Background: an optimization exercise with open tools, aiming at small area and a short achievable clock period. Do not read the settings as production practice.
The RTL was checked by simulation tests, not by an equivalence proof against the original design.
The series may have gaps, and a smaller design here may also do less where the tests do not look.
Power is estimated from default activity; no workload was simulated.

**Run 1: metal 1**

(2 px per um)
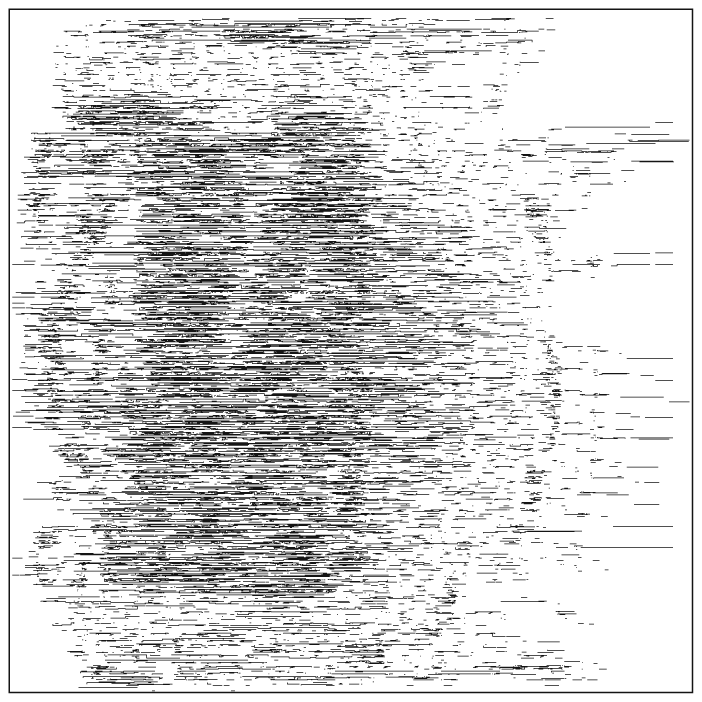
**Run 1: M2 wires**

(1 px per um)
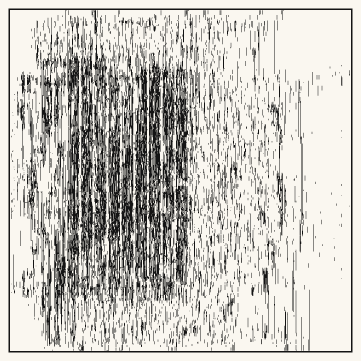
**Run 1: M3 wires**

(2 px per um)
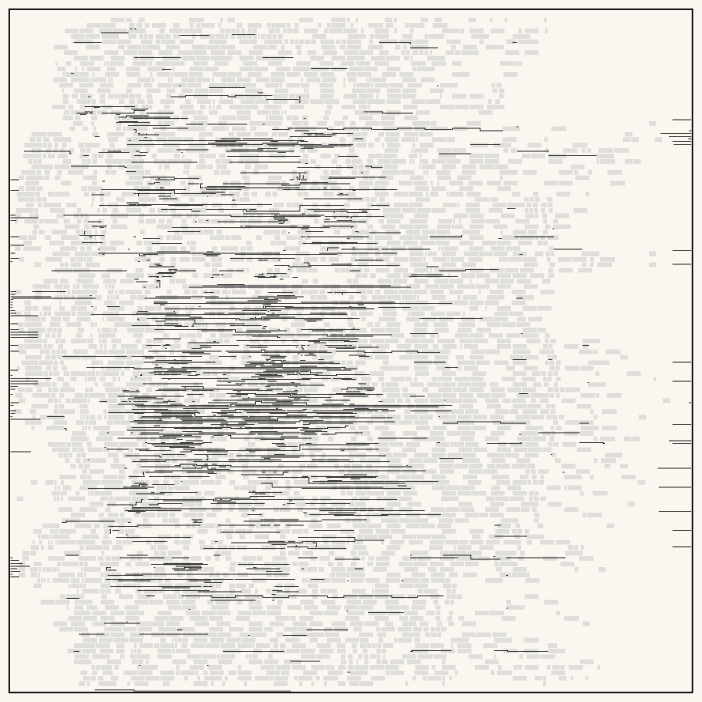
`design/flow/run.sh`:
```
#!/bin/bash
# synth_recipe.tcl (not shown) runs the flow's synth.tcl, then flattens the netlist and writes it again
# the make line also repeats each setting of config.mk as NAME=value (left out here)
make -C /OpenROAD-flow-scripts/flow DESIGN_CONFIG=/design/flow/config.mk WORK_HOME=/design/flow/orfs CLKGATE_MAP_FILE= SYNTH_SCRIPT=/design/flow/synth_recipe.tcl finish
```
`design/flow/config.mk`:
```
export PLATFORM = sky130hd
export DESIGN_NAME = mult32x32
export DESIGN_NICKNAME = mult32x32
export VERILOG_FILES = /design/flow/design.v
export SDC_FILE = /design/flow/constraint.sdc
export NUM_CORES = 4
export LEC_CHECK = 0
export CAP_MARGIN = 20
export CORE_MARGIN = 2
export CORE_UTILIZATION = 40
export CTS_CLUSTER_DIAMETER = 40
export CTS_CLUSTER_SIZE = 10
export SETUP_SLACK_MARGIN = 2.0
export SLEW_MARGIN = 20
export SYNTH_HIERARCHICAL = 1
export TNS_END_PERCENT = 100
```
`design/flow/constraint.sdc`:
```
create_clock -name core_clock -period 4.0 [get_ports {i_clk}]
set_input_delay 0.8000 -clock core_clock [delete_from_list [all_inputs] [get_ports {i_clk}]]
set_output_delay 0.8000 -clock core_clock [all_outputs]
set_load 0.01 [all_outputs]
```
`design/flow/design.v`:
```
`timescale 1ns/1ps
module full_adder(
	input   wire a,
	input   wire b,
	input   wire ci,
	output  wire s,
	output  wire co
);
assign s  = a ^ b ^ ci;
assign co = (a & b) | (a & ci) | (b & ci);
endmodule
`timescale 1ns/1ps
module half_adder(
	input   wire a,
	input   wire b,
	output  wire s,
	output  wire co
);
	assign s  = a ^ b;
	assign co = a & b;
endmodule
`timescale 1ns/1ps
module mult32x32 (
  input              i_clk     ,
  input              i_rstn    ,
  input  wire        i_multa_ns,
  input  wire        i_multb_ns,
  input  wire [31:0] i_multa   ,
  input  wire [31:0] i_multb   ,
  output wire [63:0] o_product
);
wire n1 = i_multa_ns & i_multa[31];
wire n2 = i_multb_ns & i_multb[31];
wire g3 = i_multa[1] & i_multa[0];
wire p4 = i_multa[1] ^ i_multa[0];
wire g5 = i_multa[2] & i_multa[1];
wire p6 = i_multa[2] ^ i_multa[1];
wire g7 = i_multa[3] & i_multa[2];
wire p8 = i_multa[3] ^ i_multa[2];
wire g9 = i_multa[4] & i_multa[3];
wire p10 = i_multa[4] ^ i_multa[3];
wire g11 = i_multa[5] & i_multa[4];
wire p12 = i_multa[5] ^ i_multa[4];
wire g13 = i_multa[6] & i_multa[5];
wire p14 = i_multa[6] ^ i_multa[5];
wire g15 = i_multa[7] & i_multa[6];
wire p16 = i_multa[7] ^ i_multa[6];
wire g17 = i_multa[8] & i_multa[7];
wire p18 = i_multa[8] ^ i_multa[7];
wire g19 = i_multa[9] & i_multa[8];
wire p20 = i_multa[9] ^ i_multa[8];
wire g21 = i_multa[10] & i_multa[9];
wire p22 = i_multa[10] ^ i_multa[9];
wire g23 = i_multa[11] & i_multa[10];
wire p24 = i_multa[11] ^ i_multa[10];
wire g25 = i_multa[12] & i_multa[11];
wire p26 = i_multa[12] ^ i_multa[11];
wire g27 = i_multa[13] & i_multa[12];
wire p28 = i_multa[13] ^ i_multa[12];
wire g29 = i_multa[14] & i_multa[13];
wire p30 = i_multa[14] ^ i_multa[13];
wire g31 = i_multa[15] & i_multa[14];
wire p32 = i_multa[15] ^ i_multa[14];
wire g33 = i_multa[16] & i_multa[15];
wire p34 = i_multa[16] ^ i_multa[15];
wire g35 = i_multa[17] & i_multa[16];
wire p36 = i_multa[17] ^ i_multa[16];
wire g37 = i_multa[18] & i_multa[17];
wire p38 = i_multa[18] ^ i_multa[17];
wire g39 = i_multa[19] & i_multa[18];
wire p40 = i_multa[19] ^ i_multa[18];
wire g41 = i_multa[20] & i_multa[19];
wire p42 = i_multa[20] ^ i_multa[19];
wire g43 = i_multa[21] & i_multa[20];
wire p44 = i_multa[21] ^ i_multa[20];
wire g45 = i_multa[22] & i_multa[21];
wire p46 = i_multa[22] ^ i_multa[21];
wire g47 = i_multa[23] & i_multa[22];
wire p48 = i_multa[23] ^ i_multa[22];
wire g49 = i_multa[24] & i_multa[23];
wire p50 = i_multa[24] ^ i_multa[23];
wire g51 = i_multa[25] & i_multa[24];
wire p52 = i_multa[25] ^ i_multa[24];
wire g53 = i_multa[26] & i_multa[25];
wire p54 = i_multa[26] ^ i_multa[25];
wire g55 = i_multa[27] & i_multa[26];
wire p56 = i_multa[27] ^ i_multa[26];
wire g57 = i_multa[28] & i_multa[27];
wire p58 = i_multa[28] ^ i_multa[27];
wire g59 = i_multa[29] & i_multa[28];
wire p60 = i_multa[29] ^ i_multa[28];
wire g61 = i_multa[30] & i_multa[29];
wire p62 = i_multa[30] ^ i_multa[29];
wire g63 = i_multa[31] & i_multa[30];
wire p64 = i_multa[31] ^ i_multa[30];
wire g65 = n1 & i_multa[31];
wire p66 = n1 ^ i_multa[31];
wire g67 = n1 & n1;
wire p68 = n1 ^ n1;
wire g69 = n1 & n1;
wire p70 = n1 ^ n1;
wire pp_71 = p4 & i_multa[0];
wire gg72;
mul_ao21 u_gg72 (.a(p8), .b(g5), .c(g7), .y(gg72));
wire pp_73 = p8 & p6;
wire gg74;
mul_ao21 u_gg74 (.a(p12), .b(g9), .c(g11), .y(gg74));
wire pp_75 = p12 & p10;
wire gg76;
mul_ao21 u_gg76 (.a(p16), .b(g13), .c(g15), .y(gg76));
wire pp_77 = p16 & p14;
wire gg78;
mul_ao21 u_gg78 (.a(p20), .b(g17), .c(g19), .y(gg78));
wire pp_79 = p20 & p18;
wire gg80;
mul_ao21 u_gg80 (.a(p24), .b(g21), .c(g23), .y(gg80));
wire pp_81 = p24 & p22;
wire gg82;
mul_ao21 u_gg82 (.a(p28), .b(g25), .c(g27), .y(gg82));
wire pp_83 = p28 & p26;
wire gg84;
mul_ao21 u_gg84 (.a(p32), .b(g29), .c(g31), .y(gg84));
wire pp_85 = p32 & p30;
wire gg86;
mul_ao21 u_gg86 (.a(p36), .b(g33), .c(g35), .y(gg86));
wire pp_87 = p36 & p34;
wire gg88;
mul_ao21 u_gg88 (.a(p40), .b(g37), .c(g39), .y(gg88));
wire pp_89 = p40 & p38;
wire gg90;
mul_ao21 u_gg90 (.a(p44), .b(g41), .c(g43), .y(gg90));
wire pp_91 = p44 & p42;
wire gg92;
mul_ao21 u_gg92 (.a(p48), .b(g45), .c(g47), .y(gg92));
wire pp_93 = p48 & p46;
wire gg94;
mul_ao21 u_gg94 (.a(p52), .b(g49), .c(g51), .y(gg94));
wire pp_95 = p52 & p50;
wire gg96;
mul_ao21 u_gg96 (.a(p56), .b(g53), .c(g55), .y(gg96));
wire pp_97 = p56 & p54;
wire gg98;
mul_ao21 u_gg98 (.a(p60), .b(g57), .c(g59), .y(gg98));
wire pp_99 = p60 & p58;
wire gg100;
mul_ao21 u_gg100 (.a(p64), .b(g61), .c(g63), .y(gg100));
wire pp_101 = p64 & p62;
wire gg102;
mul_ao21 u_gg102 (.a(p68), .b(g65), .c(g67), .y(gg102));
wire pp_103 = p68 & p66;
wire gg104;
mul_ao21 u_gg104 (.a(p6), .b(g3), .c(g5), .y(gg104));
wire pp_105 = p6 & pp_71;
wire gg106;
mul_ao21 u_gg106 (.a(pp_73), .b(g3), .c(gg72), .y(gg106));
wire pp_107 = pp_73 & pp_71;
wire gg108;
mul_ao21 u_gg108 (.a(p14), .b(gg74), .c(g13), .y(gg108));
wire pp_109 = p14 & pp_75;
wire gg110;
mul_ao21 u_gg110 (.a(pp_77), .b(gg74), .c(gg76), .y(gg110));
wire pp_111 = pp_77 & pp_75;
wire gg112;
mul_ao21 u_gg112 (.a(p22), .b(gg78), .c(g21), .y(gg112));
wire pp_113 = p22 & pp_79;
wire gg114;
mul_ao21 u_gg114 (.a(pp_81), .b(gg78), .c(gg80), .y(gg114));
wire pp_115 = pp_81 & pp_79;
wire gg116;
mul_ao21 u_gg116 (.a(p30), .b(gg82), .c(g29), .y(gg116));
wire pp_117 = p30 & pp_83;
wire gg118;
mul_ao21 u_gg118 (.a(pp_85), .b(gg82), .c(gg84), .y(gg118));
wire pp_119 = pp_85 & pp_83;
wire gg120;
mul_ao21 u_gg120 (.a(p38), .b(gg86), .c(g37), .y(gg120));
wire pp_121 = p38 & pp_87;
wire gg122;
mul_ao21 u_gg122 (.a(pp_89), .b(gg86), .c(gg88), .y(gg122));
wire pp_123 = pp_89 & pp_87;
wire gg124;
mul_ao21 u_gg124 (.a(p46), .b(gg90), .c(g45), .y(gg124));
wire pp_125 = p46 & pp_91;
wire gg126;
mul_ao21 u_gg126 (.a(pp_93), .b(gg90), .c(gg92), .y(gg126));
wire pp_127 = pp_93 & pp_91;
wire gg128;
mul_ao21 u_gg128 (.a(p54), .b(gg94), .c(g53), .y(gg128));
wire pp_129 = p54 & pp_95;
wire gg130;
mul_ao21 u_gg130 (.a(pp_97), .b(gg94), .c(gg96), .y(gg130));
wire pp_131 = pp_97 & pp_95;
wire gg132;
mul_ao21 u_gg132 (.a(p62), .b(gg98), .c(g61), .y(gg132));
wire pp_133 = p62 & pp_99;
wire gg134;
mul_ao21 u_gg134 (.a(pp_101), .b(gg98), .c(gg100), .y(gg134));
wire pp_135 = pp_101 & pp_99;
wire gg136;
mul_ao21 u_gg136 (.a(p70), .b(gg102), .c(g69), .y(gg136));
wire pp_137 = p70 & pp_103;
wire gg138;
mul_ao21 u_gg138 (.a(p10), .b(gg106), .c(g9), .y(gg138));
wire pp_139 = p10 & pp_107;
wire gg140;
mul_ao21 u_gg140 (.a(pp_75), .b(gg106), .c(gg74), .y(gg140));
wire pp_141 = pp_75 & pp_107;
wire gg142;
mul_ao21 u_gg142 (.a(pp_109), .b(gg106), .c(gg108), .y(gg142));
wire pp_143 = pp_109 & pp_107;
wire gg144;
mul_ao21 u_gg144 (.a(pp_111), .b(gg106), .c(gg110), .y(gg144));
wire pp_145 = pp_111 & pp_107;
wire gg146;
mul_ao21 u_gg146 (.a(p26), .b(gg114), .c(g25), .y(gg146));
wire pp_147 = p26 & pp_115;
wire gg148;
mul_ao21 u_gg148 (.a(pp_83), .b(gg114), .c(gg82), .y(gg148));
wire pp_149 = pp_83 & pp_115;
wire gg150;
mul_ao21 u_gg150 (.a(pp_117), .b(gg114), .c(gg116), .y(gg150));
wire pp_151 = pp_117 & pp_115;
wire gg152;
mul_ao21 u_gg152 (.a(pp_119), .b(gg114), .c(gg118), .y(gg152));
wire pp_153 = pp_119 & pp_115;
wire gg154;
mul_ao21 u_gg154 (.a(p42), .b(gg122), .c(g41), .y(gg154));
wire pp_155 = p42 & pp_123;
wire gg156;
mul_ao21 u_gg156 (.a(pp_91), .b(gg122), .c(gg90), .y(gg156));
wire pp_157 = pp_91 & pp_123;
wire gg158;
mul_ao21 u_gg158 (.a(pp_125), .b(gg122), .c(gg124), .y(gg158));
wire pp_159 = pp_125 & pp_123;
wire gg160;
mul_ao21 u_gg160 (.a(pp_127), .b(gg122), .c(gg126), .y(gg160));
wire pp_161 = pp_127 & pp_123;
wire gg162;
mul_ao21 u_gg162 (.a(p58), .b(gg130), .c(g57), .y(gg162));
wire pp_163 = p58 & pp_131;
wire gg164;
mul_ao21 u_gg164 (.a(pp_99), .b(gg130), .c(gg98), .y(gg164));
wire pp_165 = pp_99 & pp_131;
wire gg166;
mul_ao21 u_gg166 (.a(pp_133), .b(gg130), .c(gg132), .y(gg166));
wire pp_167 = pp_133 & pp_131;
wire gg168;
mul_ao21 u_gg168 (.a(pp_135), .b(gg130), .c(gg134), .y(gg168));
wire pp_169 = pp_135 & pp_131;
wire gg170;
mul_ao21 u_gg170 (.a(p18), .b(gg144), .c(g17), .y(gg170));
wire pp_171 = p18 & pp_145;
wire gg172;
mul_ao21 u_gg172 (.a(pp_79), .b(gg144), .c(gg78), .y(gg172));
wire pp_173 = pp_79 & pp_145;
wire gg174;
mul_ao21 u_gg174 (.a(pp_113), .b(gg144), .c(gg112), .y(gg174));
wire pp_175 = pp_113 & pp_145;
wire gg176;
mul_ao21 u_gg176 (.a(pp_115), .b(gg144), .c(gg114), .y(gg176));
wire pp_177 = pp_115 & pp_145;
wire gg178;
mul_ao21 u_gg178 (.a(pp_147), .b(gg144), .c(gg146), .y(gg178));
wire pp_179 = pp_147 & pp_145;
wire gg180;
mul_ao21 u_gg180 (.a(pp_149), .b(gg144), .c(gg148), .y(gg180));
wire pp_181 = pp_149 & pp_145;
wire gg182;
mul_ao21 u_gg182 (.a(pp_151), .b(gg144), .c(gg150), .y(gg182));
wire pp_183 = pp_151 & pp_145;
wire gg184;
mul_ao21 u_gg184 (.a(pp_153), .b(gg144), .c(gg152), .y(gg184));
wire pp_185 = pp_153 & pp_145;
wire gg186;
mul_ao21 u_gg186 (.a(p50), .b(gg160), .c(g49), .y(gg186));
wire pp_187 = p50 & pp_161;
wire gg188;
mul_ao21 u_gg188 (.a(pp_95), .b(gg160), .c(gg94), .y(gg188));
wire pp_189 = pp_95 & pp_161;
wire gg190;
mul_ao21 u_gg190 (.a(pp_129), .b(gg160), .c(gg128), .y(gg190));
wire pp_191 = pp_129 & pp_161;
wire gg192;
mul_ao21 u_gg192 (.a(pp_131), .b(gg160), .c(gg130), .y(gg192));
wire pp_193 = pp_131 & pp_161;
wire gg194;
mul_ao21 u_gg194 (.a(pp_163), .b(gg160), .c(gg162), .y(gg194));
wire pp_195 = pp_163 & pp_161;
wire gg196;
mul_ao21 u_gg196 (.a(pp_165), .b(gg160), .c(gg164), .y(gg196));
wire pp_197 = pp_165 & pp_161;
wire gg198;
mul_ao21 u_gg198 (.a(pp_167), .b(gg160), .c(gg166), .y(gg198));
wire pp_199 = pp_167 & pp_161;
wire gg200;
mul_ao21 u_gg200 (.a(pp_169), .b(gg160), .c(gg168), .y(gg200));
wire pp_201 = pp_169 & pp_161;
wire gg202;
mul_ao21 u_gg202 (.a(p34), .b(gg184), .c(g33), .y(gg202));
wire pp_203 = p34 & pp_185;
wire gg204;
mul_ao21 u_gg204 (.a(pp_87), .b(gg184), .c(gg86), .y(gg204));
wire pp_205 = pp_87 & pp_185;
wire gg206;
mul_ao21 u_gg206 (.a(pp_121), .b(gg184), .c(gg120), .y(gg206));
wire pp_207 = pp_121 & pp_185;
wire gg208;
mul_ao21 u_gg208 (.a(pp_123), .b(gg184), .c(gg122), .y(gg208));
wire pp_209 = pp_123 & pp_185;
wire gg210;
mul_ao21 u_gg210 (.a(pp_155), .b(gg184), .c(gg154), .y(gg210));
wire pp_211 = pp_155 & pp_185;
wire gg212;
mul_ao21 u_gg212 (.a(pp_157), .b(gg184), .c(gg156), .y(gg212));
wire pp_213 = pp_157 & pp_185;
wire gg214;
mul_ao21 u_gg214 (.a(pp_159), .b(gg184), .c(gg158), .y(gg214));
wire pp_215 = pp_159 & pp_185;
wire gg216;
mul_ao21 u_gg216 (.a(pp_161), .b(gg184), .c(gg160), .y(gg216));
wire pp_217 = pp_161 & pp_185;
wire gg218;
mul_ao21 u_gg218 (.a(pp_187), .b(gg184), .c(gg186), .y(gg218));
wire pp_219 = pp_187 & pp_185;
wire gg220;
mul_ao21 u_gg220 (.a(pp_189), .b(gg184), .c(gg188), .y(gg220));
wire pp_221 = pp_189 & pp_185;
wire gg222;
mul_ao21 u_gg222 (.a(pp_191), .b(gg184), .c(gg190), .y(gg222));
wire pp_223 = pp_191 & pp_185;
wire gg224;
mul_ao21 u_gg224 (.a(pp_193), .b(gg184), .c(gg192), .y(gg224));
wire pp_225 = pp_193 & pp_185;
wire gg226;
mul_ao21 u_gg226 (.a(pp_195), .b(gg184), .c(gg194), .y(gg226));
wire pp_227 = pp_195 & pp_185;
wire gg228;
mul_ao21 u_gg228 (.a(pp_197), .b(gg184), .c(gg196), .y(gg228));
wire pp_229 = pp_197 & pp_185;
wire gg230;
mul_ao21 u_gg230 (.a(pp_199), .b(gg184), .c(gg198), .y(gg230));
wire pp_231 = pp_199 & pp_185;
wire gg232;
mul_ao21 u_gg232 (.a(pp_201), .b(gg184), .c(gg200), .y(gg232));
wire pp_233 = pp_201 & pp_185;
wire gg234;
mul_ao21 u_gg234 (.a(p66), .b(gg232), .c(g65), .y(gg234));
wire pp_235 = p66 & pp_233;
wire gg236;
mul_ao21 u_gg236 (.a(pp_103), .b(gg232), .c(gg102), .y(gg236));
wire pp_237 = pp_103 & pp_233;
wire gg238;
mul_ao21 u_gg238 (.a(pp_137), .b(gg232), .c(gg136), .y(gg238));
wire pp_239 = pp_137 & pp_233;
wire sum240 = p6 ^ g3;
wire sum241 = p8 ^ gg104;
wire sum242 = p10 ^ gg106;
wire sum243 = p12 ^ gg138;
wire sum244 = p14 ^ gg140;
wire sum245 = p16 ^ gg142;
wire sum246 = p18 ^ gg144;
wire sum247 = p20 ^ gg170;
wire sum248 = p22 ^ gg172;
wire sum249 = p24 ^ gg174;
wire sum250 = p26 ^ gg176;
wire sum251 = p28 ^ gg178;
wire sum252 = p30 ^ gg180;
wire sum253 = p32 ^ gg182;
wire sum254 = p34 ^ gg184;
wire sum255 = p36 ^ gg202;
wire sum256 = p38 ^ gg204;
wire sum257 = p40 ^ gg206;
wire sum258 = p42 ^ gg208;
wire sum259 = p44 ^ gg210;
wire sum260 = p46 ^ gg212;
wire sum261 = p48 ^ gg214;
wire sum262 = p50 ^ gg216;
wire sum263 = p52 ^ gg218;
wire sum264 = p54 ^ gg220;
wire sum265 = p56 ^ gg222;
wire sum266 = p58 ^ gg224;
wire sum267 = p60 ^ gg226;
wire sum268 = p62 ^ gg228;
wire sum269 = p64 ^ gg230;
wire sum270 = p66 ^ gg232;
wire sum271 = p68 ^ gg234;
wire sum272 = p70 ^ gg236;
wire sa341 = (i_multb[0] ^ 1'b0) & (i_multb[2] ~^ i_multb[1]);
wire sb342 = (i_multb[1] ^ i_multb[0]) & (i_multb[0] ~^ 1'b0);
wire sc343 = (i_multb[0] ^ 1'b0) & (i_multb[2] ^ i_multb[1]);
wire sd344 = (~i_multb[2] & i_multb[1] & i_multb[0] & 1'b0) | (i_multb[2] & ~i_multb[1] & ~i_multb[0] & ~1'b0);
wire neg345 = i_multb[2] & ~(i_multb[1] & i_multb[0] & 1'b0);
wire pp351 = ((s1_346 & s1_273) | (s1_347 & 1'b0) | (s1_348 & s1_306) | (s1_349 & 1'b0)) ^ s1_350;
wire pp352 = ((s1_346 & s1_274) | (s1_347 & s1_273) | (s1_348 & s1_307) | (s1_349 & 1'b0)) ^ s1_350;
wire pp353 = ((s1_346 & s1_275) | (s1_347 & s1_274) | (s1_348 & s1_308) | (s1_349 & s1_273)) ^ s1_350;
wire pp354 = ((s1_346 & s1_276) | (s1_347 & s1_275) | (s1_348 & s1_309) | (s1_349 & s1_274)) ^ s1_350;
wire pp355 = ((s1_346 & s1_277) | (s1_347 & s1_276) | (s1_348 & s1_310) | (s1_349 & s1_275)) ^ s1_350;
wire pp356 = ((s1_346 & s1_278) | (s1_347 & s1_277) | (s1_348 & s1_311) | (s1_349 & s1_276)) ^ s1_350;
wire pp357 = ((s1_346 & s1_279) | (s1_347 & s1_278) | (s1_348 & s1_312) | (s1_349 & s1_277)) ^ s1_350;
wire pp358 = ((s1_346 & s1_280) | (s1_347 & s1_279) | (s1_348 & s1_313) | (s1_349 & s1_278)) ^ s1_350;
wire pp359 = ((s1_346 & s1_281) | (s1_347 & s1_280) | (s1_348 & s1_314) | (s1_349 & s1_279)) ^ s1_350;
wire pp360 = ((s1_346 & s1_282) | (s1_347 & s1_281) | (s1_348 & s1_315) | (s1_349 & s1_280)) ^ s1_350;
wire pp361 = ((s1_346 & s1_283) | (s1_347 & s1_282) | (s1_348 & s1_316) | (s1_349 & s1_281)) ^ s1_350;
wire pp362 = ((s1_346 & s1_284) | (s1_347 & s1_283) | (s1_348 & s1_317) | (s1_349 & s1_282)) ^ s1_350;
wire pp363 = ((s1_346 & s1_285) | (s1_347 & s1_284) | (s1_348 & s1_318) | (s1_349 & s1_283)) ^ s1_350;
wire pp364 = ((s1_346 & s1_286) | (s1_347 & s1_285) | (s1_348 & s1_319) | (s1_349 & s1_284)) ^ s1_350;
wire pp365 = ((s1_346 & s1_287) | (s1_347 & s1_286) | (s1_348 & s1_320) | (s1_349 & s1_285)) ^ s1_350;
wire pp366 = ((s1_346 & s1_288) | (s1_347 & s1_287) | (s1_348 & s1_321) | (s1_349 & s1_286)) ^ s1_350;
wire pp367 = ((s1_346 & s1_289) | (s1_347 & s1_288) | (s1_348 & s1_322) | (s1_349 & s1_287)) ^ s1_350;
wire pp368 = ((s1_346 & s1_290) | (s1_347 & s1_289) | (s1_348 & s1_323) | (s1_349 & s1_288)) ^ s1_350;
wire pp369 = ((s1_346 & s1_291) | (s1_347 & s1_290) | (s1_348 & s1_324) | (s1_349 & s1_289)) ^ s1_350;
wire pp370 = ((s1_346 & s1_292) | (s1_347 & s1_291) | (s1_348 & s1_325) | (s1_349 & s1_290)) ^ s1_350;
wire pp371 = ((s1_346 & s1_293) | (s1_347 & s1_292) | (s1_348 & s1_326) | (s1_349 & s1_291)) ^ s1_350;
wire pp372 = ((s1_346 & s1_294) | (s1_347 & s1_293) | (s1_348 & s1_327) | (s1_349 & s1_292)) ^ s1_350;
wire pp373 = ((s1_346 & s1_295) | (s1_347 & s1_294) | (s1_348 & s1_328) | (s1_349 & s1_293)) ^ s1_350;
wire pp374 = ((s1_346 & s1_296) | (s1_347 & s1_295) | (s1_348 & s1_329) | (s1_349 & s1_294)) ^ s1_350;
wire pp375 = ((s1_346 & s1_297) | (s1_347 & s1_296) | (s1_348 & s1_330) | (s1_349 & s1_295)) ^ s1_350;
wire pp376 = ((s1_346 & s1_298) | (s1_347 & s1_297) | (s1_348 & s1_331) | (s1_349 & s1_296)) ^ s1_350;
wire pp377 = ((s1_346 & s1_299) | (s1_347 & s1_298) | (s1_348 & s1_332) | (s1_349 & s1_297)) ^ s1_350;
wire pp378 = ((s1_346 & s1_300) | (s1_347 & s1_299) | (s1_348 & s1_333) | (s1_349 & s1_298)) ^ s1_350;
wire pp379 = ((s1_346 & s1_301) | (s1_347 & s1_300) | (s1_348 & s1_334) | (s1_349 & s1_299)) ^ s1_350;
wire pp380 = ((s1_346 & s1_302) | (s1_347 & s1_301) | (s1_348 & s1_335) | (s1_349 & s1_300)) ^ s1_350;
wire pp381 = ((s1_346 & s1_303) | (s1_347 & s1_302) | (s1_348 & s1_336) | (s1_349 & s1_301)) ^ s1_350;
wire pp382 = ((s1_346 & s1_304) | (s1_347 & s1_303) | (s1_348 & s1_337) | (s1_349 & s1_302)) ^ s1_350;
wire pp383 = ((s1_346 & s1_305) | (s1_347 & s1_304) | (s1_348 & s1_338) | (s1_349 & s1_303)) ^ s1_350;
wire pp384 = ((s1_346 & s1_305) | (s1_347 & s1_305) | (s1_348 & s1_339) | (s1_349 & s1_304)) ^ s1_350;
wire pp385 = ~(((s1_346 & s1_305) | (s1_347 & s1_305) | (s1_348 & s1_340) | (s1_349 & s1_305)) ^ s1_350);
wire sa386 = (i_multb[3] ^ i_multb[2]) & (i_multb[5] ~^ i_multb[4]);
wire sb387 = (i_multb[4] ^ i_multb[3]) & (i_multb[3] ~^ i_multb[2]);
wire sc388 = (i_multb[3] ^ i_multb[2]) & (i_multb[5] ^ i_multb[4]);
wire sd389 = (~i_multb[5] & i_multb[4] & i_multb[3] & i_multb[2]) | (i_multb[5] & ~i_multb[4] & ~i_multb[3] & ~i_multb[2]);
wire neg390 = i_multb[5] & ~(i_multb[4] & i_multb[3] & i_multb[2]);
wire pp396 = ((s1_391 & s1_273) | (s1_392 & 1'b0) | (s1_393 & s1_306) | (s1_394 & 1'b0)) ^ s1_395;
wire pp397 = ((s1_391 & s1_274) | (s1_392 & s1_273) | (s1_393 & s1_307) | (s1_394 & 1'b0)) ^ s1_395;
wire pp398 = ((s1_391 & s1_275) | (s1_392 & s1_274) | (s1_393 & s1_308) | (s1_394 & s1_273)) ^ s1_395;
wire pp399 = ((s1_391 & s1_276) | (s1_392 & s1_275) | (s1_393 & s1_309) | (s1_394 & s1_274)) ^ s1_395;
wire pp400 = ((s1_391 & s1_277) | (s1_392 & s1_276) | (s1_393 & s1_310) | (s1_394 & s1_275)) ^ s1_395;
wire pp401 = ((s1_391 & s1_278) | (s1_392 & s1_277) | (s1_393 & s1_311) | (s1_394 & s1_276)) ^ s1_395;
wire pp402 = ((s1_391 & s1_279) | (s1_392 & s1_278) | (s1_393 & s1_312) | (s1_394 & s1_277)) ^ s1_395;
wire pp403 = ((s1_391 & s1_280) | (s1_392 & s1_279) | (s1_393 & s1_313) | (s1_394 & s1_278)) ^ s1_395;
wire pp404 = ((s1_391 & s1_281) | (s1_392 & s1_280) | (s1_393 & s1_314) | (s1_394 & s1_279)) ^ s1_395;
wire pp405 = ((s1_391 & s1_282) | (s1_392 & s1_281) | (s1_393 & s1_315) | (s1_394 & s1_280)) ^ s1_395;
wire pp406 = ((s1_391 & s1_283) | (s1_392 & s1_282) | (s1_393 & s1_316) | (s1_394 & s1_281)) ^ s1_395;
wire pp407 = ((s1_391 & s1_284) | (s1_392 & s1_283) | (s1_393 & s1_317) | (s1_394 & s1_282)) ^ s1_395;
wire pp408 = ((s1_391 & s1_285) | (s1_392 & s1_284) | (s1_393 & s1_318) | (s1_394 & s1_283)) ^ s1_395;
wire pp409 = ((s1_391 & s1_286) | (s1_392 & s1_285) | (s1_393 & s1_319) | (s1_394 & s1_284)) ^ s1_395;
wire pp410 = ((s1_391 & s1_287) | (s1_392 & s1_286) | (s1_393 & s1_320) | (s1_394 & s1_285)) ^ s1_395;
wire pp411 = ((s1_391 & s1_288) | (s1_392 & s1_287) | (s1_393 & s1_321) | (s1_394 & s1_286)) ^ s1_395;
wire pp412 = ((s1_391 & s1_289) | (s1_392 & s1_288) | (s1_393 & s1_322) | (s1_394 & s1_287)) ^ s1_395;
wire pp413 = ((s1_391 & s1_290) | (s1_392 & s1_289) | (s1_393 & s1_323) | (s1_394 & s1_288)) ^ s1_395;
wire pp414 = ((s1_391 & s1_291) | (s1_392 & s1_290) | (s1_393 & s1_324) | (s1_394 & s1_289)) ^ s1_395;
wire pp415 = ((s1_391 & s1_292) | (s1_392 & s1_291) | (s1_393 & s1_325) | (s1_394 & s1_290)) ^ s1_395;
wire pp416 = ((s1_391 & s1_293) | (s1_392 & s1_292) | (s1_393 & s1_326) | (s1_394 & s1_291)) ^ s1_395;
wire pp417 = ((s1_391 & s1_294) | (s1_392 & s1_293) | (s1_393 & s1_327) | (s1_394 & s1_292)) ^ s1_395;
wire pp418 = ((s1_391 & s1_295) | (s1_392 & s1_294) | (s1_393 & s1_328) | (s1_394 & s1_293)) ^ s1_395;
wire pp419 = ((s1_391 & s1_296) | (s1_392 & s1_295) | (s1_393 & s1_329) | (s1_394 & s1_294)) ^ s1_395;
wire pp420 = ((s1_391 & s1_297) | (s1_392 & s1_296) | (s1_393 & s1_330) | (s1_394 & s1_295)) ^ s1_395;
wire pp421 = ((s1_391 & s1_298) | (s1_392 & s1_297) | (s1_393 & s1_331) | (s1_394 & s1_296)) ^ s1_395;
wire pp422 = ((s1_391 & s1_299) | (s1_392 & s1_298) | (s1_393 & s1_332) | (s1_394 & s1_297)) ^ s1_395;
wire pp423 = ((s1_391 & s1_300) | (s1_392 & s1_299) | (s1_393 & s1_333) | (s1_394 & s1_298)) ^ s1_395;
wire pp424 = ((s1_391 & s1_301) | (s1_392 & s1_300) | (s1_393 & s1_334) | (s1_394 & s1_299)) ^ s1_395;
wire pp425 = ((s1_391 & s1_302) | (s1_392 & s1_301) | (s1_393 & s1_335) | (s1_394 & s1_300)) ^ s1_395;
wire pp426 = ((s1_391 & s1_303) | (s1_392 & s1_302) | (s1_393 & s1_336) | (s1_394 & s1_301)) ^ s1_395;
wire pp427 = ((s1_391 & s1_304) | (s1_392 & s1_303) | (s1_393 & s1_337) | (s1_394 & s1_302)) ^ s1_395;
wire pp428 = ((s1_391 & s1_305) | (s1_392 & s1_304) | (s1_393 & s1_338) | (s1_394 & s1_303)) ^ s1_395;
wire pp429 = ((s1_391 & s1_305) | (s1_392 & s1_305) | (s1_393 & s1_339) | (s1_394 & s1_304)) ^ s1_395;
wire pp430 = ~(((s1_391 & s1_305) | (s1_392 & s1_305) | (s1_393 & s1_340) | (s1_394 & s1_305)) ^ s1_395);
wire sa431 = (i_multb[6] ^ i_multb[5]) & (i_multb[8] ~^ i_multb[7]);
wire sb432 = (i_multb[7] ^ i_multb[6]) & (i_multb[6] ~^ i_multb[5]);
wire sc433 = (i_multb[6] ^ i_multb[5]) & (i_multb[8] ^ i_multb[7]);
wire sd434 = (~i_multb[8] & i_multb[7] & i_multb[6] & i_multb[5]) | (i_multb[8] & ~i_multb[7] & ~i_multb[6] & ~i_multb[5]);
wire neg435 = i_multb[8] & ~(i_multb[7] & i_multb[6] & i_multb[5]);
wire pp441 = ((s1_436 & s1_273) | (s1_437 & 1'b0) | (s1_438 & s1_306) | (s1_439 & 1'b0)) ^ s1_440;
wire pp442 = ((s1_436 & s1_274) | (s1_437 & s1_273) | (s1_438 & s1_307) | (s1_439 & 1'b0)) ^ s1_440;
wire pp443 = ((s1_436 & s1_275) | (s1_437 & s1_274) | (s1_438 & s1_308) | (s1_439 & s1_273)) ^ s1_440;
wire pp444 = ((s1_436 & s1_276) | (s1_437 & s1_275) | (s1_438 & s1_309) | (s1_439 & s1_274)) ^ s1_440;
wire pp445 = ((s1_436 & s1_277) | (s1_437 & s1_276) | (s1_438 & s1_310) | (s1_439 & s1_275)) ^ s1_440;
wire pp446 = ((s1_436 & s1_278) | (s1_437 & s1_277) | (s1_438 & s1_311) | (s1_439 & s1_276)) ^ s1_440;
wire pp447 = ((s1_436 & s1_279) | (s1_437 & s1_278) | (s1_438 & s1_312) | (s1_439 & s1_277)) ^ s1_440;
wire pp448 = ((s1_436 & s1_280) | (s1_437 & s1_279) | (s1_438 & s1_313) | (s1_439 & s1_278)) ^ s1_440;
wire pp449 = ((s1_436 & s1_281) | (s1_437 & s1_280) | (s1_438 & s1_314) | (s1_439 & s1_279)) ^ s1_440;
wire pp450 = ((s1_436 & s1_282) | (s1_437 & s1_281) | (s1_438 & s1_315) | (s1_439 & s1_280)) ^ s1_440;
wire pp451 = ((s1_436 & s1_283) | (s1_437 & s1_282) | (s1_438 & s1_316) | (s1_439 & s1_281)) ^ s1_440;
wire pp452 = ((s1_436 & s1_284) | (s1_437 & s1_283) | (s1_438 & s1_317) | (s1_439 & s1_282)) ^ s1_440;
wire pp453 = ((s1_436 & s1_285) | (s1_437 & s1_284) | (s1_438 & s1_318) | (s1_439 & s1_283)) ^ s1_440;
wire pp454 = ((s1_436 & s1_286) | (s1_437 & s1_285) | (s1_438 & s1_319) | (s1_439 & s1_284)) ^ s1_440;
wire pp455 = ((s1_436 & s1_287) | (s1_437 & s1_286) | (s1_438 & s1_320) | (s1_439 & s1_285)) ^ s1_440;
wire pp456 = ((s1_436 & s1_288) | (s1_437 & s1_287) | (s1_438 & s1_321) | (s1_439 & s1_286)) ^ s1_440;
wire pp457 = ((s1_436 & s1_289) | (s1_437 & s1_288) | (s1_438 & s1_322) | (s1_439 & s1_287)) ^ s1_440;
wire pp458 = ((s1_436 & s1_290) | (s1_437 & s1_289) | (s1_438 & s1_323) | (s1_439 & s1_288)) ^ s1_440;
wire pp459 = ((s1_436 & s1_291) | (s1_437 & s1_290) | (s1_438 & s1_324) | (s1_439 & s1_289)) ^ s1_440;
wire pp460 = ((s1_436 & s1_292) | (s1_437 & s1_291) | (s1_438 & s1_325) | (s1_439 & s1_290)) ^ s1_440;
wire pp461 = ((s1_436 & s1_293) | (s1_437 & s1_292) | (s1_438 & s1_326) | (s1_439 & s1_291)) ^ s1_440;
wire pp462 = ((s1_436 & s1_294) | (s1_437 & s1_293) | (s1_438 & s1_327) | (s1_439 & s1_292)) ^ s1_440;
wire pp463 = ((s1_436 & s1_295) | (s1_437 & s1_294) | (s1_438 & s1_328) | (s1_439 & s1_293)) ^ s1_440;
wire pp464 = ((s1_436 & s1_296) | (s1_437 & s1_295) | (s1_438 & s1_329) | (s1_439 & s1_294)) ^ s1_440;
wire pp465 = ((s1_436 & s1_297) | (s1_437 & s1_296) | (s1_438 & s1_330) | (s1_439 & s1_295)) ^ s1_440;
wire pp466 = ((s1_436 & s1_298) | (s1_437 & s1_297) | (s1_438 & s1_331) | (s1_439 & s1_296)) ^ s1_440;
wire pp467 = ((s1_436 & s1_299) | (s1_437 & s1_298) | (s1_438 & s1_332) | (s1_439 & s1_297)) ^ s1_440;
wire pp468 = ((s1_436 & s1_300) | (s1_437 & s1_299) | (s1_438 & s1_333) | (s1_439 & s1_298)) ^ s1_440;
wire pp469 = ((s1_436 & s1_301) | (s1_437 & s1_300) | (s1_438 & s1_334) | (s1_439 & s1_299)) ^ s1_440;
wire pp470 = ((s1_436 & s1_302) | (s1_437 & s1_301) | (s1_438 & s1_335) | (s1_439 & s1_300)) ^ s1_440;
wire pp471 = ((s1_436 & s1_303) | (s1_437 & s1_302) | (s1_438 & s1_336) | (s1_439 & s1_301)) ^ s1_440;
wire pp472 = ((s1_436 & s1_304) | (s1_437 & s1_303) | (s1_438 & s1_337) | (s1_439 & s1_302)) ^ s1_440;
wire pp473 = ((s1_436 & s1_305) | (s1_437 & s1_304) | (s1_438 & s1_338) | (s1_439 & s1_303)) ^ s1_440;
wire pp474 = ((s1_436 & s1_305) | (s1_437 & s1_305) | (s1_438 & s1_339) | (s1_439 & s1_304)) ^ s1_440;
wire pp475 = ~(((s1_436 & s1_305) | (s1_437 & s1_305) | (s1_438 & s1_340) | (s1_439 & s1_305)) ^ s1_440);
wire sa476 = (i_multb[9] ^ i_multb[8]) & (i_multb[11] ~^ i_multb[10]);
wire sb477 = (i_multb[10] ^ i_multb[9]) & (i_multb[9] ~^ i_multb[8]);
wire sc478 = (i_multb[9] ^ i_multb[8]) & (i_multb[11] ^ i_multb[10]);
wire sd479 = (~i_multb[11] & i_multb[10] & i_multb[9] & i_multb[8]) | (i_multb[11] & ~i_multb[10] & ~i_multb[9] & ~i_multb[8]);
wire neg480 = i_multb[11] & ~(i_multb[10] & i_multb[9] & i_multb[8]);
wire pp486 = ((s1_481 & s1_273) | (s1_482 & 1'b0) | (s1_483 & s1_306) | (s1_484 & 1'b0)) ^ s1_485;
wire pp487 = ((s1_481 & s1_274) | (s1_482 & s1_273) | (s1_483 & s1_307) | (s1_484 & 1'b0)) ^ s1_485;
wire pp488 = ((s1_481 & s1_275) | (s1_482 & s1_274) | (s1_483 & s1_308) | (s1_484 & s1_273)) ^ s1_485;
wire pp489 = ((s1_481 & s1_276) | (s1_482 & s1_275) | (s1_483 & s1_309) | (s1_484 & s1_274)) ^ s1_485;
wire pp490 = ((s1_481 & s1_277) | (s1_482 & s1_276) | (s1_483 & s1_310) | (s1_484 & s1_275)) ^ s1_485;
wire pp491 = ((s1_481 & s1_278) | (s1_482 & s1_277) | (s1_483 & s1_311) | (s1_484 & s1_276)) ^ s1_485;
wire pp492 = ((s1_481 & s1_279) | (s1_482 & s1_278) | (s1_483 & s1_312) | (s1_484 & s1_277)) ^ s1_485;
wire pp493 = ((s1_481 & s1_280) | (s1_482 & s1_279) | (s1_483 & s1_313) | (s1_484 & s1_278)) ^ s1_485;
wire pp494 = ((s1_481 & s1_281) | (s1_482 & s1_280) | (s1_483 & s1_314) | (s1_484 & s1_279)) ^ s1_485;
wire pp495 = ((s1_481 & s1_282) | (s1_482 & s1_281) | (s1_483 & s1_315) | (s1_484 & s1_280)) ^ s1_485;
wire pp496 = ((s1_481 & s1_283) | (s1_482 & s1_282) | (s1_483 & s1_316) | (s1_484 & s1_281)) ^ s1_485;
wire pp497 = ((s1_481 & s1_284) | (s1_482 & s1_283) | (s1_483 & s1_317) | (s1_484 & s1_282)) ^ s1_485;
wire pp498 = ((s1_481 & s1_285) | (s1_482 & s1_284) | (s1_483 & s1_318) | (s1_484 & s1_283)) ^ s1_485;
wire pp499 = ((s1_481 & s1_286) | (s1_482 & s1_285) | (s1_483 & s1_319) | (s1_484 & s1_284)) ^ s1_485;
wire pp500 = ((s1_481 & s1_287) | (s1_482 & s1_286) | (s1_483 & s1_320) | (s1_484 & s1_285)) ^ s1_485;
wire pp501 = ((s1_481 & s1_288) | (s1_482 & s1_287) | (s1_483 & s1_321) | (s1_484 & s1_286)) ^ s1_485;
wire pp502 = ((s1_481 & s1_289) | (s1_482 & s1_288) | (s1_483 & s1_322) | (s1_484 & s1_287)) ^ s1_485;
wire pp503 = ((s1_481 & s1_290) | (s1_482 & s1_289) | (s1_483 & s1_323) | (s1_484 & s1_288)) ^ s1_485;
wire pp504 = ((s1_481 & s1_291) | (s1_482 & s1_290) | (s1_483 & s1_324) | (s1_484 & s1_289)) ^ s1_485;
wire pp505 = ((s1_481 & s1_292) | (s1_482 & s1_291) | (s1_483 & s1_325) | (s1_484 & s1_290)) ^ s1_485;
wire pp506 = ((s1_481 & s1_293) | (s1_482 & s1_292) | (s1_483 & s1_326) | (s1_484 & s1_291)) ^ s1_485;
wire pp507 = ((s1_481 & s1_294) | (s1_482 & s1_293) | (s1_483 & s1_327) | (s1_484 & s1_292)) ^ s1_485;
wire pp508 = ((s1_481 & s1_295) | (s1_482 & s1_294) | (s1_483 & s1_328) | (s1_484 & s1_293)) ^ s1_485;
wire pp509 = ((s1_481 & s1_296) | (s1_482 & s1_295) | (s1_483 & s1_329) | (s1_484 & s1_294)) ^ s1_485;
wire pp510 = ((s1_481 & s1_297) | (s1_482 & s1_296) | (s1_483 & s1_330) | (s1_484 & s1_295)) ^ s1_485;
wire pp511 = ((s1_481 & s1_298) | (s1_482 & s1_297) | (s1_483 & s1_331) | (s1_484 & s1_296)) ^ s1_485;
wire pp512 = ((s1_481 & s1_299) | (s1_482 & s1_298) | (s1_483 & s1_332) | (s1_484 & s1_297)) ^ s1_485;
wire pp513 = ((s1_481 & s1_300) | (s1_482 & s1_299) | (s1_483 & s1_333) | (s1_484 & s1_298)) ^ s1_485;
wire pp514 = ((s1_481 & s1_301) | (s1_482 & s1_300) | (s1_483 & s1_334) | (s1_484 & s1_299)) ^ s1_485;
wire pp515 = ((s1_481 & s1_302) | (s1_482 & s1_301) | (s1_483 & s1_335) | (s1_484 & s1_300)) ^ s1_485;
wire pp516 = ((s1_481 & s1_303) | (s1_482 & s1_302) | (s1_483 & s1_336) | (s1_484 & s1_301)) ^ s1_485;
wire pp517 = ((s1_481 & s1_304) | (s1_482 & s1_303) | (s1_483 & s1_337) | (s1_484 & s1_302)) ^ s1_485;
wire pp518 = ((s1_481 & s1_305) | (s1_482 & s1_304) | (s1_483 & s1_338) | (s1_484 & s1_303)) ^ s1_485;
wire pp519 = ((s1_481 & s1_305) | (s1_482 & s1_305) | (s1_483 & s1_339) | (s1_484 & s1_304)) ^ s1_485;
wire pp520 = ~(((s1_481 & s1_305) | (s1_482 & s1_305) | (s1_483 & s1_340) | (s1_484 & s1_305)) ^ s1_485);
wire sa521 = (i_multb[12] ^ i_multb[11]) & (i_multb[14] ~^ i_multb[13]);
wire sb522 = (i_multb[13] ^ i_multb[12]) & (i_multb[12] ~^ i_multb[11]);
wire sc523 = (i_multb[12] ^ i_multb[11]) & (i_multb[14] ^ i_multb[13]);
wire sd524 = (~i_multb[14] & i_multb[13] & i_multb[12] & i_multb[11]) | (i_multb[14] & ~i_multb[13] & ~i_multb[12] & ~i_multb[11]);
wire neg525 = i_multb[14] & ~(i_multb[13] & i_multb[12] & i_multb[11]);
wire pp531 = ((s1_526 & s1_273) | (s1_527 & 1'b0) | (s1_528 & s1_306) | (s1_529 & 1'b0)) ^ s1_530;
wire pp532 = ((s1_526 & s1_274) | (s1_527 & s1_273) | (s1_528 & s1_307) | (s1_529 & 1'b0)) ^ s1_530;
wire pp533 = ((s1_526 & s1_275) | (s1_527 & s1_274) | (s1_528 & s1_308) | (s1_529 & s1_273)) ^ s1_530;
wire pp534 = ((s1_526 & s1_276) | (s1_527 & s1_275) | (s1_528 & s1_309) | (s1_529 & s1_274)) ^ s1_530;
wire pp535 = ((s1_526 & s1_277) | (s1_527 & s1_276) | (s1_528 & s1_310) | (s1_529 & s1_275)) ^ s1_530;
wire pp536 = ((s1_526 & s1_278) | (s1_527 & s1_277) | (s1_528 & s1_311) | (s1_529 & s1_276)) ^ s1_530;
wire pp537 = ((s1_526 & s1_279) | (s1_527 & s1_278) | (s1_528 & s1_312) | (s1_529 & s1_277)) ^ s1_530;
wire pp538 = ((s1_526 & s1_280) | (s1_527 & s1_279) | (s1_528 & s1_313) | (s1_529 & s1_278)) ^ s1_530;
wire pp539 = ((s1_526 & s1_281) | (s1_527 & s1_280) | (s1_528 & s1_314) | (s1_529 & s1_279)) ^ s1_530;
wire pp540 = ((s1_526 & s1_282) | (s1_527 & s1_281) | (s1_528 & s1_315) | (s1_529 & s1_280)) ^ s1_530;
wire pp541 = ((s1_526 & s1_283) | (s1_527 & s1_282) | (s1_528 & s1_316) | (s1_529 & s1_281)) ^ s1_530;
wire pp542 = ((s1_526 & s1_284) | (s1_527 & s1_283) | (s1_528 & s1_317) | (s1_529 & s1_282)) ^ s1_530;
wire pp543 = ((s1_526 & s1_285) | (s1_527 & s1_284) | (s1_528 & s1_318) | (s1_529 & s1_283)) ^ s1_530;
wire pp544 = ((s1_526 & s1_286) | (s1_527 & s1_285) | (s1_528 & s1_319) | (s1_529 & s1_284)) ^ s1_530;
wire pp545 = ((s1_526 & s1_287) | (s1_527 & s1_286) | (s1_528 & s1_320) | (s1_529 & s1_285)) ^ s1_530;
wire pp546 = ((s1_526 & s1_288) | (s1_527 & s1_287) | (s1_528 & s1_321) | (s1_529 & s1_286)) ^ s1_530;
wire pp547 = ((s1_526 & s1_289) | (s1_527 & s1_288) | (s1_528 & s1_322) | (s1_529 & s1_287)) ^ s1_530;
wire pp548 = ((s1_526 & s1_290) | (s1_527 & s1_289) | (s1_528 & s1_323) | (s1_529 & s1_288)) ^ s1_530;
wire pp549 = ((s1_526 & s1_291) | (s1_527 & s1_290) | (s1_528 & s1_324) | (s1_529 & s1_289)) ^ s1_530;
wire pp550 = ((s1_526 & s1_292) | (s1_527 & s1_291) | (s1_528 & s1_325) | (s1_529 & s1_290)) ^ s1_530;
wire pp551 = ((s1_526 & s1_293) | (s1_527 & s1_292) | (s1_528 & s1_326) | (s1_529 & s1_291)) ^ s1_530;
wire pp552 = ((s1_526 & s1_294) | (s1_527 & s1_293) | (s1_528 & s1_327) | (s1_529 & s1_292)) ^ s1_530;
wire pp553 = ((s1_526 & s1_295) | (s1_527 & s1_294) | (s1_528 & s1_328) | (s1_529 & s1_293)) ^ s1_530;
wire pp554 = ((s1_526 & s1_296) | (s1_527 & s1_295) | (s1_528 & s1_329) | (s1_529 & s1_294)) ^ s1_530;
wire pp555 = ((s1_526 & s1_297) | (s1_527 & s1_296) | (s1_528 & s1_330) | (s1_529 & s1_295)) ^ s1_530;
wire pp556 = ((s1_526 & s1_298) | (s1_527 & s1_297) | (s1_528 & s1_331) | (s1_529 & s1_296)) ^ s1_530;
wire pp557 = ((s1_526 & s1_299) | (s1_527 & s1_298) | (s1_528 & s1_332) | (s1_529 & s1_297)) ^ s1_530;
wire pp558 = ((s1_526 & s1_300) | (s1_527 & s1_299) | (s1_528 & s1_333) | (s1_529 & s1_298)) ^ s1_530;
wire pp559 = ((s1_526 & s1_301) | (s1_527 & s1_300) | (s1_528 & s1_334) | (s1_529 & s1_299)) ^ s1_530;
wire pp560 = ((s1_526 & s1_302) | (s1_527 & s1_301) | (s1_528 & s1_335) | (s1_529 & s1_300)) ^ s1_530;
wire pp561 = ((s1_526 & s1_303) | (s1_527 & s1_302) | (s1_528 & s1_336) | (s1_529 & s1_301)) ^ s1_530;
wire pp562 = ((s1_526 & s1_304) | (s1_527 & s1_303) | (s1_528 & s1_337) | (s1_529 & s1_302)) ^ s1_530;
wire pp563 = ((s1_526 & s1_305) | (s1_527 & s1_304) | (s1_528 & s1_338) | (s1_529 & s1_303)) ^ s1_530;
wire pp564 = ((s1_526 & s1_305) | (s1_527 & s1_305) | (s1_528 & s1_339) | (s1_529 & s1_304)) ^ s1_530;
wire pp565 = ~(((s1_526 & s1_305) | (s1_527 & s1_305) | (s1_528 & s1_340) | (s1_529 & s1_305)) ^ s1_530);
wire sa566 = (i_multb[15] ^ i_multb[14]) & (i_multb[17] ~^ i_multb[16]);
wire sb567 = (i_multb[16] ^ i_multb[15]) & (i_multb[15] ~^ i_multb[14]);
wire sc568 = (i_multb[15] ^ i_multb[14]) & (i_multb[17] ^ i_multb[16]);
wire sd569 = (~i_multb[17] & i_multb[16] & i_multb[15] & i_multb[14]) | (i_multb[17] & ~i_multb[16] & ~i_multb[15] & ~i_multb[14]);
wire neg570 = i_multb[17] & ~(i_multb[16] & i_multb[15] & i_multb[14]);
wire pp576 = ((s1_571 & s1_273) | (s1_572 & 1'b0) | (s1_573 & s1_306) | (s1_574 & 1'b0)) ^ s1_575;
wire pp577 = ((s1_571 & s1_274) | (s1_572 & s1_273) | (s1_573 & s1_307) | (s1_574 & 1'b0)) ^ s1_575;
wire pp578 = ((s1_571 & s1_275) | (s1_572 & s1_274) | (s1_573 & s1_308) | (s1_574 & s1_273)) ^ s1_575;
wire pp579 = ((s1_571 & s1_276) | (s1_572 & s1_275) | (s1_573 & s1_309) | (s1_574 & s1_274)) ^ s1_575;
wire pp580 = ((s1_571 & s1_277) | (s1_572 & s1_276) | (s1_573 & s1_310) | (s1_574 & s1_275)) ^ s1_575;
wire pp581 = ((s1_571 & s1_278) | (s1_572 & s1_277) | (s1_573 & s1_311) | (s1_574 & s1_276)) ^ s1_575;
wire pp582 = ((s1_571 & s1_279) | (s1_572 & s1_278) | (s1_573 & s1_312) | (s1_574 & s1_277)) ^ s1_575;
wire pp583 = ((s1_571 & s1_280) | (s1_572 & s1_279) | (s1_573 & s1_313) | (s1_574 & s1_278)) ^ s1_575;
wire pp584 = ((s1_571 & s1_281) | (s1_572 & s1_280) | (s1_573 & s1_314) | (s1_574 & s1_279)) ^ s1_575;
wire pp585 = ((s1_571 & s1_282) | (s1_572 & s1_281) | (s1_573 & s1_315) | (s1_574 & s1_280)) ^ s1_575;
wire pp586 = ((s1_571 & s1_283) | (s1_572 & s1_282) | (s1_573 & s1_316) | (s1_574 & s1_281)) ^ s1_575;
wire pp587 = ((s1_571 & s1_284) | (s1_572 & s1_283) | (s1_573 & s1_317) | (s1_574 & s1_282)) ^ s1_575;
wire pp588 = ((s1_571 & s1_285) | (s1_572 & s1_284) | (s1_573 & s1_318) | (s1_574 & s1_283)) ^ s1_575;
wire pp589 = ((s1_571 & s1_286) | (s1_572 & s1_285) | (s1_573 & s1_319) | (s1_574 & s1_284)) ^ s1_575;
wire pp590 = ((s1_571 & s1_287) | (s1_572 & s1_286) | (s1_573 & s1_320) | (s1_574 & s1_285)) ^ s1_575;
wire pp591 = ((s1_571 & s1_288) | (s1_572 & s1_287) | (s1_573 & s1_321) | (s1_574 & s1_286)) ^ s1_575;
wire pp592 = ((s1_571 & s1_289) | (s1_572 & s1_288) | (s1_573 & s1_322) | (s1_574 & s1_287)) ^ s1_575;
wire pp593 = ((s1_571 & s1_290) | (s1_572 & s1_289) | (s1_573 & s1_323) | (s1_574 & s1_288)) ^ s1_575;
wire pp594 = ((s1_571 & s1_291) | (s1_572 & s1_290) | (s1_573 & s1_324) | (s1_574 & s1_289)) ^ s1_575;
wire pp595 = ((s1_571 & s1_292) | (s1_572 & s1_291) | (s1_573 & s1_325) | (s1_574 & s1_290)) ^ s1_575;
wire pp596 = ((s1_571 & s1_293) | (s1_572 & s1_292) | (s1_573 & s1_326) | (s1_574 & s1_291)) ^ s1_575;
wire pp597 = ((s1_571 & s1_294) | (s1_572 & s1_293) | (s1_573 & s1_327) | (s1_574 & s1_292)) ^ s1_575;
wire pp598 = ((s1_571 & s1_295) | (s1_572 & s1_294) | (s1_573 & s1_328) | (s1_574 & s1_293)) ^ s1_575;
wire pp599 = ((s1_571 & s1_296) | (s1_572 & s1_295) | (s1_573 & s1_329) | (s1_574 & s1_294)) ^ s1_575;
wire pp600 = ((s1_571 & s1_297) | (s1_572 & s1_296) | (s1_573 & s1_330) | (s1_574 & s1_295)) ^ s1_575;
wire pp601 = ((s1_571 & s1_298) | (s1_572 & s1_297) | (s1_573 & s1_331) | (s1_574 & s1_296)) ^ s1_575;
wire pp602 = ((s1_571 & s1_299) | (s1_572 & s1_298) | (s1_573 & s1_332) | (s1_574 & s1_297)) ^ s1_575;
wire pp603 = ((s1_571 & s1_300) | (s1_572 & s1_299) | (s1_573 & s1_333) | (s1_574 & s1_298)) ^ s1_575;
wire pp604 = ((s1_571 & s1_301) | (s1_572 & s1_300) | (s1_573 & s1_334) | (s1_574 & s1_299)) ^ s1_575;
wire pp605 = ((s1_571 & s1_302) | (s1_572 & s1_301) | (s1_573 & s1_335) | (s1_574 & s1_300)) ^ s1_575;
wire pp606 = ((s1_571 & s1_303) | (s1_572 & s1_302) | (s1_573 & s1_336) | (s1_574 & s1_301)) ^ s1_575;
wire pp607 = ((s1_571 & s1_304) | (s1_572 & s1_303) | (s1_573 & s1_337) | (s1_574 & s1_302)) ^ s1_575;
wire pp608 = ((s1_571 & s1_305) | (s1_572 & s1_304) | (s1_573 & s1_338) | (s1_574 & s1_303)) ^ s1_575;
wire pp609 = ((s1_571 & s1_305) | (s1_572 & s1_305) | (s1_573 & s1_339) | (s1_574 & s1_304)) ^ s1_575;
wire pp610 = ~(((s1_571 & s1_305) | (s1_572 & s1_305) | (s1_573 & s1_340) | (s1_574 & s1_305)) ^ s1_575);
wire sa611 = (i_multb[18] ^ i_multb[17]) & (i_multb[20] ~^ i_multb[19]);
wire sb612 = (i_multb[19] ^ i_multb[18]) & (i_multb[18] ~^ i_multb[17]);
wire sc613 = (i_multb[18] ^ i_multb[17]) & (i_multb[20] ^ i_multb[19]);
wire sd614 = (~i_multb[20] & i_multb[19] & i_multb[18] & i_multb[17]) | (i_multb[20] & ~i_multb[19] & ~i_multb[18] & ~i_multb[17]);
wire neg615 = i_multb[20] & ~(i_multb[19] & i_multb[18] & i_multb[17]);
wire pp621 = ((s1_616 & s1_273) | (s1_617 & 1'b0) | (s1_618 & s1_306) | (s1_619 & 1'b0)) ^ s1_620;
wire pp622 = ((s1_616 & s1_274) | (s1_617 & s1_273) | (s1_618 & s1_307) | (s1_619 & 1'b0)) ^ s1_620;
wire pp623 = ((s1_616 & s1_275) | (s1_617 & s1_274) | (s1_618 & s1_308) | (s1_619 & s1_273)) ^ s1_620;
wire pp624 = ((s1_616 & s1_276) | (s1_617 & s1_275) | (s1_618 & s1_309) | (s1_619 & s1_274)) ^ s1_620;
wire pp625 = ((s1_616 & s1_277) | (s1_617 & s1_276) | (s1_618 & s1_310) | (s1_619 & s1_275)) ^ s1_620;
wire pp626 = ((s1_616 & s1_278) | (s1_617 & s1_277) | (s1_618 & s1_311) | (s1_619 & s1_276)) ^ s1_620;
wire pp627 = ((s1_616 & s1_279) | (s1_617 & s1_278) | (s1_618 & s1_312) | (s1_619 & s1_277)) ^ s1_620;
wire pp628 = ((s1_616 & s1_280) | (s1_617 & s1_279) | (s1_618 & s1_313) | (s1_619 & s1_278)) ^ s1_620;
wire pp629 = ((s1_616 & s1_281) | (s1_617 & s1_280) | (s1_618 & s1_314) | (s1_619 & s1_279)) ^ s1_620;
wire pp630 = ((s1_616 & s1_282) | (s1_617 & s1_281) | (s1_618 & s1_315) | (s1_619 & s1_280)) ^ s1_620;
wire pp631 = ((s1_616 & s1_283) | (s1_617 & s1_282) | (s1_618 & s1_316) | (s1_619 & s1_281)) ^ s1_620;
wire pp632 = ((s1_616 & s1_284) | (s1_617 & s1_283) | (s1_618 & s1_317) | (s1_619 & s1_282)) ^ s1_620;
wire pp633 = ((s1_616 & s1_285) | (s1_617 & s1_284) | (s1_618 & s1_318) | (s1_619 & s1_283)) ^ s1_620;
wire pp634 = ((s1_616 & s1_286) | (s1_617 & s1_285) | (s1_618 & s1_319) | (s1_619 & s1_284)) ^ s1_620;
wire pp635 = ((s1_616 & s1_287) | (s1_617 & s1_286) | (s1_618 & s1_320) | (s1_619 & s1_285)) ^ s1_620;
wire pp636 = ((s1_616 & s1_288) | (s1_617 & s1_287) | (s1_618 & s1_321) | (s1_619 & s1_286)) ^ s1_620;
wire pp637 = ((s1_616 & s1_289) | (s1_617 & s1_288) | (s1_618 & s1_322) | (s1_619 & s1_287)) ^ s1_620;
wire pp638 = ((s1_616 & s1_290) | (s1_617 & s1_289) | (s1_618 & s1_323) | (s1_619 & s1_288)) ^ s1_620;
wire pp639 = ((s1_616 & s1_291) | (s1_617 & s1_290) | (s1_618 & s1_324) | (s1_619 & s1_289)) ^ s1_620;
wire pp640 = ((s1_616 & s1_292) | (s1_617 & s1_291) | (s1_618 & s1_325) | (s1_619 & s1_290)) ^ s1_620;
wire pp641 = ((s1_616 & s1_293) | (s1_617 & s1_292) | (s1_618 & s1_326) | (s1_619 & s1_291)) ^ s1_620;
wire pp642 = ((s1_616 & s1_294) | (s1_617 & s1_293) | (s1_618 & s1_327) | (s1_619 & s1_292)) ^ s1_620;
wire pp643 = ((s1_616 & s1_295) | (s1_617 & s1_294) | (s1_618 & s1_328) | (s1_619 & s1_293)) ^ s1_620;
wire pp644 = ((s1_616 & s1_296) | (s1_617 & s1_295) | (s1_618 & s1_329) | (s1_619 & s1_294)) ^ s1_620;
wire pp645 = ((s1_616 & s1_297) | (s1_617 & s1_296) | (s1_618 & s1_330) | (s1_619 & s1_295)) ^ s1_620;
wire pp646 = ((s1_616 & s1_298) | (s1_617 & s1_297) | (s1_618 & s1_331) | (s1_619 & s1_296)) ^ s1_620;
wire pp647 = ((s1_616 & s1_299) | (s1_617 & s1_298) | (s1_618 & s1_332) | (s1_619 & s1_297)) ^ s1_620;
wire pp648 = ((s1_616 & s1_300) | (s1_617 & s1_299) | (s1_618 & s1_333) | (s1_619 & s1_298)) ^ s1_620;
wire pp649 = ((s1_616 & s1_301) | (s1_617 & s1_300) | (s1_618 & s1_334) | (s1_619 & s1_299)) ^ s1_620;
wire pp650 = ((s1_616 & s1_302) | (s1_617 & s1_301) | (s1_618 & s1_335) | (s1_619 & s1_300)) ^ s1_620;
wire pp651 = ((s1_616 & s1_303) | (s1_617 & s1_302) | (s1_618 & s1_336) | (s1_619 & s1_301)) ^ s1_620;
wire pp652 = ((s1_616 & s1_304) | (s1_617 & s1_303) | (s1_618 & s1_337) | (s1_619 & s1_302)) ^ s1_620;
wire pp653 = ((s1_616 & s1_305) | (s1_617 & s1_304) | (s1_618 & s1_338) | (s1_619 & s1_303)) ^ s1_620;
wire pp654 = ((s1_616 & s1_305) | (s1_617 & s1_305) | (s1_618 & s1_339) | (s1_619 & s1_304)) ^ s1_620;
wire pp655 = ~(((s1_616 & s1_305) | (s1_617 & s1_305) | (s1_618 & s1_340) | (s1_619 & s1_305)) ^ s1_620);
wire sa656 = (i_multb[21] ^ i_multb[20]) & (i_multb[23] ~^ i_multb[22]);
wire sb657 = (i_multb[22] ^ i_multb[21]) & (i_multb[21] ~^ i_multb[20]);
wire sc658 = (i_multb[21] ^ i_multb[20]) & (i_multb[23] ^ i_multb[22]);
wire sd659 = (~i_multb[23] & i_multb[22] & i_multb[21] & i_multb[20]) | (i_multb[23] & ~i_multb[22] & ~i_multb[21] & ~i_multb[20]);
wire neg660 = i_multb[23] & ~(i_multb[22] & i_multb[21] & i_multb[20]);
wire pp666 = ((s1_661 & s1_273) | (s1_662 & 1'b0) | (s1_663 & s1_306) | (s1_664 & 1'b0)) ^ s1_665;
wire pp667 = ((s1_661 & s1_274) | (s1_662 & s1_273) | (s1_663 & s1_307) | (s1_664 & 1'b0)) ^ s1_665;
wire pp668 = ((s1_661 & s1_275) | (s1_662 & s1_274) | (s1_663 & s1_308) | (s1_664 & s1_273)) ^ s1_665;
wire pp669 = ((s1_661 & s1_276) | (s1_662 & s1_275) | (s1_663 & s1_309) | (s1_664 & s1_274)) ^ s1_665;
wire pp670 = ((s1_661 & s1_277) | (s1_662 & s1_276) | (s1_663 & s1_310) | (s1_664 & s1_275)) ^ s1_665;
wire pp671 = ((s1_661 & s1_278) | (s1_662 & s1_277) | (s1_663 & s1_311) | (s1_664 & s1_276)) ^ s1_665;
wire pp672 = ((s1_661 & s1_279) | (s1_662 & s1_278) | (s1_663 & s1_312) | (s1_664 & s1_277)) ^ s1_665;
wire pp673 = ((s1_661 & s1_280) | (s1_662 & s1_279) | (s1_663 & s1_313) | (s1_664 & s1_278)) ^ s1_665;
wire pp674 = ((s1_661 & s1_281) | (s1_662 & s1_280) | (s1_663 & s1_314) | (s1_664 & s1_279)) ^ s1_665;
wire pp675 = ((s1_661 & s1_282) | (s1_662 & s1_281) | (s1_663 & s1_315) | (s1_664 & s1_280)) ^ s1_665;
wire pp676 = ((s1_661 & s1_283) | (s1_662 & s1_282) | (s1_663 & s1_316) | (s1_664 & s1_281)) ^ s1_665;
wire pp677 = ((s1_661 & s1_284) | (s1_662 & s1_283) | (s1_663 & s1_317) | (s1_664 & s1_282)) ^ s1_665;
wire pp678 = ((s1_661 & s1_285) | (s1_662 & s1_284) | (s1_663 & s1_318) | (s1_664 & s1_283)) ^ s1_665;
wire pp679 = ((s1_661 & s1_286) | (s1_662 & s1_285) | (s1_663 & s1_319) | (s1_664 & s1_284)) ^ s1_665;
wire pp680 = ((s1_661 & s1_287) | (s1_662 & s1_286) | (s1_663 & s1_320) | (s1_664 & s1_285)) ^ s1_665;
wire pp681 = ((s1_661 & s1_288) | (s1_662 & s1_287) | (s1_663 & s1_321) | (s1_664 & s1_286)) ^ s1_665;
wire pp682 = ((s1_661 & s1_289) | (s1_662 & s1_288) | (s1_663 & s1_322) | (s1_664 & s1_287)) ^ s1_665;
wire pp683 = ((s1_661 & s1_290) | (s1_662 & s1_289) | (s1_663 & s1_323) | (s1_664 & s1_288)) ^ s1_665;
wire pp684 = ((s1_661 & s1_291) | (s1_662 & s1_290) | (s1_663 & s1_324) | (s1_664 & s1_289)) ^ s1_665;
wire pp685 = ((s1_661 & s1_292) | (s1_662 & s1_291) | (s1_663 & s1_325) | (s1_664 & s1_290)) ^ s1_665;
wire pp686 = ((s1_661 & s1_293) | (s1_662 & s1_292) | (s1_663 & s1_326) | (s1_664 & s1_291)) ^ s1_665;
wire pp687 = ((s1_661 & s1_294) | (s1_662 & s1_293) | (s1_663 & s1_327) | (s1_664 & s1_292)) ^ s1_665;
wire pp688 = ((s1_661 & s1_295) | (s1_662 & s1_294) | (s1_663 & s1_328) | (s1_664 & s1_293)) ^ s1_665;
wire pp689 = ((s1_661 & s1_296) | (s1_662 & s1_295) | (s1_663 & s1_329) | (s1_664 & s1_294)) ^ s1_665;
wire pp690 = ((s1_661 & s1_297) | (s1_662 & s1_296) | (s1_663 & s1_330) | (s1_664 & s1_295)) ^ s1_665;
wire pp691 = ((s1_661 & s1_298) | (s1_662 & s1_297) | (s1_663 & s1_331) | (s1_664 & s1_296)) ^ s1_665;
wire pp692 = ((s1_661 & s1_299) | (s1_662 & s1_298) | (s1_663 & s1_332) | (s1_664 & s1_297)) ^ s1_665;
wire pp693 = ((s1_661 & s1_300) | (s1_662 & s1_299) | (s1_663 & s1_333) | (s1_664 & s1_298)) ^ s1_665;
wire pp694 = ((s1_661 & s1_301) | (s1_662 & s1_300) | (s1_663 & s1_334) | (s1_664 & s1_299)) ^ s1_665;
wire pp695 = ((s1_661 & s1_302) | (s1_662 & s1_301) | (s1_663 & s1_335) | (s1_664 & s1_300)) ^ s1_665;
wire pp696 = ((s1_661 & s1_303) | (s1_662 & s1_302) | (s1_663 & s1_336) | (s1_664 & s1_301)) ^ s1_665;
wire pp697 = ((s1_661 & s1_304) | (s1_662 & s1_303) | (s1_663 & s1_337) | (s1_664 & s1_302)) ^ s1_665;
wire pp698 = ((s1_661 & s1_305) | (s1_662 & s1_304) | (s1_663 & s1_338) | (s1_664 & s1_303)) ^ s1_665;
wire pp699 = ((s1_661 & s1_305) | (s1_662 & s1_305) | (s1_663 & s1_339) | (s1_664 & s1_304)) ^ s1_665;
wire pp700 = ~(((s1_661 & s1_305) | (s1_662 & s1_305) | (s1_663 & s1_340) | (s1_664 & s1_305)) ^ s1_665);
wire sa701 = (i_multb[24] ^ i_multb[23]) & (i_multb[26] ~^ i_multb[25]);
wire sb702 = (i_multb[25] ^ i_multb[24]) & (i_multb[24] ~^ i_multb[23]);
wire sc703 = (i_multb[24] ^ i_multb[23]) & (i_multb[26] ^ i_multb[25]);
wire sd704 = (~i_multb[26] & i_multb[25] & i_multb[24] & i_multb[23]) | (i_multb[26] & ~i_multb[25] & ~i_multb[24] & ~i_multb[23]);
wire neg705 = i_multb[26] & ~(i_multb[25] & i_multb[24] & i_multb[23]);
wire pp711 = ((s1_706 & s1_273) | (s1_707 & 1'b0) | (s1_708 & s1_306) | (s1_709 & 1'b0)) ^ s1_710;
wire pp712 = ((s1_706 & s1_274) | (s1_707 & s1_273) | (s1_708 & s1_307) | (s1_709 & 1'b0)) ^ s1_710;
wire pp713 = ((s1_706 & s1_275) | (s1_707 & s1_274) | (s1_708 & s1_308) | (s1_709 & s1_273)) ^ s1_710;
wire pp714 = ((s1_706 & s1_276) | (s1_707 & s1_275) | (s1_708 & s1_309) | (s1_709 & s1_274)) ^ s1_710;
wire pp715 = ((s1_706 & s1_277) | (s1_707 & s1_276) | (s1_708 & s1_310) | (s1_709 & s1_275)) ^ s1_710;
wire pp716 = ((s1_706 & s1_278) | (s1_707 & s1_277) | (s1_708 & s1_311) | (s1_709 & s1_276)) ^ s1_710;
wire pp717 = ((s1_706 & s1_279) | (s1_707 & s1_278) | (s1_708 & s1_312) | (s1_709 & s1_277)) ^ s1_710;
wire pp718 = ((s1_706 & s1_280) | (s1_707 & s1_279) | (s1_708 & s1_313) | (s1_709 & s1_278)) ^ s1_710;
wire pp719 = ((s1_706 & s1_281) | (s1_707 & s1_280) | (s1_708 & s1_314) | (s1_709 & s1_279)) ^ s1_710;
wire pp720 = ((s1_706 & s1_282) | (s1_707 & s1_281) | (s1_708 & s1_315) | (s1_709 & s1_280)) ^ s1_710;
wire pp721 = ((s1_706 & s1_283) | (s1_707 & s1_282) | (s1_708 & s1_316) | (s1_709 & s1_281)) ^ s1_710;
wire pp722 = ((s1_706 & s1_284) | (s1_707 & s1_283) | (s1_708 & s1_317) | (s1_709 & s1_282)) ^ s1_710;
wire pp723 = ((s1_706 & s1_285) | (s1_707 & s1_284) | (s1_708 & s1_318) | (s1_709 & s1_283)) ^ s1_710;
wire pp724 = ((s1_706 & s1_286) | (s1_707 & s1_285) | (s1_708 & s1_319) | (s1_709 & s1_284)) ^ s1_710;
wire pp725 = ((s1_706 & s1_287) | (s1_707 & s1_286) | (s1_708 & s1_320) | (s1_709 & s1_285)) ^ s1_710;
wire pp726 = ((s1_706 & s1_288) | (s1_707 & s1_287) | (s1_708 & s1_321) | (s1_709 & s1_286)) ^ s1_710;
wire pp727 = ((s1_706 & s1_289) | (s1_707 & s1_288) | (s1_708 & s1_322) | (s1_709 & s1_287)) ^ s1_710;
wire pp728 = ((s1_706 & s1_290) | (s1_707 & s1_289) | (s1_708 & s1_323) | (s1_709 & s1_288)) ^ s1_710;
wire pp729 = ((s1_706 & s1_291) | (s1_707 & s1_290) | (s1_708 & s1_324) | (s1_709 & s1_289)) ^ s1_710;
wire pp730 = ((s1_706 & s1_292) | (s1_707 & s1_291) | (s1_708 & s1_325) | (s1_709 & s1_290)) ^ s1_710;
wire pp731 = ((s1_706 & s1_293) | (s1_707 & s1_292) | (s1_708 & s1_326) | (s1_709 & s1_291)) ^ s1_710;
wire pp732 = ((s1_706 & s1_294) | (s1_707 & s1_293) | (s1_708 & s1_327) | (s1_709 & s1_292)) ^ s1_710;
wire pp733 = ((s1_706 & s1_295) | (s1_707 & s1_294) | (s1_708 & s1_328) | (s1_709 & s1_293)) ^ s1_710;
wire pp734 = ((s1_706 & s1_296) | (s1_707 & s1_295) | (s1_708 & s1_329) | (s1_709 & s1_294)) ^ s1_710;
wire pp735 = ((s1_706 & s1_297) | (s1_707 & s1_296) | (s1_708 & s1_330) | (s1_709 & s1_295)) ^ s1_710;
wire pp736 = ((s1_706 & s1_298) | (s1_707 & s1_297) | (s1_708 & s1_331) | (s1_709 & s1_296)) ^ s1_710;
wire pp737 = ((s1_706 & s1_299) | (s1_707 & s1_298) | (s1_708 & s1_332) | (s1_709 & s1_297)) ^ s1_710;
wire pp738 = ((s1_706 & s1_300) | (s1_707 & s1_299) | (s1_708 & s1_333) | (s1_709 & s1_298)) ^ s1_710;
wire pp739 = ((s1_706 & s1_301) | (s1_707 & s1_300) | (s1_708 & s1_334) | (s1_709 & s1_299)) ^ s1_710;
wire pp740 = ((s1_706 & s1_302) | (s1_707 & s1_301) | (s1_708 & s1_335) | (s1_709 & s1_300)) ^ s1_710;
wire pp741 = ((s1_706 & s1_303) | (s1_707 & s1_302) | (s1_708 & s1_336) | (s1_709 & s1_301)) ^ s1_710;
wire pp742 = ((s1_706 & s1_304) | (s1_707 & s1_303) | (s1_708 & s1_337) | (s1_709 & s1_302)) ^ s1_710;
wire pp743 = ((s1_706 & s1_305) | (s1_707 & s1_304) | (s1_708 & s1_338) | (s1_709 & s1_303)) ^ s1_710;
wire pp744 = ((s1_706 & s1_305) | (s1_707 & s1_305) | (s1_708 & s1_339) | (s1_709 & s1_304)) ^ s1_710;
wire pp745 = ~(((s1_706 & s1_305) | (s1_707 & s1_305) | (s1_708 & s1_340) | (s1_709 & s1_305)) ^ s1_710);
wire sa746 = (i_multb[27] ^ i_multb[26]) & (i_multb[29] ~^ i_multb[28]);
wire sb747 = (i_multb[28] ^ i_multb[27]) & (i_multb[27] ~^ i_multb[26]);
wire sc748 = (i_multb[27] ^ i_multb[26]) & (i_multb[29] ^ i_multb[28]);
wire sd749 = (~i_multb[29] & i_multb[28] & i_multb[27] & i_multb[26]) | (i_multb[29] & ~i_multb[28] & ~i_multb[27] & ~i_multb[26]);
wire neg750 = i_multb[29] & ~(i_multb[28] & i_multb[27] & i_multb[26]);
wire pp756 = ((s1_751 & s1_273) | (s1_752 & 1'b0) | (s1_753 & s1_306) | (s1_754 & 1'b0)) ^ s1_755;
wire pp757 = ((s1_751 & s1_274) | (s1_752 & s1_273) | (s1_753 & s1_307) | (s1_754 & 1'b0)) ^ s1_755;
wire pp758 = ((s1_751 & s1_275) | (s1_752 & s1_274) | (s1_753 & s1_308) | (s1_754 & s1_273)) ^ s1_755;
wire pp759 = ((s1_751 & s1_276) | (s1_752 & s1_275) | (s1_753 & s1_309) | (s1_754 & s1_274)) ^ s1_755;
wire pp760 = ((s1_751 & s1_277) | (s1_752 & s1_276) | (s1_753 & s1_310) | (s1_754 & s1_275)) ^ s1_755;
wire pp761 = ((s1_751 & s1_278) | (s1_752 & s1_277) | (s1_753 & s1_311) | (s1_754 & s1_276)) ^ s1_755;
wire pp762 = ((s1_751 & s1_279) | (s1_752 & s1_278) | (s1_753 & s1_312) | (s1_754 & s1_277)) ^ s1_755;
wire pp763 = ((s1_751 & s1_280) | (s1_752 & s1_279) | (s1_753 & s1_313) | (s1_754 & s1_278)) ^ s1_755;
wire pp764 = ((s1_751 & s1_281) | (s1_752 & s1_280) | (s1_753 & s1_314) | (s1_754 & s1_279)) ^ s1_755;
wire pp765 = ((s1_751 & s1_282) | (s1_752 & s1_281) | (s1_753 & s1_315) | (s1_754 & s1_280)) ^ s1_755;
wire pp766 = ((s1_751 & s1_283) | (s1_752 & s1_282) | (s1_753 & s1_316) | (s1_754 & s1_281)) ^ s1_755;
wire pp767 = ((s1_751 & s1_284) | (s1_752 & s1_283) | (s1_753 & s1_317) | (s1_754 & s1_282)) ^ s1_755;
wire pp768 = ((s1_751 & s1_285) | (s1_752 & s1_284) | (s1_753 & s1_318) | (s1_754 & s1_283)) ^ s1_755;
wire pp769 = ((s1_751 & s1_286) | (s1_752 & s1_285) | (s1_753 & s1_319) | (s1_754 & s1_284)) ^ s1_755;
wire pp770 = ((s1_751 & s1_287) | (s1_752 & s1_286) | (s1_753 & s1_320) | (s1_754 & s1_285)) ^ s1_755;
wire pp771 = ((s1_751 & s1_288) | (s1_752 & s1_287) | (s1_753 & s1_321) | (s1_754 & s1_286)) ^ s1_755;
wire pp772 = ((s1_751 & s1_289) | (s1_752 & s1_288) | (s1_753 & s1_322) | (s1_754 & s1_287)) ^ s1_755;
wire pp773 = ((s1_751 & s1_290) | (s1_752 & s1_289) | (s1_753 & s1_323) | (s1_754 & s1_288)) ^ s1_755;
wire pp774 = ((s1_751 & s1_291) | (s1_752 & s1_290) | (s1_753 & s1_324) | (s1_754 & s1_289)) ^ s1_755;
wire pp775 = ((s1_751 & s1_292) | (s1_752 & s1_291) | (s1_753 & s1_325) | (s1_754 & s1_290)) ^ s1_755;
wire pp776 = ((s1_751 & s1_293) | (s1_752 & s1_292) | (s1_753 & s1_326) | (s1_754 & s1_291)) ^ s1_755;
wire pp777 = ((s1_751 & s1_294) | (s1_752 & s1_293) | (s1_753 & s1_327) | (s1_754 & s1_292)) ^ s1_755;
wire pp778 = ((s1_751 & s1_295) | (s1_752 & s1_294) | (s1_753 & s1_328) | (s1_754 & s1_293)) ^ s1_755;
wire pp779 = ((s1_751 & s1_296) | (s1_752 & s1_295) | (s1_753 & s1_329) | (s1_754 & s1_294)) ^ s1_755;
wire pp780 = ((s1_751 & s1_297) | (s1_752 & s1_296) | (s1_753 & s1_330) | (s1_754 & s1_295)) ^ s1_755;
wire pp781 = ((s1_751 & s1_298) | (s1_752 & s1_297) | (s1_753 & s1_331) | (s1_754 & s1_296)) ^ s1_755;
wire pp782 = ((s1_751 & s1_299) | (s1_752 & s1_298) | (s1_753 & s1_332) | (s1_754 & s1_297)) ^ s1_755;
wire pp783 = ((s1_751 & s1_300) | (s1_752 & s1_299) | (s1_753 & s1_333) | (s1_754 & s1_298)) ^ s1_755;
wire pp784 = ((s1_751 & s1_301) | (s1_752 & s1_300) | (s1_753 & s1_334) | (s1_754 & s1_299)) ^ s1_755;
wire pp785 = ((s1_751 & s1_302) | (s1_752 & s1_301) | (s1_753 & s1_335) | (s1_754 & s1_300)) ^ s1_755;
wire pp786 = ((s1_751 & s1_303) | (s1_752 & s1_302) | (s1_753 & s1_336) | (s1_754 & s1_301)) ^ s1_755;
wire pp787 = ((s1_751 & s1_304) | (s1_752 & s1_303) | (s1_753 & s1_337) | (s1_754 & s1_302)) ^ s1_755;
wire pp788 = ((s1_751 & s1_305) | (s1_752 & s1_304) | (s1_753 & s1_338) | (s1_754 & s1_303)) ^ s1_755;
wire pp789 = ((s1_751 & s1_305) | (s1_752 & s1_305) | (s1_753 & s1_339) | (s1_754 & s1_304)) ^ s1_755;
wire pp790 = ~(((s1_751 & s1_305) | (s1_752 & s1_305) | (s1_753 & s1_340) | (s1_754 & s1_305)) ^ s1_755);
wire sa791 = (i_multb[30] ^ i_multb[29]) & (n2 ~^ i_multb[31]);
wire sb792 = (i_multb[31] ^ i_multb[30]) & (i_multb[30] ~^ i_multb[29]);
wire sc793 = (i_multb[30] ^ i_multb[29]) & (n2 ^ i_multb[31]);
wire sd794 = (~n2 & i_multb[31] & i_multb[30] & i_multb[29]) | (n2 & ~i_multb[31] & ~i_multb[30] & ~i_multb[29]);
wire neg795 = n2 & ~(i_multb[31] & i_multb[30] & i_multb[29]);
wire pp801 = ((s1_796 & s1_273) | (s1_797 & 1'b0) | (s1_798 & s1_306) | (s1_799 & 1'b0)) ^ s1_800;
wire pp802 = ((s1_796 & s1_274) | (s1_797 & s1_273) | (s1_798 & s1_307) | (s1_799 & 1'b0)) ^ s1_800;
wire pp803 = ((s1_796 & s1_275) | (s1_797 & s1_274) | (s1_798 & s1_308) | (s1_799 & s1_273)) ^ s1_800;
wire pp804 = ((s1_796 & s1_276) | (s1_797 & s1_275) | (s1_798 & s1_309) | (s1_799 & s1_274)) ^ s1_800;
wire pp805 = ((s1_796 & s1_277) | (s1_797 & s1_276) | (s1_798 & s1_310) | (s1_799 & s1_275)) ^ s1_800;
wire pp806 = ((s1_796 & s1_278) | (s1_797 & s1_277) | (s1_798 & s1_311) | (s1_799 & s1_276)) ^ s1_800;
wire pp807 = ((s1_796 & s1_279) | (s1_797 & s1_278) | (s1_798 & s1_312) | (s1_799 & s1_277)) ^ s1_800;
wire pp808 = ((s1_796 & s1_280) | (s1_797 & s1_279) | (s1_798 & s1_313) | (s1_799 & s1_278)) ^ s1_800;
wire pp809 = ((s1_796 & s1_281) | (s1_797 & s1_280) | (s1_798 & s1_314) | (s1_799 & s1_279)) ^ s1_800;
wire pp810 = ((s1_796 & s1_282) | (s1_797 & s1_281) | (s1_798 & s1_315) | (s1_799 & s1_280)) ^ s1_800;
wire pp811 = ((s1_796 & s1_283) | (s1_797 & s1_282) | (s1_798 & s1_316) | (s1_799 & s1_281)) ^ s1_800;
wire pp812 = ((s1_796 & s1_284) | (s1_797 & s1_283) | (s1_798 & s1_317) | (s1_799 & s1_282)) ^ s1_800;
wire pp813 = ((s1_796 & s1_285) | (s1_797 & s1_284) | (s1_798 & s1_318) | (s1_799 & s1_283)) ^ s1_800;
wire pp814 = ((s1_796 & s1_286) | (s1_797 & s1_285) | (s1_798 & s1_319) | (s1_799 & s1_284)) ^ s1_800;
wire pp815 = ((s1_796 & s1_287) | (s1_797 & s1_286) | (s1_798 & s1_320) | (s1_799 & s1_285)) ^ s1_800;
wire pp816 = ((s1_796 & s1_288) | (s1_797 & s1_287) | (s1_798 & s1_321) | (s1_799 & s1_286)) ^ s1_800;
wire pp817 = ((s1_796 & s1_289) | (s1_797 & s1_288) | (s1_798 & s1_322) | (s1_799 & s1_287)) ^ s1_800;
wire pp818 = ((s1_796 & s1_290) | (s1_797 & s1_289) | (s1_798 & s1_323) | (s1_799 & s1_288)) ^ s1_800;
wire pp819 = ((s1_796 & s1_291) | (s1_797 & s1_290) | (s1_798 & s1_324) | (s1_799 & s1_289)) ^ s1_800;
wire pp820 = ((s1_796 & s1_292) | (s1_797 & s1_291) | (s1_798 & s1_325) | (s1_799 & s1_290)) ^ s1_800;
wire pp821 = ((s1_796 & s1_293) | (s1_797 & s1_292) | (s1_798 & s1_326) | (s1_799 & s1_291)) ^ s1_800;
wire pp822 = ((s1_796 & s1_294) | (s1_797 & s1_293) | (s1_798 & s1_327) | (s1_799 & s1_292)) ^ s1_800;
wire pp823 = ((s1_796 & s1_295) | (s1_797 & s1_294) | (s1_798 & s1_328) | (s1_799 & s1_293)) ^ s1_800;
wire pp824 = ((s1_796 & s1_296) | (s1_797 & s1_295) | (s1_798 & s1_329) | (s1_799 & s1_294)) ^ s1_800;
wire pp825 = ((s1_796 & s1_297) | (s1_797 & s1_296) | (s1_798 & s1_330) | (s1_799 & s1_295)) ^ s1_800;
wire pp826 = ((s1_796 & s1_298) | (s1_797 & s1_297) | (s1_798 & s1_331) | (s1_799 & s1_296)) ^ s1_800;
wire pp827 = ((s1_796 & s1_299) | (s1_797 & s1_298) | (s1_798 & s1_332) | (s1_799 & s1_297)) ^ s1_800;
wire pp828 = ((s1_796 & s1_300) | (s1_797 & s1_299) | (s1_798 & s1_333) | (s1_799 & s1_298)) ^ s1_800;
wire pp829 = ((s1_796 & s1_301) | (s1_797 & s1_300) | (s1_798 & s1_334) | (s1_799 & s1_299)) ^ s1_800;
wire pp830 = ((s1_796 & s1_302) | (s1_797 & s1_301) | (s1_798 & s1_335) | (s1_799 & s1_300)) ^ s1_800;
wire pp831 = ((s1_796 & s1_303) | (s1_797 & s1_302) | (s1_798 & s1_336) | (s1_799 & s1_301)) ^ s1_800;
wire pp832 = ((s1_796 & s1_304) | (s1_797 & s1_303) | (s1_798 & s1_337) | (s1_799 & s1_302)) ^ s1_800;
wire pp833 = ((s1_796 & s1_305) | (s1_797 & s1_304) | (s1_798 & s1_338) | (s1_799 & s1_303)) ^ s1_800;
wire pp834 = ((s1_796 & s1_305) | (s1_797 & s1_305) | (s1_798 & s1_339) | (s1_799 & s1_304)) ^ s1_800;
wire s835, c836;
full_adder u_s835 (.a(s1_395), .b(pp354), .ci(pp396), .s(s835), .co(c836));
wire s837, c838;
full_adder u_s837 (.a(s1_440), .b(pp357), .ci(pp399), .s(s837), .co(c838));
wire s839, c840;
full_adder u_s839 (.a(pp358), .b(pp400), .ci(pp442), .s(s839), .co(c840));
wire s841, c842;
full_adder u_s841 (.a(pp359), .b(pp401), .ci(pp443), .s(s841), .co(c842));
wire s843, c844;
full_adder u_s843 (.a(s1_485), .b(pp360), .ci(pp402), .s(s843), .co(c844));
wire s845, c846;
full_adder u_s845 (.a(pp361), .b(pp403), .ci(pp445), .s(s845), .co(c846));
wire s847, c848;
full_adder u_s847 (.a(pp362), .b(pp404), .ci(pp446), .s(s847), .co(c848));
wire s849, c850;
full_adder u_s849 (.a(s1_530), .b(pp363), .ci(pp405), .s(s849), .co(c850));
wire s851, c852;
full_adder u_s851 (.a(pp447), .b(pp489), .ci(pp531), .s(s851), .co(c852));
wire s853, c854;
full_adder u_s853 (.a(pp364), .b(pp406), .ci(pp448), .s(s853), .co(c854));
wire s855, c856;
full_adder u_s855 (.a(pp365), .b(pp407), .ci(pp449), .s(s855), .co(c856));
wire s857, c858;
full_adder u_s857 (.a(s1_575), .b(pp366), .ci(pp408), .s(s857), .co(c858));
wire s859, c860;
full_adder u_s859 (.a(pp450), .b(pp492), .ci(pp534), .s(s859), .co(c860));
wire s861, c862;
full_adder u_s861 (.a(pp367), .b(pp409), .ci(pp451), .s(s861), .co(c862));
wire s863, c864;
full_adder u_s863 (.a(pp493), .b(pp535), .ci(pp577), .s(s863), .co(c864));
wire s865, c866;
full_adder u_s865 (.a(pp368), .b(pp410), .ci(pp452), .s(s865), .co(c866));
wire s867, c868;
full_adder u_s867 (.a(pp494), .b(pp536), .ci(pp578), .s(s867), .co(c868));
wire s869, c870;
full_adder u_s869 (.a(s1_620), .b(pp369), .ci(pp411), .s(s869), .co(c870));
wire s871, c872;
full_adder u_s871 (.a(pp453), .b(pp495), .ci(pp537), .s(s871), .co(c872));
wire s873, c874;
full_adder u_s873 (.a(pp370), .b(pp412), .ci(pp454), .s(s873), .co(c874));
wire s875, c876;
full_adder u_s875 (.a(pp496), .b(pp538), .ci(pp580), .s(s875), .co(c876));
wire s877, c878;
full_adder u_s877 (.a(pp371), .b(pp413), .ci(pp455), .s(s877), .co(c878));
wire s879, c880;
full_adder u_s879 (.a(pp497), .b(pp539), .ci(pp581), .s(s879), .co(c880));
wire s881, c882;
full_adder u_s881 (.a(s1_665), .b(pp372), .ci(pp414), .s(s881), .co(c882));
wire s883, c884;
full_adder u_s883 (.a(pp456), .b(pp498), .ci(pp540), .s(s883), .co(c884));
wire s885, c886;
full_adder u_s885 (.a(pp582), .b(pp624), .ci(pp666), .s(s885), .co(c886));
wire s887, c888;
full_adder u_s887 (.a(pp373), .b(pp415), .ci(pp457), .s(s887), .co(c888));
wire s889, c890;
full_adder u_s889 (.a(pp499), .b(pp541), .ci(pp583), .s(s889), .co(c890));
wire s891, c892;
full_adder u_s891 (.a(pp374), .b(pp416), .ci(pp458), .s(s891), .co(c892));
wire s893, c894;
full_adder u_s893 (.a(pp500), .b(pp542), .ci(pp584), .s(s893), .co(c894));
wire s895, c896;
full_adder u_s895 (.a(s1_710), .b(pp375), .ci(pp417), .s(s895), .co(c896));
wire s897, c898;
full_adder u_s897 (.a(pp459), .b(pp501), .ci(pp543), .s(s897), .co(c898));
wire s899, c900;
full_adder u_s899 (.a(pp585), .b(pp627), .ci(pp669), .s(s899), .co(c900));
wire s901, c902;
full_adder u_s901 (.a(pp376), .b(pp418), .ci(pp460), .s(s901), .co(c902));
wire s903, c904;
full_adder u_s903 (.a(pp502), .b(pp544), .ci(pp586), .s(s903), .co(c904));
wire s905, c906;
full_adder u_s905 (.a(pp628), .b(pp670), .ci(pp712), .s(s905), .co(c906));
wire s907, c908;
full_adder u_s907 (.a(pp377), .b(pp419), .ci(pp461), .s(s907), .co(c908));
wire s909, c910;
full_adder u_s909 (.a(pp503), .b(pp545), .ci(pp587), .s(s909), .co(c910));
wire s911, c912;
full_adder u_s911 (.a(pp629), .b(pp671), .ci(pp713), .s(s911), .co(c912));
wire s913, c914;
full_adder u_s913 (.a(s1_755), .b(pp378), .ci(pp420), .s(s913), .co(c914));
wire s915, c916;
full_adder u_s915 (.a(pp462), .b(pp504), .ci(pp546), .s(s915), .co(c916));
wire s917, c918;
full_adder u_s917 (.a(pp588), .b(pp630), .ci(pp672), .s(s917), .co(c918));
wire s919, c920;
full_adder u_s919 (.a(pp379), .b(pp421), .ci(pp463), .s(s919), .co(c920));
wire s921, c922;
full_adder u_s921 (.a(pp505), .b(pp547), .ci(pp589), .s(s921), .co(c922));
wire s923, c924;
full_adder u_s923 (.a(pp631), .b(pp673), .ci(pp715), .s(s923), .co(c924));
wire s925, c926;
full_adder u_s925 (.a(pp380), .b(pp422), .ci(pp464), .s(s925), .co(c926));
wire s927, c928;
full_adder u_s927 (.a(pp506), .b(pp548), .ci(pp590), .s(s927), .co(c928));
wire s929, c930;
full_adder u_s929 (.a(pp632), .b(pp674), .ci(pp716), .s(s929), .co(c930));
wire s931, c932;
full_adder u_s931 (.a(s1_800), .b(pp381), .ci(pp423), .s(s931), .co(c932));
wire s933, c934;
full_adder u_s933 (.a(pp465), .b(pp507), .ci(pp549), .s(s933), .co(c934));
wire s935, c936;
full_adder u_s935 (.a(pp591), .b(pp633), .ci(pp675), .s(s935), .co(c936));
wire s937, c938;
full_adder u_s937 (.a(pp717), .b(pp759), .ci(pp801), .s(s937), .co(c938));
wire s939, c940;
full_adder u_s939 (.a(pp382), .b(pp424), .ci(pp466), .s(s939), .co(c940));
wire s941, c942;
full_adder u_s941 (.a(pp508), .b(pp550), .ci(pp592), .s(s941), .co(c942));
wire s943, c944;
full_adder u_s943 (.a(pp634), .b(pp676), .ci(pp718), .s(s943), .co(c944));
wire s945, c946;
full_adder u_s945 (.a(pp383), .b(pp425), .ci(pp467), .s(s945), .co(c946));
wire s947, c948;
full_adder u_s947 (.a(pp509), .b(pp551), .ci(pp593), .s(s947), .co(c948));
wire s949, c950;
full_adder u_s949 (.a(pp635), .b(pp677), .ci(pp719), .s(s949), .co(c950));
wire s951, c952;
full_adder u_s951 (.a(pp384), .b(pp426), .ci(pp468), .s(s951), .co(c952));
wire s953, c954;
full_adder u_s953 (.a(pp510), .b(pp552), .ci(pp594), .s(s953), .co(c954));
wire s955, c956;
full_adder u_s955 (.a(pp636), .b(pp678), .ci(pp720), .s(s955), .co(c956));
wire s957, c958;
full_adder u_s957 (.a(pp385), .b(pp427), .ci(pp469), .s(s957), .co(c958));
wire s959, c960;
full_adder u_s959 (.a(pp511), .b(pp553), .ci(pp595), .s(s959), .co(c960));
wire s961, c962;
full_adder u_s961 (.a(pp637), .b(pp679), .ci(pp721), .s(s961), .co(c962));
wire s963, c964;
full_adder u_s963 (.a(pp428), .b(pp470), .ci(pp512), .s(s963), .co(c964));
wire s965, c966;
full_adder u_s965 (.a(pp554), .b(pp596), .ci(pp638), .s(s965), .co(c966));
wire s967, c968;
full_adder u_s967 (.a(pp680), .b(pp722), .ci(pp764), .s(s967), .co(c968));
wire s969, c970;
full_adder u_s969 (.a(pp429), .b(pp471), .ci(pp513), .s(s969), .co(c970));
wire s971, c972;
full_adder u_s971 (.a(pp555), .b(pp597), .ci(pp639), .s(s971), .co(c972));
wire s973, c974;
full_adder u_s973 (.a(pp681), .b(pp723), .ci(pp765), .s(s973), .co(c974));
wire s975, c976;
full_adder u_s975 (.a(pp430), .b(pp472), .ci(pp514), .s(s975), .co(c976));
wire s977, c978;
full_adder u_s977 (.a(pp556), .b(pp598), .ci(pp640), .s(s977), .co(c978));
wire s979, c980;
full_adder u_s979 (.a(pp682), .b(pp724), .ci(pp766), .s(s979), .co(c980));
wire s981, c982;
full_adder u_s981 (.a(pp473), .b(pp515), .ci(pp557), .s(s981), .co(c982));
wire s983, c984;
full_adder u_s983 (.a(pp599), .b(pp641), .ci(pp683), .s(s983), .co(c984));
wire s985, c986;
full_adder u_s985 (.a(pp725), .b(pp767), .ci(pp809), .s(s985), .co(c986));
wire s987, c988;
full_adder u_s987 (.a(pp474), .b(pp516), .ci(pp558), .s(s987), .co(c988));
wire s989, c990;
full_adder u_s989 (.a(pp600), .b(pp642), .ci(pp684), .s(s989), .co(c990));
wire s991, c992;
full_adder u_s991 (.a(pp726), .b(pp768), .ci(pp810), .s(s991), .co(c992));
wire s993, c994;
full_adder u_s993 (.a(pp475), .b(pp517), .ci(pp559), .s(s993), .co(c994));
wire s995, c996;
full_adder u_s995 (.a(pp601), .b(pp643), .ci(pp685), .s(s995), .co(c996));
wire s997, c998;
full_adder u_s997 (.a(pp727), .b(pp769), .ci(pp811), .s(s997), .co(c998));
wire s999, c1000;
full_adder u_s999 (.a(pp518), .b(pp560), .ci(pp602), .s(s999), .co(c1000));
wire s1001, c1002;
full_adder u_s1001 (.a(pp644), .b(pp686), .ci(pp728), .s(s1001), .co(c1002));
wire s1003, c1004;
full_adder u_s1003 (.a(pp519), .b(pp561), .ci(pp603), .s(s1003), .co(c1004));
wire s1005, c1006;
full_adder u_s1005 (.a(pp645), .b(pp687), .ci(pp729), .s(s1005), .co(c1006));
wire s1007, c1008;
full_adder u_s1007 (.a(pp520), .b(pp562), .ci(pp604), .s(s1007), .co(c1008));
wire s1009, c1010;
full_adder u_s1009 (.a(pp646), .b(pp688), .ci(pp730), .s(s1009), .co(c1010));
wire s1011, c1012;
full_adder u_s1011 (.a(pp563), .b(pp605), .ci(pp647), .s(s1011), .co(c1012));
wire s1013, c1014;
full_adder u_s1013 (.a(pp689), .b(pp731), .ci(pp773), .s(s1013), .co(c1014));
wire s1015, c1016;
full_adder u_s1015 (.a(pp564), .b(pp606), .ci(pp648), .s(s1015), .co(c1016));
wire s1017, c1018;
full_adder u_s1017 (.a(pp690), .b(pp732), .ci(pp774), .s(s1017), .co(c1018));
wire s1019, c1020;
full_adder u_s1019 (.a(pp565), .b(pp607), .ci(pp649), .s(s1019), .co(c1020));
wire s1021, c1022;
full_adder u_s1021 (.a(pp691), .b(pp733), .ci(pp775), .s(s1021), .co(c1022));
wire s1023, c1024;
full_adder u_s1023 (.a(pp608), .b(pp650), .ci(pp692), .s(s1023), .co(c1024));
wire s1025, c1026;
full_adder u_s1025 (.a(pp734), .b(pp776), .ci(pp818), .s(s1025), .co(c1026));
wire s1027, c1028;
full_adder u_s1027 (.a(pp609), .b(pp651), .ci(pp693), .s(s1027), .co(c1028));
wire s1029, c1030;
full_adder u_s1029 (.a(pp735), .b(pp777), .ci(pp819), .s(s1029), .co(c1030));
wire s1031, c1032;
full_adder u_s1031 (.a(pp610), .b(pp652), .ci(pp694), .s(s1031), .co(c1032));
wire s1033, c1034;
full_adder u_s1033 (.a(pp736), .b(pp778), .ci(pp820), .s(s1033), .co(c1034));
wire s1035, c1036;
full_adder u_s1035 (.a(pp653), .b(pp695), .ci(pp737), .s(s1035), .co(c1036));
wire s1037, c1038;
full_adder u_s1037 (.a(pp654), .b(pp696), .ci(pp738), .s(s1037), .co(c1038));
wire s1039, c1040;
full_adder u_s1039 (.a(pp655), .b(pp697), .ci(pp739), .s(s1039), .co(c1040));
wire s1041, c1042;
full_adder u_s1041 (.a(pp698), .b(pp740), .ci(pp782), .s(s1041), .co(c1042));
wire s1043, c1044;
full_adder u_s1043 (.a(pp699), .b(pp741), .ci(pp783), .s(s1043), .co(c1044));
wire s1045, c1046;
full_adder u_s1045 (.a(pp700), .b(pp742), .ci(pp784), .s(s1045), .co(c1046));
wire s1047, c1048;
full_adder u_s1047 (.a(pp743), .b(pp785), .ci(pp827), .s(s1047), .co(c1048));
wire s1049, c1050;
full_adder u_s1049 (.a(pp744), .b(pp786), .ci(pp828), .s(s1049), .co(c1050));
wire s1051, c1052;
full_adder u_s1051 (.a(pp745), .b(pp787), .ci(pp829), .s(s1051), .co(c1052));
wire s1339, c1340;
full_adder u_s1339 (.a(s2_1058), .b(s2_1059), .ci(s2_1060), .s(s1339), .co(c1340));
wire s1341, c1342;
full_adder u_s1341 (.a(s2_1061), .b(s2_1062), .ci(c1340), .s(s1341), .co(c1342));
wire s1343, c1344;
full_adder u_s1343 (.a(s2_1063), .b(s2_1064), .ci(c1342), .s(s1343), .co(c1344));
wire s1345, c1346;
full_adder u_s1345 (.a(s2_1069), .b(s2_1070), .ci(s2_1071), .s(s1345), .co(c1346));
wire s1347, c1348;
full_adder u_s1347 (.a(s2_1073), .b(s2_1074), .ci(s2_1075), .s(s1347), .co(c1348));
wire s1349, c1350;
full_adder u_s1349 (.a(s2_1076), .b(s2_1077), .ci(s2_1078), .s(s1349), .co(c1350));
wire s1351, c1352;
full_adder u_s1351 (.a(s2_1079), .b(s2_1080), .ci(s2_1081), .s(s1351), .co(c1352));
wire s1353, c1354;
full_adder u_s1353 (.a(s2_1082), .b(s2_1083), .ci(s2_1084), .s(s1353), .co(c1354));
wire s1355, c1356;
full_adder u_s1355 (.a(s2_1085), .b(s2_1086), .ci(c1352), .s(s1355), .co(c1356));
wire s1357, c1358;
full_adder u_s1357 (.a(s2_1087), .b(s2_1088), .ci(s2_1089), .s(s1357), .co(c1358));
wire s1359, c1360;
full_adder u_s1359 (.a(s2_1090), .b(c1354), .ci(s1357), .s(s1359), .co(c1360));
wire s1361, c1362;
full_adder u_s1361 (.a(s2_1091), .b(s2_1092), .ci(s2_1093), .s(s1361), .co(c1362));
wire s1363, c1364;
full_adder u_s1363 (.a(s2_1094), .b(c1358), .ci(s1361), .s(s1363), .co(c1364));
wire s1365, c1366;
full_adder u_s1365 (.a(s2_1095), .b(s2_1096), .ci(s2_1097), .s(s1365), .co(c1366));
wire s1367, c1368;
full_adder u_s1367 (.a(s2_1098), .b(c1362), .ci(s1365), .s(s1367), .co(c1368));
wire s1369, c1370;
full_adder u_s1369 (.a(s2_1099), .b(s2_1100), .ci(s2_1101), .s(s1369), .co(c1370));
wire s1371, c1372;
full_adder u_s1371 (.a(s2_1102), .b(c1366), .ci(s1369), .s(s1371), .co(c1372));
wire s1373, c1374;
full_adder u_s1373 (.a(s2_1103), .b(s2_1104), .ci(s2_1105), .s(s1373), .co(c1374));
wire s1375, c1376;
full_adder u_s1375 (.a(s2_1106), .b(s2_1107), .ci(s2_1108), .s(s1375), .co(c1376));
wire s1377, c1378;
full_adder u_s1377 (.a(c1370), .b(s1373), .ci(s1375), .s(s1377), .co(c1378));
wire s1379, c1380;
full_adder u_s1379 (.a(s2_1109), .b(s2_1110), .ci(s2_1111), .s(s1379), .co(c1380));
wire s1381, c1382;
full_adder u_s1381 (.a(s2_1112), .b(s2_1113), .ci(c1374), .s(s1381), .co(c1382));
wire s1383, c1384;
full_adder u_s1383 (.a(c1376), .b(s1379), .ci(c1378), .s(s1383), .co(c1384));
wire s1385, c1386;
full_adder u_s1385 (.a(s2_1114), .b(s2_1115), .ci(s2_1116), .s(s1385), .co(c1386));
wire s1387, c1388;
full_adder u_s1387 (.a(s2_1117), .b(s2_1118), .ci(c1380), .s(s1387), .co(c1388));
wire s1389, c1390;
full_adder u_s1389 (.a(s1385), .b(c1382), .ci(s1387), .s(s1389), .co(c1390));
wire s1391, c1392;
full_adder u_s1391 (.a(s2_1119), .b(s2_1120), .ci(s2_1121), .s(s1391), .co(c1392));
wire s1393, c1394;
full_adder u_s1393 (.a(s2_1122), .b(s2_1123), .ci(c1386), .s(s1393), .co(c1394));
wire s1395, c1396;
full_adder u_s1395 (.a(s1391), .b(c1388), .ci(s1393), .s(s1395), .co(c1396));
wire s1397, c1398;
full_adder u_s1397 (.a(s2_1124), .b(s2_1125), .ci(s2_1126), .s(s1397), .co(c1398));
wire s1399, c1400;
full_adder u_s1399 (.a(s2_1127), .b(s2_1128), .ci(s2_1129), .s(s1399), .co(c1400));
wire s1401, c1402;
full_adder u_s1401 (.a(s2_1130), .b(c1392), .ci(s1397), .s(s1401), .co(c1402));
wire s1403, c1404;
full_adder u_s1403 (.a(s2_1131), .b(s2_1132), .ci(s2_1133), .s(s1403), .co(c1404));
wire s1405, c1406;
full_adder u_s1405 (.a(s2_1134), .b(s2_1135), .ci(s2_1136), .s(s1405), .co(c1406));
wire s1407, c1408;
full_adder u_s1407 (.a(c1398), .b(c1400), .ci(s1403), .s(s1407), .co(c1408));
wire s1409, c1410;
full_adder u_s1409 (.a(s2_1137), .b(s2_1138), .ci(s2_1139), .s(s1409), .co(c1410));
wire s1411, c1412;
full_adder u_s1411 (.a(s2_1140), .b(s2_1141), .ci(s2_1142), .s(s1411), .co(c1412));
wire s1413, c1414;
full_adder u_s1413 (.a(c1404), .b(c1406), .ci(s1409), .s(s1413), .co(c1414));
wire s1415, c1416;
full_adder u_s1415 (.a(s2_1143), .b(s2_1144), .ci(s2_1145), .s(s1415), .co(c1416));
wire s1417, c1418;
full_adder u_s1417 (.a(s2_1146), .b(s2_1147), .ci(s2_1148), .s(s1417), .co(c1418));
wire s1419, c1420;
full_adder u_s1419 (.a(c1410), .b(c1412), .ci(s1415), .s(s1419), .co(c1420));
wire s1421, c1422;
full_adder u_s1421 (.a(s2_1149), .b(s2_1150), .ci(s2_1151), .s(s1421), .co(c1422));
wire s1423, c1424;
full_adder u_s1423 (.a(s2_1152), .b(s2_1153), .ci(s2_1154), .s(s1423), .co(c1424));
wire s1425, c1426;
full_adder u_s1425 (.a(c1416), .b(c1418), .ci(s1421), .s(s1425), .co(c1426));
wire s1427, c1428;
full_adder u_s1427 (.a(s2_1155), .b(s2_1156), .ci(s2_1157), .s(s1427), .co(c1428));
wire s1429, c1430;
full_adder u_s1429 (.a(s2_1158), .b(s2_1159), .ci(s2_1160), .s(s1429), .co(c1430));
wire s1431, c1432;
full_adder u_s1431 (.a(s2_1161), .b(s2_1162), .ci(c1422), .s(s1431), .co(c1432));
wire s1433, c1434;
full_adder u_s1433 (.a(c1424), .b(s1427), .ci(s1429), .s(s1433), .co(c1434));
wire s1435, c1436;
full_adder u_s1435 (.a(s2_1163), .b(s2_1164), .ci(s2_1165), .s(s1435), .co(c1436));
wire s1437, c1438;
full_adder u_s1437 (.a(s2_1166), .b(s2_1167), .ci(s2_1168), .s(s1437), .co(c1438));
wire s1439, c1440;
full_adder u_s1439 (.a(s2_1169), .b(c1428), .ci(c1430), .s(s1439), .co(c1440));
wire s1441, c1442;
full_adder u_s1441 (.a(s1435), .b(s1437), .ci(c1432), .s(s1441), .co(c1442));
wire s1443, c1444;
full_adder u_s1443 (.a(s2_1170), .b(s2_1171), .ci(s2_1172), .s(s1443), .co(c1444));
wire s1445, c1446;
full_adder u_s1445 (.a(s2_1173), .b(s2_1174), .ci(s2_1175), .s(s1445), .co(c1446));
wire s1447, c1448;
full_adder u_s1447 (.a(s2_1176), .b(c1436), .ci(c1438), .s(s1447), .co(c1448));
wire s1449, c1450;
full_adder u_s1449 (.a(s1443), .b(s1445), .ci(c1440), .s(s1449), .co(c1450));
wire s1451, c1452;
full_adder u_s1451 (.a(s2_1177), .b(s2_1178), .ci(s2_1179), .s(s1451), .co(c1452));
wire s1453, c1454;
full_adder u_s1453 (.a(s2_1180), .b(s2_1181), .ci(s2_1182), .s(s1453), .co(c1454));
wire s1455, c1456;
full_adder u_s1455 (.a(s2_1183), .b(c1444), .ci(c1446), .s(s1455), .co(c1456));
wire s1457, c1458;
full_adder u_s1457 (.a(s1451), .b(s1453), .ci(c1448), .s(s1457), .co(c1458));
wire s1459, c1460;
full_adder u_s1459 (.a(s2_1184), .b(s2_1185), .ci(s2_1186), .s(s1459), .co(c1460));
wire s1461, c1462;
full_adder u_s1461 (.a(s2_1187), .b(s2_1188), .ci(s2_1189), .s(s1461), .co(c1462));
wire s1463, c1464;
full_adder u_s1463 (.a(s2_1190), .b(s2_1191), .ci(s2_1192), .s(s1463), .co(c1464));
wire s1465, c1466;
full_adder u_s1465 (.a(c1452), .b(c1454), .ci(s1459), .s(s1465), .co(c1466));
wire s1467, c1468;
full_adder u_s1467 (.a(s1461), .b(s1463), .ci(c1456), .s(s1467), .co(c1468));
wire s1469, c1470;
full_adder u_s1469 (.a(s2_1193), .b(s2_1194), .ci(s2_1195), .s(s1469), .co(c1470));
wire s1471, c1472;
full_adder u_s1471 (.a(s2_1196), .b(s2_1197), .ci(s2_1198), .s(s1471), .co(c1472));
wire s1473, c1474;
full_adder u_s1473 (.a(s2_1199), .b(s2_1200), .ci(c1460), .s(s1473), .co(c1474));
wire s1475, c1476;
full_adder u_s1475 (.a(c1462), .b(c1464), .ci(s1469), .s(s1475), .co(c1476));
wire s1477, c1478;
full_adder u_s1477 (.a(s1471), .b(c1466), .ci(s1473), .s(s1477), .co(c1478));
wire s1479, c1480;
full_adder u_s1479 (.a(s2_1201), .b(s2_1202), .ci(s2_1203), .s(s1479), .co(c1480));
wire s1481, c1482;
full_adder u_s1481 (.a(s2_1204), .b(s2_1205), .ci(s2_1206), .s(s1481), .co(c1482));
wire s1483, c1484;
full_adder u_s1483 (.a(s2_1207), .b(s2_1208), .ci(c1470), .s(s1483), .co(c1484));
wire s1485, c1486;
full_adder u_s1485 (.a(c1472), .b(s1479), .ci(s1481), .s(s1485), .co(c1486));
wire s1487, c1488;
full_adder u_s1487 (.a(c1474), .b(c1476), .ci(s1483), .s(s1487), .co(c1488));
wire s1489 = ~(s2_1209 ^ s2_1210);
wire c1490 = s2_1209 | s2_1210;
wire s1491, c1492;
full_adder u_s1491 (.a(s2_1211), .b(s2_1212), .ci(s2_1213), .s(s1491), .co(c1492));
wire s1493, c1494;
full_adder u_s1493 (.a(s2_1214), .b(s2_1215), .ci(s2_1216), .s(s1493), .co(c1494));
wire s1495, c1496;
full_adder u_s1495 (.a(s1489), .b(c1480), .ci(c1482), .s(s1495), .co(c1496));
wire s1497, c1498;
full_adder u_s1497 (.a(s1491), .b(s1493), .ci(c1484), .s(s1497), .co(c1498));
wire s1499 = ~(s2_1217 ^ s2_1218);
wire c1500 = s2_1217 | s2_1218;
wire s1501, c1502;
full_adder u_s1501 (.a(s2_1219), .b(s2_1220), .ci(s2_1221), .s(s1501), .co(c1502));
wire s1503, c1504;
full_adder u_s1503 (.a(s2_1222), .b(s2_1223), .ci(c1490), .s(s1503), .co(c1504));
wire s1505, c1506;
full_adder u_s1505 (.a(s1499), .b(c1492), .ci(c1494), .s(s1505), .co(c1506));
wire s1507, c1508;
full_adder u_s1507 (.a(s1501), .b(s1503), .ci(c1496), .s(s1507), .co(c1508));
wire s1509 = ~(s2_1224 ^ s2_1225);
wire c1510 = s2_1224 | s2_1225;
wire s1511, c1512;
full_adder u_s1511 (.a(s2_1226), .b(s2_1227), .ci(s2_1228), .s(s1511), .co(c1512));
wire s1513, c1514;
full_adder u_s1513 (.a(s2_1229), .b(s2_1230), .ci(c1500), .s(s1513), .co(c1514));
wire s1515, c1516;
full_adder u_s1515 (.a(s1509), .b(c1502), .ci(s1511), .s(s1515), .co(c1516));
wire s1517, c1518;
full_adder u_s1517 (.a(c1504), .b(s1513), .ci(c1506), .s(s1517), .co(c1518));
wire s1519, c1520;
full_adder u_s1519 (.a(s2_1231), .b(s2_1232), .ci(s2_1233), .s(s1519), .co(c1520));
wire s1521, c1522;
full_adder u_s1521 (.a(s2_1234), .b(s2_1235), .ci(s2_1236), .s(s1521), .co(c1522));
wire s1523, c1524;
full_adder u_s1523 (.a(s2_1237), .b(c1510), .ci(c1512), .s(s1523), .co(c1524));
wire s1525, c1526;
full_adder u_s1525 (.a(s1519), .b(s1521), .ci(c1514), .s(s1525), .co(c1526));
wire s1527 = ~(s2_1238 ^ s2_1239);
wire c1528 = s2_1238 | s2_1239;
wire s1529, c1530;
full_adder u_s1529 (.a(s2_1240), .b(s2_1241), .ci(s2_1242), .s(s1529), .co(c1530));
wire s1531, c1532;
full_adder u_s1531 (.a(s2_1243), .b(s1527), .ci(c1520), .s(s1531), .co(c1532));
wire s1533, c1534;
full_adder u_s1533 (.a(c1522), .b(s1529), .ci(c1524), .s(s1533), .co(c1534));
wire s1535 = ~(s2_1244 ^ s2_1245);
wire c1536 = s2_1244 | s2_1245;
wire s1537, c1538;
full_adder u_s1537 (.a(s2_1246), .b(s2_1247), .ci(s2_1248), .s(s1537), .co(c1538));
wire s1539, c1540;
full_adder u_s1539 (.a(s2_1249), .b(c1528), .ci(s1535), .s(s1539), .co(c1540));
wire s1541, c1542;
full_adder u_s1541 (.a(c1530), .b(s1537), .ci(s1539), .s(s1541), .co(c1542));
wire s1543, c1544;
full_adder u_s1543 (.a(s2_1250), .b(s2_1251), .ci(s2_1252), .s(s1543), .co(c1544));
wire s1545, c1546;
full_adder u_s1545 (.a(s2_1253), .b(s2_1254), .ci(s2_1255), .s(s1545), .co(c1546));
wire s1547, c1548;
full_adder u_s1547 (.a(c1536), .b(c1538), .ci(s1543), .s(s1547), .co(c1548));
wire s1549 = ~(s2_1256 ^ s2_1257);
wire c1550 = s2_1256 | s2_1257;
wire s1551, c1552;
full_adder u_s1551 (.a(s2_1258), .b(s2_1259), .ci(s2_1260), .s(s1551), .co(c1552));
wire s1553, c1554;
full_adder u_s1553 (.a(s2_1261), .b(s2_1262), .ci(s1549), .s(s1553), .co(c1554));
wire s1555, c1556;
full_adder u_s1555 (.a(c1544), .b(c1546), .ci(s1551), .s(s1555), .co(c1556));
wire s1557 = ~(s2_1263 ^ s2_1264);
wire c1558 = s2_1263 | s2_1264;
wire s1559, c1560;
full_adder u_s1559 (.a(s2_1265), .b(s2_1266), .ci(s2_1267), .s(s1559), .co(c1560));
wire s1561, c1562;
full_adder u_s1561 (.a(s2_1268), .b(c1550), .ci(s1557), .s(s1561), .co(c1562));
wire s1563, c1564;
full_adder u_s1563 (.a(c1552), .b(s1559), .ci(c1554), .s(s1563), .co(c1564));
wire s1565, c1566;
full_adder u_s1565 (.a(s2_1269), .b(s2_1270), .ci(s2_1271), .s(s1565), .co(c1566));
wire s1567, c1568;
full_adder u_s1567 (.a(s2_1272), .b(s2_1273), .ci(s2_1274), .s(s1567), .co(c1568));
wire s1569, c1570;
full_adder u_s1569 (.a(c1558), .b(c1560), .ci(s1565), .s(s1569), .co(c1570));
wire s1571 = ~(s2_1275 ^ s2_1276);
wire c1572 = s2_1275 | s2_1276;
wire s1573, c1574;
full_adder u_s1573 (.a(s2_1277), .b(s2_1278), .ci(s2_1279), .s(s1573), .co(c1574));
wire s1575, c1576;
full_adder u_s1575 (.a(s1571), .b(c1566), .ci(c1568), .s(s1575), .co(c1576));
wire s1577, c1578;
full_adder u_s1577 (.a(s1573), .b(c1570), .ci(s1575), .s(s1577), .co(c1578));
wire s1579 = ~(s2_1280 ^ s2_1281);
wire c1580 = s2_1280 | s2_1281;
wire s1581, c1582;
full_adder u_s1581 (.a(s2_1282), .b(s2_1283), .ci(s2_1284), .s(s1581), .co(c1582));
wire s1583, c1584;
full_adder u_s1583 (.a(c1572), .b(s1579), .ci(c1574), .s(s1583), .co(c1584));
wire s1585, c1586;
full_adder u_s1585 (.a(s1581), .b(c1576), .ci(s1583), .s(s1585), .co(c1586));
wire s1587, c1588;
full_adder u_s1587 (.a(s2_1285), .b(s2_1286), .ci(s2_1287), .s(s1587), .co(c1588));
wire s1589, c1590;
full_adder u_s1589 (.a(s2_1288), .b(s2_1289), .ci(c1580), .s(s1589), .co(c1590));
wire s1591, c1592;
full_adder u_s1591 (.a(c1582), .b(s1587), .ci(s1589), .s(s1591), .co(c1592));
wire s1593 = ~(s2_1290 ^ s2_1291);
wire c1594 = s2_1290 | s2_1291;
wire s1595, c1596;
full_adder u_s1595 (.a(s2_1292), .b(s2_1293), .ci(s1593), .s(s1595), .co(c1596));
wire s1597, c1598;
full_adder u_s1597 (.a(c1588), .b(c1590), .ci(s1595), .s(s1597), .co(c1598));
wire s1599 = ~(s2_1294 ^ s2_1295);
wire c1600 = s2_1294 | s2_1295;
wire s1601, c1602;
full_adder u_s1601 (.a(s2_1296), .b(s2_1297), .ci(c1594), .s(s1601), .co(c1602));
wire s1603, c1604;
full_adder u_s1603 (.a(s1599), .b(c1596), .ci(s1601), .s(s1603), .co(c1604));
wire s1605, c1606;
full_adder u_s1605 (.a(s2_1298), .b(s2_1299), .ci(s2_1300), .s(s1605), .co(c1606));
wire s1607, c1608;
full_adder u_s1607 (.a(s2_1301), .b(c1600), .ci(s1605), .s(s1607), .co(c1608));
wire s1609 = ~(s2_1302 ^ s2_1303);
wire c1610 = s2_1302 | s2_1303;
wire s1611, c1612;
full_adder u_s1611 (.a(s2_1304), .b(s2_1305), .ci(s2_1306), .s(s1611), .co(c1612));
wire s1613, c1614;
full_adder u_s1613 (.a(s1609), .b(c1606), .ci(s1611), .s(s1613), .co(c1614));
wire s1615 = ~(s2_1307 ^ s2_1308);
wire c1616 = s2_1307 | s2_1308;
wire s1617, c1618;
full_adder u_s1617 (.a(s2_1309), .b(s2_1310), .ci(c1610), .s(s1617), .co(c1618));
wire s1619, c1620;
full_adder u_s1619 (.a(s1615), .b(c1612), .ci(s1617), .s(s1619), .co(c1620));
wire s1621, c1622;
full_adder u_s1621 (.a(s2_1311), .b(s2_1312), .ci(s2_1313), .s(s1621), .co(c1622));
wire s1623, c1624;
full_adder u_s1623 (.a(s2_1314), .b(c1616), .ci(s1621), .s(s1623), .co(c1624));
wire s1625 = ~(s2_1315 ^ s2_1316);
wire c1626 = s2_1315 | s2_1316;
wire s1627, c1628;
full_adder u_s1627 (.a(s2_1317), .b(s1625), .ci(c1622), .s(s1627), .co(c1628));
wire s1629 = ~(s2_1318 ^ s2_1319);
wire c1630 = s2_1318 | s2_1319;
wire s1631, c1632;
full_adder u_s1631 (.a(s2_1320), .b(c1626), .ci(s1629), .s(s1631), .co(c1632));
wire s1633, c1634;
full_adder u_s1633 (.a(s2_1321), .b(s2_1322), .ci(s2_1323), .s(s1633), .co(c1634));
wire s1635, c1636;
full_adder u_s1635 (.a(c1630), .b(s1633), .ci(c1632), .s(s1635), .co(c1636));
wire s1637 = ~(s2_1324 ^ s2_1325);
wire c1638 = s2_1324 | s2_1325;
wire s1639 = ~(s2_1326 ^ s2_1327);
wire c1640 = s2_1326 | s2_1327;
wire s1641, c1642;
full_adder u_s1641 (.a(s2_1328), .b(s2_1329), .ci(c1640), .s(s1641), .co(c1642));
wire s1643 = ~(s2_1330 ^ s2_1331);
wire c1644 = s2_1330 | s2_1331;
wire s1645, c1646;
full_adder u_s1645 (.a(s2_1332), .b(s1643), .ci(c1642), .s(s1645), .co(c1646));
wire s1647 = ~(s2_1333 ^ s2_1334);
wire c1648 = s2_1333 | s2_1334;
wire s1649, c1650;
full_adder u_s1649 (.a(s2_1335), .b(s2_1336), .ci(c1648), .s(s1649), .co(c1650));
wire s1651 = ~(s2_1337 ^ c1650);
wire c1652 = s2_1337 | c1650;
wire s1653 = ~(s2_1338 ^ c1652);
wire c1654 = s2_1338 | c1652;
wire s1803, c1804;
full_adder u_s1803 (.a(s3_1663), .b(s3_1664), .ci(s3_1665), .s(s1803), .co(c1804));
wire s1805, c1806;
full_adder u_s1805 (.a(s3_1666), .b(s3_1667), .ci(c1804), .s(s1805), .co(c1806));
wire s1807, c1808;
full_adder u_s1807 (.a(s3_1694), .b(s3_1695), .ci(s3_1696), .s(s1807), .co(c1808));
wire s1809, c1810;
full_adder u_s1809 (.a(s3_1698), .b(s3_1699), .ci(s3_1700), .s(s1809), .co(c1810));
wire s1811, c1812;
full_adder u_s1811 (.a(s3_1701), .b(s3_1702), .ci(s3_1703), .s(s1811), .co(c1812));
wire s1813, c1814;
full_adder u_s1813 (.a(s3_1704), .b(s3_1705), .ci(s3_1706), .s(s1813), .co(c1814));
wire s1815, c1816;
full_adder u_s1815 (.a(s3_1707), .b(s3_1708), .ci(s3_1709), .s(s1815), .co(c1816));
wire s1817, c1818;
full_adder u_s1817 (.a(s3_1710), .b(s3_1711), .ci(s3_1712), .s(s1817), .co(c1818));
wire s1819, c1820;
full_adder u_s1819 (.a(s3_1713), .b(s3_1714), .ci(s3_1715), .s(s1819), .co(c1820));
wire s1821, c1822;
full_adder u_s1821 (.a(s3_1716), .b(s3_1717), .ci(s3_1718), .s(s1821), .co(c1822));
wire s1823, c1824;
full_adder u_s1823 (.a(s3_1719), .b(s3_1720), .ci(s3_1721), .s(s1823), .co(c1824));
wire s1825, c1826;
full_adder u_s1825 (.a(s3_1722), .b(s3_1723), .ci(s3_1724), .s(s1825), .co(c1826));
wire s1827, c1828;
full_adder u_s1827 (.a(s3_1725), .b(s3_1726), .ci(s3_1727), .s(s1827), .co(c1828));
wire s1829, c1830;
full_adder u_s1829 (.a(s3_1728), .b(s3_1729), .ci(s3_1730), .s(s1829), .co(c1830));
wire s1831, c1832;
full_adder u_s1831 (.a(s3_1731), .b(s3_1732), .ci(s3_1733), .s(s1831), .co(c1832));
wire s1833, c1834;
full_adder u_s1833 (.a(s3_1734), .b(c1830), .ci(s1831), .s(s1833), .co(c1834));
wire s1835, c1836;
full_adder u_s1835 (.a(s3_1735), .b(s3_1736), .ci(s3_1737), .s(s1835), .co(c1836));
wire s1837, c1838;
full_adder u_s1837 (.a(s3_1738), .b(s3_1739), .ci(s3_1740), .s(s1837), .co(c1838));
wire s1839, c1840;
full_adder u_s1839 (.a(s3_1741), .b(s3_1742), .ci(s3_1743), .s(s1839), .co(c1840));
wire s1841, c1842;
full_adder u_s1841 (.a(s3_1744), .b(c1838), .ci(s1839), .s(s1841), .co(c1842));
wire s1843, c1844;
full_adder u_s1843 (.a(s3_1745), .b(s3_1746), .ci(s3_1747), .s(s1843), .co(c1844));
wire s1845, c1846;
full_adder u_s1845 (.a(s3_1748), .b(s3_1749), .ci(s3_1750), .s(s1845), .co(c1846));
wire s1847, c1848;
full_adder u_s1847 (.a(s3_1751), .b(s3_1752), .ci(s3_1753), .s(s1847), .co(c1848));
wire s1849, c1850;
full_adder u_s1849 (.a(s3_1754), .b(c1846), .ci(s1847), .s(s1849), .co(c1850));
wire s1851, c1852;
full_adder u_s1851 (.a(s3_1755), .b(s3_1756), .ci(s3_1757), .s(s1851), .co(c1852));
wire s1853, c1854;
full_adder u_s1853 (.a(s3_1758), .b(s3_1759), .ci(s3_1760), .s(s1853), .co(c1854));
wire s1855, c1856;
full_adder u_s1855 (.a(s3_1761), .b(s3_1762), .ci(s3_1763), .s(s1855), .co(c1856));
wire s1857, c1858;
full_adder u_s1857 (.a(s3_1764), .b(c1854), .ci(s1855), .s(s1857), .co(c1858));
wire s1859, c1860;
full_adder u_s1859 (.a(s3_1768), .b(s3_1769), .ci(s3_1770), .s(s1859), .co(c1860));
wire s1861, c1862;
full_adder u_s1861 (.a(s3_1771), .b(s3_1772), .ci(c1860), .s(s1861), .co(c1862));
wire s1863, c1864;
full_adder u_s1863 (.a(s3_1775), .b(s3_1776), .ci(s3_1777), .s(s1863), .co(c1864));
wire s1865, c1866;
full_adder u_s1865 (.a(s3_1778), .b(s3_1779), .ci(c1864), .s(s1865), .co(c1866));
wire s1867, c1868;
full_adder u_s1867 (.a(s3_1782), .b(s3_1783), .ci(s3_1784), .s(s1867), .co(c1868));
wire s1869, c1870;
full_adder u_s1869 (.a(s3_1785), .b(s3_1786), .ci(c1868), .s(s1869), .co(c1870));
wire s1871, c1872;
full_adder u_s1871 (.a(s3_1790), .b(s3_1791), .ci(s3_1792), .s(s1871), .co(c1872));
wire s1873, c1874;
full_adder u_s1873 (.a(s3_1793), .b(s3_1794), .ci(c1872), .s(s1873), .co(c1874));
wire s1875, c1876;
full_adder u_s1875 (.a(s3_1797), .b(s3_1798), .ci(s3_1799), .s(s1875), .co(c1876));
wire s1877, c1878;
full_adder u_s1877 (.a(s3_1668), .b(s3_1669), .ci(c1806), .s(s1877), .co(c1878));
wire s1879, c1880;
half_adder u_s1879 (.a(s3_1670), .b(s3_1671), .s(s1879), .co(c1880));
wire s1881, c1882;
half_adder u_s1881 (.a(s3_1672), .b(s3_1673), .s(s1881), .co(c1882));
wire s1883, c1884;
half_adder u_s1883 (.a(s3_1674), .b(s3_1675), .s(s1883), .co(c1884));
wire s1885, c1886;
half_adder u_s1885 (.a(s3_1676), .b(s3_1677), .s(s1885), .co(c1886));
wire s1887, c1888;
half_adder u_s1887 (.a(s3_1678), .b(s3_1679), .s(s1887), .co(c1888));
wire s1889, c1890;
half_adder u_s1889 (.a(s3_1680), .b(s3_1681), .s(s1889), .co(c1890));
wire s1891, c1892;
half_adder u_s1891 (.a(s3_1682), .b(s3_1683), .s(s1891), .co(c1892));
wire s1893, c1894;
half_adder u_s1893 (.a(s3_1684), .b(s3_1685), .s(s1893), .co(c1894));
wire s1895, c1896;
half_adder u_s1895 (.a(s3_1686), .b(s3_1687), .s(s1895), .co(c1896));
wire s1897, c1898;
half_adder u_s1897 (.a(s3_1688), .b(s3_1689), .s(s1897), .co(c1898));
wire s1899, c1900;
half_adder u_s1899 (.a(s3_1690), .b(s3_1691), .s(s1899), .co(c1900));
wire s1901, c1902;
half_adder u_s1901 (.a(s3_1692), .b(s3_1693), .s(s1901), .co(c1902));
wire s1903, c1904;
half_adder u_s1903 (.a(s3_1697), .b(s1807), .s(s1903), .co(c1904));
wire s1905, c1906;
half_adder u_s1905 (.a(c1808), .b(s1809), .s(s1905), .co(c1906));
wire s1907, c1908;
half_adder u_s1907 (.a(c1810), .b(s1811), .s(s1907), .co(c1908));
wire s1909, c1910;
half_adder u_s1909 (.a(c1812), .b(s1813), .s(s1909), .co(c1910));
wire s1911, c1912;
half_adder u_s1911 (.a(c1814), .b(s1815), .s(s1911), .co(c1912));
wire s1913, c1914;
half_adder u_s1913 (.a(c1816), .b(s1817), .s(s1913), .co(c1914));
wire s1915, c1916;
half_adder u_s1915 (.a(c1818), .b(s1819), .s(s1915), .co(c1916));
wire s1917, c1918;
half_adder u_s1917 (.a(c1820), .b(s1821), .s(s1917), .co(c1918));
wire s1919, c1920;
half_adder u_s1919 (.a(c1822), .b(s1823), .s(s1919), .co(c1920));
wire s1921, c1922;
half_adder u_s1921 (.a(c1824), .b(s1825), .s(s1921), .co(c1922));
wire s1923, c1924;
half_adder u_s1923 (.a(c1826), .b(s1827), .s(s1923), .co(c1924));
wire s1925, c1926;
half_adder u_s1925 (.a(c1828), .b(s1829), .s(s1925), .co(c1926));
wire s1927, c1928;
full_adder u_s1927 (.a(c1832), .b(s1835), .ci(c1834), .s(s1927), .co(c1928));
wire s1929, c1930;
half_adder u_s1929 (.a(c1836), .b(s1837), .s(s1929), .co(c1930));
wire s1931, c1932;
full_adder u_s1931 (.a(c1840), .b(s1843), .ci(c1842), .s(s1931), .co(c1932));
wire s1933, c1934;
half_adder u_s1933 (.a(c1844), .b(s1845), .s(s1933), .co(c1934));
wire s1935, c1936;
full_adder u_s1935 (.a(c1848), .b(s1851), .ci(c1850), .s(s1935), .co(c1936));
wire s1937, c1938;
half_adder u_s1937 (.a(c1852), .b(s1853), .s(s1937), .co(c1938));
wire s1939, c1940;
full_adder u_s1939 (.a(s3_1765), .b(c1856), .ci(c1858), .s(s1939), .co(c1940));
wire s1941, c1942;
half_adder u_s1941 (.a(s3_1766), .b(s3_1767), .s(s1941), .co(c1942));
wire s1943, c1944;
full_adder u_s1943 (.a(s3_1773), .b(s3_1774), .ci(c1862), .s(s1943), .co(c1944));
wire s1945, c1946;
full_adder u_s1945 (.a(s3_1780), .b(s3_1781), .ci(c1866), .s(s1945), .co(c1946));
wire s1947, c1948;
full_adder u_s1947 (.a(s3_1787), .b(s3_1788), .ci(c1870), .s(s1947), .co(c1948));
wire [63:0] row0 = {s4_2051, s4_2050, s4_2048, s4_2047, s4_2046, s4_2044, s4_2043, s4_2042, s4_2040, s4_2039, s4_2038, s4_2036, s4_2035, s4_2034, s4_2032, s4_2031, s4_2030, s4_2028, s4_2026, s4_2025, s4_2023, s4_2021, s4_2020, s4_2018, s4_2016, s4_2015, s4_2013, s4_2011, s4_2010, s4_2008, s4_2006, s4_2004, s4_2002, s4_2000, s4_1998, s4_1996, s4_1994, s4_1992, s4_1990, s4_1988, s4_1986, s4_1984, s4_1982, s4_1980, s4_1978, s4_1976, s4_1974, s4_1972, s4_1970, s4_1968, s4_1966, s4_1964, s4_1962, s4_1960, s4_1959, s4_1958, s4_1957, s4_1956, s4_1955, s4_1954, s4_1953, s4_1952, s4_1951, s4_1949};
wire [63:0] row1 = {1'b0, 1'b0, s4_2049, 1'b0, 1'b0, s4_2045, 1'b0, 1'b0, s4_2041, 1'b0, 1'b0, s4_2037, 1'b0, 1'b0, s4_2033, 1'b0, 1'b0, s4_2029, s4_2027, 1'b0, s4_2024, s4_2022, 1'b0, s4_2019, s4_2017, 1'b0, s4_2014, s4_2012, 1'b0, s4_2009, s4_2007, s4_2005, s4_2003, s4_2001, s4_1999, s4_1997, s4_1995, s4_1993, s4_1991, s4_1989, s4_1987, s4_1985, s4_1983, s4_1981, s4_1979, s4_1977, s4_1975, s4_1973, s4_1971, s4_1969, s4_1967, s4_1965, s4_1963, s4_1961, 1'b0, 1'b0, 1'b0, 1'b0, 1'b0, 1'b0, 1'b0, 1'b0, 1'b0, s4_1950};
wire [63:0] rowa = row0;
wire [63:0] rowb = row1;
wire g2052 = s4_1949 & s4_1950;
wire p2053 = s4_1949 ^ s4_1950;
wire g2054 = s4_1960 & s4_1961;
wire p2055 = s4_1960 ^ s4_1961;
wire g2056 = s4_1962 & s4_1963;
wire p2057 = s4_1962 ^ s4_1963;
wire g2058 = s4_1964 & s4_1965;
wire p2059 = s4_1964 ^ s4_1965;
wire g2060 = s4_1966 & s4_1967;
wire p2061 = s4_1966 ^ s4_1967;
wire g2062 = s4_1968 & s4_1969;
wire p2063 = s4_1968 ^ s4_1969;
wire g2064 = s4_1970 & s4_1971;
wire p2065 = s4_1970 ^ s4_1971;
wire g2066 = s4_1972 & s4_1973;
wire p2067 = s4_1972 ^ s4_1973;
wire g2068 = s4_1974 & s4_1975;
wire p2069 = s4_1974 ^ s4_1975;
wire g2070 = s4_1976 & s4_1977;
wire p2071 = s4_1976 ^ s4_1977;
wire g2072 = s4_1978 & s4_1979;
wire p2073 = s4_1978 ^ s4_1979;
wire g2074 = s4_1980 & s4_1981;
wire p2075 = s4_1980 ^ s4_1981;
wire g2076 = s4_1982 & s4_1983;
wire p2077 = s4_1982 ^ s4_1983;
wire gg2078 = s4_1951 & g2052;
wire pp_2079 = s4_1951 & p2053;
wire pp_2080 = s4_1953 & s4_1952;
wire pp_2081 = s4_1955 & s4_1954;
wire pp_2082 = s4_1957 & s4_1956;
wire pp_2083 = s4_1959 & s4_1958;
wire gg2084;
mul_ao21 u_gg2084 (.a(p2057), .b(g2054), .c(g2056), .y(gg2084));
wire pp_2085 = p2057 & p2055;
wire gg2086;
mul_ao21 u_gg2086 (.a(p2061), .b(g2058), .c(g2060), .y(gg2086));
wire pp_2087 = p2061 & p2059;
wire gg2088;
mul_ao21 u_gg2088 (.a(p2065), .b(g2062), .c(g2064), .y(gg2088));
wire pp_2089 = p2065 & p2063;
wire gg2090;
mul_ao21 u_gg2090 (.a(p2069), .b(g2066), .c(g2068), .y(gg2090));
wire pp_2091 = p2069 & p2067;
wire gg2092;
mul_ao21 u_gg2092 (.a(p2073), .b(g2070), .c(g2072), .y(gg2092));
wire pp_2093 = p2073 & p2071;
wire gg2094;
mul_ao21 u_gg2094 (.a(p2077), .b(g2074), .c(g2076), .y(gg2094));
wire pp_2095 = p2077 & p2075;
wire gg2096 = s4_1952 & gg2078;
wire pp_2097 = s4_1952 & pp_2079;
wire gg2098 = pp_2080 & gg2078;
wire pp_2099 = pp_2080 & pp_2079;
wire pp_2100 = s4_1956 & pp_2081;
wire pp_2101 = pp_2082 & pp_2081;
wire pp_2102 = p2055 & pp_2083;
wire pp_2103 = pp_2085 & pp_2083;
wire gg2104;
mul_ao21 u_gg2104 (.a(p2063), .b(gg2086), .c(g2062), .y(gg2104));
wire pp_2105 = p2063 & pp_2087;
wire gg2106;
mul_ao21 u_gg2106 (.a(pp_2089), .b(gg2086), .c(gg2088), .y(gg2106));
wire pp_2107 = pp_2089 & pp_2087;
wire gg2108;
mul_ao21 u_gg2108 (.a(p2071), .b(gg2090), .c(g2070), .y(gg2108));
wire pp_2109 = p2071 & pp_2091;
wire gg2110;
mul_ao21 u_gg2110 (.a(pp_2093), .b(gg2090), .c(gg2092), .y(gg2110));
wire pp_2111 = pp_2093 & pp_2091;
wire gg2112 = s4_1954 & gg2098;
wire pp_2113 = s4_1954 & pp_2099;
wire gg2114 = pp_2081 & gg2098;
wire pp_2115 = pp_2081 & pp_2099;
wire gg2116 = pp_2100 & gg2098;
wire pp_2117 = pp_2100 & pp_2099;
wire gg2118 = pp_2101 & gg2098;
wire pp_2119 = pp_2101 & pp_2099;
wire gg2120;
mul_ao21 u_gg2120 (.a(p2059), .b(gg2084), .c(g2058), .y(gg2120));
wire pp_2121 = p2059 & pp_2103;
wire gg2122;
mul_ao21 u_gg2122 (.a(pp_2087), .b(gg2084), .c(gg2086), .y(gg2122));
wire pp_2123 = pp_2087 & pp_2103;
wire gg2124;
mul_ao21 u_gg2124 (.a(pp_2105), .b(gg2084), .c(gg2104), .y(gg2124));
wire pp_2125 = pp_2105 & pp_2103;
wire gg2126;
mul_ao21 u_gg2126 (.a(pp_2107), .b(gg2084), .c(gg2106), .y(gg2126));
wire pp_2127 = pp_2107 & pp_2103;
wire gg2128;
mul_ao21 u_gg2128 (.a(p2075), .b(gg2110), .c(g2074), .y(gg2128));
wire pp_2129 = p2075 & pp_2111;
wire gg2130;
mul_ao21 u_gg2130 (.a(pp_2095), .b(gg2110), .c(gg2094), .y(gg2130));
wire pp_2131 = pp_2095 & pp_2111;
wire gg2132 = s4_1958 & gg2118;
wire pp_2133 = s4_1958 & pp_2119;
wire gg2134 = pp_2083 & gg2118;
wire pp_2135 = pp_2083 & pp_2119;
wire gg2136;
mul_ao21 u_gg2136 (.a(pp_2102), .b(gg2118), .c(g2054), .y(gg2136));
wire pp_2137 = pp_2102 & pp_2119;
wire gg2138;
mul_ao21 u_gg2138 (.a(pp_2103), .b(gg2118), .c(gg2084), .y(gg2138));
wire pp_2139 = pp_2103 & pp_2119;
wire gg2140;
mul_ao21 u_gg2140 (.a(pp_2121), .b(gg2118), .c(gg2120), .y(gg2140));
wire pp_2141 = pp_2121 & pp_2119;
wire gg2142;
mul_ao21 u_gg2142 (.a(pp_2123), .b(gg2118), .c(gg2122), .y(gg2142));
wire pp_2143 = pp_2123 & pp_2119;
wire gg2144;
mul_ao21 u_gg2144 (.a(pp_2125), .b(gg2118), .c(gg2124), .y(gg2144));
wire pp_2145 = pp_2125 & pp_2119;
wire gg2146;
mul_ao21 u_gg2146 (.a(pp_2127), .b(gg2118), .c(gg2126), .y(gg2146));
wire pp_2147 = pp_2127 & pp_2119;
wire gg2148;
mul_ao21 u_gg2148 (.a(p2067), .b(gg2146), .c(g2066), .y(gg2148));
wire pp_2149 = p2067 & pp_2147;
wire gg2150;
mul_ao21 u_gg2150 (.a(pp_2091), .b(gg2146), .c(gg2090), .y(gg2150));
wire pp_2151 = pp_2091 & pp_2147;
wire gg2152;
mul_ao21 u_gg2152 (.a(pp_2109), .b(gg2146), .c(gg2108), .y(gg2152));
wire pp_2153 = pp_2109 & pp_2147;
wire gg2154;
mul_ao21 u_gg2154 (.a(pp_2111), .b(gg2146), .c(gg2110), .y(gg2154));
wire pp_2155 = pp_2111 & pp_2147;
wire gg2156;
mul_ao21 u_gg2156 (.a(pp_2129), .b(gg2146), .c(gg2128), .y(gg2156));
wire pp_2157 = pp_2129 & pp_2147;
wire gg2158;
mul_ao21 u_gg2158 (.a(pp_2131), .b(gg2146), .c(gg2130), .y(gg2158));
wire pp_2159 = pp_2131 & pp_2147;
wire sum2160 = s4_1951 ^ g2052;
wire sum2161 = s4_1952 ^ gg2078;
wire sum2162 = s4_1953 ^ gg2096;
wire sum2163 = s4_1954 ^ gg2098;
wire sum2164 = s4_1955 ^ gg2112;
wire sum2165 = s4_1956 ^ gg2114;
wire sum2166 = s4_1957 ^ gg2116;
wire sum2167 = s4_1958 ^ gg2118;
wire sum2168 = s4_1959 ^ gg2132;
wire sum2169 = p2055 ^ gg2134;
wire sum2170 = p2057 ^ gg2136;
wire sum2171 = p2059 ^ gg2138;
wire sum2172 = p2061 ^ gg2140;
wire sum2173 = p2063 ^ gg2142;
wire sum2174 = p2065 ^ gg2144;
wire sum2175 = p2067 ^ gg2146;
wire sum2176 = p2069 ^ gg2148;
wire sum2177 = p2071 ^ gg2150;
wire sum2178 = p2073 ^ gg2152;
wire sum2179 = p2075 ^ gg2154;
wire sum2180 = p2077 ^ gg2156;
wire g2272 = s5_2204 & s5_2246;
wire p2273 = s5_2204 ^ s5_2246;
wire g2274 = s5_2205 & s5_2247;
wire p2275 = s5_2205 ^ s5_2247;
wire g2276 = s5_2206 & s5_2248;
wire p2277 = s5_2206 ^ s5_2248;
wire g2278 = s5_2207 & s5_2249;
wire p2279 = s5_2207 ^ s5_2249;
wire g2280 = s5_2208 & s5_2250;
wire p2281 = s5_2208 ^ s5_2250;
wire g2282 = s5_2209 & s5_2251;
wire p2283 = s5_2209 ^ s5_2251;
wire g2284 = s5_2210 & s5_2252;
wire p2285 = s5_2210 ^ s5_2252;
wire g2286 = s5_2211 & s5_2253;
wire p2287 = s5_2211 ^ s5_2253;
wire g2288 = s5_2212 & s5_2254;
wire p2289 = s5_2212 ^ s5_2254;
wire g2290 = s5_2213 & s5_2255;
wire p2291 = s5_2213 ^ s5_2255;
wire g2292 = s5_2214 & s5_2256;
wire p2293 = s5_2214 ^ s5_2256;
wire g2294 = s5_2215 & s5_2257;
wire p2295 = s5_2215 ^ s5_2257;
wire g2296 = s5_2216 & s5_2258;
wire p2297 = s5_2216 ^ s5_2258;
wire g2298 = s5_2218 & s5_2259;
wire p2299 = s5_2218 ^ s5_2259;
wire g2300 = s5_2219 & s5_2260;
wire p2301 = s5_2219 ^ s5_2260;
wire g2302 = s5_2221 & s5_2261;
wire p2303 = s5_2221 ^ s5_2261;
wire g2304 = s5_2222 & s5_2262;
wire p2305 = s5_2222 ^ s5_2262;
wire g2306 = s5_2224 & s5_2263;
wire p2307 = s5_2224 ^ s5_2263;
wire g2308 = s5_2225 & s5_2264;
wire p2309 = s5_2225 ^ s5_2264;
wire gg2310;
mul_ao21 u_gg2310 (.a(p2273), .b(s5_2203), .c(g2272), .y(gg2310));
wire gg2311;
mul_ao21 u_gg2311 (.a(p2277), .b(g2274), .c(g2276), .y(gg2311));
wire pp_2312 = p2277 & p2275;
wire gg2313;
mul_ao21 u_gg2313 (.a(p2281), .b(g2278), .c(g2280), .y(gg2313));
wire pp_2314 = p2281 & p2279;
wire gg2315;
mul_ao21 u_gg2315 (.a(p2285), .b(g2282), .c(g2284), .y(gg2315));
wire pp_2316 = p2285 & p2283;
wire gg2317;
mul_ao21 u_gg2317 (.a(p2289), .b(g2286), .c(g2288), .y(gg2317));
wire pp_2318 = p2289 & p2287;
wire gg2319;
mul_ao21 u_gg2319 (.a(p2293), .b(g2290), .c(g2292), .y(gg2319));
wire pp_2320 = p2293 & p2291;
wire gg2321;
mul_ao21 u_gg2321 (.a(p2297), .b(g2294), .c(g2296), .y(gg2321));
wire pp_2322 = p2297 & p2295;
wire pp_2323 = p2299 & s5_2217;
wire gg2324 = s5_2220 & g2300;
wire pp_2325 = s5_2220 & p2301;
wire gg2326;
mul_ao21 u_gg2326 (.a(p2305), .b(g2302), .c(g2304), .y(gg2326));
wire pp_2327 = p2305 & p2303;
wire pp_2328 = p2307 & s5_2223;
wire gg2329;
mul_ao21 u_gg2329 (.a(p2275), .b(gg2310), .c(g2274), .y(gg2329));
wire gg2330;
mul_ao21 u_gg2330 (.a(pp_2312), .b(gg2310), .c(gg2311), .y(gg2330));
wire gg2331;
mul_ao21 u_gg2331 (.a(p2283), .b(gg2313), .c(g2282), .y(gg2331));
wire pp_2332 = p2283 & pp_2314;
wire gg2333;
mul_ao21 u_gg2333 (.a(pp_2316), .b(gg2313), .c(gg2315), .y(gg2333));
wire pp_2334 = pp_2316 & pp_2314;
wire gg2335;
mul_ao21 u_gg2335 (.a(p2291), .b(gg2317), .c(g2290), .y(gg2335));
wire pp_2336 = p2291 & pp_2318;
wire gg2337;
mul_ao21 u_gg2337 (.a(pp_2320), .b(gg2317), .c(gg2319), .y(gg2337));
wire pp_2338 = pp_2320 & pp_2318;
wire gg2339 = s5_2217 & gg2321;
wire pp_2340 = s5_2217 & pp_2322;
wire gg2341;
mul_ao21 u_gg2341 (.a(pp_2323), .b(gg2321), .c(g2298), .y(gg2341));
wire pp_2342 = pp_2323 & pp_2322;
wire gg2343;
mul_ao21 u_gg2343 (.a(p2303), .b(gg2324), .c(g2302), .y(gg2343));
wire pp_2344 = p2303 & pp_2325;
wire gg2345;
mul_ao21 u_gg2345 (.a(pp_2327), .b(gg2324), .c(gg2326), .y(gg2345));
wire pp_2346 = pp_2327 & pp_2325;
wire gg2347;
mul_ao21 u_gg2347 (.a(p2309), .b(g2306), .c(g2308), .y(gg2347));
wire pp_2348 = p2309 & pp_2328;
wire gg2349;
mul_ao21 u_gg2349 (.a(p2279), .b(gg2330), .c(g2278), .y(gg2349));
wire gg2350;
mul_ao21 u_gg2350 (.a(pp_2314), .b(gg2330), .c(gg2313), .y(gg2350));
wire gg2351;
mul_ao21 u_gg2351 (.a(pp_2332), .b(gg2330), .c(gg2331), .y(gg2351));
wire gg2352;
mul_ao21 u_gg2352 (.a(pp_2334), .b(gg2330), .c(gg2333), .y(gg2352));
wire gg2353;
mul_ao21 u_gg2353 (.a(p2295), .b(gg2337), .c(g2294), .y(gg2353));
wire pp_2354 = p2295 & pp_2338;
wire gg2355;
mul_ao21 u_gg2355 (.a(pp_2322), .b(gg2337), .c(gg2321), .y(gg2355));
wire pp_2356 = pp_2322 & pp_2338;
wire gg2357;
mul_ao21 u_gg2357 (.a(pp_2340), .b(gg2337), .c(gg2339), .y(gg2357));
wire pp_2358 = pp_2340 & pp_2338;
wire gg2359;
mul_ao21 u_gg2359 (.a(pp_2342), .b(gg2337), .c(gg2341), .y(gg2359));
wire pp_2360 = pp_2342 & pp_2338;
wire gg2361 = s5_2223 & gg2345;
wire pp_2362 = s5_2223 & pp_2346;
wire gg2363;
mul_ao21 u_gg2363 (.a(pp_2328), .b(gg2345), .c(g2306), .y(gg2363));
wire pp_2364 = pp_2328 & pp_2346;
wire gg2365;
mul_ao21 u_gg2365 (.a(pp_2348), .b(gg2345), .c(gg2347), .y(gg2365));
wire pp_2366 = pp_2348 & pp_2346;
wire gg2367;
mul_ao21 u_gg2367 (.a(p2287), .b(gg2352), .c(g2286), .y(gg2367));
wire gg2368;
mul_ao21 u_gg2368 (.a(pp_2318), .b(gg2352), .c(gg2317), .y(gg2368));
wire gg2369;
mul_ao21 u_gg2369 (.a(pp_2336), .b(gg2352), .c(gg2335), .y(gg2369));
wire gg2370;
mul_ao21 u_gg2370 (.a(pp_2338), .b(gg2352), .c(gg2337), .y(gg2370));
wire gg2371;
mul_ao21 u_gg2371 (.a(pp_2354), .b(gg2352), .c(gg2353), .y(gg2371));
wire gg2372;
mul_ao21 u_gg2372 (.a(pp_2356), .b(gg2352), .c(gg2355), .y(gg2372));
wire gg2373;
mul_ao21 u_gg2373 (.a(pp_2358), .b(gg2352), .c(gg2357), .y(gg2373));
wire gg2374;
mul_ao21 u_gg2374 (.a(pp_2360), .b(gg2352), .c(gg2359), .y(gg2374));
wire gg2375;
mul_ao21 u_gg2375 (.a(p2301), .b(gg2374), .c(g2300), .y(gg2375));
wire gg2376;
mul_ao21 u_gg2376 (.a(pp_2325), .b(gg2374), .c(gg2324), .y(gg2376));
wire gg2377;
mul_ao21 u_gg2377 (.a(pp_2344), .b(gg2374), .c(gg2343), .y(gg2377));
wire gg2378;
mul_ao21 u_gg2378 (.a(pp_2346), .b(gg2374), .c(gg2345), .y(gg2378));
wire gg2379;
mul_ao21 u_gg2379 (.a(pp_2362), .b(gg2374), .c(gg2361), .y(gg2379));
wire gg2380;
mul_ao21 u_gg2380 (.a(pp_2364), .b(gg2374), .c(gg2363), .y(gg2380));
wire gg2381;
mul_ao21 u_gg2381 (.a(pp_2366), .b(gg2374), .c(gg2365), .y(gg2381));
wire sum2382 = p2273 ^ s5_2203;
wire sum2383 = p2275 ^ gg2310;
wire sum2384 = p2277 ^ gg2329;
wire sum2385 = p2279 ^ gg2330;
wire sum2386 = p2281 ^ gg2349;
wire sum2387 = p2283 ^ gg2350;
wire sum2388 = p2285 ^ gg2351;
wire sum2389 = p2287 ^ gg2352;
wire sum2390 = p2289 ^ gg2367;
wire sum2391 = p2291 ^ gg2368;
wire sum2392 = p2293 ^ gg2369;
wire sum2393 = p2295 ^ gg2370;
wire sum2394 = p2297 ^ gg2371;
wire sum2395 = s5_2217 ^ gg2372;
wire sum2396 = p2299 ^ gg2373;
wire sum2397 = p2301 ^ gg2374;
wire sum2398 = s5_2220 ^ gg2375;
wire sum2399 = p2303 ^ gg2376;
wire sum2400 = p2305 ^ gg2377;
wire sum2401 = s5_2223 ^ gg2378;
wire sum2402 = p2307 ^ gg2379;
wire sum2403 = p2309 ^ gg2380;
wire g2476 = s6_2449 & s6_2448;
wire p2477 = s6_2449 ^ s6_2448;
wire g2478 = s6_2450 & s6_2469;
wire p2479 = s6_2450 ^ s6_2469;
wire g2480 = s6_2451 & s6_2470;
wire p2481 = s6_2451 ^ s6_2470;
wire g2482 = s6_2454 & s6_2471;
wire p2483 = s6_2454 ^ s6_2471;
wire g2484 = s6_2457 & s6_2472;
wire p2485 = s6_2457 ^ s6_2472;
wire g2486 = s6_2460 & s6_2473;
wire p2487 = s6_2460 ^ s6_2473;
wire g2488 = s6_2463 & s6_2474;
wire p2489 = s6_2463 ^ s6_2474;
wire g2490 = s6_2466 & s6_2475;
wire p2491 = s6_2466 ^ s6_2475;
wire gg2492;
mul_ao21 u_gg2492 (.a(p2479), .b(g2476), .c(g2478), .y(gg2492));
wire pp_2493 = p2479 & p2477;
wire gg2494 = s6_2452 & g2480;
wire pp_2495 = s6_2452 & p2481;
wire pp_2496 = p2483 & s6_2453;
wire pp_2497 = s6_2456 & s6_2455;
wire gg2498 = s6_2458 & g2484;
wire pp_2499 = s6_2458 & p2485;
wire pp_2500 = p2487 & s6_2459;
wire pp_2501 = s6_2462 & s6_2461;
wire gg2502 = s6_2464 & g2488;
wire pp_2503 = s6_2464 & p2489;
wire pp_2504 = p2491 & s6_2465;
wire pp_2505 = s6_2468 & s6_2467;
wire gg2506;
mul_ao21 u_gg2506 (.a(p2481), .b(gg2492), .c(g2480), .y(gg2506));
wire pp_2507 = p2481 & pp_2493;
wire gg2508;
mul_ao21 u_gg2508 (.a(pp_2495), .b(gg2492), .c(gg2494), .y(gg2508));
wire pp_2509 = pp_2495 & pp_2493;
wire gg2510 = s6_2455 & g2482;
wire pp_2511 = s6_2455 & pp_2496;
wire gg2512 = pp_2497 & g2482;
wire pp_2513 = pp_2497 & pp_2496;
wire gg2514 = s6_2459 & gg2498;
wire pp_2515 = s6_2459 & pp_2499;
wire gg2516;
mul_ao21 u_gg2516 (.a(pp_2500), .b(gg2498), .c(g2486), .y(gg2516));
wire pp_2517 = pp_2500 & pp_2499;
wire pp_2518 = p2489 & pp_2501;
wire pp_2519 = pp_2503 & pp_2501;
wire gg2520 = s6_2467 & g2490;
wire pp_2521 = s6_2467 & pp_2504;
wire gg2522 = pp_2505 & g2490;
wire pp_2523 = pp_2505 & pp_2504;
wire gg2524 = s6_2453 & gg2508;
wire pp_2525 = s6_2453 & pp_2509;
wire gg2526;
mul_ao21 u_gg2526 (.a(pp_2496), .b(gg2508), .c(g2482), .y(gg2526));
wire pp_2527 = pp_2496 & pp_2509;
wire gg2528;
mul_ao21 u_gg2528 (.a(pp_2511), .b(gg2508), .c(gg2510), .y(gg2528));
wire pp_2529 = pp_2511 & pp_2509;
wire gg2530;
mul_ao21 u_gg2530 (.a(pp_2513), .b(gg2508), .c(gg2512), .y(gg2530));
wire pp_2531 = pp_2513 & pp_2509;
wire gg2532 = s6_2461 & gg2516;
wire pp_2533 = s6_2461 & pp_2517;
wire gg2534 = pp_2501 & gg2516;
wire pp_2535 = pp_2501 & pp_2517;
wire gg2536;
mul_ao21 u_gg2536 (.a(pp_2518), .b(gg2516), .c(g2488), .y(gg2536));
wire pp_2537 = pp_2518 & pp_2517;
wire gg2538;
mul_ao21 u_gg2538 (.a(pp_2519), .b(gg2516), .c(gg2502), .y(gg2538));
wire pp_2539 = pp_2519 & pp_2517;
wire gg2540;
mul_ao21 u_gg2540 (.a(p2485), .b(gg2530), .c(g2484), .y(gg2540));
wire pp_2541 = p2485 & pp_2531;
wire gg2542;
mul_ao21 u_gg2542 (.a(pp_2499), .b(gg2530), .c(gg2498), .y(gg2542));
wire pp_2543 = pp_2499 & pp_2531;
wire gg2544;
mul_ao21 u_gg2544 (.a(pp_2515), .b(gg2530), .c(gg2514), .y(gg2544));
wire pp_2545 = pp_2515 & pp_2531;
wire gg2546;
mul_ao21 u_gg2546 (.a(pp_2517), .b(gg2530), .c(gg2516), .y(gg2546));
wire pp_2547 = pp_2517 & pp_2531;
wire gg2548;
mul_ao21 u_gg2548 (.a(pp_2533), .b(gg2530), .c(gg2532), .y(gg2548));
wire pp_2549 = pp_2533 & pp_2531;
wire gg2550;
mul_ao21 u_gg2550 (.a(pp_2535), .b(gg2530), .c(gg2534), .y(gg2550));
wire pp_2551 = pp_2535 & pp_2531;
wire gg2552;
mul_ao21 u_gg2552 (.a(pp_2537), .b(gg2530), .c(gg2536), .y(gg2552));
wire pp_2553 = pp_2537 & pp_2531;
wire gg2554;
mul_ao21 u_gg2554 (.a(pp_2539), .b(gg2530), .c(gg2538), .y(gg2554));
wire pp_2555 = pp_2539 & pp_2531;
wire gg2556 = s6_2465 & gg2554;
wire pp_2557 = s6_2465 & pp_2555;
wire gg2558;
mul_ao21 u_gg2558 (.a(pp_2504), .b(gg2554), .c(g2490), .y(gg2558));
wire pp_2559 = pp_2504 & pp_2555;
wire gg2560;
mul_ao21 u_gg2560 (.a(pp_2521), .b(gg2554), .c(gg2520), .y(gg2560));
wire pp_2561 = pp_2521 & pp_2555;
wire gg2562;
mul_ao21 u_gg2562 (.a(pp_2523), .b(gg2554), .c(gg2522), .y(gg2562));
wire pp_2563 = pp_2523 & pp_2555;
wire sum2564 = p2479 ^ g2476;
wire sum2565 = p2481 ^ gg2492;
wire sum2566 = s6_2452 ^ gg2506;
wire sum2567 = s6_2453 ^ gg2508;
wire sum2568 = p2483 ^ gg2524;
wire sum2569 = s6_2455 ^ gg2526;
wire sum2570 = s6_2456 ^ gg2528;
wire sum2571 = p2485 ^ gg2530;
wire sum2572 = s6_2458 ^ gg2540;
wire sum2573 = s6_2459 ^ gg2542;
wire sum2574 = p2487 ^ gg2544;
wire sum2575 = s6_2461 ^ gg2546;
wire sum2576 = s6_2462 ^ gg2548;
wire sum2577 = p2489 ^ gg2550;
wire sum2578 = s6_2464 ^ gg2552;
wire sum2579 = s6_2465 ^ gg2554;
wire sum2580 = p2491 ^ gg2556;
wire sum2581 = s6_2467 ^ gg2558;
wire sum2582 = s6_2468 ^ gg2560;
wire [63:0] pd = {s7_2646, s7_2645, s7_2644, s7_2643, s7_2642, s7_2641, s7_2640, s7_2639, s7_2638, s7_2637, s7_2636, s7_2635, s7_2634, s7_2633, s7_2632, s7_2631, s7_2630, s7_2629, s7_2628, s7_2627, s7_2626, s7_2625, s7_2624, s7_2623, s7_2622, s7_2621, s7_2620, s7_2619, s7_2618, s7_2617, s7_2616, s7_2615, s7_2614, s7_2613, s7_2612, s7_2611, s7_2610, s7_2609, s7_2608, s7_2607, s7_2606, s7_2605, s7_2604, s7_2603, s7_2602, s7_2601, s7_2600, s7_2599, s7_2598, s7_2597, s7_2596, s7_2595, s7_2594, s7_2593, s7_2592, s7_2591, s7_2590, s7_2589, s7_2588, s7_2587, s7_2586, s7_2585, s7_2584, s7_2583};
reg s1_273;
reg s1_274;
reg s1_275;
reg s1_276;
reg s1_277;
reg s1_278;
reg s1_279;
reg s1_280;
reg s1_281;
reg s1_282;
reg s1_283;
reg s1_284;
reg s1_285;
reg s1_286;
reg s1_287;
reg s1_288;
reg s1_289;
reg s1_290;
reg s1_291;
reg s1_292;
reg s1_293;
reg s1_294;
reg s1_295;
reg s1_296;
reg s1_297;
reg s1_298;
reg s1_299;
reg s1_300;
reg s1_301;
reg s1_302;
reg s1_303;
reg s1_304;
reg s1_305;
reg s1_306;
reg s1_307;
reg s1_308;
reg s1_309;
reg s1_310;
reg s1_311;
reg s1_312;
reg s1_313;
reg s1_314;
reg s1_315;
reg s1_316;
reg s1_317;
reg s1_318;
reg s1_319;
reg s1_320;
reg s1_321;
reg s1_322;
reg s1_323;
reg s1_324;
reg s1_325;
reg s1_326;
reg s1_327;
reg s1_328;
reg s1_329;
reg s1_330;
reg s1_331;
reg s1_332;
reg s1_333;
reg s1_334;
reg s1_335;
reg s1_336;
reg s1_337;
reg s1_338;
reg s1_339;
reg s1_340;
reg s1_346;
reg s1_347;
reg s1_348;
reg s1_349;
reg s1_350;
reg s1_391;
reg s1_392;
reg s1_393;
reg s1_394;
reg s1_395;
reg s1_436;
reg s1_437;
reg s1_438;
reg s1_439;
reg s1_440;
reg s1_481;
reg s1_482;
reg s1_483;
reg s1_484;
reg s1_485;
reg s1_526;
reg s1_527;
reg s1_528;
reg s1_529;
reg s1_530;
reg s1_571;
reg s1_572;
reg s1_573;
reg s1_574;
reg s1_575;
reg s1_616;
reg s1_617;
reg s1_618;
reg s1_619;
reg s1_620;
reg s1_661;
reg s1_662;
reg s1_663;
reg s1_664;
reg s1_665;
reg s1_706;
reg s1_707;
reg s1_708;
reg s1_709;
reg s1_710;
reg s1_751;
reg s1_752;
reg s1_753;
reg s1_754;
reg s1_755;
reg s1_796;
reg s1_797;
reg s1_798;
reg s1_799;
reg s1_800;
reg s2_1053;
reg s2_1054;
reg s2_1055;
reg s2_1056;
reg s2_1057;
reg s2_1058;
reg s2_1059;
reg s2_1060;
reg s2_1061;
reg s2_1062;
reg s2_1063;
reg s2_1064;
reg s2_1065;
reg s2_1066;
reg s2_1067;
reg s2_1068;
reg s2_1069;
reg s2_1070;
reg s2_1071;
reg s2_1072;
reg s2_1073;
reg s2_1074;
reg s2_1075;
reg s2_1076;
reg s2_1077;
reg s2_1078;
reg s2_1079;
reg s2_1080;
reg s2_1081;
reg s2_1082;
reg s2_1083;
reg s2_1084;
reg s2_1085;
reg s2_1086;
reg s2_1087;
reg s2_1088;
reg s2_1089;
reg s2_1090;
reg s2_1091;
reg s2_1092;
reg s2_1093;
reg s2_1094;
reg s2_1095;
reg s2_1096;
reg s2_1097;
reg s2_1098;
reg s2_1099;
reg s2_1100;
reg s2_1101;
reg s2_1102;
reg s2_1103;
reg s2_1104;
reg s2_1105;
reg s2_1106;
reg s2_1107;
reg s2_1108;
reg s2_1109;
reg s2_1110;
reg s2_1111;
reg s2_1112;
reg s2_1113;
reg s2_1114;
reg s2_1115;
reg s2_1116;
reg s2_1117;
reg s2_1118;
reg s2_1119;
reg s2_1120;
reg s2_1121;
reg s2_1122;
reg s2_1123;
reg s2_1124;
reg s2_1125;
reg s2_1126;
reg s2_1127;
reg s2_1128;
reg s2_1129;
reg s2_1130;
reg s2_1131;
reg s2_1132;
reg s2_1133;
reg s2_1134;
reg s2_1135;
reg s2_1136;
reg s2_1137;
reg s2_1138;
reg s2_1139;
reg s2_1140;
reg s2_1141;
reg s2_1142;
reg s2_1143;
reg s2_1144;
reg s2_1145;
reg s2_1146;
reg s2_1147;
reg s2_1148;
reg s2_1149;
reg s2_1150;
reg s2_1151;
reg s2_1152;
reg s2_1153;
reg s2_1154;
reg s2_1155;
reg s2_1156;
reg s2_1157;
reg s2_1158;
reg s2_1159;
reg s2_1160;
reg s2_1161;
reg s2_1162;
reg s2_1163;
reg s2_1164;
reg s2_1165;
reg s2_1166;
reg s2_1167;
reg s2_1168;
reg s2_1169;
reg s2_1170;
reg s2_1171;
reg s2_1172;
reg s2_1173;
reg s2_1174;
reg s2_1175;
reg s2_1176;
reg s2_1177;
reg s2_1178;
reg s2_1179;
reg s2_1180;
reg s2_1181;
reg s2_1182;
reg s2_1183;
reg s2_1184;
reg s2_1185;
reg s2_1186;
reg s2_1187;
reg s2_1188;
reg s2_1189;
reg s2_1190;
reg s2_1191;
reg s2_1192;
reg s2_1193;
reg s2_1194;
reg s2_1195;
reg s2_1196;
reg s2_1197;
reg s2_1198;
reg s2_1199;
reg s2_1200;
reg s2_1201;
reg s2_1202;
reg s2_1203;
reg s2_1204;
reg s2_1205;
reg s2_1206;
reg s2_1207;
reg s2_1208;
reg s2_1209;
reg s2_1210;
reg s2_1211;
reg s2_1212;
reg s2_1213;
reg s2_1214;
reg s2_1215;
reg s2_1216;
reg s2_1217;
reg s2_1218;
reg s2_1219;
reg s2_1220;
reg s2_1221;
reg s2_1222;
reg s2_1223;
reg s2_1224;
reg s2_1225;
reg s2_1226;
reg s2_1227;
reg s2_1228;
reg s2_1229;
reg s2_1230;
reg s2_1231;
reg s2_1232;
reg s2_1233;
reg s2_1234;
reg s2_1235;
reg s2_1236;
reg s2_1237;
reg s2_1238;
reg s2_1239;
reg s2_1240;
reg s2_1241;
reg s2_1242;
reg s2_1243;
reg s2_1244;
reg s2_1245;
reg s2_1246;
reg s2_1247;
reg s2_1248;
reg s2_1249;
reg s2_1250;
reg s2_1251;
reg s2_1252;
reg s2_1253;
reg s2_1254;
reg s2_1255;
reg s2_1256;
reg s2_1257;
reg s2_1258;
reg s2_1259;
reg s2_1260;
reg s2_1261;
reg s2_1262;
reg s2_1263;
reg s2_1264;
reg s2_1265;
reg s2_1266;
reg s2_1267;
reg s2_1268;
reg s2_1269;
reg s2_1270;
reg s2_1271;
reg s2_1272;
reg s2_1273;
reg s2_1274;
reg s2_1275;
reg s2_1276;
reg s2_1277;
reg s2_1278;
reg s2_1279;
reg s2_1280;
reg s2_1281;
reg s2_1282;
reg s2_1283;
reg s2_1284;
reg s2_1285;
reg s2_1286;
reg s2_1287;
reg s2_1288;
reg s2_1289;
reg s2_1290;
reg s2_1291;
reg s2_1292;
reg s2_1293;
reg s2_1294;
reg s2_1295;
reg s2_1296;
reg s2_1297;
reg s2_1298;
reg s2_1299;
reg s2_1300;
reg s2_1301;
reg s2_1302;
reg s2_1303;
reg s2_1304;
reg s2_1305;
reg s2_1306;
reg s2_1307;
reg s2_1308;
reg s2_1309;
reg s2_1310;
reg s2_1311;
reg s2_1312;
reg s2_1313;
reg s2_1314;
reg s2_1315;
reg s2_1316;
reg s2_1317;
reg s2_1318;
reg s2_1319;
reg s2_1320;
reg s2_1321;
reg s2_1322;
reg s2_1323;
reg s2_1324;
reg s2_1325;
reg s2_1326;
reg s2_1327;
reg s2_1328;
reg s2_1329;
reg s2_1330;
reg s2_1331;
reg s2_1332;
reg s2_1333;
reg s2_1334;
reg s2_1335;
reg s2_1336;
reg s2_1337;
reg s2_1338;
reg s3_1655;
reg s3_1656;
reg s3_1657;
reg s3_1658;
reg s3_1659;
reg s3_1660;
reg s3_1661;
reg s3_1662;
reg s3_1663;
reg s3_1664;
reg s3_1665;
reg s3_1666;
reg s3_1667;
reg s3_1668;
reg s3_1669;
reg s3_1670;
reg s3_1671;
reg s3_1672;
reg s3_1673;
reg s3_1674;
reg s3_1675;
reg s3_1676;
reg s3_1677;
reg s3_1678;
reg s3_1679;
reg s3_1680;
reg s3_1681;
reg s3_1682;
reg s3_1683;
reg s3_1684;
reg s3_1685;
reg s3_1686;
reg s3_1687;
reg s3_1688;
reg s3_1689;
reg s3_1690;
reg s3_1691;
reg s3_1692;
reg s3_1693;
reg s3_1694;
reg s3_1695;
reg s3_1696;
reg s3_1697;
reg s3_1698;
reg s3_1699;
reg s3_1700;
reg s3_1701;
reg s3_1702;
reg s3_1703;
reg s3_1704;
reg s3_1705;
reg s3_1706;
reg s3_1707;
reg s3_1708;
reg s3_1709;
reg s3_1710;
reg s3_1711;
reg s3_1712;
reg s3_1713;
reg s3_1714;
reg s3_1715;
reg s3_1716;
reg s3_1717;
reg s3_1718;
reg s3_1719;
reg s3_1720;
reg s3_1721;
reg s3_1722;
reg s3_1723;
reg s3_1724;
reg s3_1725;
reg s3_1726;
reg s3_1727;
reg s3_1728;
reg s3_1729;
reg s3_1730;
reg s3_1731;
reg s3_1732;
reg s3_1733;
reg s3_1734;
reg s3_1735;
reg s3_1736;
reg s3_1737;
reg s3_1738;
reg s3_1739;
reg s3_1740;
reg s3_1741;
reg s3_1742;
reg s3_1743;
reg s3_1744;
reg s3_1745;
reg s3_1746;
reg s3_1747;
reg s3_1748;
reg s3_1749;
reg s3_1750;
reg s3_1751;
reg s3_1752;
reg s3_1753;
reg s3_1754;
reg s3_1755;
reg s3_1756;
reg s3_1757;
reg s3_1758;
reg s3_1759;
reg s3_1760;
reg s3_1761;
reg s3_1762;
reg s3_1763;
reg s3_1764;
reg s3_1765;
reg s3_1766;
reg s3_1767;
reg s3_1768;
reg s3_1769;
reg s3_1770;
reg s3_1771;
reg s3_1772;
reg s3_1773;
reg s3_1774;
reg s3_1775;
reg s3_1776;
reg s3_1777;
reg s3_1778;
reg s3_1779;
reg s3_1780;
reg s3_1781;
reg s3_1782;
reg s3_1783;
reg s3_1784;
reg s3_1785;
reg s3_1786;
reg s3_1787;
reg s3_1788;
reg s3_1789;
reg s3_1790;
reg s3_1791;
reg s3_1792;
reg s3_1793;
reg s3_1794;
reg s3_1795;
reg s3_1796;
reg s3_1797;
reg s3_1798;
reg s3_1799;
reg s3_1800;
reg s3_1801;
reg s3_1802;
reg s4_1949;
reg s4_1950;
reg s4_1951;
reg s4_1952;
reg s4_1953;
reg s4_1954;
reg s4_1955;
reg s4_1956;
reg s4_1957;
reg s4_1958;
reg s4_1959;
reg s4_1960;
reg s4_1961;
reg s4_1962;
reg s4_1963;
reg s4_1964;
reg s4_1965;
reg s4_1966;
reg s4_1967;
reg s4_1968;
reg s4_1969;
reg s4_1970;
reg s4_1971;
reg s4_1972;
reg s4_1973;
reg s4_1974;
reg s4_1975;
reg s4_1976;
reg s4_1977;
reg s4_1978;
reg s4_1979;
reg s4_1980;
reg s4_1981;
reg s4_1982;
reg s4_1983;
reg s4_1984;
reg s4_1985;
reg s4_1986;
reg s4_1987;
reg s4_1988;
reg s4_1989;
reg s4_1990;
reg s4_1991;
reg s4_1992;
reg s4_1993;
reg s4_1994;
reg s4_1995;
reg s4_1996;
reg s4_1997;
reg s4_1998;
reg s4_1999;
reg s4_2000;
reg s4_2001;
reg s4_2002;
reg s4_2003;
reg s4_2004;
reg s4_2005;
reg s4_2006;
reg s4_2007;
reg s4_2008;
reg s4_2009;
reg s4_2010;
reg s4_2011;
reg s4_2012;
reg s4_2013;
reg s4_2014;
reg s4_2015;
reg s4_2016;
reg s4_2017;
reg s4_2018;
reg s4_2019;
reg s4_2020;
reg s4_2021;
reg s4_2022;
reg s4_2023;
reg s4_2024;
reg s4_2025;
reg s4_2026;
reg s4_2027;
reg s4_2028;
reg s4_2029;
reg s4_2030;
reg s4_2031;
reg s4_2032;
reg s4_2033;
reg s4_2034;
reg s4_2035;
reg s4_2036;
reg s4_2037;
reg s4_2038;
reg s4_2039;
reg s4_2040;
reg s4_2041;
reg s4_2042;
reg s4_2043;
reg s4_2044;
reg s4_2045;
reg s4_2046;
reg s4_2047;
reg s4_2048;
reg s4_2049;
reg s4_2050;
reg s4_2051;
reg s5_2181;
reg s5_2182;
reg s5_2183;
reg s5_2184;
reg s5_2185;
reg s5_2186;
reg s5_2187;
reg s5_2188;
reg s5_2189;
reg s5_2190;
reg s5_2191;
reg s5_2192;
reg s5_2193;
reg s5_2194;
reg s5_2195;
reg s5_2196;
reg s5_2197;
reg s5_2198;
reg s5_2199;
reg s5_2200;
reg s5_2201;
reg s5_2202;
reg s5_2203;
reg s5_2204;
reg s5_2205;
reg s5_2206;
reg s5_2207;
reg s5_2208;
reg s5_2209;
reg s5_2210;
reg s5_2211;
reg s5_2212;
reg s5_2213;
reg s5_2214;
reg s5_2215;
reg s5_2216;
reg s5_2217;
reg s5_2218;
reg s5_2219;
reg s5_2220;
reg s5_2221;
reg s5_2222;
reg s5_2223;
reg s5_2224;
reg s5_2225;
reg s5_2226;
reg s5_2227;
reg s5_2228;
reg s5_2229;
reg s5_2230;
reg s5_2231;
reg s5_2232;
reg s5_2233;
reg s5_2234;
reg s5_2235;
reg s5_2236;
reg s5_2237;
reg s5_2238;
reg s5_2239;
reg s5_2240;
reg s5_2241;
reg s5_2242;
reg s5_2243;
reg s5_2244;
reg s5_2245;
reg s5_2246;
reg s5_2247;
reg s5_2248;
reg s5_2249;
reg s5_2250;
reg s5_2251;
reg s5_2252;
reg s5_2253;
reg s5_2254;
reg s5_2255;
reg s5_2256;
reg s5_2257;
reg s5_2258;
reg s5_2259;
reg s5_2260;
reg s5_2261;
reg s5_2262;
reg s5_2263;
reg s5_2264;
reg s5_2265;
reg s5_2266;
reg s5_2267;
reg s5_2268;
reg s5_2269;
reg s5_2270;
reg s5_2271;
reg s6_2404;
reg s6_2405;
reg s6_2406;
reg s6_2407;
reg s6_2408;
reg s6_2409;
reg s6_2410;
reg s6_2411;
reg s6_2412;
reg s6_2413;
reg s6_2414;
reg s6_2415;
reg s6_2416;
reg s6_2417;
reg s6_2418;
reg s6_2419;
reg s6_2420;
reg s6_2421;
reg s6_2422;
reg s6_2423;
reg s6_2424;
reg s6_2425;
reg s6_2426;
reg s6_2427;
reg s6_2428;
reg s6_2429;
reg s6_2430;
reg s6_2431;
reg s6_2432;
reg s6_2433;
reg s6_2434;
reg s6_2435;
reg s6_2436;
reg s6_2437;
reg s6_2438;
reg s6_2439;
reg s6_2440;
reg s6_2441;
reg s6_2442;
reg s6_2443;
reg s6_2444;
reg s6_2445;
reg s6_2446;
reg s6_2447;
reg s6_2448;
reg s6_2449;
reg s6_2450;
reg s6_2451;
reg s6_2452;
reg s6_2453;
reg s6_2454;
reg s6_2455;
reg s6_2456;
reg s6_2457;
reg s6_2458;
reg s6_2459;
reg s6_2460;
reg s6_2461;
reg s6_2462;
reg s6_2463;
reg s6_2464;
reg s6_2465;
reg s6_2466;
reg s6_2467;
reg s6_2468;
reg s6_2469;
reg s6_2470;
reg s6_2471;
reg s6_2472;
reg s6_2473;
reg s6_2474;
reg s6_2475;
reg s7_2583;
reg s7_2584;
reg s7_2585;
reg s7_2586;
reg s7_2587;
reg s7_2588;
reg s7_2589;
reg s7_2590;
reg s7_2591;
reg s7_2592;
reg s7_2593;
reg s7_2594;
reg s7_2595;
reg s7_2596;
reg s7_2597;
reg s7_2598;
reg s7_2599;
reg s7_2600;
reg s7_2601;
reg s7_2602;
reg s7_2603;
reg s7_2604;
reg s7_2605;
reg s7_2606;
reg s7_2607;
reg s7_2608;
reg s7_2609;
reg s7_2610;
reg s7_2611;
reg s7_2612;
reg s7_2613;
reg s7_2614;
reg s7_2615;
reg s7_2616;
reg s7_2617;
reg s7_2618;
reg s7_2619;
reg s7_2620;
reg s7_2621;
reg s7_2622;
reg s7_2623;
reg s7_2624;
reg s7_2625;
reg s7_2626;
reg s7_2627;
reg s7_2628;
reg s7_2629;
reg s7_2630;
reg s7_2631;
reg s7_2632;
reg s7_2633;
reg s7_2634;
reg s7_2635;
reg s7_2636;
reg s7_2637;
reg s7_2638;
reg s7_2639;
reg s7_2640;
reg s7_2641;
reg s7_2642;
reg s7_2643;
reg s7_2644;
reg s7_2645;
reg s7_2646;
always @(posedge i_clk) begin
  s1_273 <= i_multa[0];
  s1_274 <= i_multa[1];
  s1_275 <= i_multa[2];
  s1_276 <= i_multa[3];
  s1_277 <= i_multa[4];
  s1_278 <= i_multa[5];
  s1_279 <= i_multa[6];
  s1_280 <= i_multa[7];
  s1_281 <= i_multa[8];
  s1_282 <= i_multa[9];
  s1_283 <= i_multa[10];
  s1_284 <= i_multa[11];
  s1_285 <= i_multa[12];
  s1_286 <= i_multa[13];
  s1_287 <= i_multa[14];
  s1_288 <= i_multa[15];
  s1_289 <= i_multa[16];
  s1_290 <= i_multa[17];
  s1_291 <= i_multa[18];
  s1_292 <= i_multa[19];
  s1_293 <= i_multa[20];
  s1_294 <= i_multa[21];
  s1_295 <= i_multa[22];
  s1_296 <= i_multa[23];
  s1_297 <= i_multa[24];
  s1_298 <= i_multa[25];
  s1_299 <= i_multa[26];
  s1_300 <= i_multa[27];
  s1_301 <= i_multa[28];
  s1_302 <= i_multa[29];
  s1_303 <= i_multa[30];
  s1_304 <= i_multa[31];
  s1_305 <= n1;
  s1_306 <= i_multa[0];
  s1_307 <= p4;
  s1_308 <= sum240;
  s1_309 <= sum241;
  s1_310 <= sum242;
  s1_311 <= sum243;
  s1_312 <= sum244;
  s1_313 <= sum245;
  s1_314 <= sum246;
  s1_315 <= sum247;
  s1_316 <= sum248;
  s1_317 <= sum249;
  s1_318 <= sum250;
  s1_319 <= sum251;
  s1_320 <= sum252;
  s1_321 <= sum253;
  s1_322 <= sum254;
  s1_323 <= sum255;
  s1_324 <= sum256;
  s1_325 <= sum257;
  s1_326 <= sum258;
  s1_327 <= sum259;
  s1_328 <= sum260;
  s1_329 <= sum261;
  s1_330 <= sum262;
  s1_331 <= sum263;
  s1_332 <= sum264;
  s1_333 <= sum265;
  s1_334 <= sum266;
  s1_335 <= sum267;
  s1_336 <= sum268;
  s1_337 <= sum269;
  s1_338 <= sum270;
  s1_339 <= sum271;
  s1_340 <= sum272;
  s1_346 <= sa341;
  s1_347 <= sb342;
  s1_348 <= sc343;
  s1_349 <= sd344;
  s1_350 <= neg345;
  s1_391 <= sa386;
  s1_392 <= sb387;
  s1_393 <= sc388;
  s1_394 <= sd389;
  s1_395 <= neg390;
  s1_436 <= sa431;
  s1_437 <= sb432;
  s1_438 <= sc433;
  s1_439 <= sd434;
  s1_440 <= neg435;
  s1_481 <= sa476;
  s1_482 <= sb477;
  s1_483 <= sc478;
  s1_484 <= sd479;
  s1_485 <= neg480;
  s1_526 <= sa521;
  s1_527 <= sb522;
  s1_528 <= sc523;
  s1_529 <= sd524;
  s1_530 <= neg525;
  s1_571 <= sa566;
  s1_572 <= sb567;
  s1_573 <= sc568;
  s1_574 <= sd569;
  s1_575 <= neg570;
  s1_616 <= sa611;
  s1_617 <= sb612;
  s1_618 <= sc613;
  s1_619 <= sd614;
  s1_620 <= neg615;
  s1_661 <= sa656;
  s1_662 <= sb657;
  s1_663 <= sc658;
  s1_664 <= sd659;
  s1_665 <= neg660;
  s1_706 <= sa701;
  s1_707 <= sb702;
  s1_708 <= sc703;
  s1_709 <= sd704;
  s1_710 <= neg705;
  s1_751 <= sa746;
  s1_752 <= sb747;
  s1_753 <= sc748;
  s1_754 <= sd749;
  s1_755 <= neg750;
  s1_796 <= sa791;
  s1_797 <= sb792;
  s1_798 <= sc793;
  s1_799 <= sd794;
  s1_800 <= neg795;
  s2_1053 <= s1_350;
  s2_1054 <= pp351;
  s2_1055 <= pp352;
  s2_1056 <= pp353;
  s2_1057 <= s835;
  s2_1058 <= pp355;
  s2_1059 <= pp397;
  s2_1060 <= c836;
  s2_1061 <= pp356;
  s2_1062 <= pp398;
  s2_1063 <= pp441;
  s2_1064 <= s837;
  s2_1065 <= c838;
  s2_1066 <= s839;
  s2_1067 <= c840;
  s2_1068 <= s841;
  s2_1069 <= pp444;
  s2_1070 <= pp486;
  s2_1071 <= c842;
  s2_1072 <= s843;
  s2_1073 <= pp487;
  s2_1074 <= c844;
  s2_1075 <= s845;
  s2_1076 <= pp488;
  s2_1077 <= c846;
  s2_1078 <= s847;
  s2_1079 <= c848;
  s2_1080 <= s849;
  s2_1081 <= s851;
  s2_1082 <= pp490;
  s2_1083 <= pp532;
  s2_1084 <= c850;
  s2_1085 <= c852;
  s2_1086 <= s853;
  s2_1087 <= pp491;
  s2_1088 <= pp533;
  s2_1089 <= c854;
  s2_1090 <= s855;
  s2_1091 <= pp576;
  s2_1092 <= c856;
  s2_1093 <= s857;
  s2_1094 <= s859;
  s2_1095 <= c858;
  s2_1096 <= c860;
  s2_1097 <= s861;
  s2_1098 <= s863;
  s2_1099 <= c862;
  s2_1100 <= c864;
  s2_1101 <= s865;
  s2_1102 <= s867;
  s2_1103 <= pp579;
  s2_1104 <= pp621;
  s2_1105 <= c866;
  s2_1106 <= c868;
  s2_1107 <= s869;
  s2_1108 <= s871;
  s2_1109 <= pp622;
  s2_1110 <= c870;
  s2_1111 <= c872;
  s2_1112 <= s873;
  s2_1113 <= s875;
  s2_1114 <= pp623;
  s2_1115 <= c874;
  s2_1116 <= c876;
  s2_1117 <= s877;
  s2_1118 <= s879;
  s2_1119 <= c878;
  s2_1120 <= c880;
  s2_1121 <= s881;
  s2_1122 <= s883;
  s2_1123 <= s885;
  s2_1124 <= pp625;
  s2_1125 <= pp667;
  s2_1126 <= c882;
  s2_1127 <= c884;
  s2_1128 <= c886;
  s2_1129 <= s887;
  s2_1130 <= s889;
  s2_1131 <= pp626;
  s2_1132 <= pp668;
  s2_1133 <= c888;
  s2_1134 <= c890;
  s2_1135 <= s891;
  s2_1136 <= s893;
  s2_1137 <= pp711;
  s2_1138 <= c892;
  s2_1139 <= c894;
  s2_1140 <= s895;
  s2_1141 <= s897;
  s2_1142 <= s899;
  s2_1143 <= c896;
  s2_1144 <= c898;
  s2_1145 <= c900;
  s2_1146 <= s901;
  s2_1147 <= s903;
  s2_1148 <= s905;
  s2_1149 <= c902;
  s2_1150 <= c904;
  s2_1151 <= c906;
  s2_1152 <= s907;
  s2_1153 <= s909;
  s2_1154 <= s911;
  s2_1155 <= pp714;
  s2_1156 <= pp756;
  s2_1157 <= c908;
  s2_1158 <= c910;
  s2_1159 <= c912;
  s2_1160 <= s913;
  s2_1161 <= s915;
  s2_1162 <= s917;
  s2_1163 <= pp757;
  s2_1164 <= c914;
  s2_1165 <= c916;
  s2_1166 <= c918;
  s2_1167 <= s919;
  s2_1168 <= s921;
  s2_1169 <= s923;
  s2_1170 <= pp758;
  s2_1171 <= c920;
  s2_1172 <= c922;
  s2_1173 <= c924;
  s2_1174 <= s925;
  s2_1175 <= s927;
  s2_1176 <= s929;
  s2_1177 <= c926;
  s2_1178 <= c928;
  s2_1179 <= c930;
  s2_1180 <= s931;
  s2_1181 <= s933;
  s2_1182 <= s935;
  s2_1183 <= s937;
  s2_1184 <= pp760;
  s2_1185 <= pp802;
  s2_1186 <= c932;
  s2_1187 <= c934;
  s2_1188 <= c936;
  s2_1189 <= c938;
  s2_1190 <= s939;
  s2_1191 <= s941;
  s2_1192 <= s943;
  s2_1193 <= pp761;
  s2_1194 <= pp803;
  s2_1195 <= c940;
  s2_1196 <= c942;
  s2_1197 <= c944;
  s2_1198 <= s945;
  s2_1199 <= s947;
  s2_1200 <= s949;
  s2_1201 <= pp762;
  s2_1202 <= pp804;
  s2_1203 <= c946;
  s2_1204 <= c948;
  s2_1205 <= c950;
  s2_1206 <= s951;
  s2_1207 <= s953;
  s2_1208 <= s955;
  s2_1209 <= pp763;
  s2_1210 <= pp805;
  s2_1211 <= c952;
  s2_1212 <= c954;
  s2_1213 <= c956;
  s2_1214 <= s957;
  s2_1215 <= s959;
  s2_1216 <= s961;
  s2_1217 <= pp806;
  s2_1218 <= c958;
  s2_1219 <= c960;
  s2_1220 <= c962;
  s2_1221 <= s963;
  s2_1222 <= s965;
  s2_1223 <= s967;
  s2_1224 <= pp807;
  s2_1225 <= c964;
  s2_1226 <= c966;
  s2_1227 <= c968;
  s2_1228 <= s969;
  s2_1229 <= s971;
  s2_1230 <= s973;
  s2_1231 <= pp808;
  s2_1232 <= c970;
  s2_1233 <= c972;
  s2_1234 <= c974;
  s2_1235 <= s975;
  s2_1236 <= s977;
  s2_1237 <= s979;
  s2_1238 <= c976;
  s2_1239 <= c978;
  s2_1240 <= c980;
  s2_1241 <= s981;
  s2_1242 <= s983;
  s2_1243 <= s985;
  s2_1244 <= c982;
  s2_1245 <= c984;
  s2_1246 <= c986;
  s2_1247 <= s987;
  s2_1248 <= s989;
  s2_1249 <= s991;
  s2_1250 <= c988;
  s2_1251 <= c990;
  s2_1252 <= c992;
  s2_1253 <= s993;
  s2_1254 <= s995;
  s2_1255 <= s997;
  s2_1256 <= pp770;
  s2_1257 <= pp812;
  s2_1258 <= c994;
  s2_1259 <= c996;
  s2_1260 <= c998;
  s2_1261 <= s999;
  s2_1262 <= s1001;
  s2_1263 <= pp771;
  s2_1264 <= pp813;
  s2_1265 <= c1000;
  s2_1266 <= c1002;
  s2_1267 <= s1003;
  s2_1268 <= s1005;
  s2_1269 <= pp772;
  s2_1270 <= pp814;
  s2_1271 <= c1004;
  s2_1272 <= c1006;
  s2_1273 <= s1007;
  s2_1274 <= s1009;
  s2_1275 <= pp815;
  s2_1276 <= c1008;
  s2_1277 <= c1010;
  s2_1278 <= s1011;
  s2_1279 <= s1013;
  s2_1280 <= pp816;
  s2_1281 <= c1012;
  s2_1282 <= c1014;
  s2_1283 <= s1015;
  s2_1284 <= s1017;
  s2_1285 <= pp817;
  s2_1286 <= c1016;
  s2_1287 <= c1018;
  s2_1288 <= s1019;
  s2_1289 <= s1021;
  s2_1290 <= c1020;
  s2_1291 <= c1022;
  s2_1292 <= s1023;
  s2_1293 <= s1025;
  s2_1294 <= c1024;
  s2_1295 <= c1026;
  s2_1296 <= s1027;
  s2_1297 <= s1029;
  s2_1298 <= c1028;
  s2_1299 <= c1030;
  s2_1300 <= s1031;
  s2_1301 <= s1033;
  s2_1302 <= pp779;
  s2_1303 <= pp821;
  s2_1304 <= c1032;
  s2_1305 <= c1034;
  s2_1306 <= s1035;
  s2_1307 <= pp780;
  s2_1308 <= pp822;
  s2_1309 <= c1036;
  s2_1310 <= s1037;
  s2_1311 <= pp781;
  s2_1312 <= pp823;
  s2_1313 <= c1038;
  s2_1314 <= s1039;
  s2_1315 <= pp824;
  s2_1316 <= c1040;
  s2_1317 <= s1041;
  s2_1318 <= pp825;
  s2_1319 <= c1042;
  s2_1320 <= s1043;
  s2_1321 <= pp826;
  s2_1322 <= c1044;
  s2_1323 <= s1045;
  s2_1324 <= c1046;
  s2_1325 <= s1047;
  s2_1326 <= c1048;
  s2_1327 <= s1049;
  s2_1328 <= c1050;
  s2_1329 <= s1051;
  s2_1330 <= pp788;
  s2_1331 <= pp830;
  s2_1332 <= c1052;
  s2_1333 <= pp789;
  s2_1334 <= pp831;
  s2_1335 <= pp790;
  s2_1336 <= pp832;
  s2_1337 <= pp833;
  s2_1338 <= pp834;
  s3_1655 <= s2_1053;
  s3_1656 <= s2_1054;
  s3_1657 <= s2_1055;
  s3_1658 <= s2_1056;
  s3_1659 <= s2_1057;
  s3_1660 <= s1339;
  s3_1661 <= s1341;
  s3_1662 <= s1343;
  s3_1663 <= s2_1065;
  s3_1664 <= s2_1066;
  s3_1665 <= c1344;
  s3_1666 <= s2_1067;
  s3_1667 <= s2_1068;
  s3_1668 <= s2_1072;
  s3_1669 <= s1345;
  s3_1670 <= c1346;
  s3_1671 <= s1347;
  s3_1672 <= c1348;
  s3_1673 <= s1349;
  s3_1674 <= c1350;
  s3_1675 <= s1351;
  s3_1676 <= s1353;
  s3_1677 <= s1355;
  s3_1678 <= c1356;
  s3_1679 <= s1359;
  s3_1680 <= c1360;
  s3_1681 <= s1363;
  s3_1682 <= c1364;
  s3_1683 <= s1367;
  s3_1684 <= c1368;
  s3_1685 <= s1371;
  s3_1686 <= c1372;
  s3_1687 <= s1377;
  s3_1688 <= s1381;
  s3_1689 <= s1383;
  s3_1690 <= c1384;
  s3_1691 <= s1389;
  s3_1692 <= c1390;
  s3_1693 <= s1395;
  s3_1694 <= s1399;
  s3_1695 <= c1394;
  s3_1696 <= s1401;
  s3_1697 <= c1396;
  s3_1698 <= s1405;
  s3_1699 <= c1402;
  s3_1700 <= s1407;
  s3_1701 <= s1411;
  s3_1702 <= c1408;
  s3_1703 <= s1413;
  s3_1704 <= s1417;
  s3_1705 <= c1414;
  s3_1706 <= s1419;
  s3_1707 <= s1423;
  s3_1708 <= c1420;
  s3_1709 <= s1425;
  s3_1710 <= c1426;
  s3_1711 <= s1431;
  s3_1712 <= s1433;
  s3_1713 <= c1434;
  s3_1714 <= s1439;
  s3_1715 <= s1441;
  s3_1716 <= s1447;
  s3_1717 <= c1442;
  s3_1718 <= s1449;
  s3_1719 <= s1455;
  s3_1720 <= c1450;
  s3_1721 <= s1457;
  s3_1722 <= s1465;
  s3_1723 <= c1458;
  s3_1724 <= s1467;
  s3_1725 <= s1475;
  s3_1726 <= c1468;
  s3_1727 <= s1477;
  s3_1728 <= s1485;
  s3_1729 <= c1478;
  s3_1730 <= s1487;
  s3_1731 <= c1486;
  s3_1732 <= s1495;
  s3_1733 <= c1488;
  s3_1734 <= s1497;
  s3_1735 <= s1505;
  s3_1736 <= c1498;
  s3_1737 <= s1507;
  s3_1738 <= s1515;
  s3_1739 <= c1508;
  s3_1740 <= s1517;
  s3_1741 <= c1516;
  s3_1742 <= s1523;
  s3_1743 <= s1525;
  s3_1744 <= c1518;
  s3_1745 <= s1531;
  s3_1746 <= c1526;
  s3_1747 <= s1533;
  s3_1748 <= c1532;
  s3_1749 <= s1541;
  s3_1750 <= c1534;
  s3_1751 <= s1545;
  s3_1752 <= c1540;
  s3_1753 <= s1547;
  s3_1754 <= c1542;
  s3_1755 <= s1553;
  s3_1756 <= c1548;
  s3_1757 <= s1555;
  s3_1758 <= s1561;
  s3_1759 <= c1556;
  s3_1760 <= s1563;
  s3_1761 <= s1567;
  s3_1762 <= c1562;
  s3_1763 <= s1569;
  s3_1764 <= c1564;
  s3_1765 <= s1577;
  s3_1766 <= c1578;
  s3_1767 <= s1585;
  s3_1768 <= c1584;
  s3_1769 <= s1591;
  s3_1770 <= c1586;
  s3_1771 <= c1592;
  s3_1772 <= s1597;
  s3_1773 <= c1598;
  s3_1774 <= s1603;
  s3_1775 <= c1602;
  s3_1776 <= s1607;
  s3_1777 <= c1604;
  s3_1778 <= c1608;
  s3_1779 <= s1613;
  s3_1780 <= c1614;
  s3_1781 <= s1619;
  s3_1782 <= c1618;
  s3_1783 <= s1623;
  s3_1784 <= c1620;
  s3_1785 <= c1624;
  s3_1786 <= s1627;
  s3_1787 <= s1631;
  s3_1788 <= c1628;
  s3_1789 <= s1635;
  s3_1790 <= s1637;
  s3_1791 <= c1634;
  s3_1792 <= c1636;
  s3_1793 <= c1638;
  s3_1794 <= s1639;
  s3_1795 <= s1641;
  s3_1796 <= s1645;
  s3_1797 <= c1644;
  s3_1798 <= s1647;
  s3_1799 <= c1646;
  s3_1800 <= s1649;
  s3_1801 <= s1651;
  s3_1802 <= s1653;
  s4_1949 <= s3_1655;
  s4_1950 <= s3_1656;
  s4_1951 <= s3_1657;
  s4_1952 <= s3_1658;
  s4_1953 <= s3_1659;
  s4_1954 <= s3_1660;
  s4_1955 <= s3_1661;
  s4_1956 <= s3_1662;
  s4_1957 <= s1803;
  s4_1958 <= s1805;
  s4_1959 <= s1877;
  s4_1960 <= c1878;
  s4_1961 <= s1879;
  s4_1962 <= c1880;
  s4_1963 <= s1881;
  s4_1964 <= c1882;
  s4_1965 <= s1883;
  s4_1966 <= c1884;
  s4_1967 <= s1885;
  s4_1968 <= c1886;
  s4_1969 <= s1887;
  s4_1970 <= c1888;
  s4_1971 <= s1889;
  s4_1972 <= c1890;
  s4_1973 <= s1891;
  s4_1974 <= c1892;
  s4_1975 <= s1893;
  s4_1976 <= c1894;
  s4_1977 <= s1895;
  s4_1978 <= c1896;
  s4_1979 <= s1897;
  s4_1980 <= c1898;
  s4_1981 <= s1899;
  s4_1982 <= c1900;
  s4_1983 <= s1901;
  s4_1984 <= c1902;
  s4_1985 <= s1903;
  s4_1986 <= c1904;
  s4_1987 <= s1905;
  s4_1988 <= c1906;
  s4_1989 <= s1907;
  s4_1990 <= c1908;
  s4_1991 <= s1909;
  s4_1992 <= c1910;
  s4_1993 <= s1911;
  s4_1994 <= c1912;
  s4_1995 <= s1913;
  s4_1996 <= c1914;
  s4_1997 <= s1915;
  s4_1998 <= c1916;
  s4_1999 <= s1917;
  s4_2000 <= c1918;
  s4_2001 <= s1919;
  s4_2002 <= c1920;
  s4_2003 <= s1921;
  s4_2004 <= c1922;
  s4_2005 <= s1923;
  s4_2006 <= c1924;
  s4_2007 <= s1925;
  s4_2008 <= c1926;
  s4_2009 <= s1833;
  s4_2010 <= s1927;
  s4_2011 <= c1928;
  s4_2012 <= s1929;
  s4_2013 <= c1930;
  s4_2014 <= s1841;
  s4_2015 <= s1931;
  s4_2016 <= c1932;
  s4_2017 <= s1933;
  s4_2018 <= c1934;
  s4_2019 <= s1849;
  s4_2020 <= s1935;
  s4_2021 <= c1936;
  s4_2022 <= s1937;
  s4_2023 <= c1938;
  s4_2024 <= s1857;
  s4_2025 <= s1939;
  s4_2026 <= c1940;
  s4_2027 <= s1941;
  s4_2028 <= c1942;
  s4_2029 <= s1859;
  s4_2030 <= s1861;
  s4_2031 <= s1943;
  s4_2032 <= c1944;
  s4_2033 <= s1863;
  s4_2034 <= s1865;
  s4_2035 <= s1945;
  s4_2036 <= c1946;
  s4_2037 <= s1867;
  s4_2038 <= s1869;
  s4_2039 <= s1947;
  s4_2040 <= c1948;
  s4_2041 <= s3_1789;
  s4_2042 <= s1871;
  s4_2043 <= s1873;
  s4_2044 <= s3_1795;
  s4_2045 <= c1874;
  s4_2046 <= s3_1796;
  s4_2047 <= s1875;
  s4_2048 <= s3_1800;
  s4_2049 <= c1876;
  s4_2050 <= s3_1801;
  s4_2051 <= s3_1802;
  s5_2181 <= p2053;
  s5_2182 <= sum2160;
  s5_2183 <= sum2161;
  s5_2184 <= sum2162;
  s5_2185 <= sum2163;
  s5_2186 <= sum2164;
  s5_2187 <= sum2165;
  s5_2188 <= sum2166;
  s5_2189 <= sum2167;
  s5_2190 <= sum2168;
  s5_2191 <= sum2169;
  s5_2192 <= sum2170;
  s5_2193 <= sum2171;
  s5_2194 <= sum2172;
  s5_2195 <= sum2173;
  s5_2196 <= sum2174;
  s5_2197 <= sum2175;
  s5_2198 <= sum2176;
  s5_2199 <= sum2177;
  s5_2200 <= sum2178;
  s5_2201 <= sum2179;
  s5_2202 <= sum2180;
  s5_2203 <= gg2158;
  s5_2204 <= s4_1984;
  s5_2205 <= s4_1986;
  s5_2206 <= s4_1988;
  s5_2207 <= s4_1990;
  s5_2208 <= s4_1992;
  s5_2209 <= s4_1994;
  s5_2210 <= s4_1996;
  s5_2211 <= s4_1998;
  s5_2212 <= s4_2000;
  s5_2213 <= s4_2002;
  s5_2214 <= s4_2004;
  s5_2215 <= s4_2006;
  s5_2216 <= s4_2008;
  s5_2217 <= s4_2010;
  s5_2218 <= s4_2011;
  s5_2219 <= s4_2013;
  s5_2220 <= s4_2015;
  s5_2221 <= s4_2016;
  s5_2222 <= s4_2018;
  s5_2223 <= s4_2020;
  s5_2224 <= s4_2021;
  s5_2225 <= s4_2023;
  s5_2226 <= s4_2025;
  s5_2227 <= s4_2026;
  s5_2228 <= s4_2028;
  s5_2229 <= s4_2030;
  s5_2230 <= s4_2031;
  s5_2231 <= s4_2032;
  s5_2232 <= s4_2034;
  s5_2233 <= s4_2035;
  s5_2234 <= s4_2036;
  s5_2235 <= s4_2038;
  s5_2236 <= s4_2039;
  s5_2237 <= s4_2040;
  s5_2238 <= s4_2042;
  s5_2239 <= s4_2043;
  s5_2240 <= s4_2044;
  s5_2241 <= s4_2046;
  s5_2242 <= s4_2047;
  s5_2243 <= s4_2048;
  s5_2244 <= s4_2050;
  s5_2245 <= s4_2051;
  s5_2246 <= s4_1985;
  s5_2247 <= s4_1987;
  s5_2248 <= s4_1989;
  s5_2249 <= s4_1991;
  s5_2250 <= s4_1993;
  s5_2251 <= s4_1995;
  s5_2252 <= s4_1997;
  s5_2253 <= s4_1999;
  s5_2254 <= s4_2001;
  s5_2255 <= s4_2003;
  s5_2256 <= s4_2005;
  s5_2257 <= s4_2007;
  s5_2258 <= s4_2009;
  s5_2259 <= s4_2012;
  s5_2260 <= s4_2014;
  s5_2261 <= s4_2017;
  s5_2262 <= s4_2019;
  s5_2263 <= s4_2022;
  s5_2264 <= s4_2024;
  s5_2265 <= s4_2027;
  s5_2266 <= s4_2029;
  s5_2267 <= s4_2033;
  s5_2268 <= s4_2037;
  s5_2269 <= s4_2041;
  s5_2270 <= s4_2045;
  s5_2271 <= s4_2049;
  s6_2404 <= s5_2181;
  s6_2405 <= s5_2182;
  s6_2406 <= s5_2183;
  s6_2407 <= s5_2184;
  s6_2408 <= s5_2185;
  s6_2409 <= s5_2186;
  s6_2410 <= s5_2187;
  s6_2411 <= s5_2188;
  s6_2412 <= s5_2189;
  s6_2413 <= s5_2190;
  s6_2414 <= s5_2191;
  s6_2415 <= s5_2192;
  s6_2416 <= s5_2193;
  s6_2417 <= s5_2194;
  s6_2418 <= s5_2195;
  s6_2419 <= s5_2196;
  s6_2420 <= s5_2197;
  s6_2421 <= s5_2198;
  s6_2422 <= s5_2199;
  s6_2423 <= s5_2200;
  s6_2424 <= s5_2201;
  s6_2425 <= s5_2202;
  s6_2426 <= sum2382;
  s6_2427 <= sum2383;
  s6_2428 <= sum2384;
  s6_2429 <= sum2385;
  s6_2430 <= sum2386;
  s6_2431 <= sum2387;
  s6_2432 <= sum2388;
  s6_2433 <= sum2389;
  s6_2434 <= sum2390;
  s6_2435 <= sum2391;
  s6_2436 <= sum2392;
  s6_2437 <= sum2393;
  s6_2438 <= sum2394;
  s6_2439 <= sum2395;
  s6_2440 <= sum2396;
  s6_2441 <= sum2397;
  s6_2442 <= sum2398;
  s6_2443 <= sum2399;
  s6_2444 <= sum2400;
  s6_2445 <= sum2401;
  s6_2446 <= sum2402;
  s6_2447 <= sum2403;
  s6_2448 <= gg2381;
  s6_2449 <= s5_2226;
  s6_2450 <= s5_2227;
  s6_2451 <= s5_2228;
  s6_2452 <= s5_2229;
  s6_2453 <= s5_2230;
  s6_2454 <= s5_2231;
  s6_2455 <= s5_2232;
  s6_2456 <= s5_2233;
  s6_2457 <= s5_2234;
  s6_2458 <= s5_2235;
  s6_2459 <= s5_2236;
  s6_2460 <= s5_2237;
  s6_2461 <= s5_2238;
  s6_2462 <= s5_2239;
  s6_2463 <= s5_2240;
  s6_2464 <= s5_2241;
  s6_2465 <= s5_2242;
  s6_2466 <= s5_2243;
  s6_2467 <= s5_2244;
  s6_2468 <= s5_2245;
  s6_2469 <= s5_2265;
  s6_2470 <= s5_2266;
  s6_2471 <= s5_2267;
  s6_2472 <= s5_2268;
  s6_2473 <= s5_2269;
  s6_2474 <= s5_2270;
  s6_2475 <= s5_2271;
  s7_2583 <= s6_2404;
  s7_2584 <= s6_2405;
  s7_2585 <= s6_2406;
  s7_2586 <= s6_2407;
  s7_2587 <= s6_2408;
  s7_2588 <= s6_2409;
  s7_2589 <= s6_2410;
  s7_2590 <= s6_2411;
  s7_2591 <= s6_2412;
  s7_2592 <= s6_2413;
  s7_2593 <= s6_2414;
  s7_2594 <= s6_2415;
  s7_2595 <= s6_2416;
  s7_2596 <= s6_2417;
  s7_2597 <= s6_2418;
  s7_2598 <= s6_2419;
  s7_2599 <= s6_2420;
  s7_2600 <= s6_2421;
  s7_2601 <= s6_2422;
  s7_2602 <= s6_2423;
  s7_2603 <= s6_2424;
  s7_2604 <= s6_2425;
  s7_2605 <= s6_2426;
  s7_2606 <= s6_2427;
  s7_2607 <= s6_2428;
  s7_2608 <= s6_2429;
  s7_2609 <= s6_2430;
  s7_2610 <= s6_2431;
  s7_2611 <= s6_2432;
  s7_2612 <= s6_2433;
  s7_2613 <= s6_2434;
  s7_2614 <= s6_2435;
  s7_2615 <= s6_2436;
  s7_2616 <= s6_2437;
  s7_2617 <= s6_2438;
  s7_2618 <= s6_2439;
  s7_2619 <= s6_2440;
  s7_2620 <= s6_2441;
  s7_2621 <= s6_2442;
  s7_2622 <= s6_2443;
  s7_2623 <= s6_2444;
  s7_2624 <= s6_2445;
  s7_2625 <= s6_2446;
  s7_2626 <= s6_2447;
  s7_2627 <= p2477;
  s7_2628 <= sum2564;
  s7_2629 <= sum2565;
  s7_2630 <= sum2566;
  s7_2631 <= sum2567;
  s7_2632 <= sum2568;
  s7_2633 <= sum2569;
  s7_2634 <= sum2570;
  s7_2635 <= sum2571;
  s7_2636 <= sum2572;
  s7_2637 <= sum2573;
  s7_2638 <= sum2574;
  s7_2639 <= sum2575;
  s7_2640 <= sum2576;
  s7_2641 <= sum2577;
  s7_2642 <= sum2578;
  s7_2643 <= sum2579;
  s7_2644 <= sum2580;
  s7_2645 <= sum2581;
  s7_2646 <= sum2582;
end
reg [6:0] vld;
always @(posedge i_clk or negedge i_rstn) begin
  if (~i_rstn) vld <= 7'b0;
  else        vld <= {vld[5:0], 1'b1};
end
reg [63:0] prod_q;
wire out_en = vld[6] & i_rstn;
always @(posedge i_clk) prod_q <= out_en ? pd : 64'b0;
assign o_product = prod_q;
endmodule
module mul_ao21 (input wire a, input wire b, input wire c, output wire y);
assign y = (a & b) | c;
endmodule
```
==> impl_results.md, run 1 <==
* Status: no timing/DRC/antenna violations
* Period utilization at 0.519
* Most flops, register: prod_q
* Post-synthesis simple-gate area fraction at 0.0352
* Max Transition Viols Final at 0
* Final antenna-violating net count at 0
* Clk sinks at 957
* Combinational family with the most area after synthesis: compound AO/OA/AOI/OAI gates
* RR Startpoint: s1_333$_DFF_P_
* Cell taking the most area after synthesis: dfxtp_1
* DRT iter0 DRCs at between 2000 and 3000
* Hold Crit Class: in -> reg
* Drc violations at 0
* Post-DP HPWL at about 84 mm
* Layout cell share with drive strength beyond 1 at 0.268
* Net Sw Frac at 0.331
* Clock slew at reported path FFs at around 0.050 ns
* Period minus WS final at between 2 and 2.5 ns
* Flop-to-flop setup slack at 1.93 ns
* Cell family with most CP delay: flip-flops
* Yosys top cell area share at 0.419
* Top post-synthesis cells by area: dfxtp_1, fa_1, a221oi_2
* Top Registers: prod_q (64), vld (7)
* DR pass1 iterations at 7
* R2R depth at 4
* P_clk at 11.9 mW
* Setup Buffers After CTS at 9
* IO Count at between 100 and 150
* Total power at between 40 and 50 mW
* Hold Path Stages at 1
* Top Consumer: sequential cells
* Placement-stage cell area at around 47000 um^2
* H-Tree Depth at 4
* Pwr Density at 772 nW/um^2
* Final hold vios at 0
* CTS resizes at 492
* Nets at 4148
* Critical path peak fanout at 11
* Top cells by count, synth: dfxtp_1, xnor2_1, a221oi_2, a22o_1, fa_1
* Mean post-synth cell area at 12.7 um^2
* Place WS at 0.630 ns
* Post-Place Cells at slightly below 5000
* Antenna violations before repair at 13
* GPL Wtd Cong at 0.862
* Largest net degree at the start of global routing at 65
* Primary FF master, synth: dfxtp_1
* Setup crit end kind: register
* Final WS setup at 1.93 ns
* Post-Route Skew at about 0.031 ns
* Leakage at approximately 22 nW
* Hold Crit Endpoint: s1_274$_DFF_P_
* Buffers on Ports at 131
* Headroom to the max-slew limit at 0.452
* CTS Buffer Depth at 3
* Final core occ at 0.474
* Number of vias per cell at ~5.6
* Initial core utilization at 0.404
* Cell Chain, Critical Path: a22o_1 -> a221oi_2 -> xnor2_1 -> fa_1
* CTS tree: built
* Internal power at between 20 and 30 mW
* Hold path start: i_multa[1]
* Critical path's slowest cell: dfxtp_1
* Clock power share at 0.289
* Endpoint of the worst-slack reg-to-reg timing path: s2_1160$_DFF_P_
* Grt ovf at 0
* Async set-reset flop share out of synthesis at 0.00731
* XOR/XNOR share of the synthesized area at 0.0934
* Sequential cell power at roughly 17 mW
* Average routed wire per standard cell at 25.0 um
* Hold slack at 0.251 ns
* Core area at about 110000 um^2
* Die ar. at 116000 um^2
* Worst ir drop on vdd at about 0.39 mV
* Combinational power at 12.8 mW
* Synth unique cells at 31
* Req. time, crit path at roughly 4.6 ns
* Die Y-Extent at approximately 340 um
* Post-Synth Adder-Cell Area at 0.170
* Post-route cell area at approximately 53000 um^2
* Largest register FFs at 64
* Multi-input gate area at between 20000 and 25000 um^2
* Comb power frac at 0.312
* Setup Viol. Count Final at 0
* Layout area overhead at 17.4%
* CTS Hold Bufs at 0
* Worst path arrival time at about 2.7 ns
* Switching power at 13.6 mW
* Mux contribution to synthesized area at 0
* Mapped Area at 45400 um^2
* Syn Inst Count at approximately 3600
* Worst-Skew Late Latency at 0.74 ns
* Yosys reg bits at approximately 960
* Worst path bufs/invs at 0
* Tightest Pin Transition at between 0.8 and 0.9 ns
* Highest clock rate at approximately 480 MHz
* Maxcap violations at 0
* Count leader, synth: dfxtp_1
* GRT Total Usage at 0.216
* Post-synthesis sequential area ratio at 0.423
* Largest stage delay on the critical path at around 0.64 ns
* Die span in x at about 340 um
* Worst setup endpoint: s2_1160$_DFF_P_
* # rows at around 120
* TNS Setup at 0 ns
* Crit path kind: reg -> reg
* Worst Setup SP: s1_333$_DFF_P_
* Worst Setup Start Kind: register
* Yosys warnings at 7
* Non-Filler Instances at between 5000 and 6000
* FF+latch area at a little under 20000 um^2
* Post-synth EDFFs at 0
* CP Depth at 4
* TritonCTS Buffers at between 100 and 150
* CTS Root Cell: clkbuf_16
* Seq pwr share at 0.400
* RSZ-0062 raised after global routing: true
* First-pass GRT wire length at 190 mm
* ANT cells at 0
* Area fraction in compound gates after synthesis at 0.218
* Vias in the first global route at 29500
* Fill cells at roughly 9900
About 'metal 1':
- share of all routed wire: 44%
- nets with wire on the layer: 3918
- main direction: horizontal
- longest straight run: 90.6 um
- wire length on this layer: 57.5 mm
M1 GR Usage: 0.303
final WL: 131 mm

About 'M2 wires':
- share of all routed wire: 41%
- main direction: vertical
- wire length on this layer: 53.6 mm
total number of vias: 29200
M2 GR Usage: 0.305

About 'M3 wires':
- share of all routed wire: 11%
- wire length on this layer: 13800 um
- main direction: horizontal
met3 Track Usage GR: 0.0683

==> run 1: per-layer routing <==
layer  vias to the layer above  track usage  wire length (um)
li1                      12900            -                 -
met1                     14400        0.303             57500
met2                      1558        0.305             53600
met3                       359       0.0683             13800
met4                         8       0.0907              5720
met5                         -            0                54
==> run 1: placed cells by master (no fill, tap or decap), types with 73 or more instances in the layout <==
cell type	instances
ha_1	118
fa_1	278
and3_1	107
dfxtp_1	817
a22o_1	341
and2_1	73
inv_1	102
buf_4	103
xor2_1	106
clkbuf_16	150
xnor2_1	370
a221oi_2	340
a21o_1	162
==> run 1: per-module statistics from Yosys (local to each module, per instance) <==
module,cells inside,flip-flops and latches,area (um^2)
full_adder,1,0,20.0
half_adder,1,0,12.5
mul_ao21,1,0,7.51
mult32x32,3079,957,37900
==> run 1: cell type report <==
| class | count | area share |
|---|---|---|
| clock inverter | 61 | 0.0144 |
| tap | 1500 | 0.0352 |
| multi-input combinational | 2144 | 0.452 |
| timing repair buffer | 286 | 0.0528 |
| clock buffer | 167 | 0.0719 |
| inverter | 104 | 0.00732 |
| sequential | 957 | 0.366 |
**Run 1: metal 4**

(1.5 px per um)
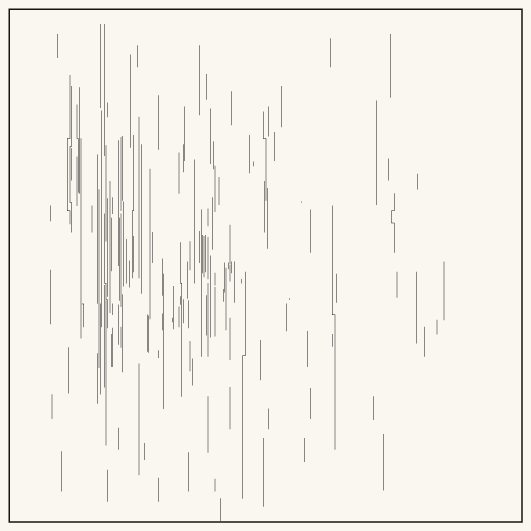

--- run 2 (diff from run 1) ---
--- a/design/flow/config.mk
+++ b/design/flow/config.mk
@@ -8,8 +8,8 @@
 export CAP_MARGIN = 20
 export CORE_MARGIN = 2
 export CORE_UTILIZATION = 40
-export CTS_CLUSTER_DIAMETER = 40
-export CTS_CLUSTER_SIZE = 10
+export CTS_CLUSTER_DIAMETER = 60
+export CTS_CLUSTER_SIZE = 25
 export SETUP_SLACK_MARGIN = 2.0
 export SLEW_MARGIN = 20
 export SYNTH_HIERARCHICAL = 1
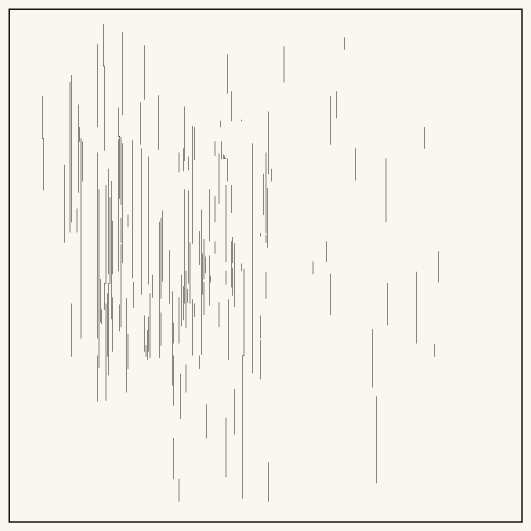
**Above:** run 2 (metal 4).
(1.5 px per um)
- nets with wire on the layer: 81
- longest straight run: 153 um
- main direction: vertical
- share of all routed wire: 4.2%
- wire length on this layer: 5350 um
final WL: 129 mm
total number of vias: 28700

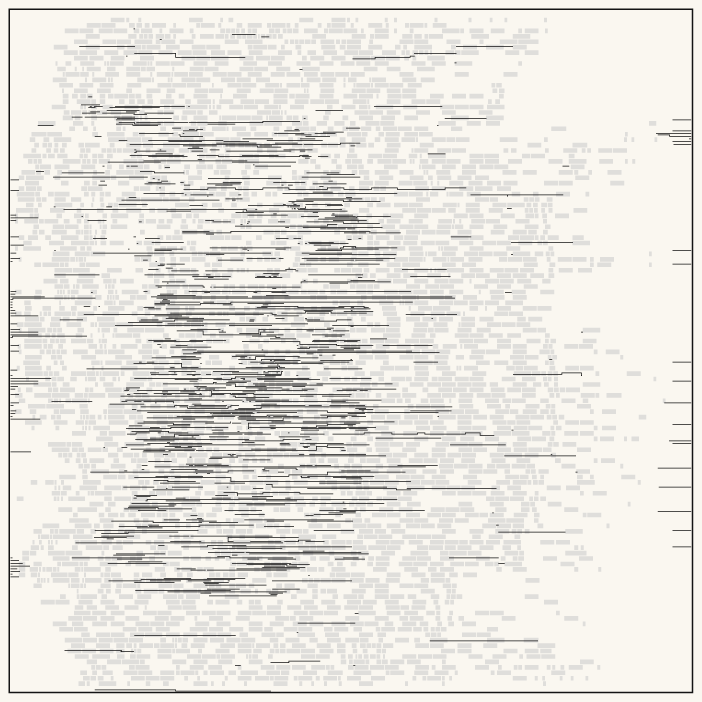
**Above:** run 2 (M3 wires).
(2 px per um)
- share of all routed wire: 11%
- main direction: horizontal
met3 Track Usage GR: 0.0609

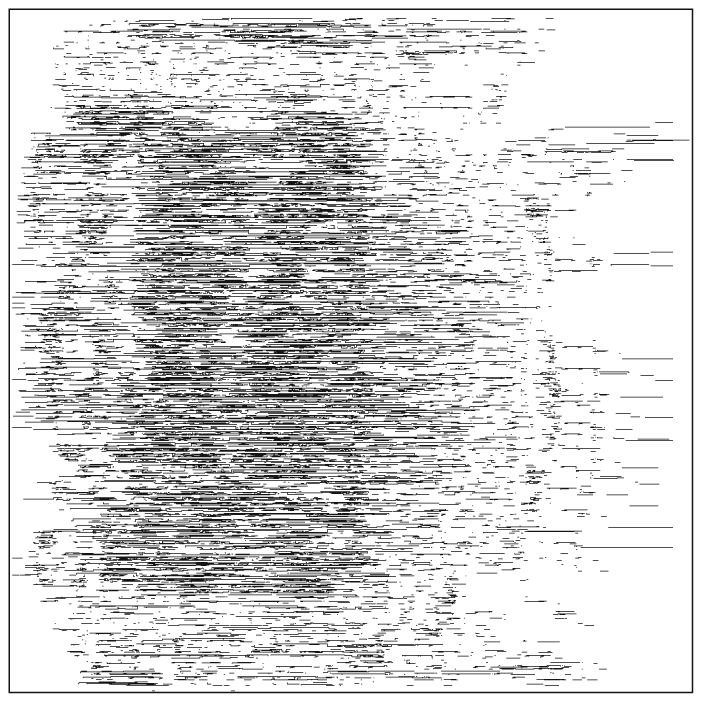
**Above:** run 2 (metal 1).
(2 px per um)
- wire length on this layer: 56.9 mm
- nets with wire on the layer: 3844
- main direction: horizontal

==> run 2 against run 1 <==
Compared with the run above: still clean on timing, DRC and antenna; combinational power about the same; non-clock buffer count increased by 17; utilization decreased by 1.6 points; clock skew increased by 0.029 ns; first-iteration DRC count decreased by 0.70%; setup slack improved by 0.0029 ns; largest cell class unchanged.
==> impl_results.md, run 2 <==
* Status: no timing/DRC/antenna violations
* Yosys reg bits at 957 (unchanged)
* Primary FF master, synth: dfxtp_1
* Worst path bufs/invs at 1 (+1)
* XOR/XNOR share of the synthesized area at 0.0934 (unchanged)
* Final core occ at 0.458 (-0.0164)
* Worst path arrival time at 2.63 ns (-0.03 ns)
* Setup Viol. Count Final at 0 (unchanged)
* GRT Total Usage at 0.213 (-0.00262)
* Non-Filler Instances at 5153 (-1.3%)
* Nets at 4100 (-1.2%)
* FF+latch area at 19500 um^2 (-0.19%)
* TritonCTS Buffers at 78 (-45%)
* # rows at 123 (unchanged)
* P_clk at 8.37 mW (-30%)
* DR pass1 iterations at 9 (+2)
* Hold slack at 0.261 ns (+0.00983 ns)
* Cell family with most CP delay: flip-flops
* Maxcap violations at 0 (unchanged)
* Flop-to-flop setup slack at 1.93 ns (about the same)
* Vias in the first global route at 28600 (-2.9%)
* Core area at 112000 um^2 (unchanged)
* Mux contribution to synthesized area at 0 (unchanged)
* Setup crit end kind: register
* Antenna violations before repair at 19 (+6)
* Synth unique cells at 31 (unchanged)
* Post-Route Skew at 0.0599 ns (+0.0287 ns)
* Worst Setup SP: s1_296$_DFF_P_
* Max Transition Viols Final at 0 (unchanged)
* #MultiIn Comb at 2144 (unchanged)
* Die ar. at 116000 um^2 (unchanged)
* Top Registers: prod_q (64), vld (7)
* Period minus WS final at 2.07 ns (-0.00288 ns)
* First-pass GRT wire length at 188 mm (-0.99%)
* RSZ-0062 raised after global routing: true
* Average routed wire per standard cell at 25.0 um (about the same)
* Crit path kind: reg -> reg
* Clock buf count at 81 (-51%)
* Area fraction in compound gates after synthesis at 0.218 (unchanged)
* Largest cell class: multi-input gates
* Mapped Area at 45400 um^2 (unchanged)
* Clock power share at 0.223 (-0.066)
* ANT cells at 2 (+2)
* Switching power at 13.5 mW (-1.2%)
* Comb power frac at 0.341 (+0.029)
* Top cells by count, synth: dfxtp_1, xnor2_1, a221oi_2, a22o_1, fa_1
* Layout cell share with drive strength beyond 1 at 0.252 (-0.0161)
* Final WS setup at 1.93 ns (+0.00288 ns)
* Highest clock rate at 483 MHz (+0.14%)
* Cell Chain, Critical Path: buf_12 -> a221oi_2 -> xnor2_1 -> fa_1
* Worst Setup Start Kind: register
* TNS Setup at 0 ns (unchanged)
* Post-synthesis simple-gate area fraction at 0.0352 (unchanged)
* Clock slew at reported path FFs at 0.09 ns (+0.04 ns)
* Tightest Pin Transition at 0.811 ns (-0.00923 ns)
* Non-clock buffers at 303 (+5.9%)
* Worst ir drop on vdd at 0.344 mV (-11%)
* Critical path peak fanout at 12 (+1)
* Endpoint of the worst-slack reg-to-reg timing path: s2_1140$_DFF_P_
* Die Y-Extent at 341 um (unchanged)
* Top Consumer: sequential cells
* Leakage at 21.5 nW (-3.6%)
* Clk sinks at 957 (unchanged)
* Buffers on Ports at 131 (unchanged)
* Critical path's slowest cell: dfxtp_2
* Final clock-cell share at 0.0563 (-0.0300)
* Headroom to the max-slew limit at 0.458 (+0.00616)
* Commonest non-fill, non-tap cell in the layout: dfxtp_1
* CTS Buffer Depth at 3 (unchanged)
* Largest stage delay on the critical path at 0.63 ns (about the same)
* Num sequential at 957 (unchanged)
[run 2: how the worst min path moves through the flow]
stage | from | end | slack [ns] | cells past startpoint
after floorplan | s2_1053$_DFF_P_ | s3_1655$_DFF_P_ | 0.31 | 0
after global placement | s4_2049$_DFF_P_ | s5_2271$_DFF_P_ | 0.31 | 0
after detailed placement | s2_1054$_DFF_P_ | s3_1656$_DFF_P_ | 0.31 | 0
after CTS | i_multa[8] | s1_281$_DFF_P_ | 0.27 | 1
after global routing | i_multa[1] | s1_274$_DFF_P_ | 0.24 | 1
final | i_multa[1] | s1_274$_DFF_P_ | 0.26 | 1
[run 2: timing repair]
item,CTS,global route
gates cloned,2,1
pin swaps,14,26
endpoints found under the setup margin,325,127
setup buffers,12,48
hold buffers,0,0
resized for setup,473,101
[run 2: routing by layer]
| metal | GRT usage | up-vias | wire [um] |
|---|---|---|---|
| met5 | 0 | - | 40 |
| met3 | 0.0609 | 327 | 14100 |
| met2 | 0.300 | 1504 | 52600 |
| met4 | 0.0831 | 6 | 5350 |
| li1 | - | 12800 | - |
| met1 | 0.307 | 14100 | 56900 |
**Run 2: M2 wires**

(1 px per um)
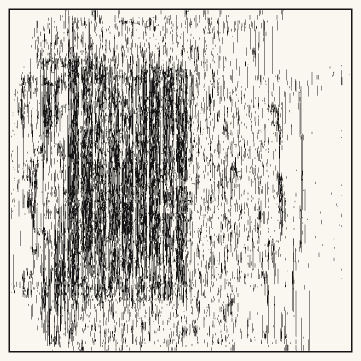

--- run 3 (diff from run 2) ---
==> design/flow/flow/run.sh (new file) <==
#!/bin/bash
set -euo pipefail
export CTS_ARGS="-sink_clustering_enable -repair_clock_nets -dont_use_dummy_load"
bash standard.sh > standard.log 2>&1
==> design/flow/standard.sh (new file) <==
#!/bin/bash
# synth_recipe.tcl (not shown) runs the flow's synth.tcl, then flattens the netlist and writes it again
# the make line also repeats each setting of config.mk as NAME=value (left out here)
make -C /OpenROAD-flow-scripts/flow DESIGN_CONFIG=/design/flow/config.mk WORK_HOME=/design/flow/orfs CLKGATE_MAP_FILE= SYNTH_SCRIPT=/design/flow/synth_recipe.tcl "${@:-finish}"
--- a/design/flow/config.mk
+++ b/design/flow/config.mk
@@ -8,8 +8,7 @@
 export CAP_MARGIN = 20
 export CORE_MARGIN = 2
 export CORE_UTILIZATION = 40
-export CTS_CLUSTER_DIAMETER = 60
-export CTS_CLUSTER_SIZE = 25
+export PLACE_DENSITY = 0.75
 export SETUP_SLACK_MARGIN = 2.0
 export SLEW_MARGIN = 20
 export SYNTH_HIERARCHICAL = 1
removed: design/flow/run.sh
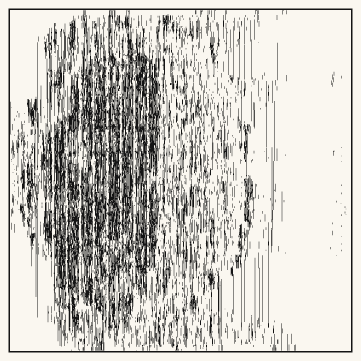
**Above:** run 3 (M2 wires).
(1 px per um)
- share of all routed wire: 42%
- longest straight run: 105 um
- nets with wire on the layer: 3263
- main direction: vertical
- wire length on this layer: 51.1 mm

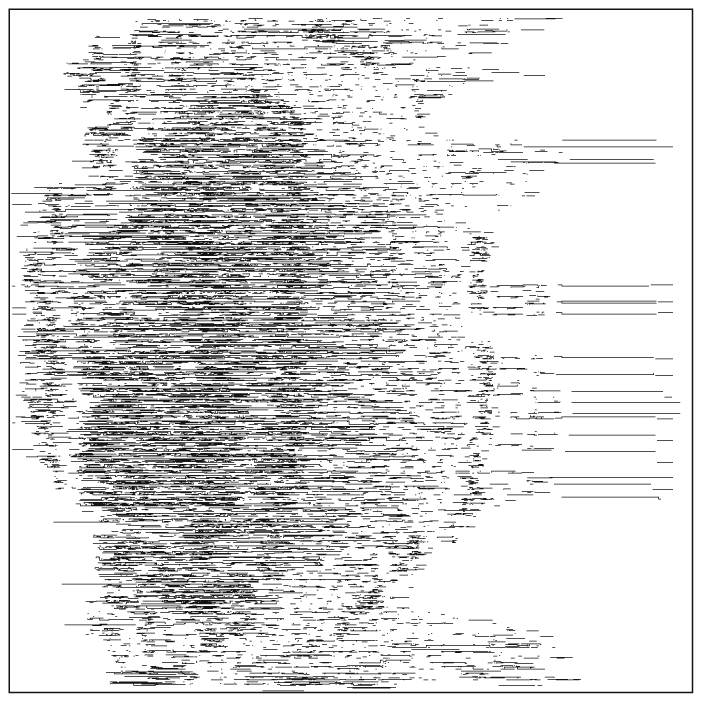
**Above:** run 3 (metal 1).
(2 px per um)
- longest straight run: 83.3 um
- share of all routed wire: 43%
- wire length on this layer: 51.9 mm
- main direction: horizontal

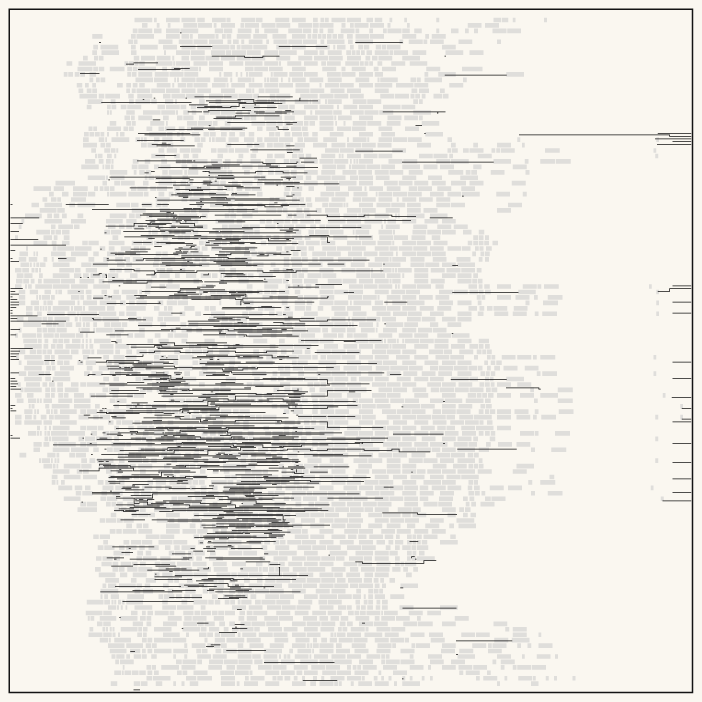
**Above:** run 3 (M3 wires).
(2 px per um)
- main direction: horizontal
- wire length on this layer: 14200 um
- nets with wire on the layer: 389
- longest straight run: 132 um
total number of vias: 28500
final WL: 122 mm
met3 Track Usage GR: 0.0643

==> run 3 against run 2 <==
Compared with the run above: utilization shrank 0.83 points; final cell count fell by 1.7%; largest power group unchanged; via count decreased by 0.48%.
==> impl_results.md, run 3 <==
* Syn Inst Count at about 3600
* Setup Viol. Count Final at 0 (unchanged)
* Core area at 112000 um^2 (unchanged)
* DR pass1 iterations at 7 (-2)
* Yosys reg bits at 957 (unchanged)
* #MultiIn Comb at 2144 (unchanged)
* Cell Chain, Critical Path: a22o_1 -> a221oi_2 -> xnor2_1 -> fa_1
* Worst ir drop on vdd at 0.359 mV (+4.6%)
* Nets at 4075 (-0.61%)
* Primary FF master, synth: dfxtp_1
* Top post-synthesis cells by area: dfxtp_1, fa_1, a221oi_2
* Worst path arrival time at 2.51 ns (-0.12 ns)
* Endpoint of the worst-slack reg-to-reg timing path: s2_1130$_DFF_P_
* Buffers on Ports at 131 (unchanged)
* Clock buf count at 91 (+12%)
* Average routed wire per standard cell at 24.0 um (-4.1%)
* Top Registers: prod_q (64), vld (7)
* Antenna violations before repair at 11 (-8)
* Largest register FFs at 64
* P_clk at 7.24 mW (-14%)
* Post-route cell area at around 51000 um^2
* TNS Setup at 0 ns (unchanged)
* FF+latch area at 19500 um^2 (-0.13%)
* CTS Hold Bufs at 0 (unchanged)
* Post-DP HPWL at about 81 mm
* Hold slack at 0.229 ns (-0.0313 ns)
* Mux contribution to synthesized area at 0 (unchanged)
* Critical path peak fanout at 11 (-1)
* Comb power frac at 0.360 (+0.019)
* Final antenna-violating net count at 0
* TritonCTS Buffers at 91 (+17%)
* # rows at 123 (unchanged)
* Area fraction in compound gates after synthesis at 0.218 (unchanged)
* Clock slew at reported path FFs at 0.06 ns (-0.03 ns)
* Max Transition Viols Final at 0 (unchanged)
* Switching power at 12.8 mW (-5.2%)
* Status: no timing/DRC/antenna violations
* Non-Filler Instances at 5064 (-1.7%)
* Post-Route Skew at 0.0444 ns (-0.0156 ns)
* Headroom to the max-slew limit at 0.467 (+0.00876)
* Period minus WS final at 2.04 ns (-0.0347 ns)
* Flop-to-flop setup slack at 1.96 ns (+0.03 ns)
* Data buffer area share at 0.0447
* Layout area overhead at 11.3%
* Clock power share at 0.196 (-0.027)
* Largest cell class: multi-input gates
* ANT cells at 3 (+1)
* Final WS setup at 1.96 ns (+0.0347 ns)
* Tightest Pin Transition at 0.798 ns (-0.0131 ns)
* Multi-input gate area at about 24000 um^2
* Worst path bufs/invs at 0 (-1)
* Die Y-Extent at 341 um (unchanged)
* Clk sinks at 957 (unchanged)
* Post-Place Cells at a little under 5000
* XOR/XNOR share of the synthesized area at 0.0934 (unchanged)
* Highest clock rate at 491 MHz (+1.7%)
* Mapped Area at 45400 um^2 (unchanged)
* Largest stage delay on the critical path at 0.83 ns (+0.20 ns)
* Count leader, synth: dfxtp_1
* Req. time, crit path at between 4 and 5 ns
* Critical path's slowest cell: dfxtp_1
* Final clock-cell share at 0.0450 (-0.0113)
* Post-synthesis simple-gate area fraction at 0.0352 (unchanged)
* Commonest non-fill, non-tap cell in the layout: dfxtp_1
* Maxcap violations at 0 (unchanged)
* Setup crit end kind: register
* Yosys top cell area share at 0.419
* Crit path kind: reg -> reg
* Cell family with most CP delay: flip-flops
* Combinational family with the most area after synthesis: compound AO/OA/AOI/OAI gates
* CTS Buffer Depth at 3 (unchanged)
* Leakage at 21.1 nW (-2.2%)
* Net Sw Frac at 0.346
* Non-clock buffers at 265 (-13%)
* First-pass GRT wire length at 182 mm (-3.0%)
* Num sequential at 957 (unchanged)
* Post-synth EDFFs at 0
* Synth unique cells at 31 (unchanged)
* GRT Total Usage at 0.203 (-0.0101)
* Die ar. at 116000 um^2 (unchanged)
* RSZ-0062 raised after global routing: true
* Vias in the first global route at 28900 (+0.86%)
* Top cells by count, synth: dfxtp_1, xnor2_1, a221oi_2, a22o_1, fa_1
* Top Consumer: sequential cells
* Worst Setup Start Kind: register
* Final hold vios at 0
* Layout cell share with drive strength beyond 1 at 0.236 (-0.0161)
* Cell taking the most area after synthesis: dfxtp_1
* Final core occ at 0.449 (-0.00830)
## run 3: cell counts after synthesis
Identical to the previous run, type by type.
## run 3: worst max-delay path by stage
stage                     slack, ns             from  cells past startpoint         endpoint
final                          1.96   s1_313$_DFF_P_                      4  s2_1130$_DFF_P_
after global placement         0.70       i_multa[7]                      8   s1_339$_DFF_P_
after detailed placement       0.71       i_multa[7]                      8   s1_338$_DFF_P_
after global routing           1.96  s6_2460$_DFF_P_                      7  s7_2646$_DFF_P_
after CTS                      1.98  s6_2450$_DFF_P_                      7  s7_2646$_DFF_P_
after floorplan                1.62       i_multa[2]                      7   s1_339$_DFF_P_
## run 3: timing repair
action	4_1_cts	5_1_grt
resized for setup	471	104
endpoints found under the hold margin	0	0
buffers inserted	15	18
endpoints found under the setup margin	322	108
cloned	3	1
pin swaps	20	28
## run 3: layer usage
layer	up-vias	global-route usage	wire length, um
met5	-	0	37
met4	6	0.0749	4420
met3	331	0.0643	14200
met2	1559	0.297	51100
met1	14000	0.280	51900
li1	12600	-	-
--- run 4 (diff from run 3) ---
--- a/design/flow/config.mk
+++ b/design/flow/config.mk
@@ -8,6 +8,7 @@
 export CAP_MARGIN = 20
 export CORE_MARGIN = 2
 export CORE_UTILIZATION = 40
+export GPL_ROUTABILITY_DRIVEN = 0
 export PLACE_DENSITY = 0.75
 export SETUP_SLACK_MARGIN = 2.0
 export SLEW_MARGIN = 20
==> run 4 against run 3 <==
Compared with the run above: global-route usage shrank 0.59 points; area after synthesis is the same; maximum frequency shrank 0.35%; via count grew 1.1%; highest routed layer unchanged; critical endpoint is now s2_1140$_DFF_P_; power is essentially flat; clock skew grew 0.036 ns; cell area is essentially flat; critical path depth is the same.
==> impl_results.md, run 4 <==
* R2R depth at 4
* Post-Place Cells at 4936 (+0.061%)
* TNS Setup at 0 ns (unchanged)
* Initial core utilization at 0.404
* Hold slack at 0.290 ns (+0.0605 ns)
* Synth unique cells at 31 (unchanged)
* Met3 Track Usage GR at 0.0635 (-0.000780)
* Yosys warnings at 7
* Drc violations at 0
* Hold path start: s6_2445$_DFF_P_
* Worst setup endpoint: s2_1140$_DFF_P_
* Yosys reg bits at 957 (unchanged)
* RR Startpoint: s1_330$_DFF_P_
* M1 GR Usage at 0.267 (-0.0130)
* Largest stage delay on the critical path at 0.82 ns (about the same)
* Final hold vios at 0 (unchanged)
* Total power at between 30 and 40 mW
* Hold Crit Endpoint: s7_2624$_DFF_P_
* Max Transition Viols Final at 0 (unchanged)
* First-pass GRT wire length at 178 mm (-2.6%)
* Period minus WS final at 2.04 ns (+0.00721 ns)
* Critical path's slowest cell: dfxtp_1
* Top Metal Used: met5
* Setup crit end kind: register
* Worst Setup SP: s1_330$_DFF_P_
* Top post-synthesis cells by area: dfxtp_1, fa_1, a221oi_2
* Most flops, register: prod_q
* Largest register FFs at 64 (unchanged)
* Grt ovf at 0
* Highest clock rate at 489 MHz (-0.35%)
* Syn Inst Count at 3570 (unchanged)
* CTS Root Cell: clkbuf_16
* Post-route cell area at 50600 um^2 (about the same)
* Final antenna-violating net count at 0 (unchanged)
* CTS tree: built
* Req. time, crit path at 4.52 ns (+0.04 ns)
* Flop-to-flop setup slack at 1.96 ns (about the same)
* Post-synthesis sequential area ratio at 0.423
* Most Crowded Layer GR: met2
* Top cells by count, synth: dfxtp_1, xnor2_1, a221oi_2, a22o_1, fa_1
* Cell Chain, Critical Path: a22o_1 -> a221oi_2 -> xnor2_1 -> fa_1
* Endpoint of the worst-slack reg-to-reg timing path: s2_1140$_DFF_P_
* # rows at 123 (unchanged)
* DR pass1 iterations at 7 (unchanged)
* Mean post-synth cell area at ~13 um^2
* RSZ-0062 raised after global routing: false
* Most frequent cells in the layout: dfxtp_1, xnor2_1, a22o_1, a221oi_2, fa_1
* DRT iter0 DRCs at between 2000 and 3000
* IO Count at around 130
* CTS Buffer Depth at 3 (unchanged)
* H-Tree Depth at 3
* Yosys top cell area share at 0.419 (unchanged)
* Number of vias per cell at 5.68
* Crit path kind: reg -> reg
* Period utilization at 0.511
* Worst-Skew Late Latency at 0.66 ns
* CTS Hold Bufs at 0 (unchanged)
* Post-DP HPWL at 80.0 mm (-1.6%)
* Fill cells at between 9000 and 10000
* Commonest non-fill, non-tap cell in the layout: dfxtp_1
* Post-Route Skew at 0.0801 ns (+0.0358 ns)
* Hold Path Stages at 0
* Final WS setup at 1.96 ns (-0.00721 ns)
* Placement-stage cell area at 47200 um^2
* Async set-reset flop share out of synthesis at 0.00731
* M2 GR Usage at 0.293 (-0.00385)
* Top Registers: prod_q (64), vld (7)
* Cell taking the most area after synthesis: dfxtp_1
* Core area at 112000 um^2 (unchanged)
* TritonCTS Buffers at 90 (-1.1%)
* Worst ir drop on vdd at 0.468 mV (+30%)
* Worst Setup Start Kind: register
* Layout cell share with drive strength beyond 1 at 0.234 (-0.00260)
* WL met2 at 50.9 mm (-0.30%)
* CTS resizes at 422 (-10%)
* Buffers on Ports at 131 (unchanged)
* Hold Crit Class: reg -> reg
* Vias in the first global route at 28900 (+0.19%)
* Leakage at 21.0 nW (about the same)
* Status: no timing/DRC/antenna violations
* Maxcap violations at 0 (unchanged)
* Pwr Density at 729 nW/um^2
* GRT Total Usage at 0.197 (-0.00585)
* Place WS at around 0.68 ns
* Met3 Wirelength at 14.4 mm (+1.4%)
* Critical path peak fanout at 11 (unchanged)
* Count leader, synth: dfxtp_1
* Clock slew at reported path FFs at 0.06 ns (about the same)
* Nets at 4089 (+0.34%)
* Setup Viol. Count Final at 0 (unchanged)
* Antenna violations before repair at 14 (+3)
* Post-synth EDFFs at 0 (unchanged)
* Mapped Area at 45400 um^2 (unchanged)
* Layout area overhead at 11.4% (about the same)
* Setup Buffers After CTS at 15 (unchanged)
* Largest net degree at the start of global routing at 65
* Clk sinks at 957 (unchanged)
* Worst path arrival time at 2.57 ns (+0.06 ns)
* Headroom to the max-slew limit at 0.477 (+0.0101)
* Non-Filler Instances at 5077 (+0.26%)
* Tightest Pin Transition at 0.783 ns (-0.0152 ns)
* Primary FF master, synth: dfxtp_1
## run 4: cell counts after synthesis
Identical to the previous run, type by type.
## run 4: where the power goes
group	internal, mW	switching (mW)	total, mW
logic	6.44	6.92	13.4
clock network	3.93	3.22	7.15
registers	13.8	2.56	16.4
## run 4: cells by family (layout without fill, tap and decap cells)
logic type                 count (synthesis)  after routing  synth area share
DFF                                      957            957             0.423
and+or+nand+nor                          282            282            0.0352
adders and majority gates                444            444             0.170
other                                      2              5          0.000165
buffers and inverters                    473            474            0.0603
AOI/OAI and AO/OA                        928            931             0.218
xor gates and xnor gates                 484            484            0.0934
## run 4: final cells by class
cell class / instances / area [um^2] / area share
Tap cell: 1500 / 1880 / 0.0371
Multi-Input combinational cell: 2144 / 24200 / 0.480
Antenna cell: 2 / 5.00 / 0.0000990
Sequential cell: 957 / 19400 / 0.384
Timing Repair Buffer: 280 / 2350 / 0.0465
Clock buffer: 90 / 2250 / 0.0445
Inverter: 104 / 390 / 0.00772
## run 4: critical path, delay by kind of cell (launching register included)
| kind | cells | cell delay (ns) |
|---|---|---|
| compound gates | 2 | 0.30 |
| xor+xnor | 1 | 0.32 |
| fa+ha+maj | 1 | 0.50 |
| flops | 1 | 0.82 |
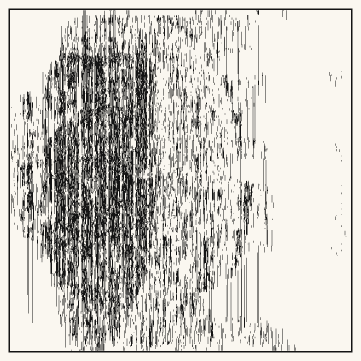
**Above:** run 4 (M2 wires).
(1 px per um)
- nets with wire on the layer: 3326
- share of all routed wire: 43%
- wire length on this layer: 50.9 mm
- longest straight run: 99.6 um

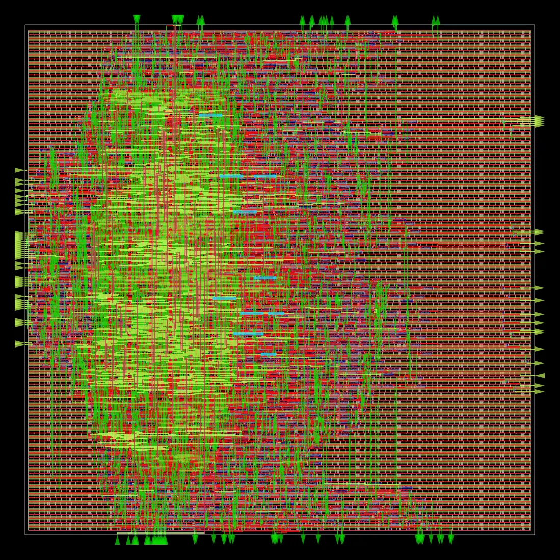
**Above:** run 4 (signal routing as the flow saved it).
total number of vias: 28800
met1 WL: 49.7 mm
average routed wire per standard cell: 23.5 um
final WL: 119 mm

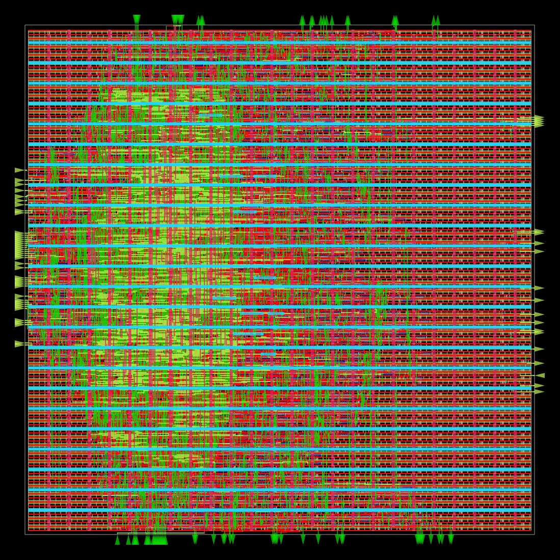
**Above:** run 4 (the whole layout, all layers).
Die ar.: 116000 um^2
Die Y-Extent: 341 um
final core occ: 0.449
die span in x: 341 um

--- run 5 (diff from run 4) ---
--- a/design/flow/config.mk
+++ b/design/flow/config.mk
@@ -8,8 +8,7 @@
 export CAP_MARGIN = 20
 export CORE_MARGIN = 2
 export CORE_UTILIZATION = 40
-export GPL_ROUTABILITY_DRIVEN = 0
-export PLACE_DENSITY = 0.75
+export PLACE_DENSITY = 0.95
 export SETUP_SLACK_MARGIN = 2.0
 export SLEW_MARGIN = 20
 export SYNTH_HIERARCHICAL = 1
==> run 5 against run 4 <==
Compared with the run above: still clean; combinational power increased by 7%; cell area up 0.35%; first-iteration DRC count is 20% higher; via count up 4.2%; wire length grew 11%; critical path type unchanged; critical endpoint is now s2_1148$_DFF_P_; largest power group unchanged; highest routed layer unchanged.
==> impl_results.md, run 5 <==
* Non-clock buffers at 280 (unchanged)
* ANT cells at 5 (+3)
* Worst path bufs/invs at 1 (+1)
* Pwr Density at 751 nW/um^2 (+3.0%)
* RR Startpoint: s1_278$_DFF_P_
* Data buffer area share at 0.0487 (+0.00223)
* Final antenna-violating net count at 0 (unchanged)
* Worst ir drop on vdd at 0.365 mV (-22%)
* H-Tree Depth at 3 (unchanged)
* Tightest Pin Transition at 1.00 ns (+0.219 ns)
* Most Crowded Layer GR: met2
* Cell Chain, Critical Path: buf_6 -> a22o_1 -> a221oi_2 -> xnor2_1 -> fa_1
* Maxcap violations at 0 (unchanged)
* Cell taking the most area after synthesis: dfxtp_1
* Req. time, crit path at 4.52 ns (about the same)
* Mean post-synth cell area at 12.7 um^2 (unchanged)
* M1 GR Usage at 0.274 (+0.00665)
* Yosys top cell area share at 0.419 (unchanged)
* DR pass1 iterations at 6 (-1)
* Hold Crit Class: in -> async
* Num sequential at 957 (unchanged)
* Largest register FFs at 64 (unchanged)
* Post-Route Skew at 0.0874 ns (+0.00723 ns)
* Count leader, synth: dfxtp_1
* R2R depth at 5 (+1)
* Met3 Track Usage GR at 0.0638 (+0.000279)
* Critical path's slowest cell: fa_1
* Drc violations at 0 (unchanged)
* Fill cells at 9441 (-4.6%)
* # rows at 123 (unchanged)
* Leakage at 21.1 nW (+0.15%)
* Largest net degree at the start of global routing at 72 (+11%)
* Post-synthesis sequential area ratio at 0.423 (unchanged)
* Largest stage delay on the critical path at 0.55 ns (-0.27 ns)
* Yosys reg bits at 957 (unchanged)
* Total power at 38.1 mW (+3.3%)
* Place WS at 0.665 ns (-0.0175 ns)
* Period minus WS final at 2.09 ns (+0.0432 ns)
* Highest clock rate at 479 MHz (-2.1%)
* CTS Buffer Depth at 3 (unchanged)
* CTS Root Cell: clkbuf_16
* Post-synth EDFFs at 0 (unchanged)
* Flop-to-flop setup slack at 1.91 ns (-0.04 ns)
* Status: no timing/DRC/antenna violations
* Final core occ at 0.451 (+0.00159)
* Primary FF master, synth: dfxtp_1
* TritonCTS Buffers at 87 (-3.3%)
* Clk sinks at 957 (unchanged)
* Final hold vios at 0 (unchanged)
* Met3 Wirelength at 15.5 mm (+7.7%)
* First-pass GRT wire length at 195 mm (+9.7%)
* Mapped Area at 45400 um^2 (unchanged)
* Nets at 4086 (-0.073%)
* Top cells by count, synth: dfxtp_1, xnor2_1, a221oi_2, a22o_1, fa_1
* Clock buf count at 87 (-3.3%)
* Vias in the first global route at 30600 (+5.8%)
* Met1 WL at 50.7 mm (+1.9%)
* Final WS setup at 1.91 ns (-0.0432 ns)
* Layout cell share with drive strength beyond 1 at 0.242 (+0.00859)
* TNS Setup at 0 ns (unchanged)
* DRT iter0 DRCs at 3381 (+20%)
* Critical path peak fanout at 33 (+22)
* Initial core utilization at 0.404 (unchanged)
* Final WL at 133 mm (+11%)
* Worst path arrival time at 2.60 ns (+0.03 ns)
* CTS tree: built
* Post-DP HPWL at 85.2 mm (+6.5%)
* Endpoint of the worst-slack reg-to-reg timing path: s2_1148$_DFF_P_
* #MultiIn Comb at 2144 (unchanged)
* Multi-input gate area at 24400 um^2 (+0.45%)
* Setup Buffers After CTS at 12 (-3)
* Buffers on Ports at 131 (unchanged)
* RSZ-0062 raised after global routing: true
* Setup Viol. Count Final at 0 (unchanged)
* M2 GR Usage at 0.350 (+0.0567)
* CTS Hold Bufs at 0 (unchanged)
* Post-Place Cells at 4935 (-0.020%)
* Period utilization at 0.522 (+0.0108)
* Layout area overhead at 11.7%
* Most frequent cells in the layout: dfxtp_1, xnor2_1, a22o_1
* CTS resizes at 477 (+13%)
* Grt ovf at 0 (unchanged)
* Max Transition Viols Final at 0 (unchanged)
* Tapcell count at 1500 (unchanged)
* Largest cell class: multi-input gates
* Async set-reset flop share out of synthesis at 0.00731 (unchanged)
* Antenna violations before repair at 17 (+3)
* Top Metal Used: met5
* Top Registers: prod_q (64), vld (7)
* Cell family with most CP delay: compound AO/OA/AOI/OAI gates
* Crit path kind: reg -> reg
* FF+latch area at 19500 um^2 (about the same)
* Worst-Skew Late Latency at 0.70 ns (+0.04 ns)
* Total number of vias at 30000 (+4.2%)
* Die span in x at 341 um (unchanged)
* GPL Wtd Cong at approximately 0.95
* Clock slew at reported path FFs at 0.07 ns (about the same)
* Number of vias per cell at 5.92 (+4.2%)
* GRT Total Usage at 0.218 (+0.0206)
* Placement-stage cell area at 47200 um^2 (about the same)
* Sequential share of cell area at 0.383 (-0.00104)
* Top post-synthesis cells by area: dfxtp_1, fa_1, a221oi_2
* WL met2 at 59.5 mm (+17%)
* Inverter count at 104 (unchanged)
* Die ar. at 116000 um^2 (unchanged)
* Synth unique cells at 31 (unchanged)
* Commonest non-fill, non-tap cell in the layout: dfxtp_1
* Multi-input combinational area share at 0.480 (about the same)
* Most flops, register: prod_q
* Hold slack at 0.227 ns (-0.0629 ns)
* Core area at 112000 um^2 (unchanged)
* Syn Inst Count at 3570 (unchanged)
* Headroom to the max-slew limit at 0.332 (-0.146)
* Setup crit end kind: register
* Worst Setup Start Kind: register
* Die Y-Extent at 341 um (unchanged)
* Post-route cell area at 50700 um^2 (+0.35%)
* Average routed wire per standard cell at 26.1 um (+11%)
* Final clock-cell share at 0.0429 (-0.00164)
* Yosys warnings at 7 (unchanged)
## run 5: cell counts after synthesis
Identical to the previous run, type by type.
## run 5: how the worst max path moves through the flow
stage,end,slack (ns),cells past startpoint,from
detailed placement,s1_339$_DFF_P_,0.67,8,i_multa[7]
global placement,s1_338$_DFF_P_,0.68,8,i_multa[7]
CTS,s1_339$_DFF_P_,2.00,8,i_multa[16]
floorplan,s1_339$_DFF_P_,1.62,7,i_multa[2]
global route,s2_1223$_DFF_P_,1.92,5,s1_279$_DFF_P_
finish,s2_1148$_DFF_P_,1.91,5,s1_278$_DFF_P_
## run 5: kinds of logic (layout without fill, tap and decap cells)
family / count (synthesis) / after routing / synth area share
AO/OA/AOI/OAI: 928 / 931 / 0.218
flip-flops: 957 / 957 / 0.423
buffers and inverters: 473 / 471 / 0.0603
XOR/XNOR: 484 / 484 / 0.0934
other: 2 / 8 / 0.000165
AND/OR/NAND/NOR: 282 / 282 / 0.0352
adder cells (fa/ha/maj): 444 / 444 / 0.170
## run 5: report_power, final
part           internal, mW  switching [mW]  total [mW]
Combinational          6.76            7.64        14.4
Sequential             13.8            2.75        16.6
Clock                  3.81            3.33        7.14
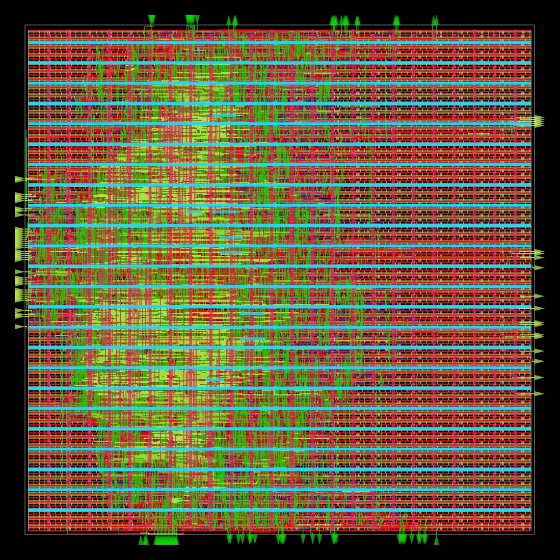
**Above:** run 5 (the whole layout, all layers).
Non-Filler Instances: 5077
IO Count: 132

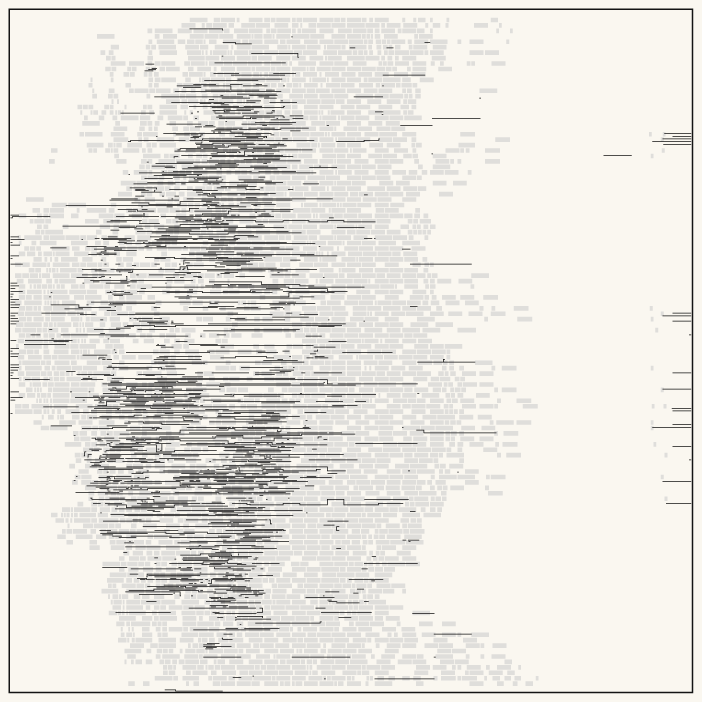
**Above:** run 5 (M3 wires).
(2 px per um)
- nets with wire on the layer: 507
- main direction: horizontal

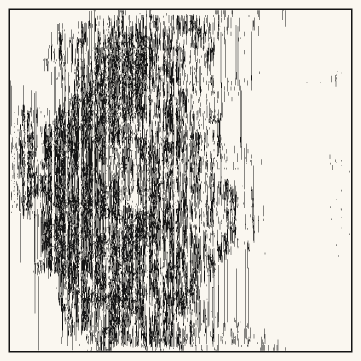
**Above:** run 5 (M2 wires).
(1 px per um)
- nets with wire on the layer: 3510
- longest straight run: 140 um
- wire length on this layer: 59.5 mm
- main direction: vertical
- share of all routed wire: 45%

--- run 6 (diff from run 5) ---
--- a/design/flow/config.mk
+++ b/design/flow/config.mk
@@ -8,7 +8,6 @@
 export CAP_MARGIN = 20
 export CORE_MARGIN = 2
 export CORE_UTILIZATION = 40
-export PLACE_DENSITY = 0.95
 export SETUP_SLACK_MARGIN = 2.0
 export SLEW_MARGIN = 20
 export SYNTH_HIERARCHICAL = 1
==> run 6 against run 5 <==
Compared with the run above: critical path type unchanged; clock skew rose by 0.011 ns; clock-buffer cell count increased by 12; largest power group unchanged; highest routed layer unchanged; largest cell class unchanged; setup slack improved by 0.015 ns; sequential power hardly changed; cell area is essentially flat.
==> impl_results.md, run 6 <==
* XOR/XNOR share of the synthesized area at 0.0934 (unchanged)
* RSZ-0062 raised after global routing: true
* Non-Filler Instances at 5091 (+0.28%)
* Top post-synthesis cells by area: dfxtp_1, fa_1, a221oi_2
* Commonest non-fill, non-tap cell in the layout: dfxtp_1
* Top Metal Used: met5
* Post-Synth Adder-Cell Area at 0.170 (unchanged)
* Hold Crit Class: reg -> reg
* Cell Chain, Critical Path: buf_12 -> o31a_1 -> a21oi_1 -> xor2_1 -> fa_1
* Period utilization at 0.518 (-0.00371)
* Highest clock rate at 483 MHz (+0.72%)
* Average routed wire per standard cell at 25.1 um (-4.0%)
* Worst Setup Start Kind: register
* CTS resizes at 474 (-0.63%)
* Maxcap violations at 0 (unchanged)
* Post-route cell area at 50700 um^2 (about the same)
* Die Y-Extent at 341 um (unchanged)
* Pwr Density at 725 nW/um^2 (-3.5%)
* Tightest Pin Transition at 0.815 ns (-0.187 ns)
* Internal power at 24.3 mW (-0.44%)
* Post-synth EDFFs at 0 (unchanged)
* Combinational power at 12.7 mW (-12%)
* Total number of vias at 28600 (-4.9%)
* Seq pwr share at 0.447 (+0.012)
* Req. time, crit path at 4.49 ns (-0.03 ns)
* Period minus WS final at 2.07 ns (-0.0148 ns)
* Switching power at 12.5 mW (-8.9%)
* Critical path's slowest cell: fa_1
* CTS Hold Bufs at 0 (unchanged)
* Final core occ at 0.451 (about the same)
* DR pass1 iterations at 6 (unchanged)
* Post-synthesis simple-gate area fraction at 0.0352 (unchanged)
* Worst path bufs/invs at 1 (unchanged)
* WL met2 at 51.8 mm (-13%)
* Top Registers: prod_q (64), vld (7)
* Final antenna-violating net count at 0 (unchanged)
* Sequential cell power at 16.4 mW (about the same)
* Synth unique cells at 31 (unchanged)
* Vias in the first global route at 28800 (-5.9%)
* CTS Root Cell: clkbuf_16
* Placement-stage cell area at 47300 um^2 (+0.40%)
* Count leader, synth: dfxtp_1
* # rows at 123 (unchanged)
* Cell taking the most area after synthesis: dfxtp_1
* Die ar. at 116000 um^2 (unchanged)
* Die span in x at 341 um (unchanged)
* H-Tree Depth at 3 (unchanged)
* Primary FF master, synth: dfxtp_1
* Clock power share at 0.208 (+0.021)
* TritonCTS Buffers at 99 (+14%)
* Clk sinks at 957 (unchanged)
* Worst ir drop on vdd at 0.335 mV (-8.2%)
* Critical path peak fanout at 18 (-45%)
* Area fraction in compound gates after synthesis at 0.218 (unchanged)
* Largest stage delay on the critical path at 0.54 ns (about the same)
* Largest net degree at the start of global routing at 65 (-9.7%)
* IO Count at 132 (unchanged)
* CTS tree: built
* Yosys reg bits at 957 (unchanged)
* Nets at 4101 (+0.37%)
* Final WS setup at 1.93 ns (+0.0148 ns)
* Setup Viol. Count Final at 0 (unchanged)
* Core area at 112000 um^2 (unchanged)
* Syn Inst Count at 3570 (unchanged)
* Most flops, register: prod_q
* Setup crit end kind: register
* Cell family with most CP delay: adder cells
* Combinational family with the most area after synthesis: compound AO/OA/AOI/OAI gates
* Clock slew at reported path FFs at 0.06 ns (about the same)
* Layout area overhead at 11.7% (about the same)
* Mapped Area at 45400 um^2 (unchanged)
* Setup Buffers After CTS at 11 (-1)
* Final WL at 128 mm (-3.7%)
* First-pass GRT wire length at 188 mm (-3.7%)
* Total power at 36.8 mW (-3.5%)
* Yosys top cell area share at 0.419 (unchanged)
* Leakage at 21.2 nW (+0.58%)
* Mux contribution to synthesized area at 0 (unchanged)
* Post-synthesis sequential area ratio at 0.423 (unchanged)
* Final hold vios at 0 (unchanged)
* Status: no timing/DRC/antenna violations
* Grt ovf at 0 (unchanged)
* Most frequent cells in the layout: dfxtp_1, xnor2_1, a22o_1, a221oi_2, fa_1
* Top cells by count, synth: dfxtp_1, xnor2_1, a221oi_2, a22o_1, fa_1
* P_clk at 7.64 mW (+7.0%)
* Met3 Wirelength at 13.6 mm (-12%)
* Post-Route Skew at 0.0984 ns (+0.0111 ns)
* Drc violations at 0 (unchanged)
* Largest register FFs at 64 (unchanged)
* Max Transition Viols Final at 0 (unchanged)
* Headroom to the max-slew limit at 0.456 (+0.124)
* Async set-reset flop share out of synthesis at 0.00731 (unchanged)
* TNS Setup at 0 ns (unchanged)
* Number of vias per cell at 5.61 (-5.1%)
* DRT iter0 DRCs at 2378 (-30%)
* Top Consumer: sequential cells
* CTS Buffer Depth at 3 (unchanged)
* Comb power frac at 0.346 (-0.032)
* Post-Place Cells at 4945 (+0.20%)
* Initial core utilization at 0.404 (unchanged)
* Worst-Skew Late Latency at 0.69 ns (about the same)
* Buffers on Ports at 131 (unchanged)
* Post-DP HPWL at 84.3 mm (-1.1%)
* GPL Wtd Cong at 0.862 (-9.4%)
* Worst path arrival time at 2.56 ns (-0.04 ns)
* Antenna violations before repair at 14 (-3)
* Mean post-synth cell area at 12.7 um^2 (unchanged)
run 6: cell counts after synthesis:
No cell type changed its count.
run 6: worst paths after layout:
check | start | end | slack [ns] | cells past startpoint
min in group asynchronous | i_rstn | vld[2]$_DFF_PN0_ | 0.62 | 2
setup reg to reg | s1_484$_DFF_P_ | s2_1273$_DFF_P_ | 1.93 | 5
max in group asynchronous | i_rstn | vld[6]$_DFF_PN0_ | 3.02 | 2
hold / removal | s4_1987$_DFF_P_ | s5_2247$_DFF_P_ | 0.28 | 0
setup / recovery | s1_484$_DFF_P_ | s2_1273$_DFF_P_ | 1.93 | 5
hold reg to reg | s4_1987$_DFF_P_ | s5_2247$_DFF_P_ | 0.28 | 0
run 6: final cells by class:
class | count | area (um^2)
diodes | 4 | 10.0
clock buffers | 99 | 2480
fillers | 10200 | 61800
inverters | 104 | 390
multi-input cells | 2144 | 24100
flip-flops and latches | 957 | 19500
well taps | 1500 | 1880
repair buffers | 283 | 2400
run 6: routing by layer:
metal | track usage | vias to the layer above
li1 | - | 12700
met1 | 0.303 | 14100
met2 | 0.300 | 1416
met3 | 0.0624 | 344
met4 | 0.0860 | 8
met5 | 0 | -
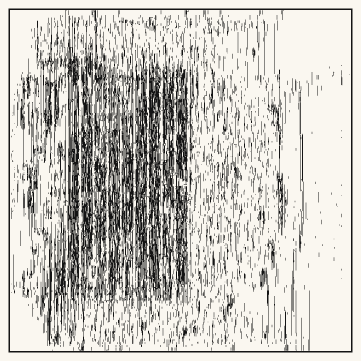
**Above:** run 6 (M2 wires).
(1 px per um)
- nets with wire on the layer: 3214
- wire length on this layer: 51.8 mm
- main direction: vertical
- share of all routed wire: 41%
- longest straight run: 119 um

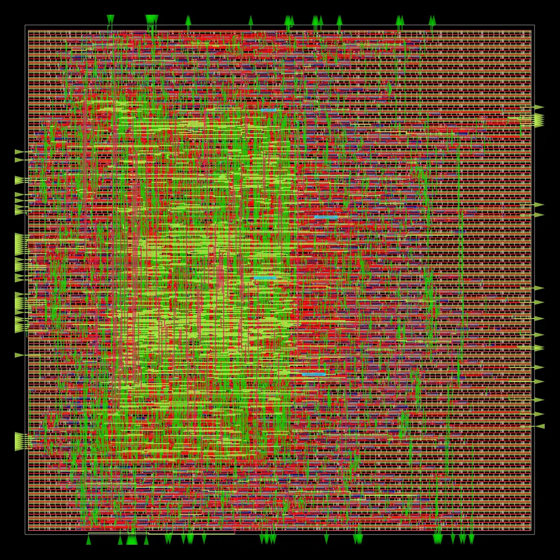
**Above:** run 6 (signal routing as the flow saved it).
GRT Total Usage: 0.212
met1 WL: 57.1 mm

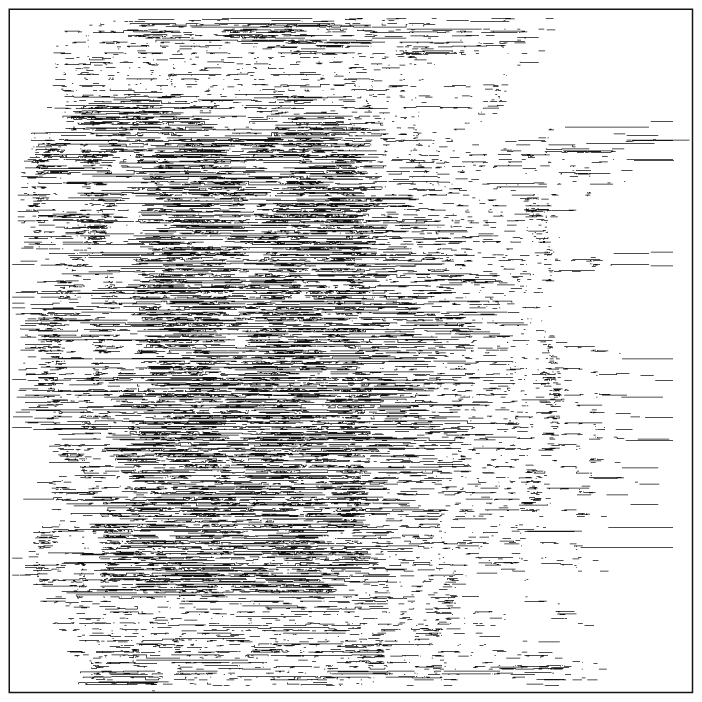
**Above:** run 6 (metal 1).
(2 px per um)
- wire length on this layer: 57.1 mm
- main direction: horizontal
- longest straight run: 127 um

--- run 7 (diff from run 6) ---
--- a/design/flow/config.mk
+++ b/design/flow/config.mk
@@ -8,6 +8,7 @@
 export CAP_MARGIN = 20
 export CORE_MARGIN = 2
 export CORE_UTILIZATION = 40
+export PLACE_DENSITY = 0.85
 export SETUP_SLACK_MARGIN = 2.0
 export SLEW_MARGIN = 20
 export SYNTH_HIERARCHICAL = 1
==> run 7 against run 6 <==
Compared with the run above: power grew 1.6%; hold slack lost 0.017 ns; flip-flop and latch count is the same; sequential power is essentially flat; critical path depth shrank 1; global-route usage shrank 0.44 points; setup slack gained 0.068 ns; via count grew 2.1%; area after synthesis is the same; critical endpoint is now s2_1288$_DFF_P_; highest routed layer unchanged.
==> impl_results.md, run 7 <==
* Area fraction in compound gates after synthesis at 0.218 (unchanged)
* Total power at 37.4 mW (+1.6%)
* FF+latch area at 19400 um^2 (-0.13%)
* Largest net degree at the start of global routing at 65 (unchanged)
* Die ar. at 116000 um^2 (unchanged)
* Headroom to the max-slew limit at 0.333 (-0.123)
* Period utilization at 0.501 (-0.0170)
* Top Consumer: sequential cells
* P_clk at 7.17 mW (-6.2%)
* Post-synthesis simple-gate area fraction at 0.0352 (unchanged)
* Vias in the first global route at 30000 (+4.2%)
* Post-Route Skew at 0.0766 ns (-0.0218 ns)
* Comb power frac at 0.366 (+0.020)
* Layout area overhead at 10.8%
* Fill cells at 9730 (-4.3%)
* Largest stage delay on the critical path at 0.77 ns (+0.23 ns)
* Mux contribution to synthesized area at 0 (unchanged)
* Post-Place Cells at 4931 (-0.28%)
* Initial core utilization at 0.404 (unchanged)
* Tightest Pin Transition at 1.00 ns (+0.185 ns)
* Largest register FFs at 64 (unchanged)
* Worst-Skew Late Latency at 0.67 ns (-0.02 ns)
* Buffers on Ports at 131 (unchanged)
* Sequential cell power at 16.5 mW (about the same)
* Commonest non-fill, non-tap cell in the layout: dfxtp_1
* Placement-stage cell area at 47200 um^2 (-0.38%)
* Die span in x at 341 um (unchanged)
* Met3 Wirelength at 14.4 mm (+5.9%)
* Mapped Area at 45400 um^2 (unchanged)
* Yosys warnings at 7
* Primary FF master, synth: dfxtp_1
* First-pass GRT wire length at 187 mm (-0.29%)
* RSZ-0062 raised after global routing: true
* Hold slack at 0.266 ns
* Status: no timing/DRC/antenna violations
* Grt ovf at 0 (unchanged)
* Maxcap violations at 0 (unchanged)
* Synth unique cells at 31 (unchanged)
* Cell taking the most area after synthesis: dfxtp_1
* WL met2 at 56.3 mm (+8.7%)
* Core area at 112000 um^2 (unchanged)
* CTS Buffer Depth at 3 (unchanged)
* Most flops, register: prod_q
* Period minus WS final at 2.00 ns (-0.0679 ns)
* H-Tree Depth at 3 (unchanged)
* Top post-synthesis cells by area: dfxtp_1, fa_1, a221oi_2
* Worst Setup Start Kind: register
* Layout cell share with drive strength beyond 1 at 0.231
* Average routed wire per standard cell at 24.8 um (-1.0%)
* Antenna violations before repair at 17 (+3)
* CTS tree: built
* Count leader, synth: dfxtp_1
* Worst path bufs/invs at 0 (-1)
* Number of vias per cell at 5.77 (+2.9%)
* Clock slew at reported path FFs at 0.06 ns (about the same)
* CTS resizes at 462 (-2.5%)
* Seq pwr share at 0.442 (-0.005)
* Nets at 4066 (-0.85%)
* Max Transition Viols Final at 0 (unchanged)
* Syn Inst Count at 3570 (unchanged)
* Worst ir drop on vdd at 0.356 mV (+6.4%)
* Critical path peak fanout at 34 (+16)
* DR pass1 iterations at 6 (unchanged)
* DRT iter0 DRCs at 3019 (+27%)
* Cell family with most CP delay: flip-flops
* Met3 Track Usage GR at 0.0578 (-0.00462)
* Setup Viol. Count Final at 0 (unchanged)
* Total number of vias at 29200 (+2.1%)
* Net Sw Frac at 0.353
* Final WS setup at 2.00 ns (+0.0679 ns)
* Worst path arrival time at 2.50 ns (-0.06 ns)
* Clk sinks at 957 (unchanged)
* Post-synthesis sequential area ratio at 0.423 (unchanged)
* Mean post-synth cell area at 12.7 um^2 (unchanged)
* Combinational power at 13.7 mW (+8%)
* Met1 WL at 49.8 mm (-13%)
* TritonCTS Buffers at 89 (-10%)
* Post-Synth Adder-Cell Area at 0.170 (unchanged)
* Most frequent cells in the layout: dfxtp_1, xnor2_1, a22o_1, a221oi_2, fa_1
* IO Count at 132 (unchanged)
* Critical path's slowest cell: dfxtp_4
* Final hold vios at 0 (unchanged)
* Pwr Density at 743 nW/um^2 (+2.4%)
* Yosys top cell area share at 0.419 (unchanged)
* Die Y-Extent at 341 um (unchanged)
* Yosys reg bits at 957 (unchanged)
* Setup crit end kind: register
* Setup Buffers After CTS at 15 (+4)
* Hold Crit Class: reg -> reg
* GPL Wtd Cong at 0.941 (+9.2%)
* Most Crowded Layer GR: met2
* Clock power share at 0.192 (-0.016)
* M2 GR Usage at 0.328 (+0.0281)
* Switching power at 13.2 mW (+5.4%)
* Leakage at 20.9 nW (-1.2%)
* Place WS at 0.637 ns
* Highest clock rate at 499 MHz (+3.4%)
* Top Registers: prod_q (64), vld (7)
* CTS Root Cell: clkbuf_16
* Drc violations at 0 (unchanged)
* Async set-reset flop share out of synthesis at 0.00731 (unchanged)
* XOR/XNOR share of the synthesized area at 0.0934 (unchanged)
* Cell Chain, Critical Path: o31a_1 -> a21oi_1 -> xor2_1 -> fa_1
* Req. time, crit path at 4.50 ns (about the same)
* CTS Hold Bufs at 0 (unchanged)
* Post-DP HPWL at 82.6 mm (-2.0%)
* TNS Setup at 0 ns (unchanged)
* Internal power at 24.2 mW (-0.39%)
* Crit path kind: reg -> reg
* Multi-input gate area at 24100 um^2 (about the same)
* Post-synth EDFFs at 0 (unchanged)
* Final antenna-violating net count at 0 (unchanged)
* Combinational family with the most area after synthesis: compound AO/OA/AOI/OAI gates
* GRT Total Usage at 0.208 (-0.00437)
* Top Metal Used: met5
* Top cells by count, synth: dfxtp_1, xnor2_1, a221oi_2, a22o_1, fa_1
run 7: cell count changes in the layout (fill, tap and decap cells not counted), sizes merged:
cell / previous run / this run
buf: 230 / 192
clkbuf: 106 / 101
clkdlybuf4s15: 7 / 15
diode: 4 / 1
run 7: layout make-up:
type                    instances  area share
repair buffers                258      0.0446
flip-flops and latches        957       0.386
inverters                     104     0.00776
diodes                          1   0.0000497
multi-input cells            2144       0.480
clock buffers                  89      0.0443
well taps                    1500      0.0373
run 7: final timing paths:
path | startpoint | to | slack (ns) | cells after the start
max in group asynchronous | i_rstn | vld[6]$_DFF_PN0_ | 3.35 | 2
worst min-delay path | s4_1994$_DFF_P_ | s5_2209$_DFF_P_ | 0.27 | 0
worst max register to register | s1_527$_DFF_P_ | s2_1288$_DFF_P_ | 2.00 | 4
worst min register to register | s4_1994$_DFF_P_ | s5_2209$_DFF_P_ | 0.27 | 0
min in group asynchronous | i_rstn | vld[3]$_DFF_PN0_ | 0.46 | 2
worst max-delay path | s1_527$_DFF_P_ | s2_1288$_DFF_P_ | 2.00 | 4
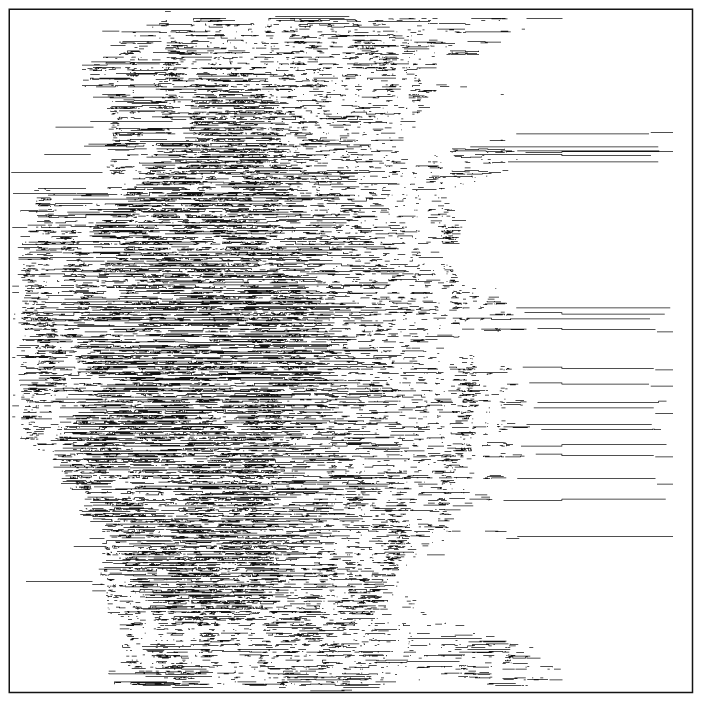
**Above:** run 7 (metal 1).
(2 px per um)
- share of all routed wire: 40%
- wire length on this layer: 49.8 mm
- main direction: horizontal
- longest straight run: 93.8 um
M1 GR Usage: 0.271
final WL: 126 mm

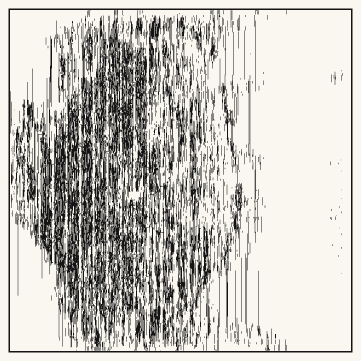
**Above:** run 7 (M2 wires).
(1 px per um)
- share of all routed wire: 45%
- wire length on this layer: 56.3 mm
- main direction: vertical
- nets with wire on the layer: 3410

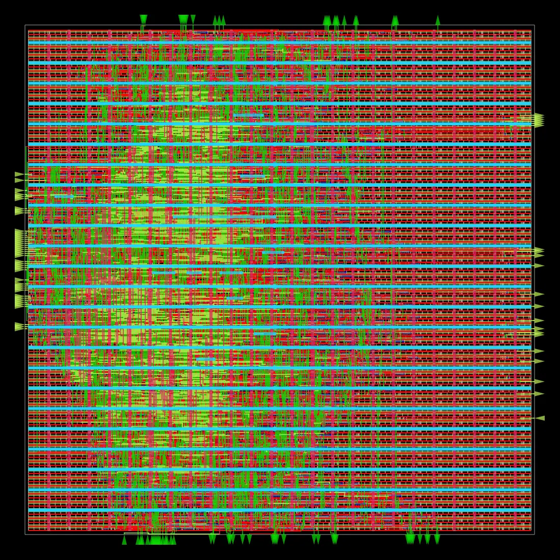
**Above:** run 7 (the whole layout, all layers).
final core occ: 0.447
# rows: 123
post-route cell area: 50300 um^2
Non-Filler Instances: 5053

--- run 8 (diff from run 7) ---
--- a/design/flow/config.mk
+++ b/design/flow/config.mk
@@ -7,7 +7,7 @@
 export LEC_CHECK = 0
 export CAP_MARGIN = 20
 export CORE_MARGIN = 2
-export CORE_UTILIZATION = 40
+export CORE_UTILIZATION = 60
 export PLACE_DENSITY = 0.85
 export SETUP_SLACK_MARGIN = 2.0
 export SLEW_MARGIN = 20
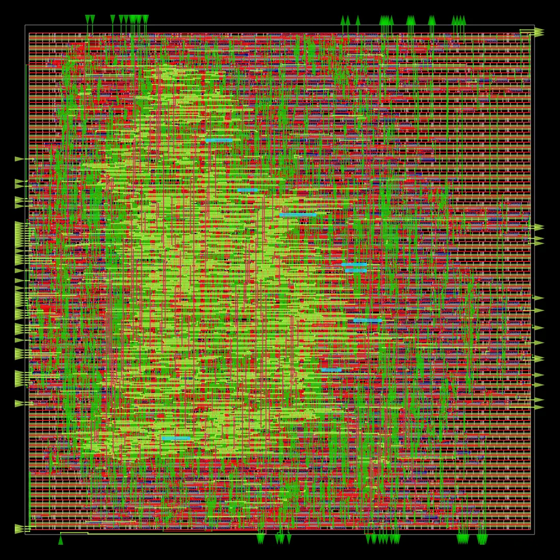
**Above:** run 8 (signal routing as the flow saved it).
WL met2: 53.7 mm
Top Metal Used: met5

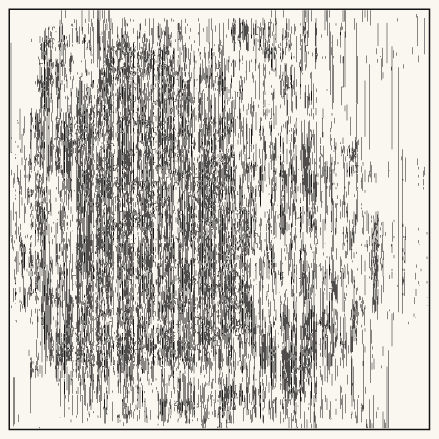
**Above:** run 8 (M2 wires).
(1.5 px per um)
- main direction: vertical
- longest straight run: 163 um
- wire length on this layer: 53.7 mm
M2 GR Usage: 0.463
total number of vias: 29400
final WL: 120 mm

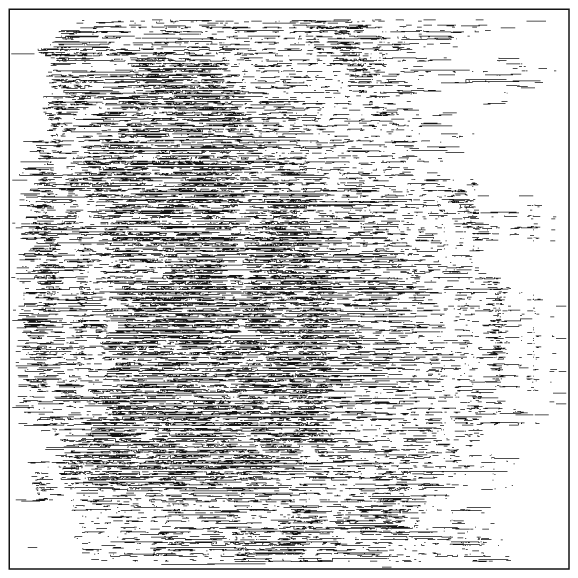
**Above:** run 8 (metal 1).
(2 px per um)
- main direction: horizontal
- share of all routed wire: 38%
- nets with wire on the layer: 3849

==> run 8 against run 7 <==
Compared with the run above: utilization is 22 points higher; highest routed layer unchanged; cell area decreased by 0.91%; power increased by 0.99%; critical path type unchanged; sequential share of layout area increased by 0.34 points; combinational power hardly changed; sequential power about the same; still clean; global-route usage increased by 8.9 points; largest power group unchanged; final cell count down 10%.
==> impl_results.md, run 8 <==
* ANT cells at 1 (unchanged)
* Clk sinks at 957 (unchanged)
* Primary FF master, synth: dfxtp_1
* Place WS at 0.840 ns (+0.203 ns)
* Syn Inst Count at 3570 (unchanged)
* Count leader, synth: dfxtp_1
* Yosys top cell area share at 0.419 (unchanged)
* Top Registers: prod_q (64), vld (7)
* Leakage at 21.0 nW (about the same)
* Sequential cell power at 16.6 mW (about the same)
* Post-DP HPWL at 77.9 mm (-5.7%)
* Worst path bufs/invs at 0 (unchanged)
* Top post-synthesis cells by area: dfxtp_1, fa_1, a221oi_2
* Initial core utilization at 0.608 (+0.204)
* Core area at 74700 um^2 (-34%)
* CTS Root Cell: clkbuf_16
* P_clk at 7.28 mW (+2%)
* Yosys reg bits at 957 (unchanged)
* Switching power at 13.3 mW (+1.1%)
* # rows at 100 (-19%)
* GRT Total Usage at 0.298 (+0.0895)
* Post-synth EDFFs at 0 (unchanged)
* GPL Wtd Cong at 0.963 (+2.4%)
* Drc violations at 0 (unchanged)
* RR Startpoint: s1_312$_DFF_P_
* Met3 Wirelength at 16.2 mm (+13%)
* RSZ-0062 raised after global routing: true
* CTS tree: built
* DRT iter0 DRCs at 3618 (+20%)
* Hold slack at 0.249 ns (-0.0170 ns)
* Non-clock buffers at 271 (+5.0%)
* Placement-stage cell area at 46500 um^2 (-1.4%)
* Async set-reset flop share out of synthesis at 0.00731 (unchanged)
* Clock power share at 0.193 (about the same)
* TritonCTS Buffers at 92 (+3.4%)
* Post-Synth Adder-Cell Area at 0.170 (unchanged)
* Area fraction in compound gates after synthesis at 0.218 (unchanged)
* Cell Chain, Critical Path: a22o_1 -> a221oi_2 -> xnor2_1 -> fa_1
* Max Transition Viols Final at 0 (unchanged)
* Flop-to-flop setup slack at 1.98 ns (-0.02 ns)
* Number of vias per cell at 6.48 (+12%)
* First-pass GRT wire length at 179 mm (-4.3%)
* Grt ovf at 0 (unchanged)
* Die span in x at 279 um (-18%)
* M1 GR Usage at 0.378 (+0.107)
* Internal power at 24.4 mW (+0.95%)
* Comb power frac at 0.366 (about the same)
* Worst ir drop on vdd at 0.408 mV (+15%)
* Period minus WS final at 2.02 ns (+0.0181 ns)
* Post-route cell area at 49800 um^2 (-0.91%)
* Largest net degree at the start of global routing at 72 (+11%)
* Worst Setup Start Kind: register
* Non-Filler Instances at 4538 (-10%)
* Tightest Pin Transition at 0.870 ns (-0.131 ns)
* Maxcap violations at 0 (unchanged)
* Period utilization at 0.506 (+0.00453)
* Commonest non-fill, non-tap cell in the layout: dfxtp_1
* Pwr Density at 757 nW/um^2 (+1.9%)
* Synth unique cells at 31 (unchanged)
* Data buffer area share at 0.0467 (+0.00207)
* Cell family with most CP delay: flip-flops
* IO Count at 132 (unchanged)
* Clock buf count at 92 (+3.4%)
* Most Crowded Layer GR: met2
* Sequential share of cell area at 0.390 (+0.00338)
* Status: no timing/DRC/antenna violations
* Mean post-synth cell area at 12.7 um^2 (unchanged)
* Final WS setup at 1.98 ns (-0.0181 ns)
* Fill cells at 5089 (-48%)
* Worst path arrival time at 2.55 ns (+0.05 ns)
* Top Consumer: sequential cells
* Nets at 4082 (+0.39%)
* Crit path kind: reg -> reg
* Setup crit end kind: register
* Buffers on Ports at 131 (unchanged)
[run 8: what timing repair did]
action / CTS / global route
pin swaps: 17 / 31
resized for setup: 365 / 124
cloned: 3 / 0
setup endpoints to repair: 323 / 130
endpoints found under the hold margin: 0 / 0
setup buffers: 9 / 29
[run 8: cell families (layout without fill, tap and decap cells)]
group / count (synthesis) / in the layout
flip-flops: 957 / 957
AO/OA/AOI/OAI: 928 / 931
XOR/XNOR: 484 / 484
buffers and inverters: 473 / 467
adder cells (fa/ha/maj): 444 / 444
AND/OR/NAND/NOR: 282 / 282
other: 2 / 4
[run 8: worst max-delay path by stage]
stage / to / cells after the start / slack (ns) / start
after floorplan: s1_339$_DFF_P_ / 7 / 1.62 / i_multa[2]
after global placement: s1_339$_DFF_P_ / 8 / 0.88 / i_multa[3]
after detailed placement: s1_338$_DFF_P_ / 8 / 0.84 / i_multa[2]
after CTS: s6_2445$_DFF_P_ / 7 / 1.98 / s5_2246$_DFF_P_
after global routing: s6_2446$_DFF_P_ / 7 / 1.95 / s5_2204$_DFF_P_
final: s2_1183$_DFF_P_ / 4 / 1.98 / s1_312$_DFF_P_

==> port drivers added, routing unchanged <==
No port has a modelled driver above. Below, the same layouts with a new extraction and two added sets of constraints. Step 1 sets driving cells, clkbuf_16 on the clock port and buf_2 on the other inputs (assumed; they add their load-dependent delay and slew). Step 2 adds t to the input delays and takes it off the output delays; t is the mean of the earliest and latest rising clock arrival at the registers after step 1. Input paths then give back, and output paths get back, about the clock's delay inside the block. Slacks: ideal ports / drivers / drivers and shift; pairs: ideal ports / drivers.
run | shift t [ns] | slack for setup (ns) | hold slack, ns | worst setup path at the end | slew at the worst register clock pin (ns)
run 1 | 0.788 | 1.926 / 1.926 / 1.251 | 0.251 / 0.215 / 0.320 | input to register | 0.05 / 0.05
run 2 | 0.750 | 1.929 / 1.929 / 1.316 | 0.261 / 0.232 / 0.322 | input to register | 0.09 / 0.09
run 3 | 0.706 | 1.964 / 1.964 / 1.371 | 0.229 / 0.216 / 0.307 | input to register | 0.06 / 0.06
run 4 | 0.688 | 1.956 / 1.956 / 1.341 | 0.290 / 0.288 / 0.290 | input to register | 0.07 / 0.07
run 5 | 0.716 | 1.913 / 1.913 / 1.301 | 0.227 / 0.201 / 0.255 | input to register | 0.07 / 0.07
run 6 | 0.712 | 1.928 / 1.928 / 1.342 | 0.283 / 0.280 / 0.283 | input to register | 0.06 / 0.06
run 7 | 0.699 | 1.996 / 1.973 / 1.341 | 0.266 / 0.241 / 0.266 | input to register | 0.07 / 0.07
run 8 | 0.686 | 1.978 / 1.978 / 1.358 | 0.249 / 0.215 / 0.308 | input to register | 0.06 / 0.06
After both steps setup and hold are still met in every run listed. For run 1, which loses most, drivers alone change the setup slack by 0.000 ns; drivers and shift together by -0.675 ns.
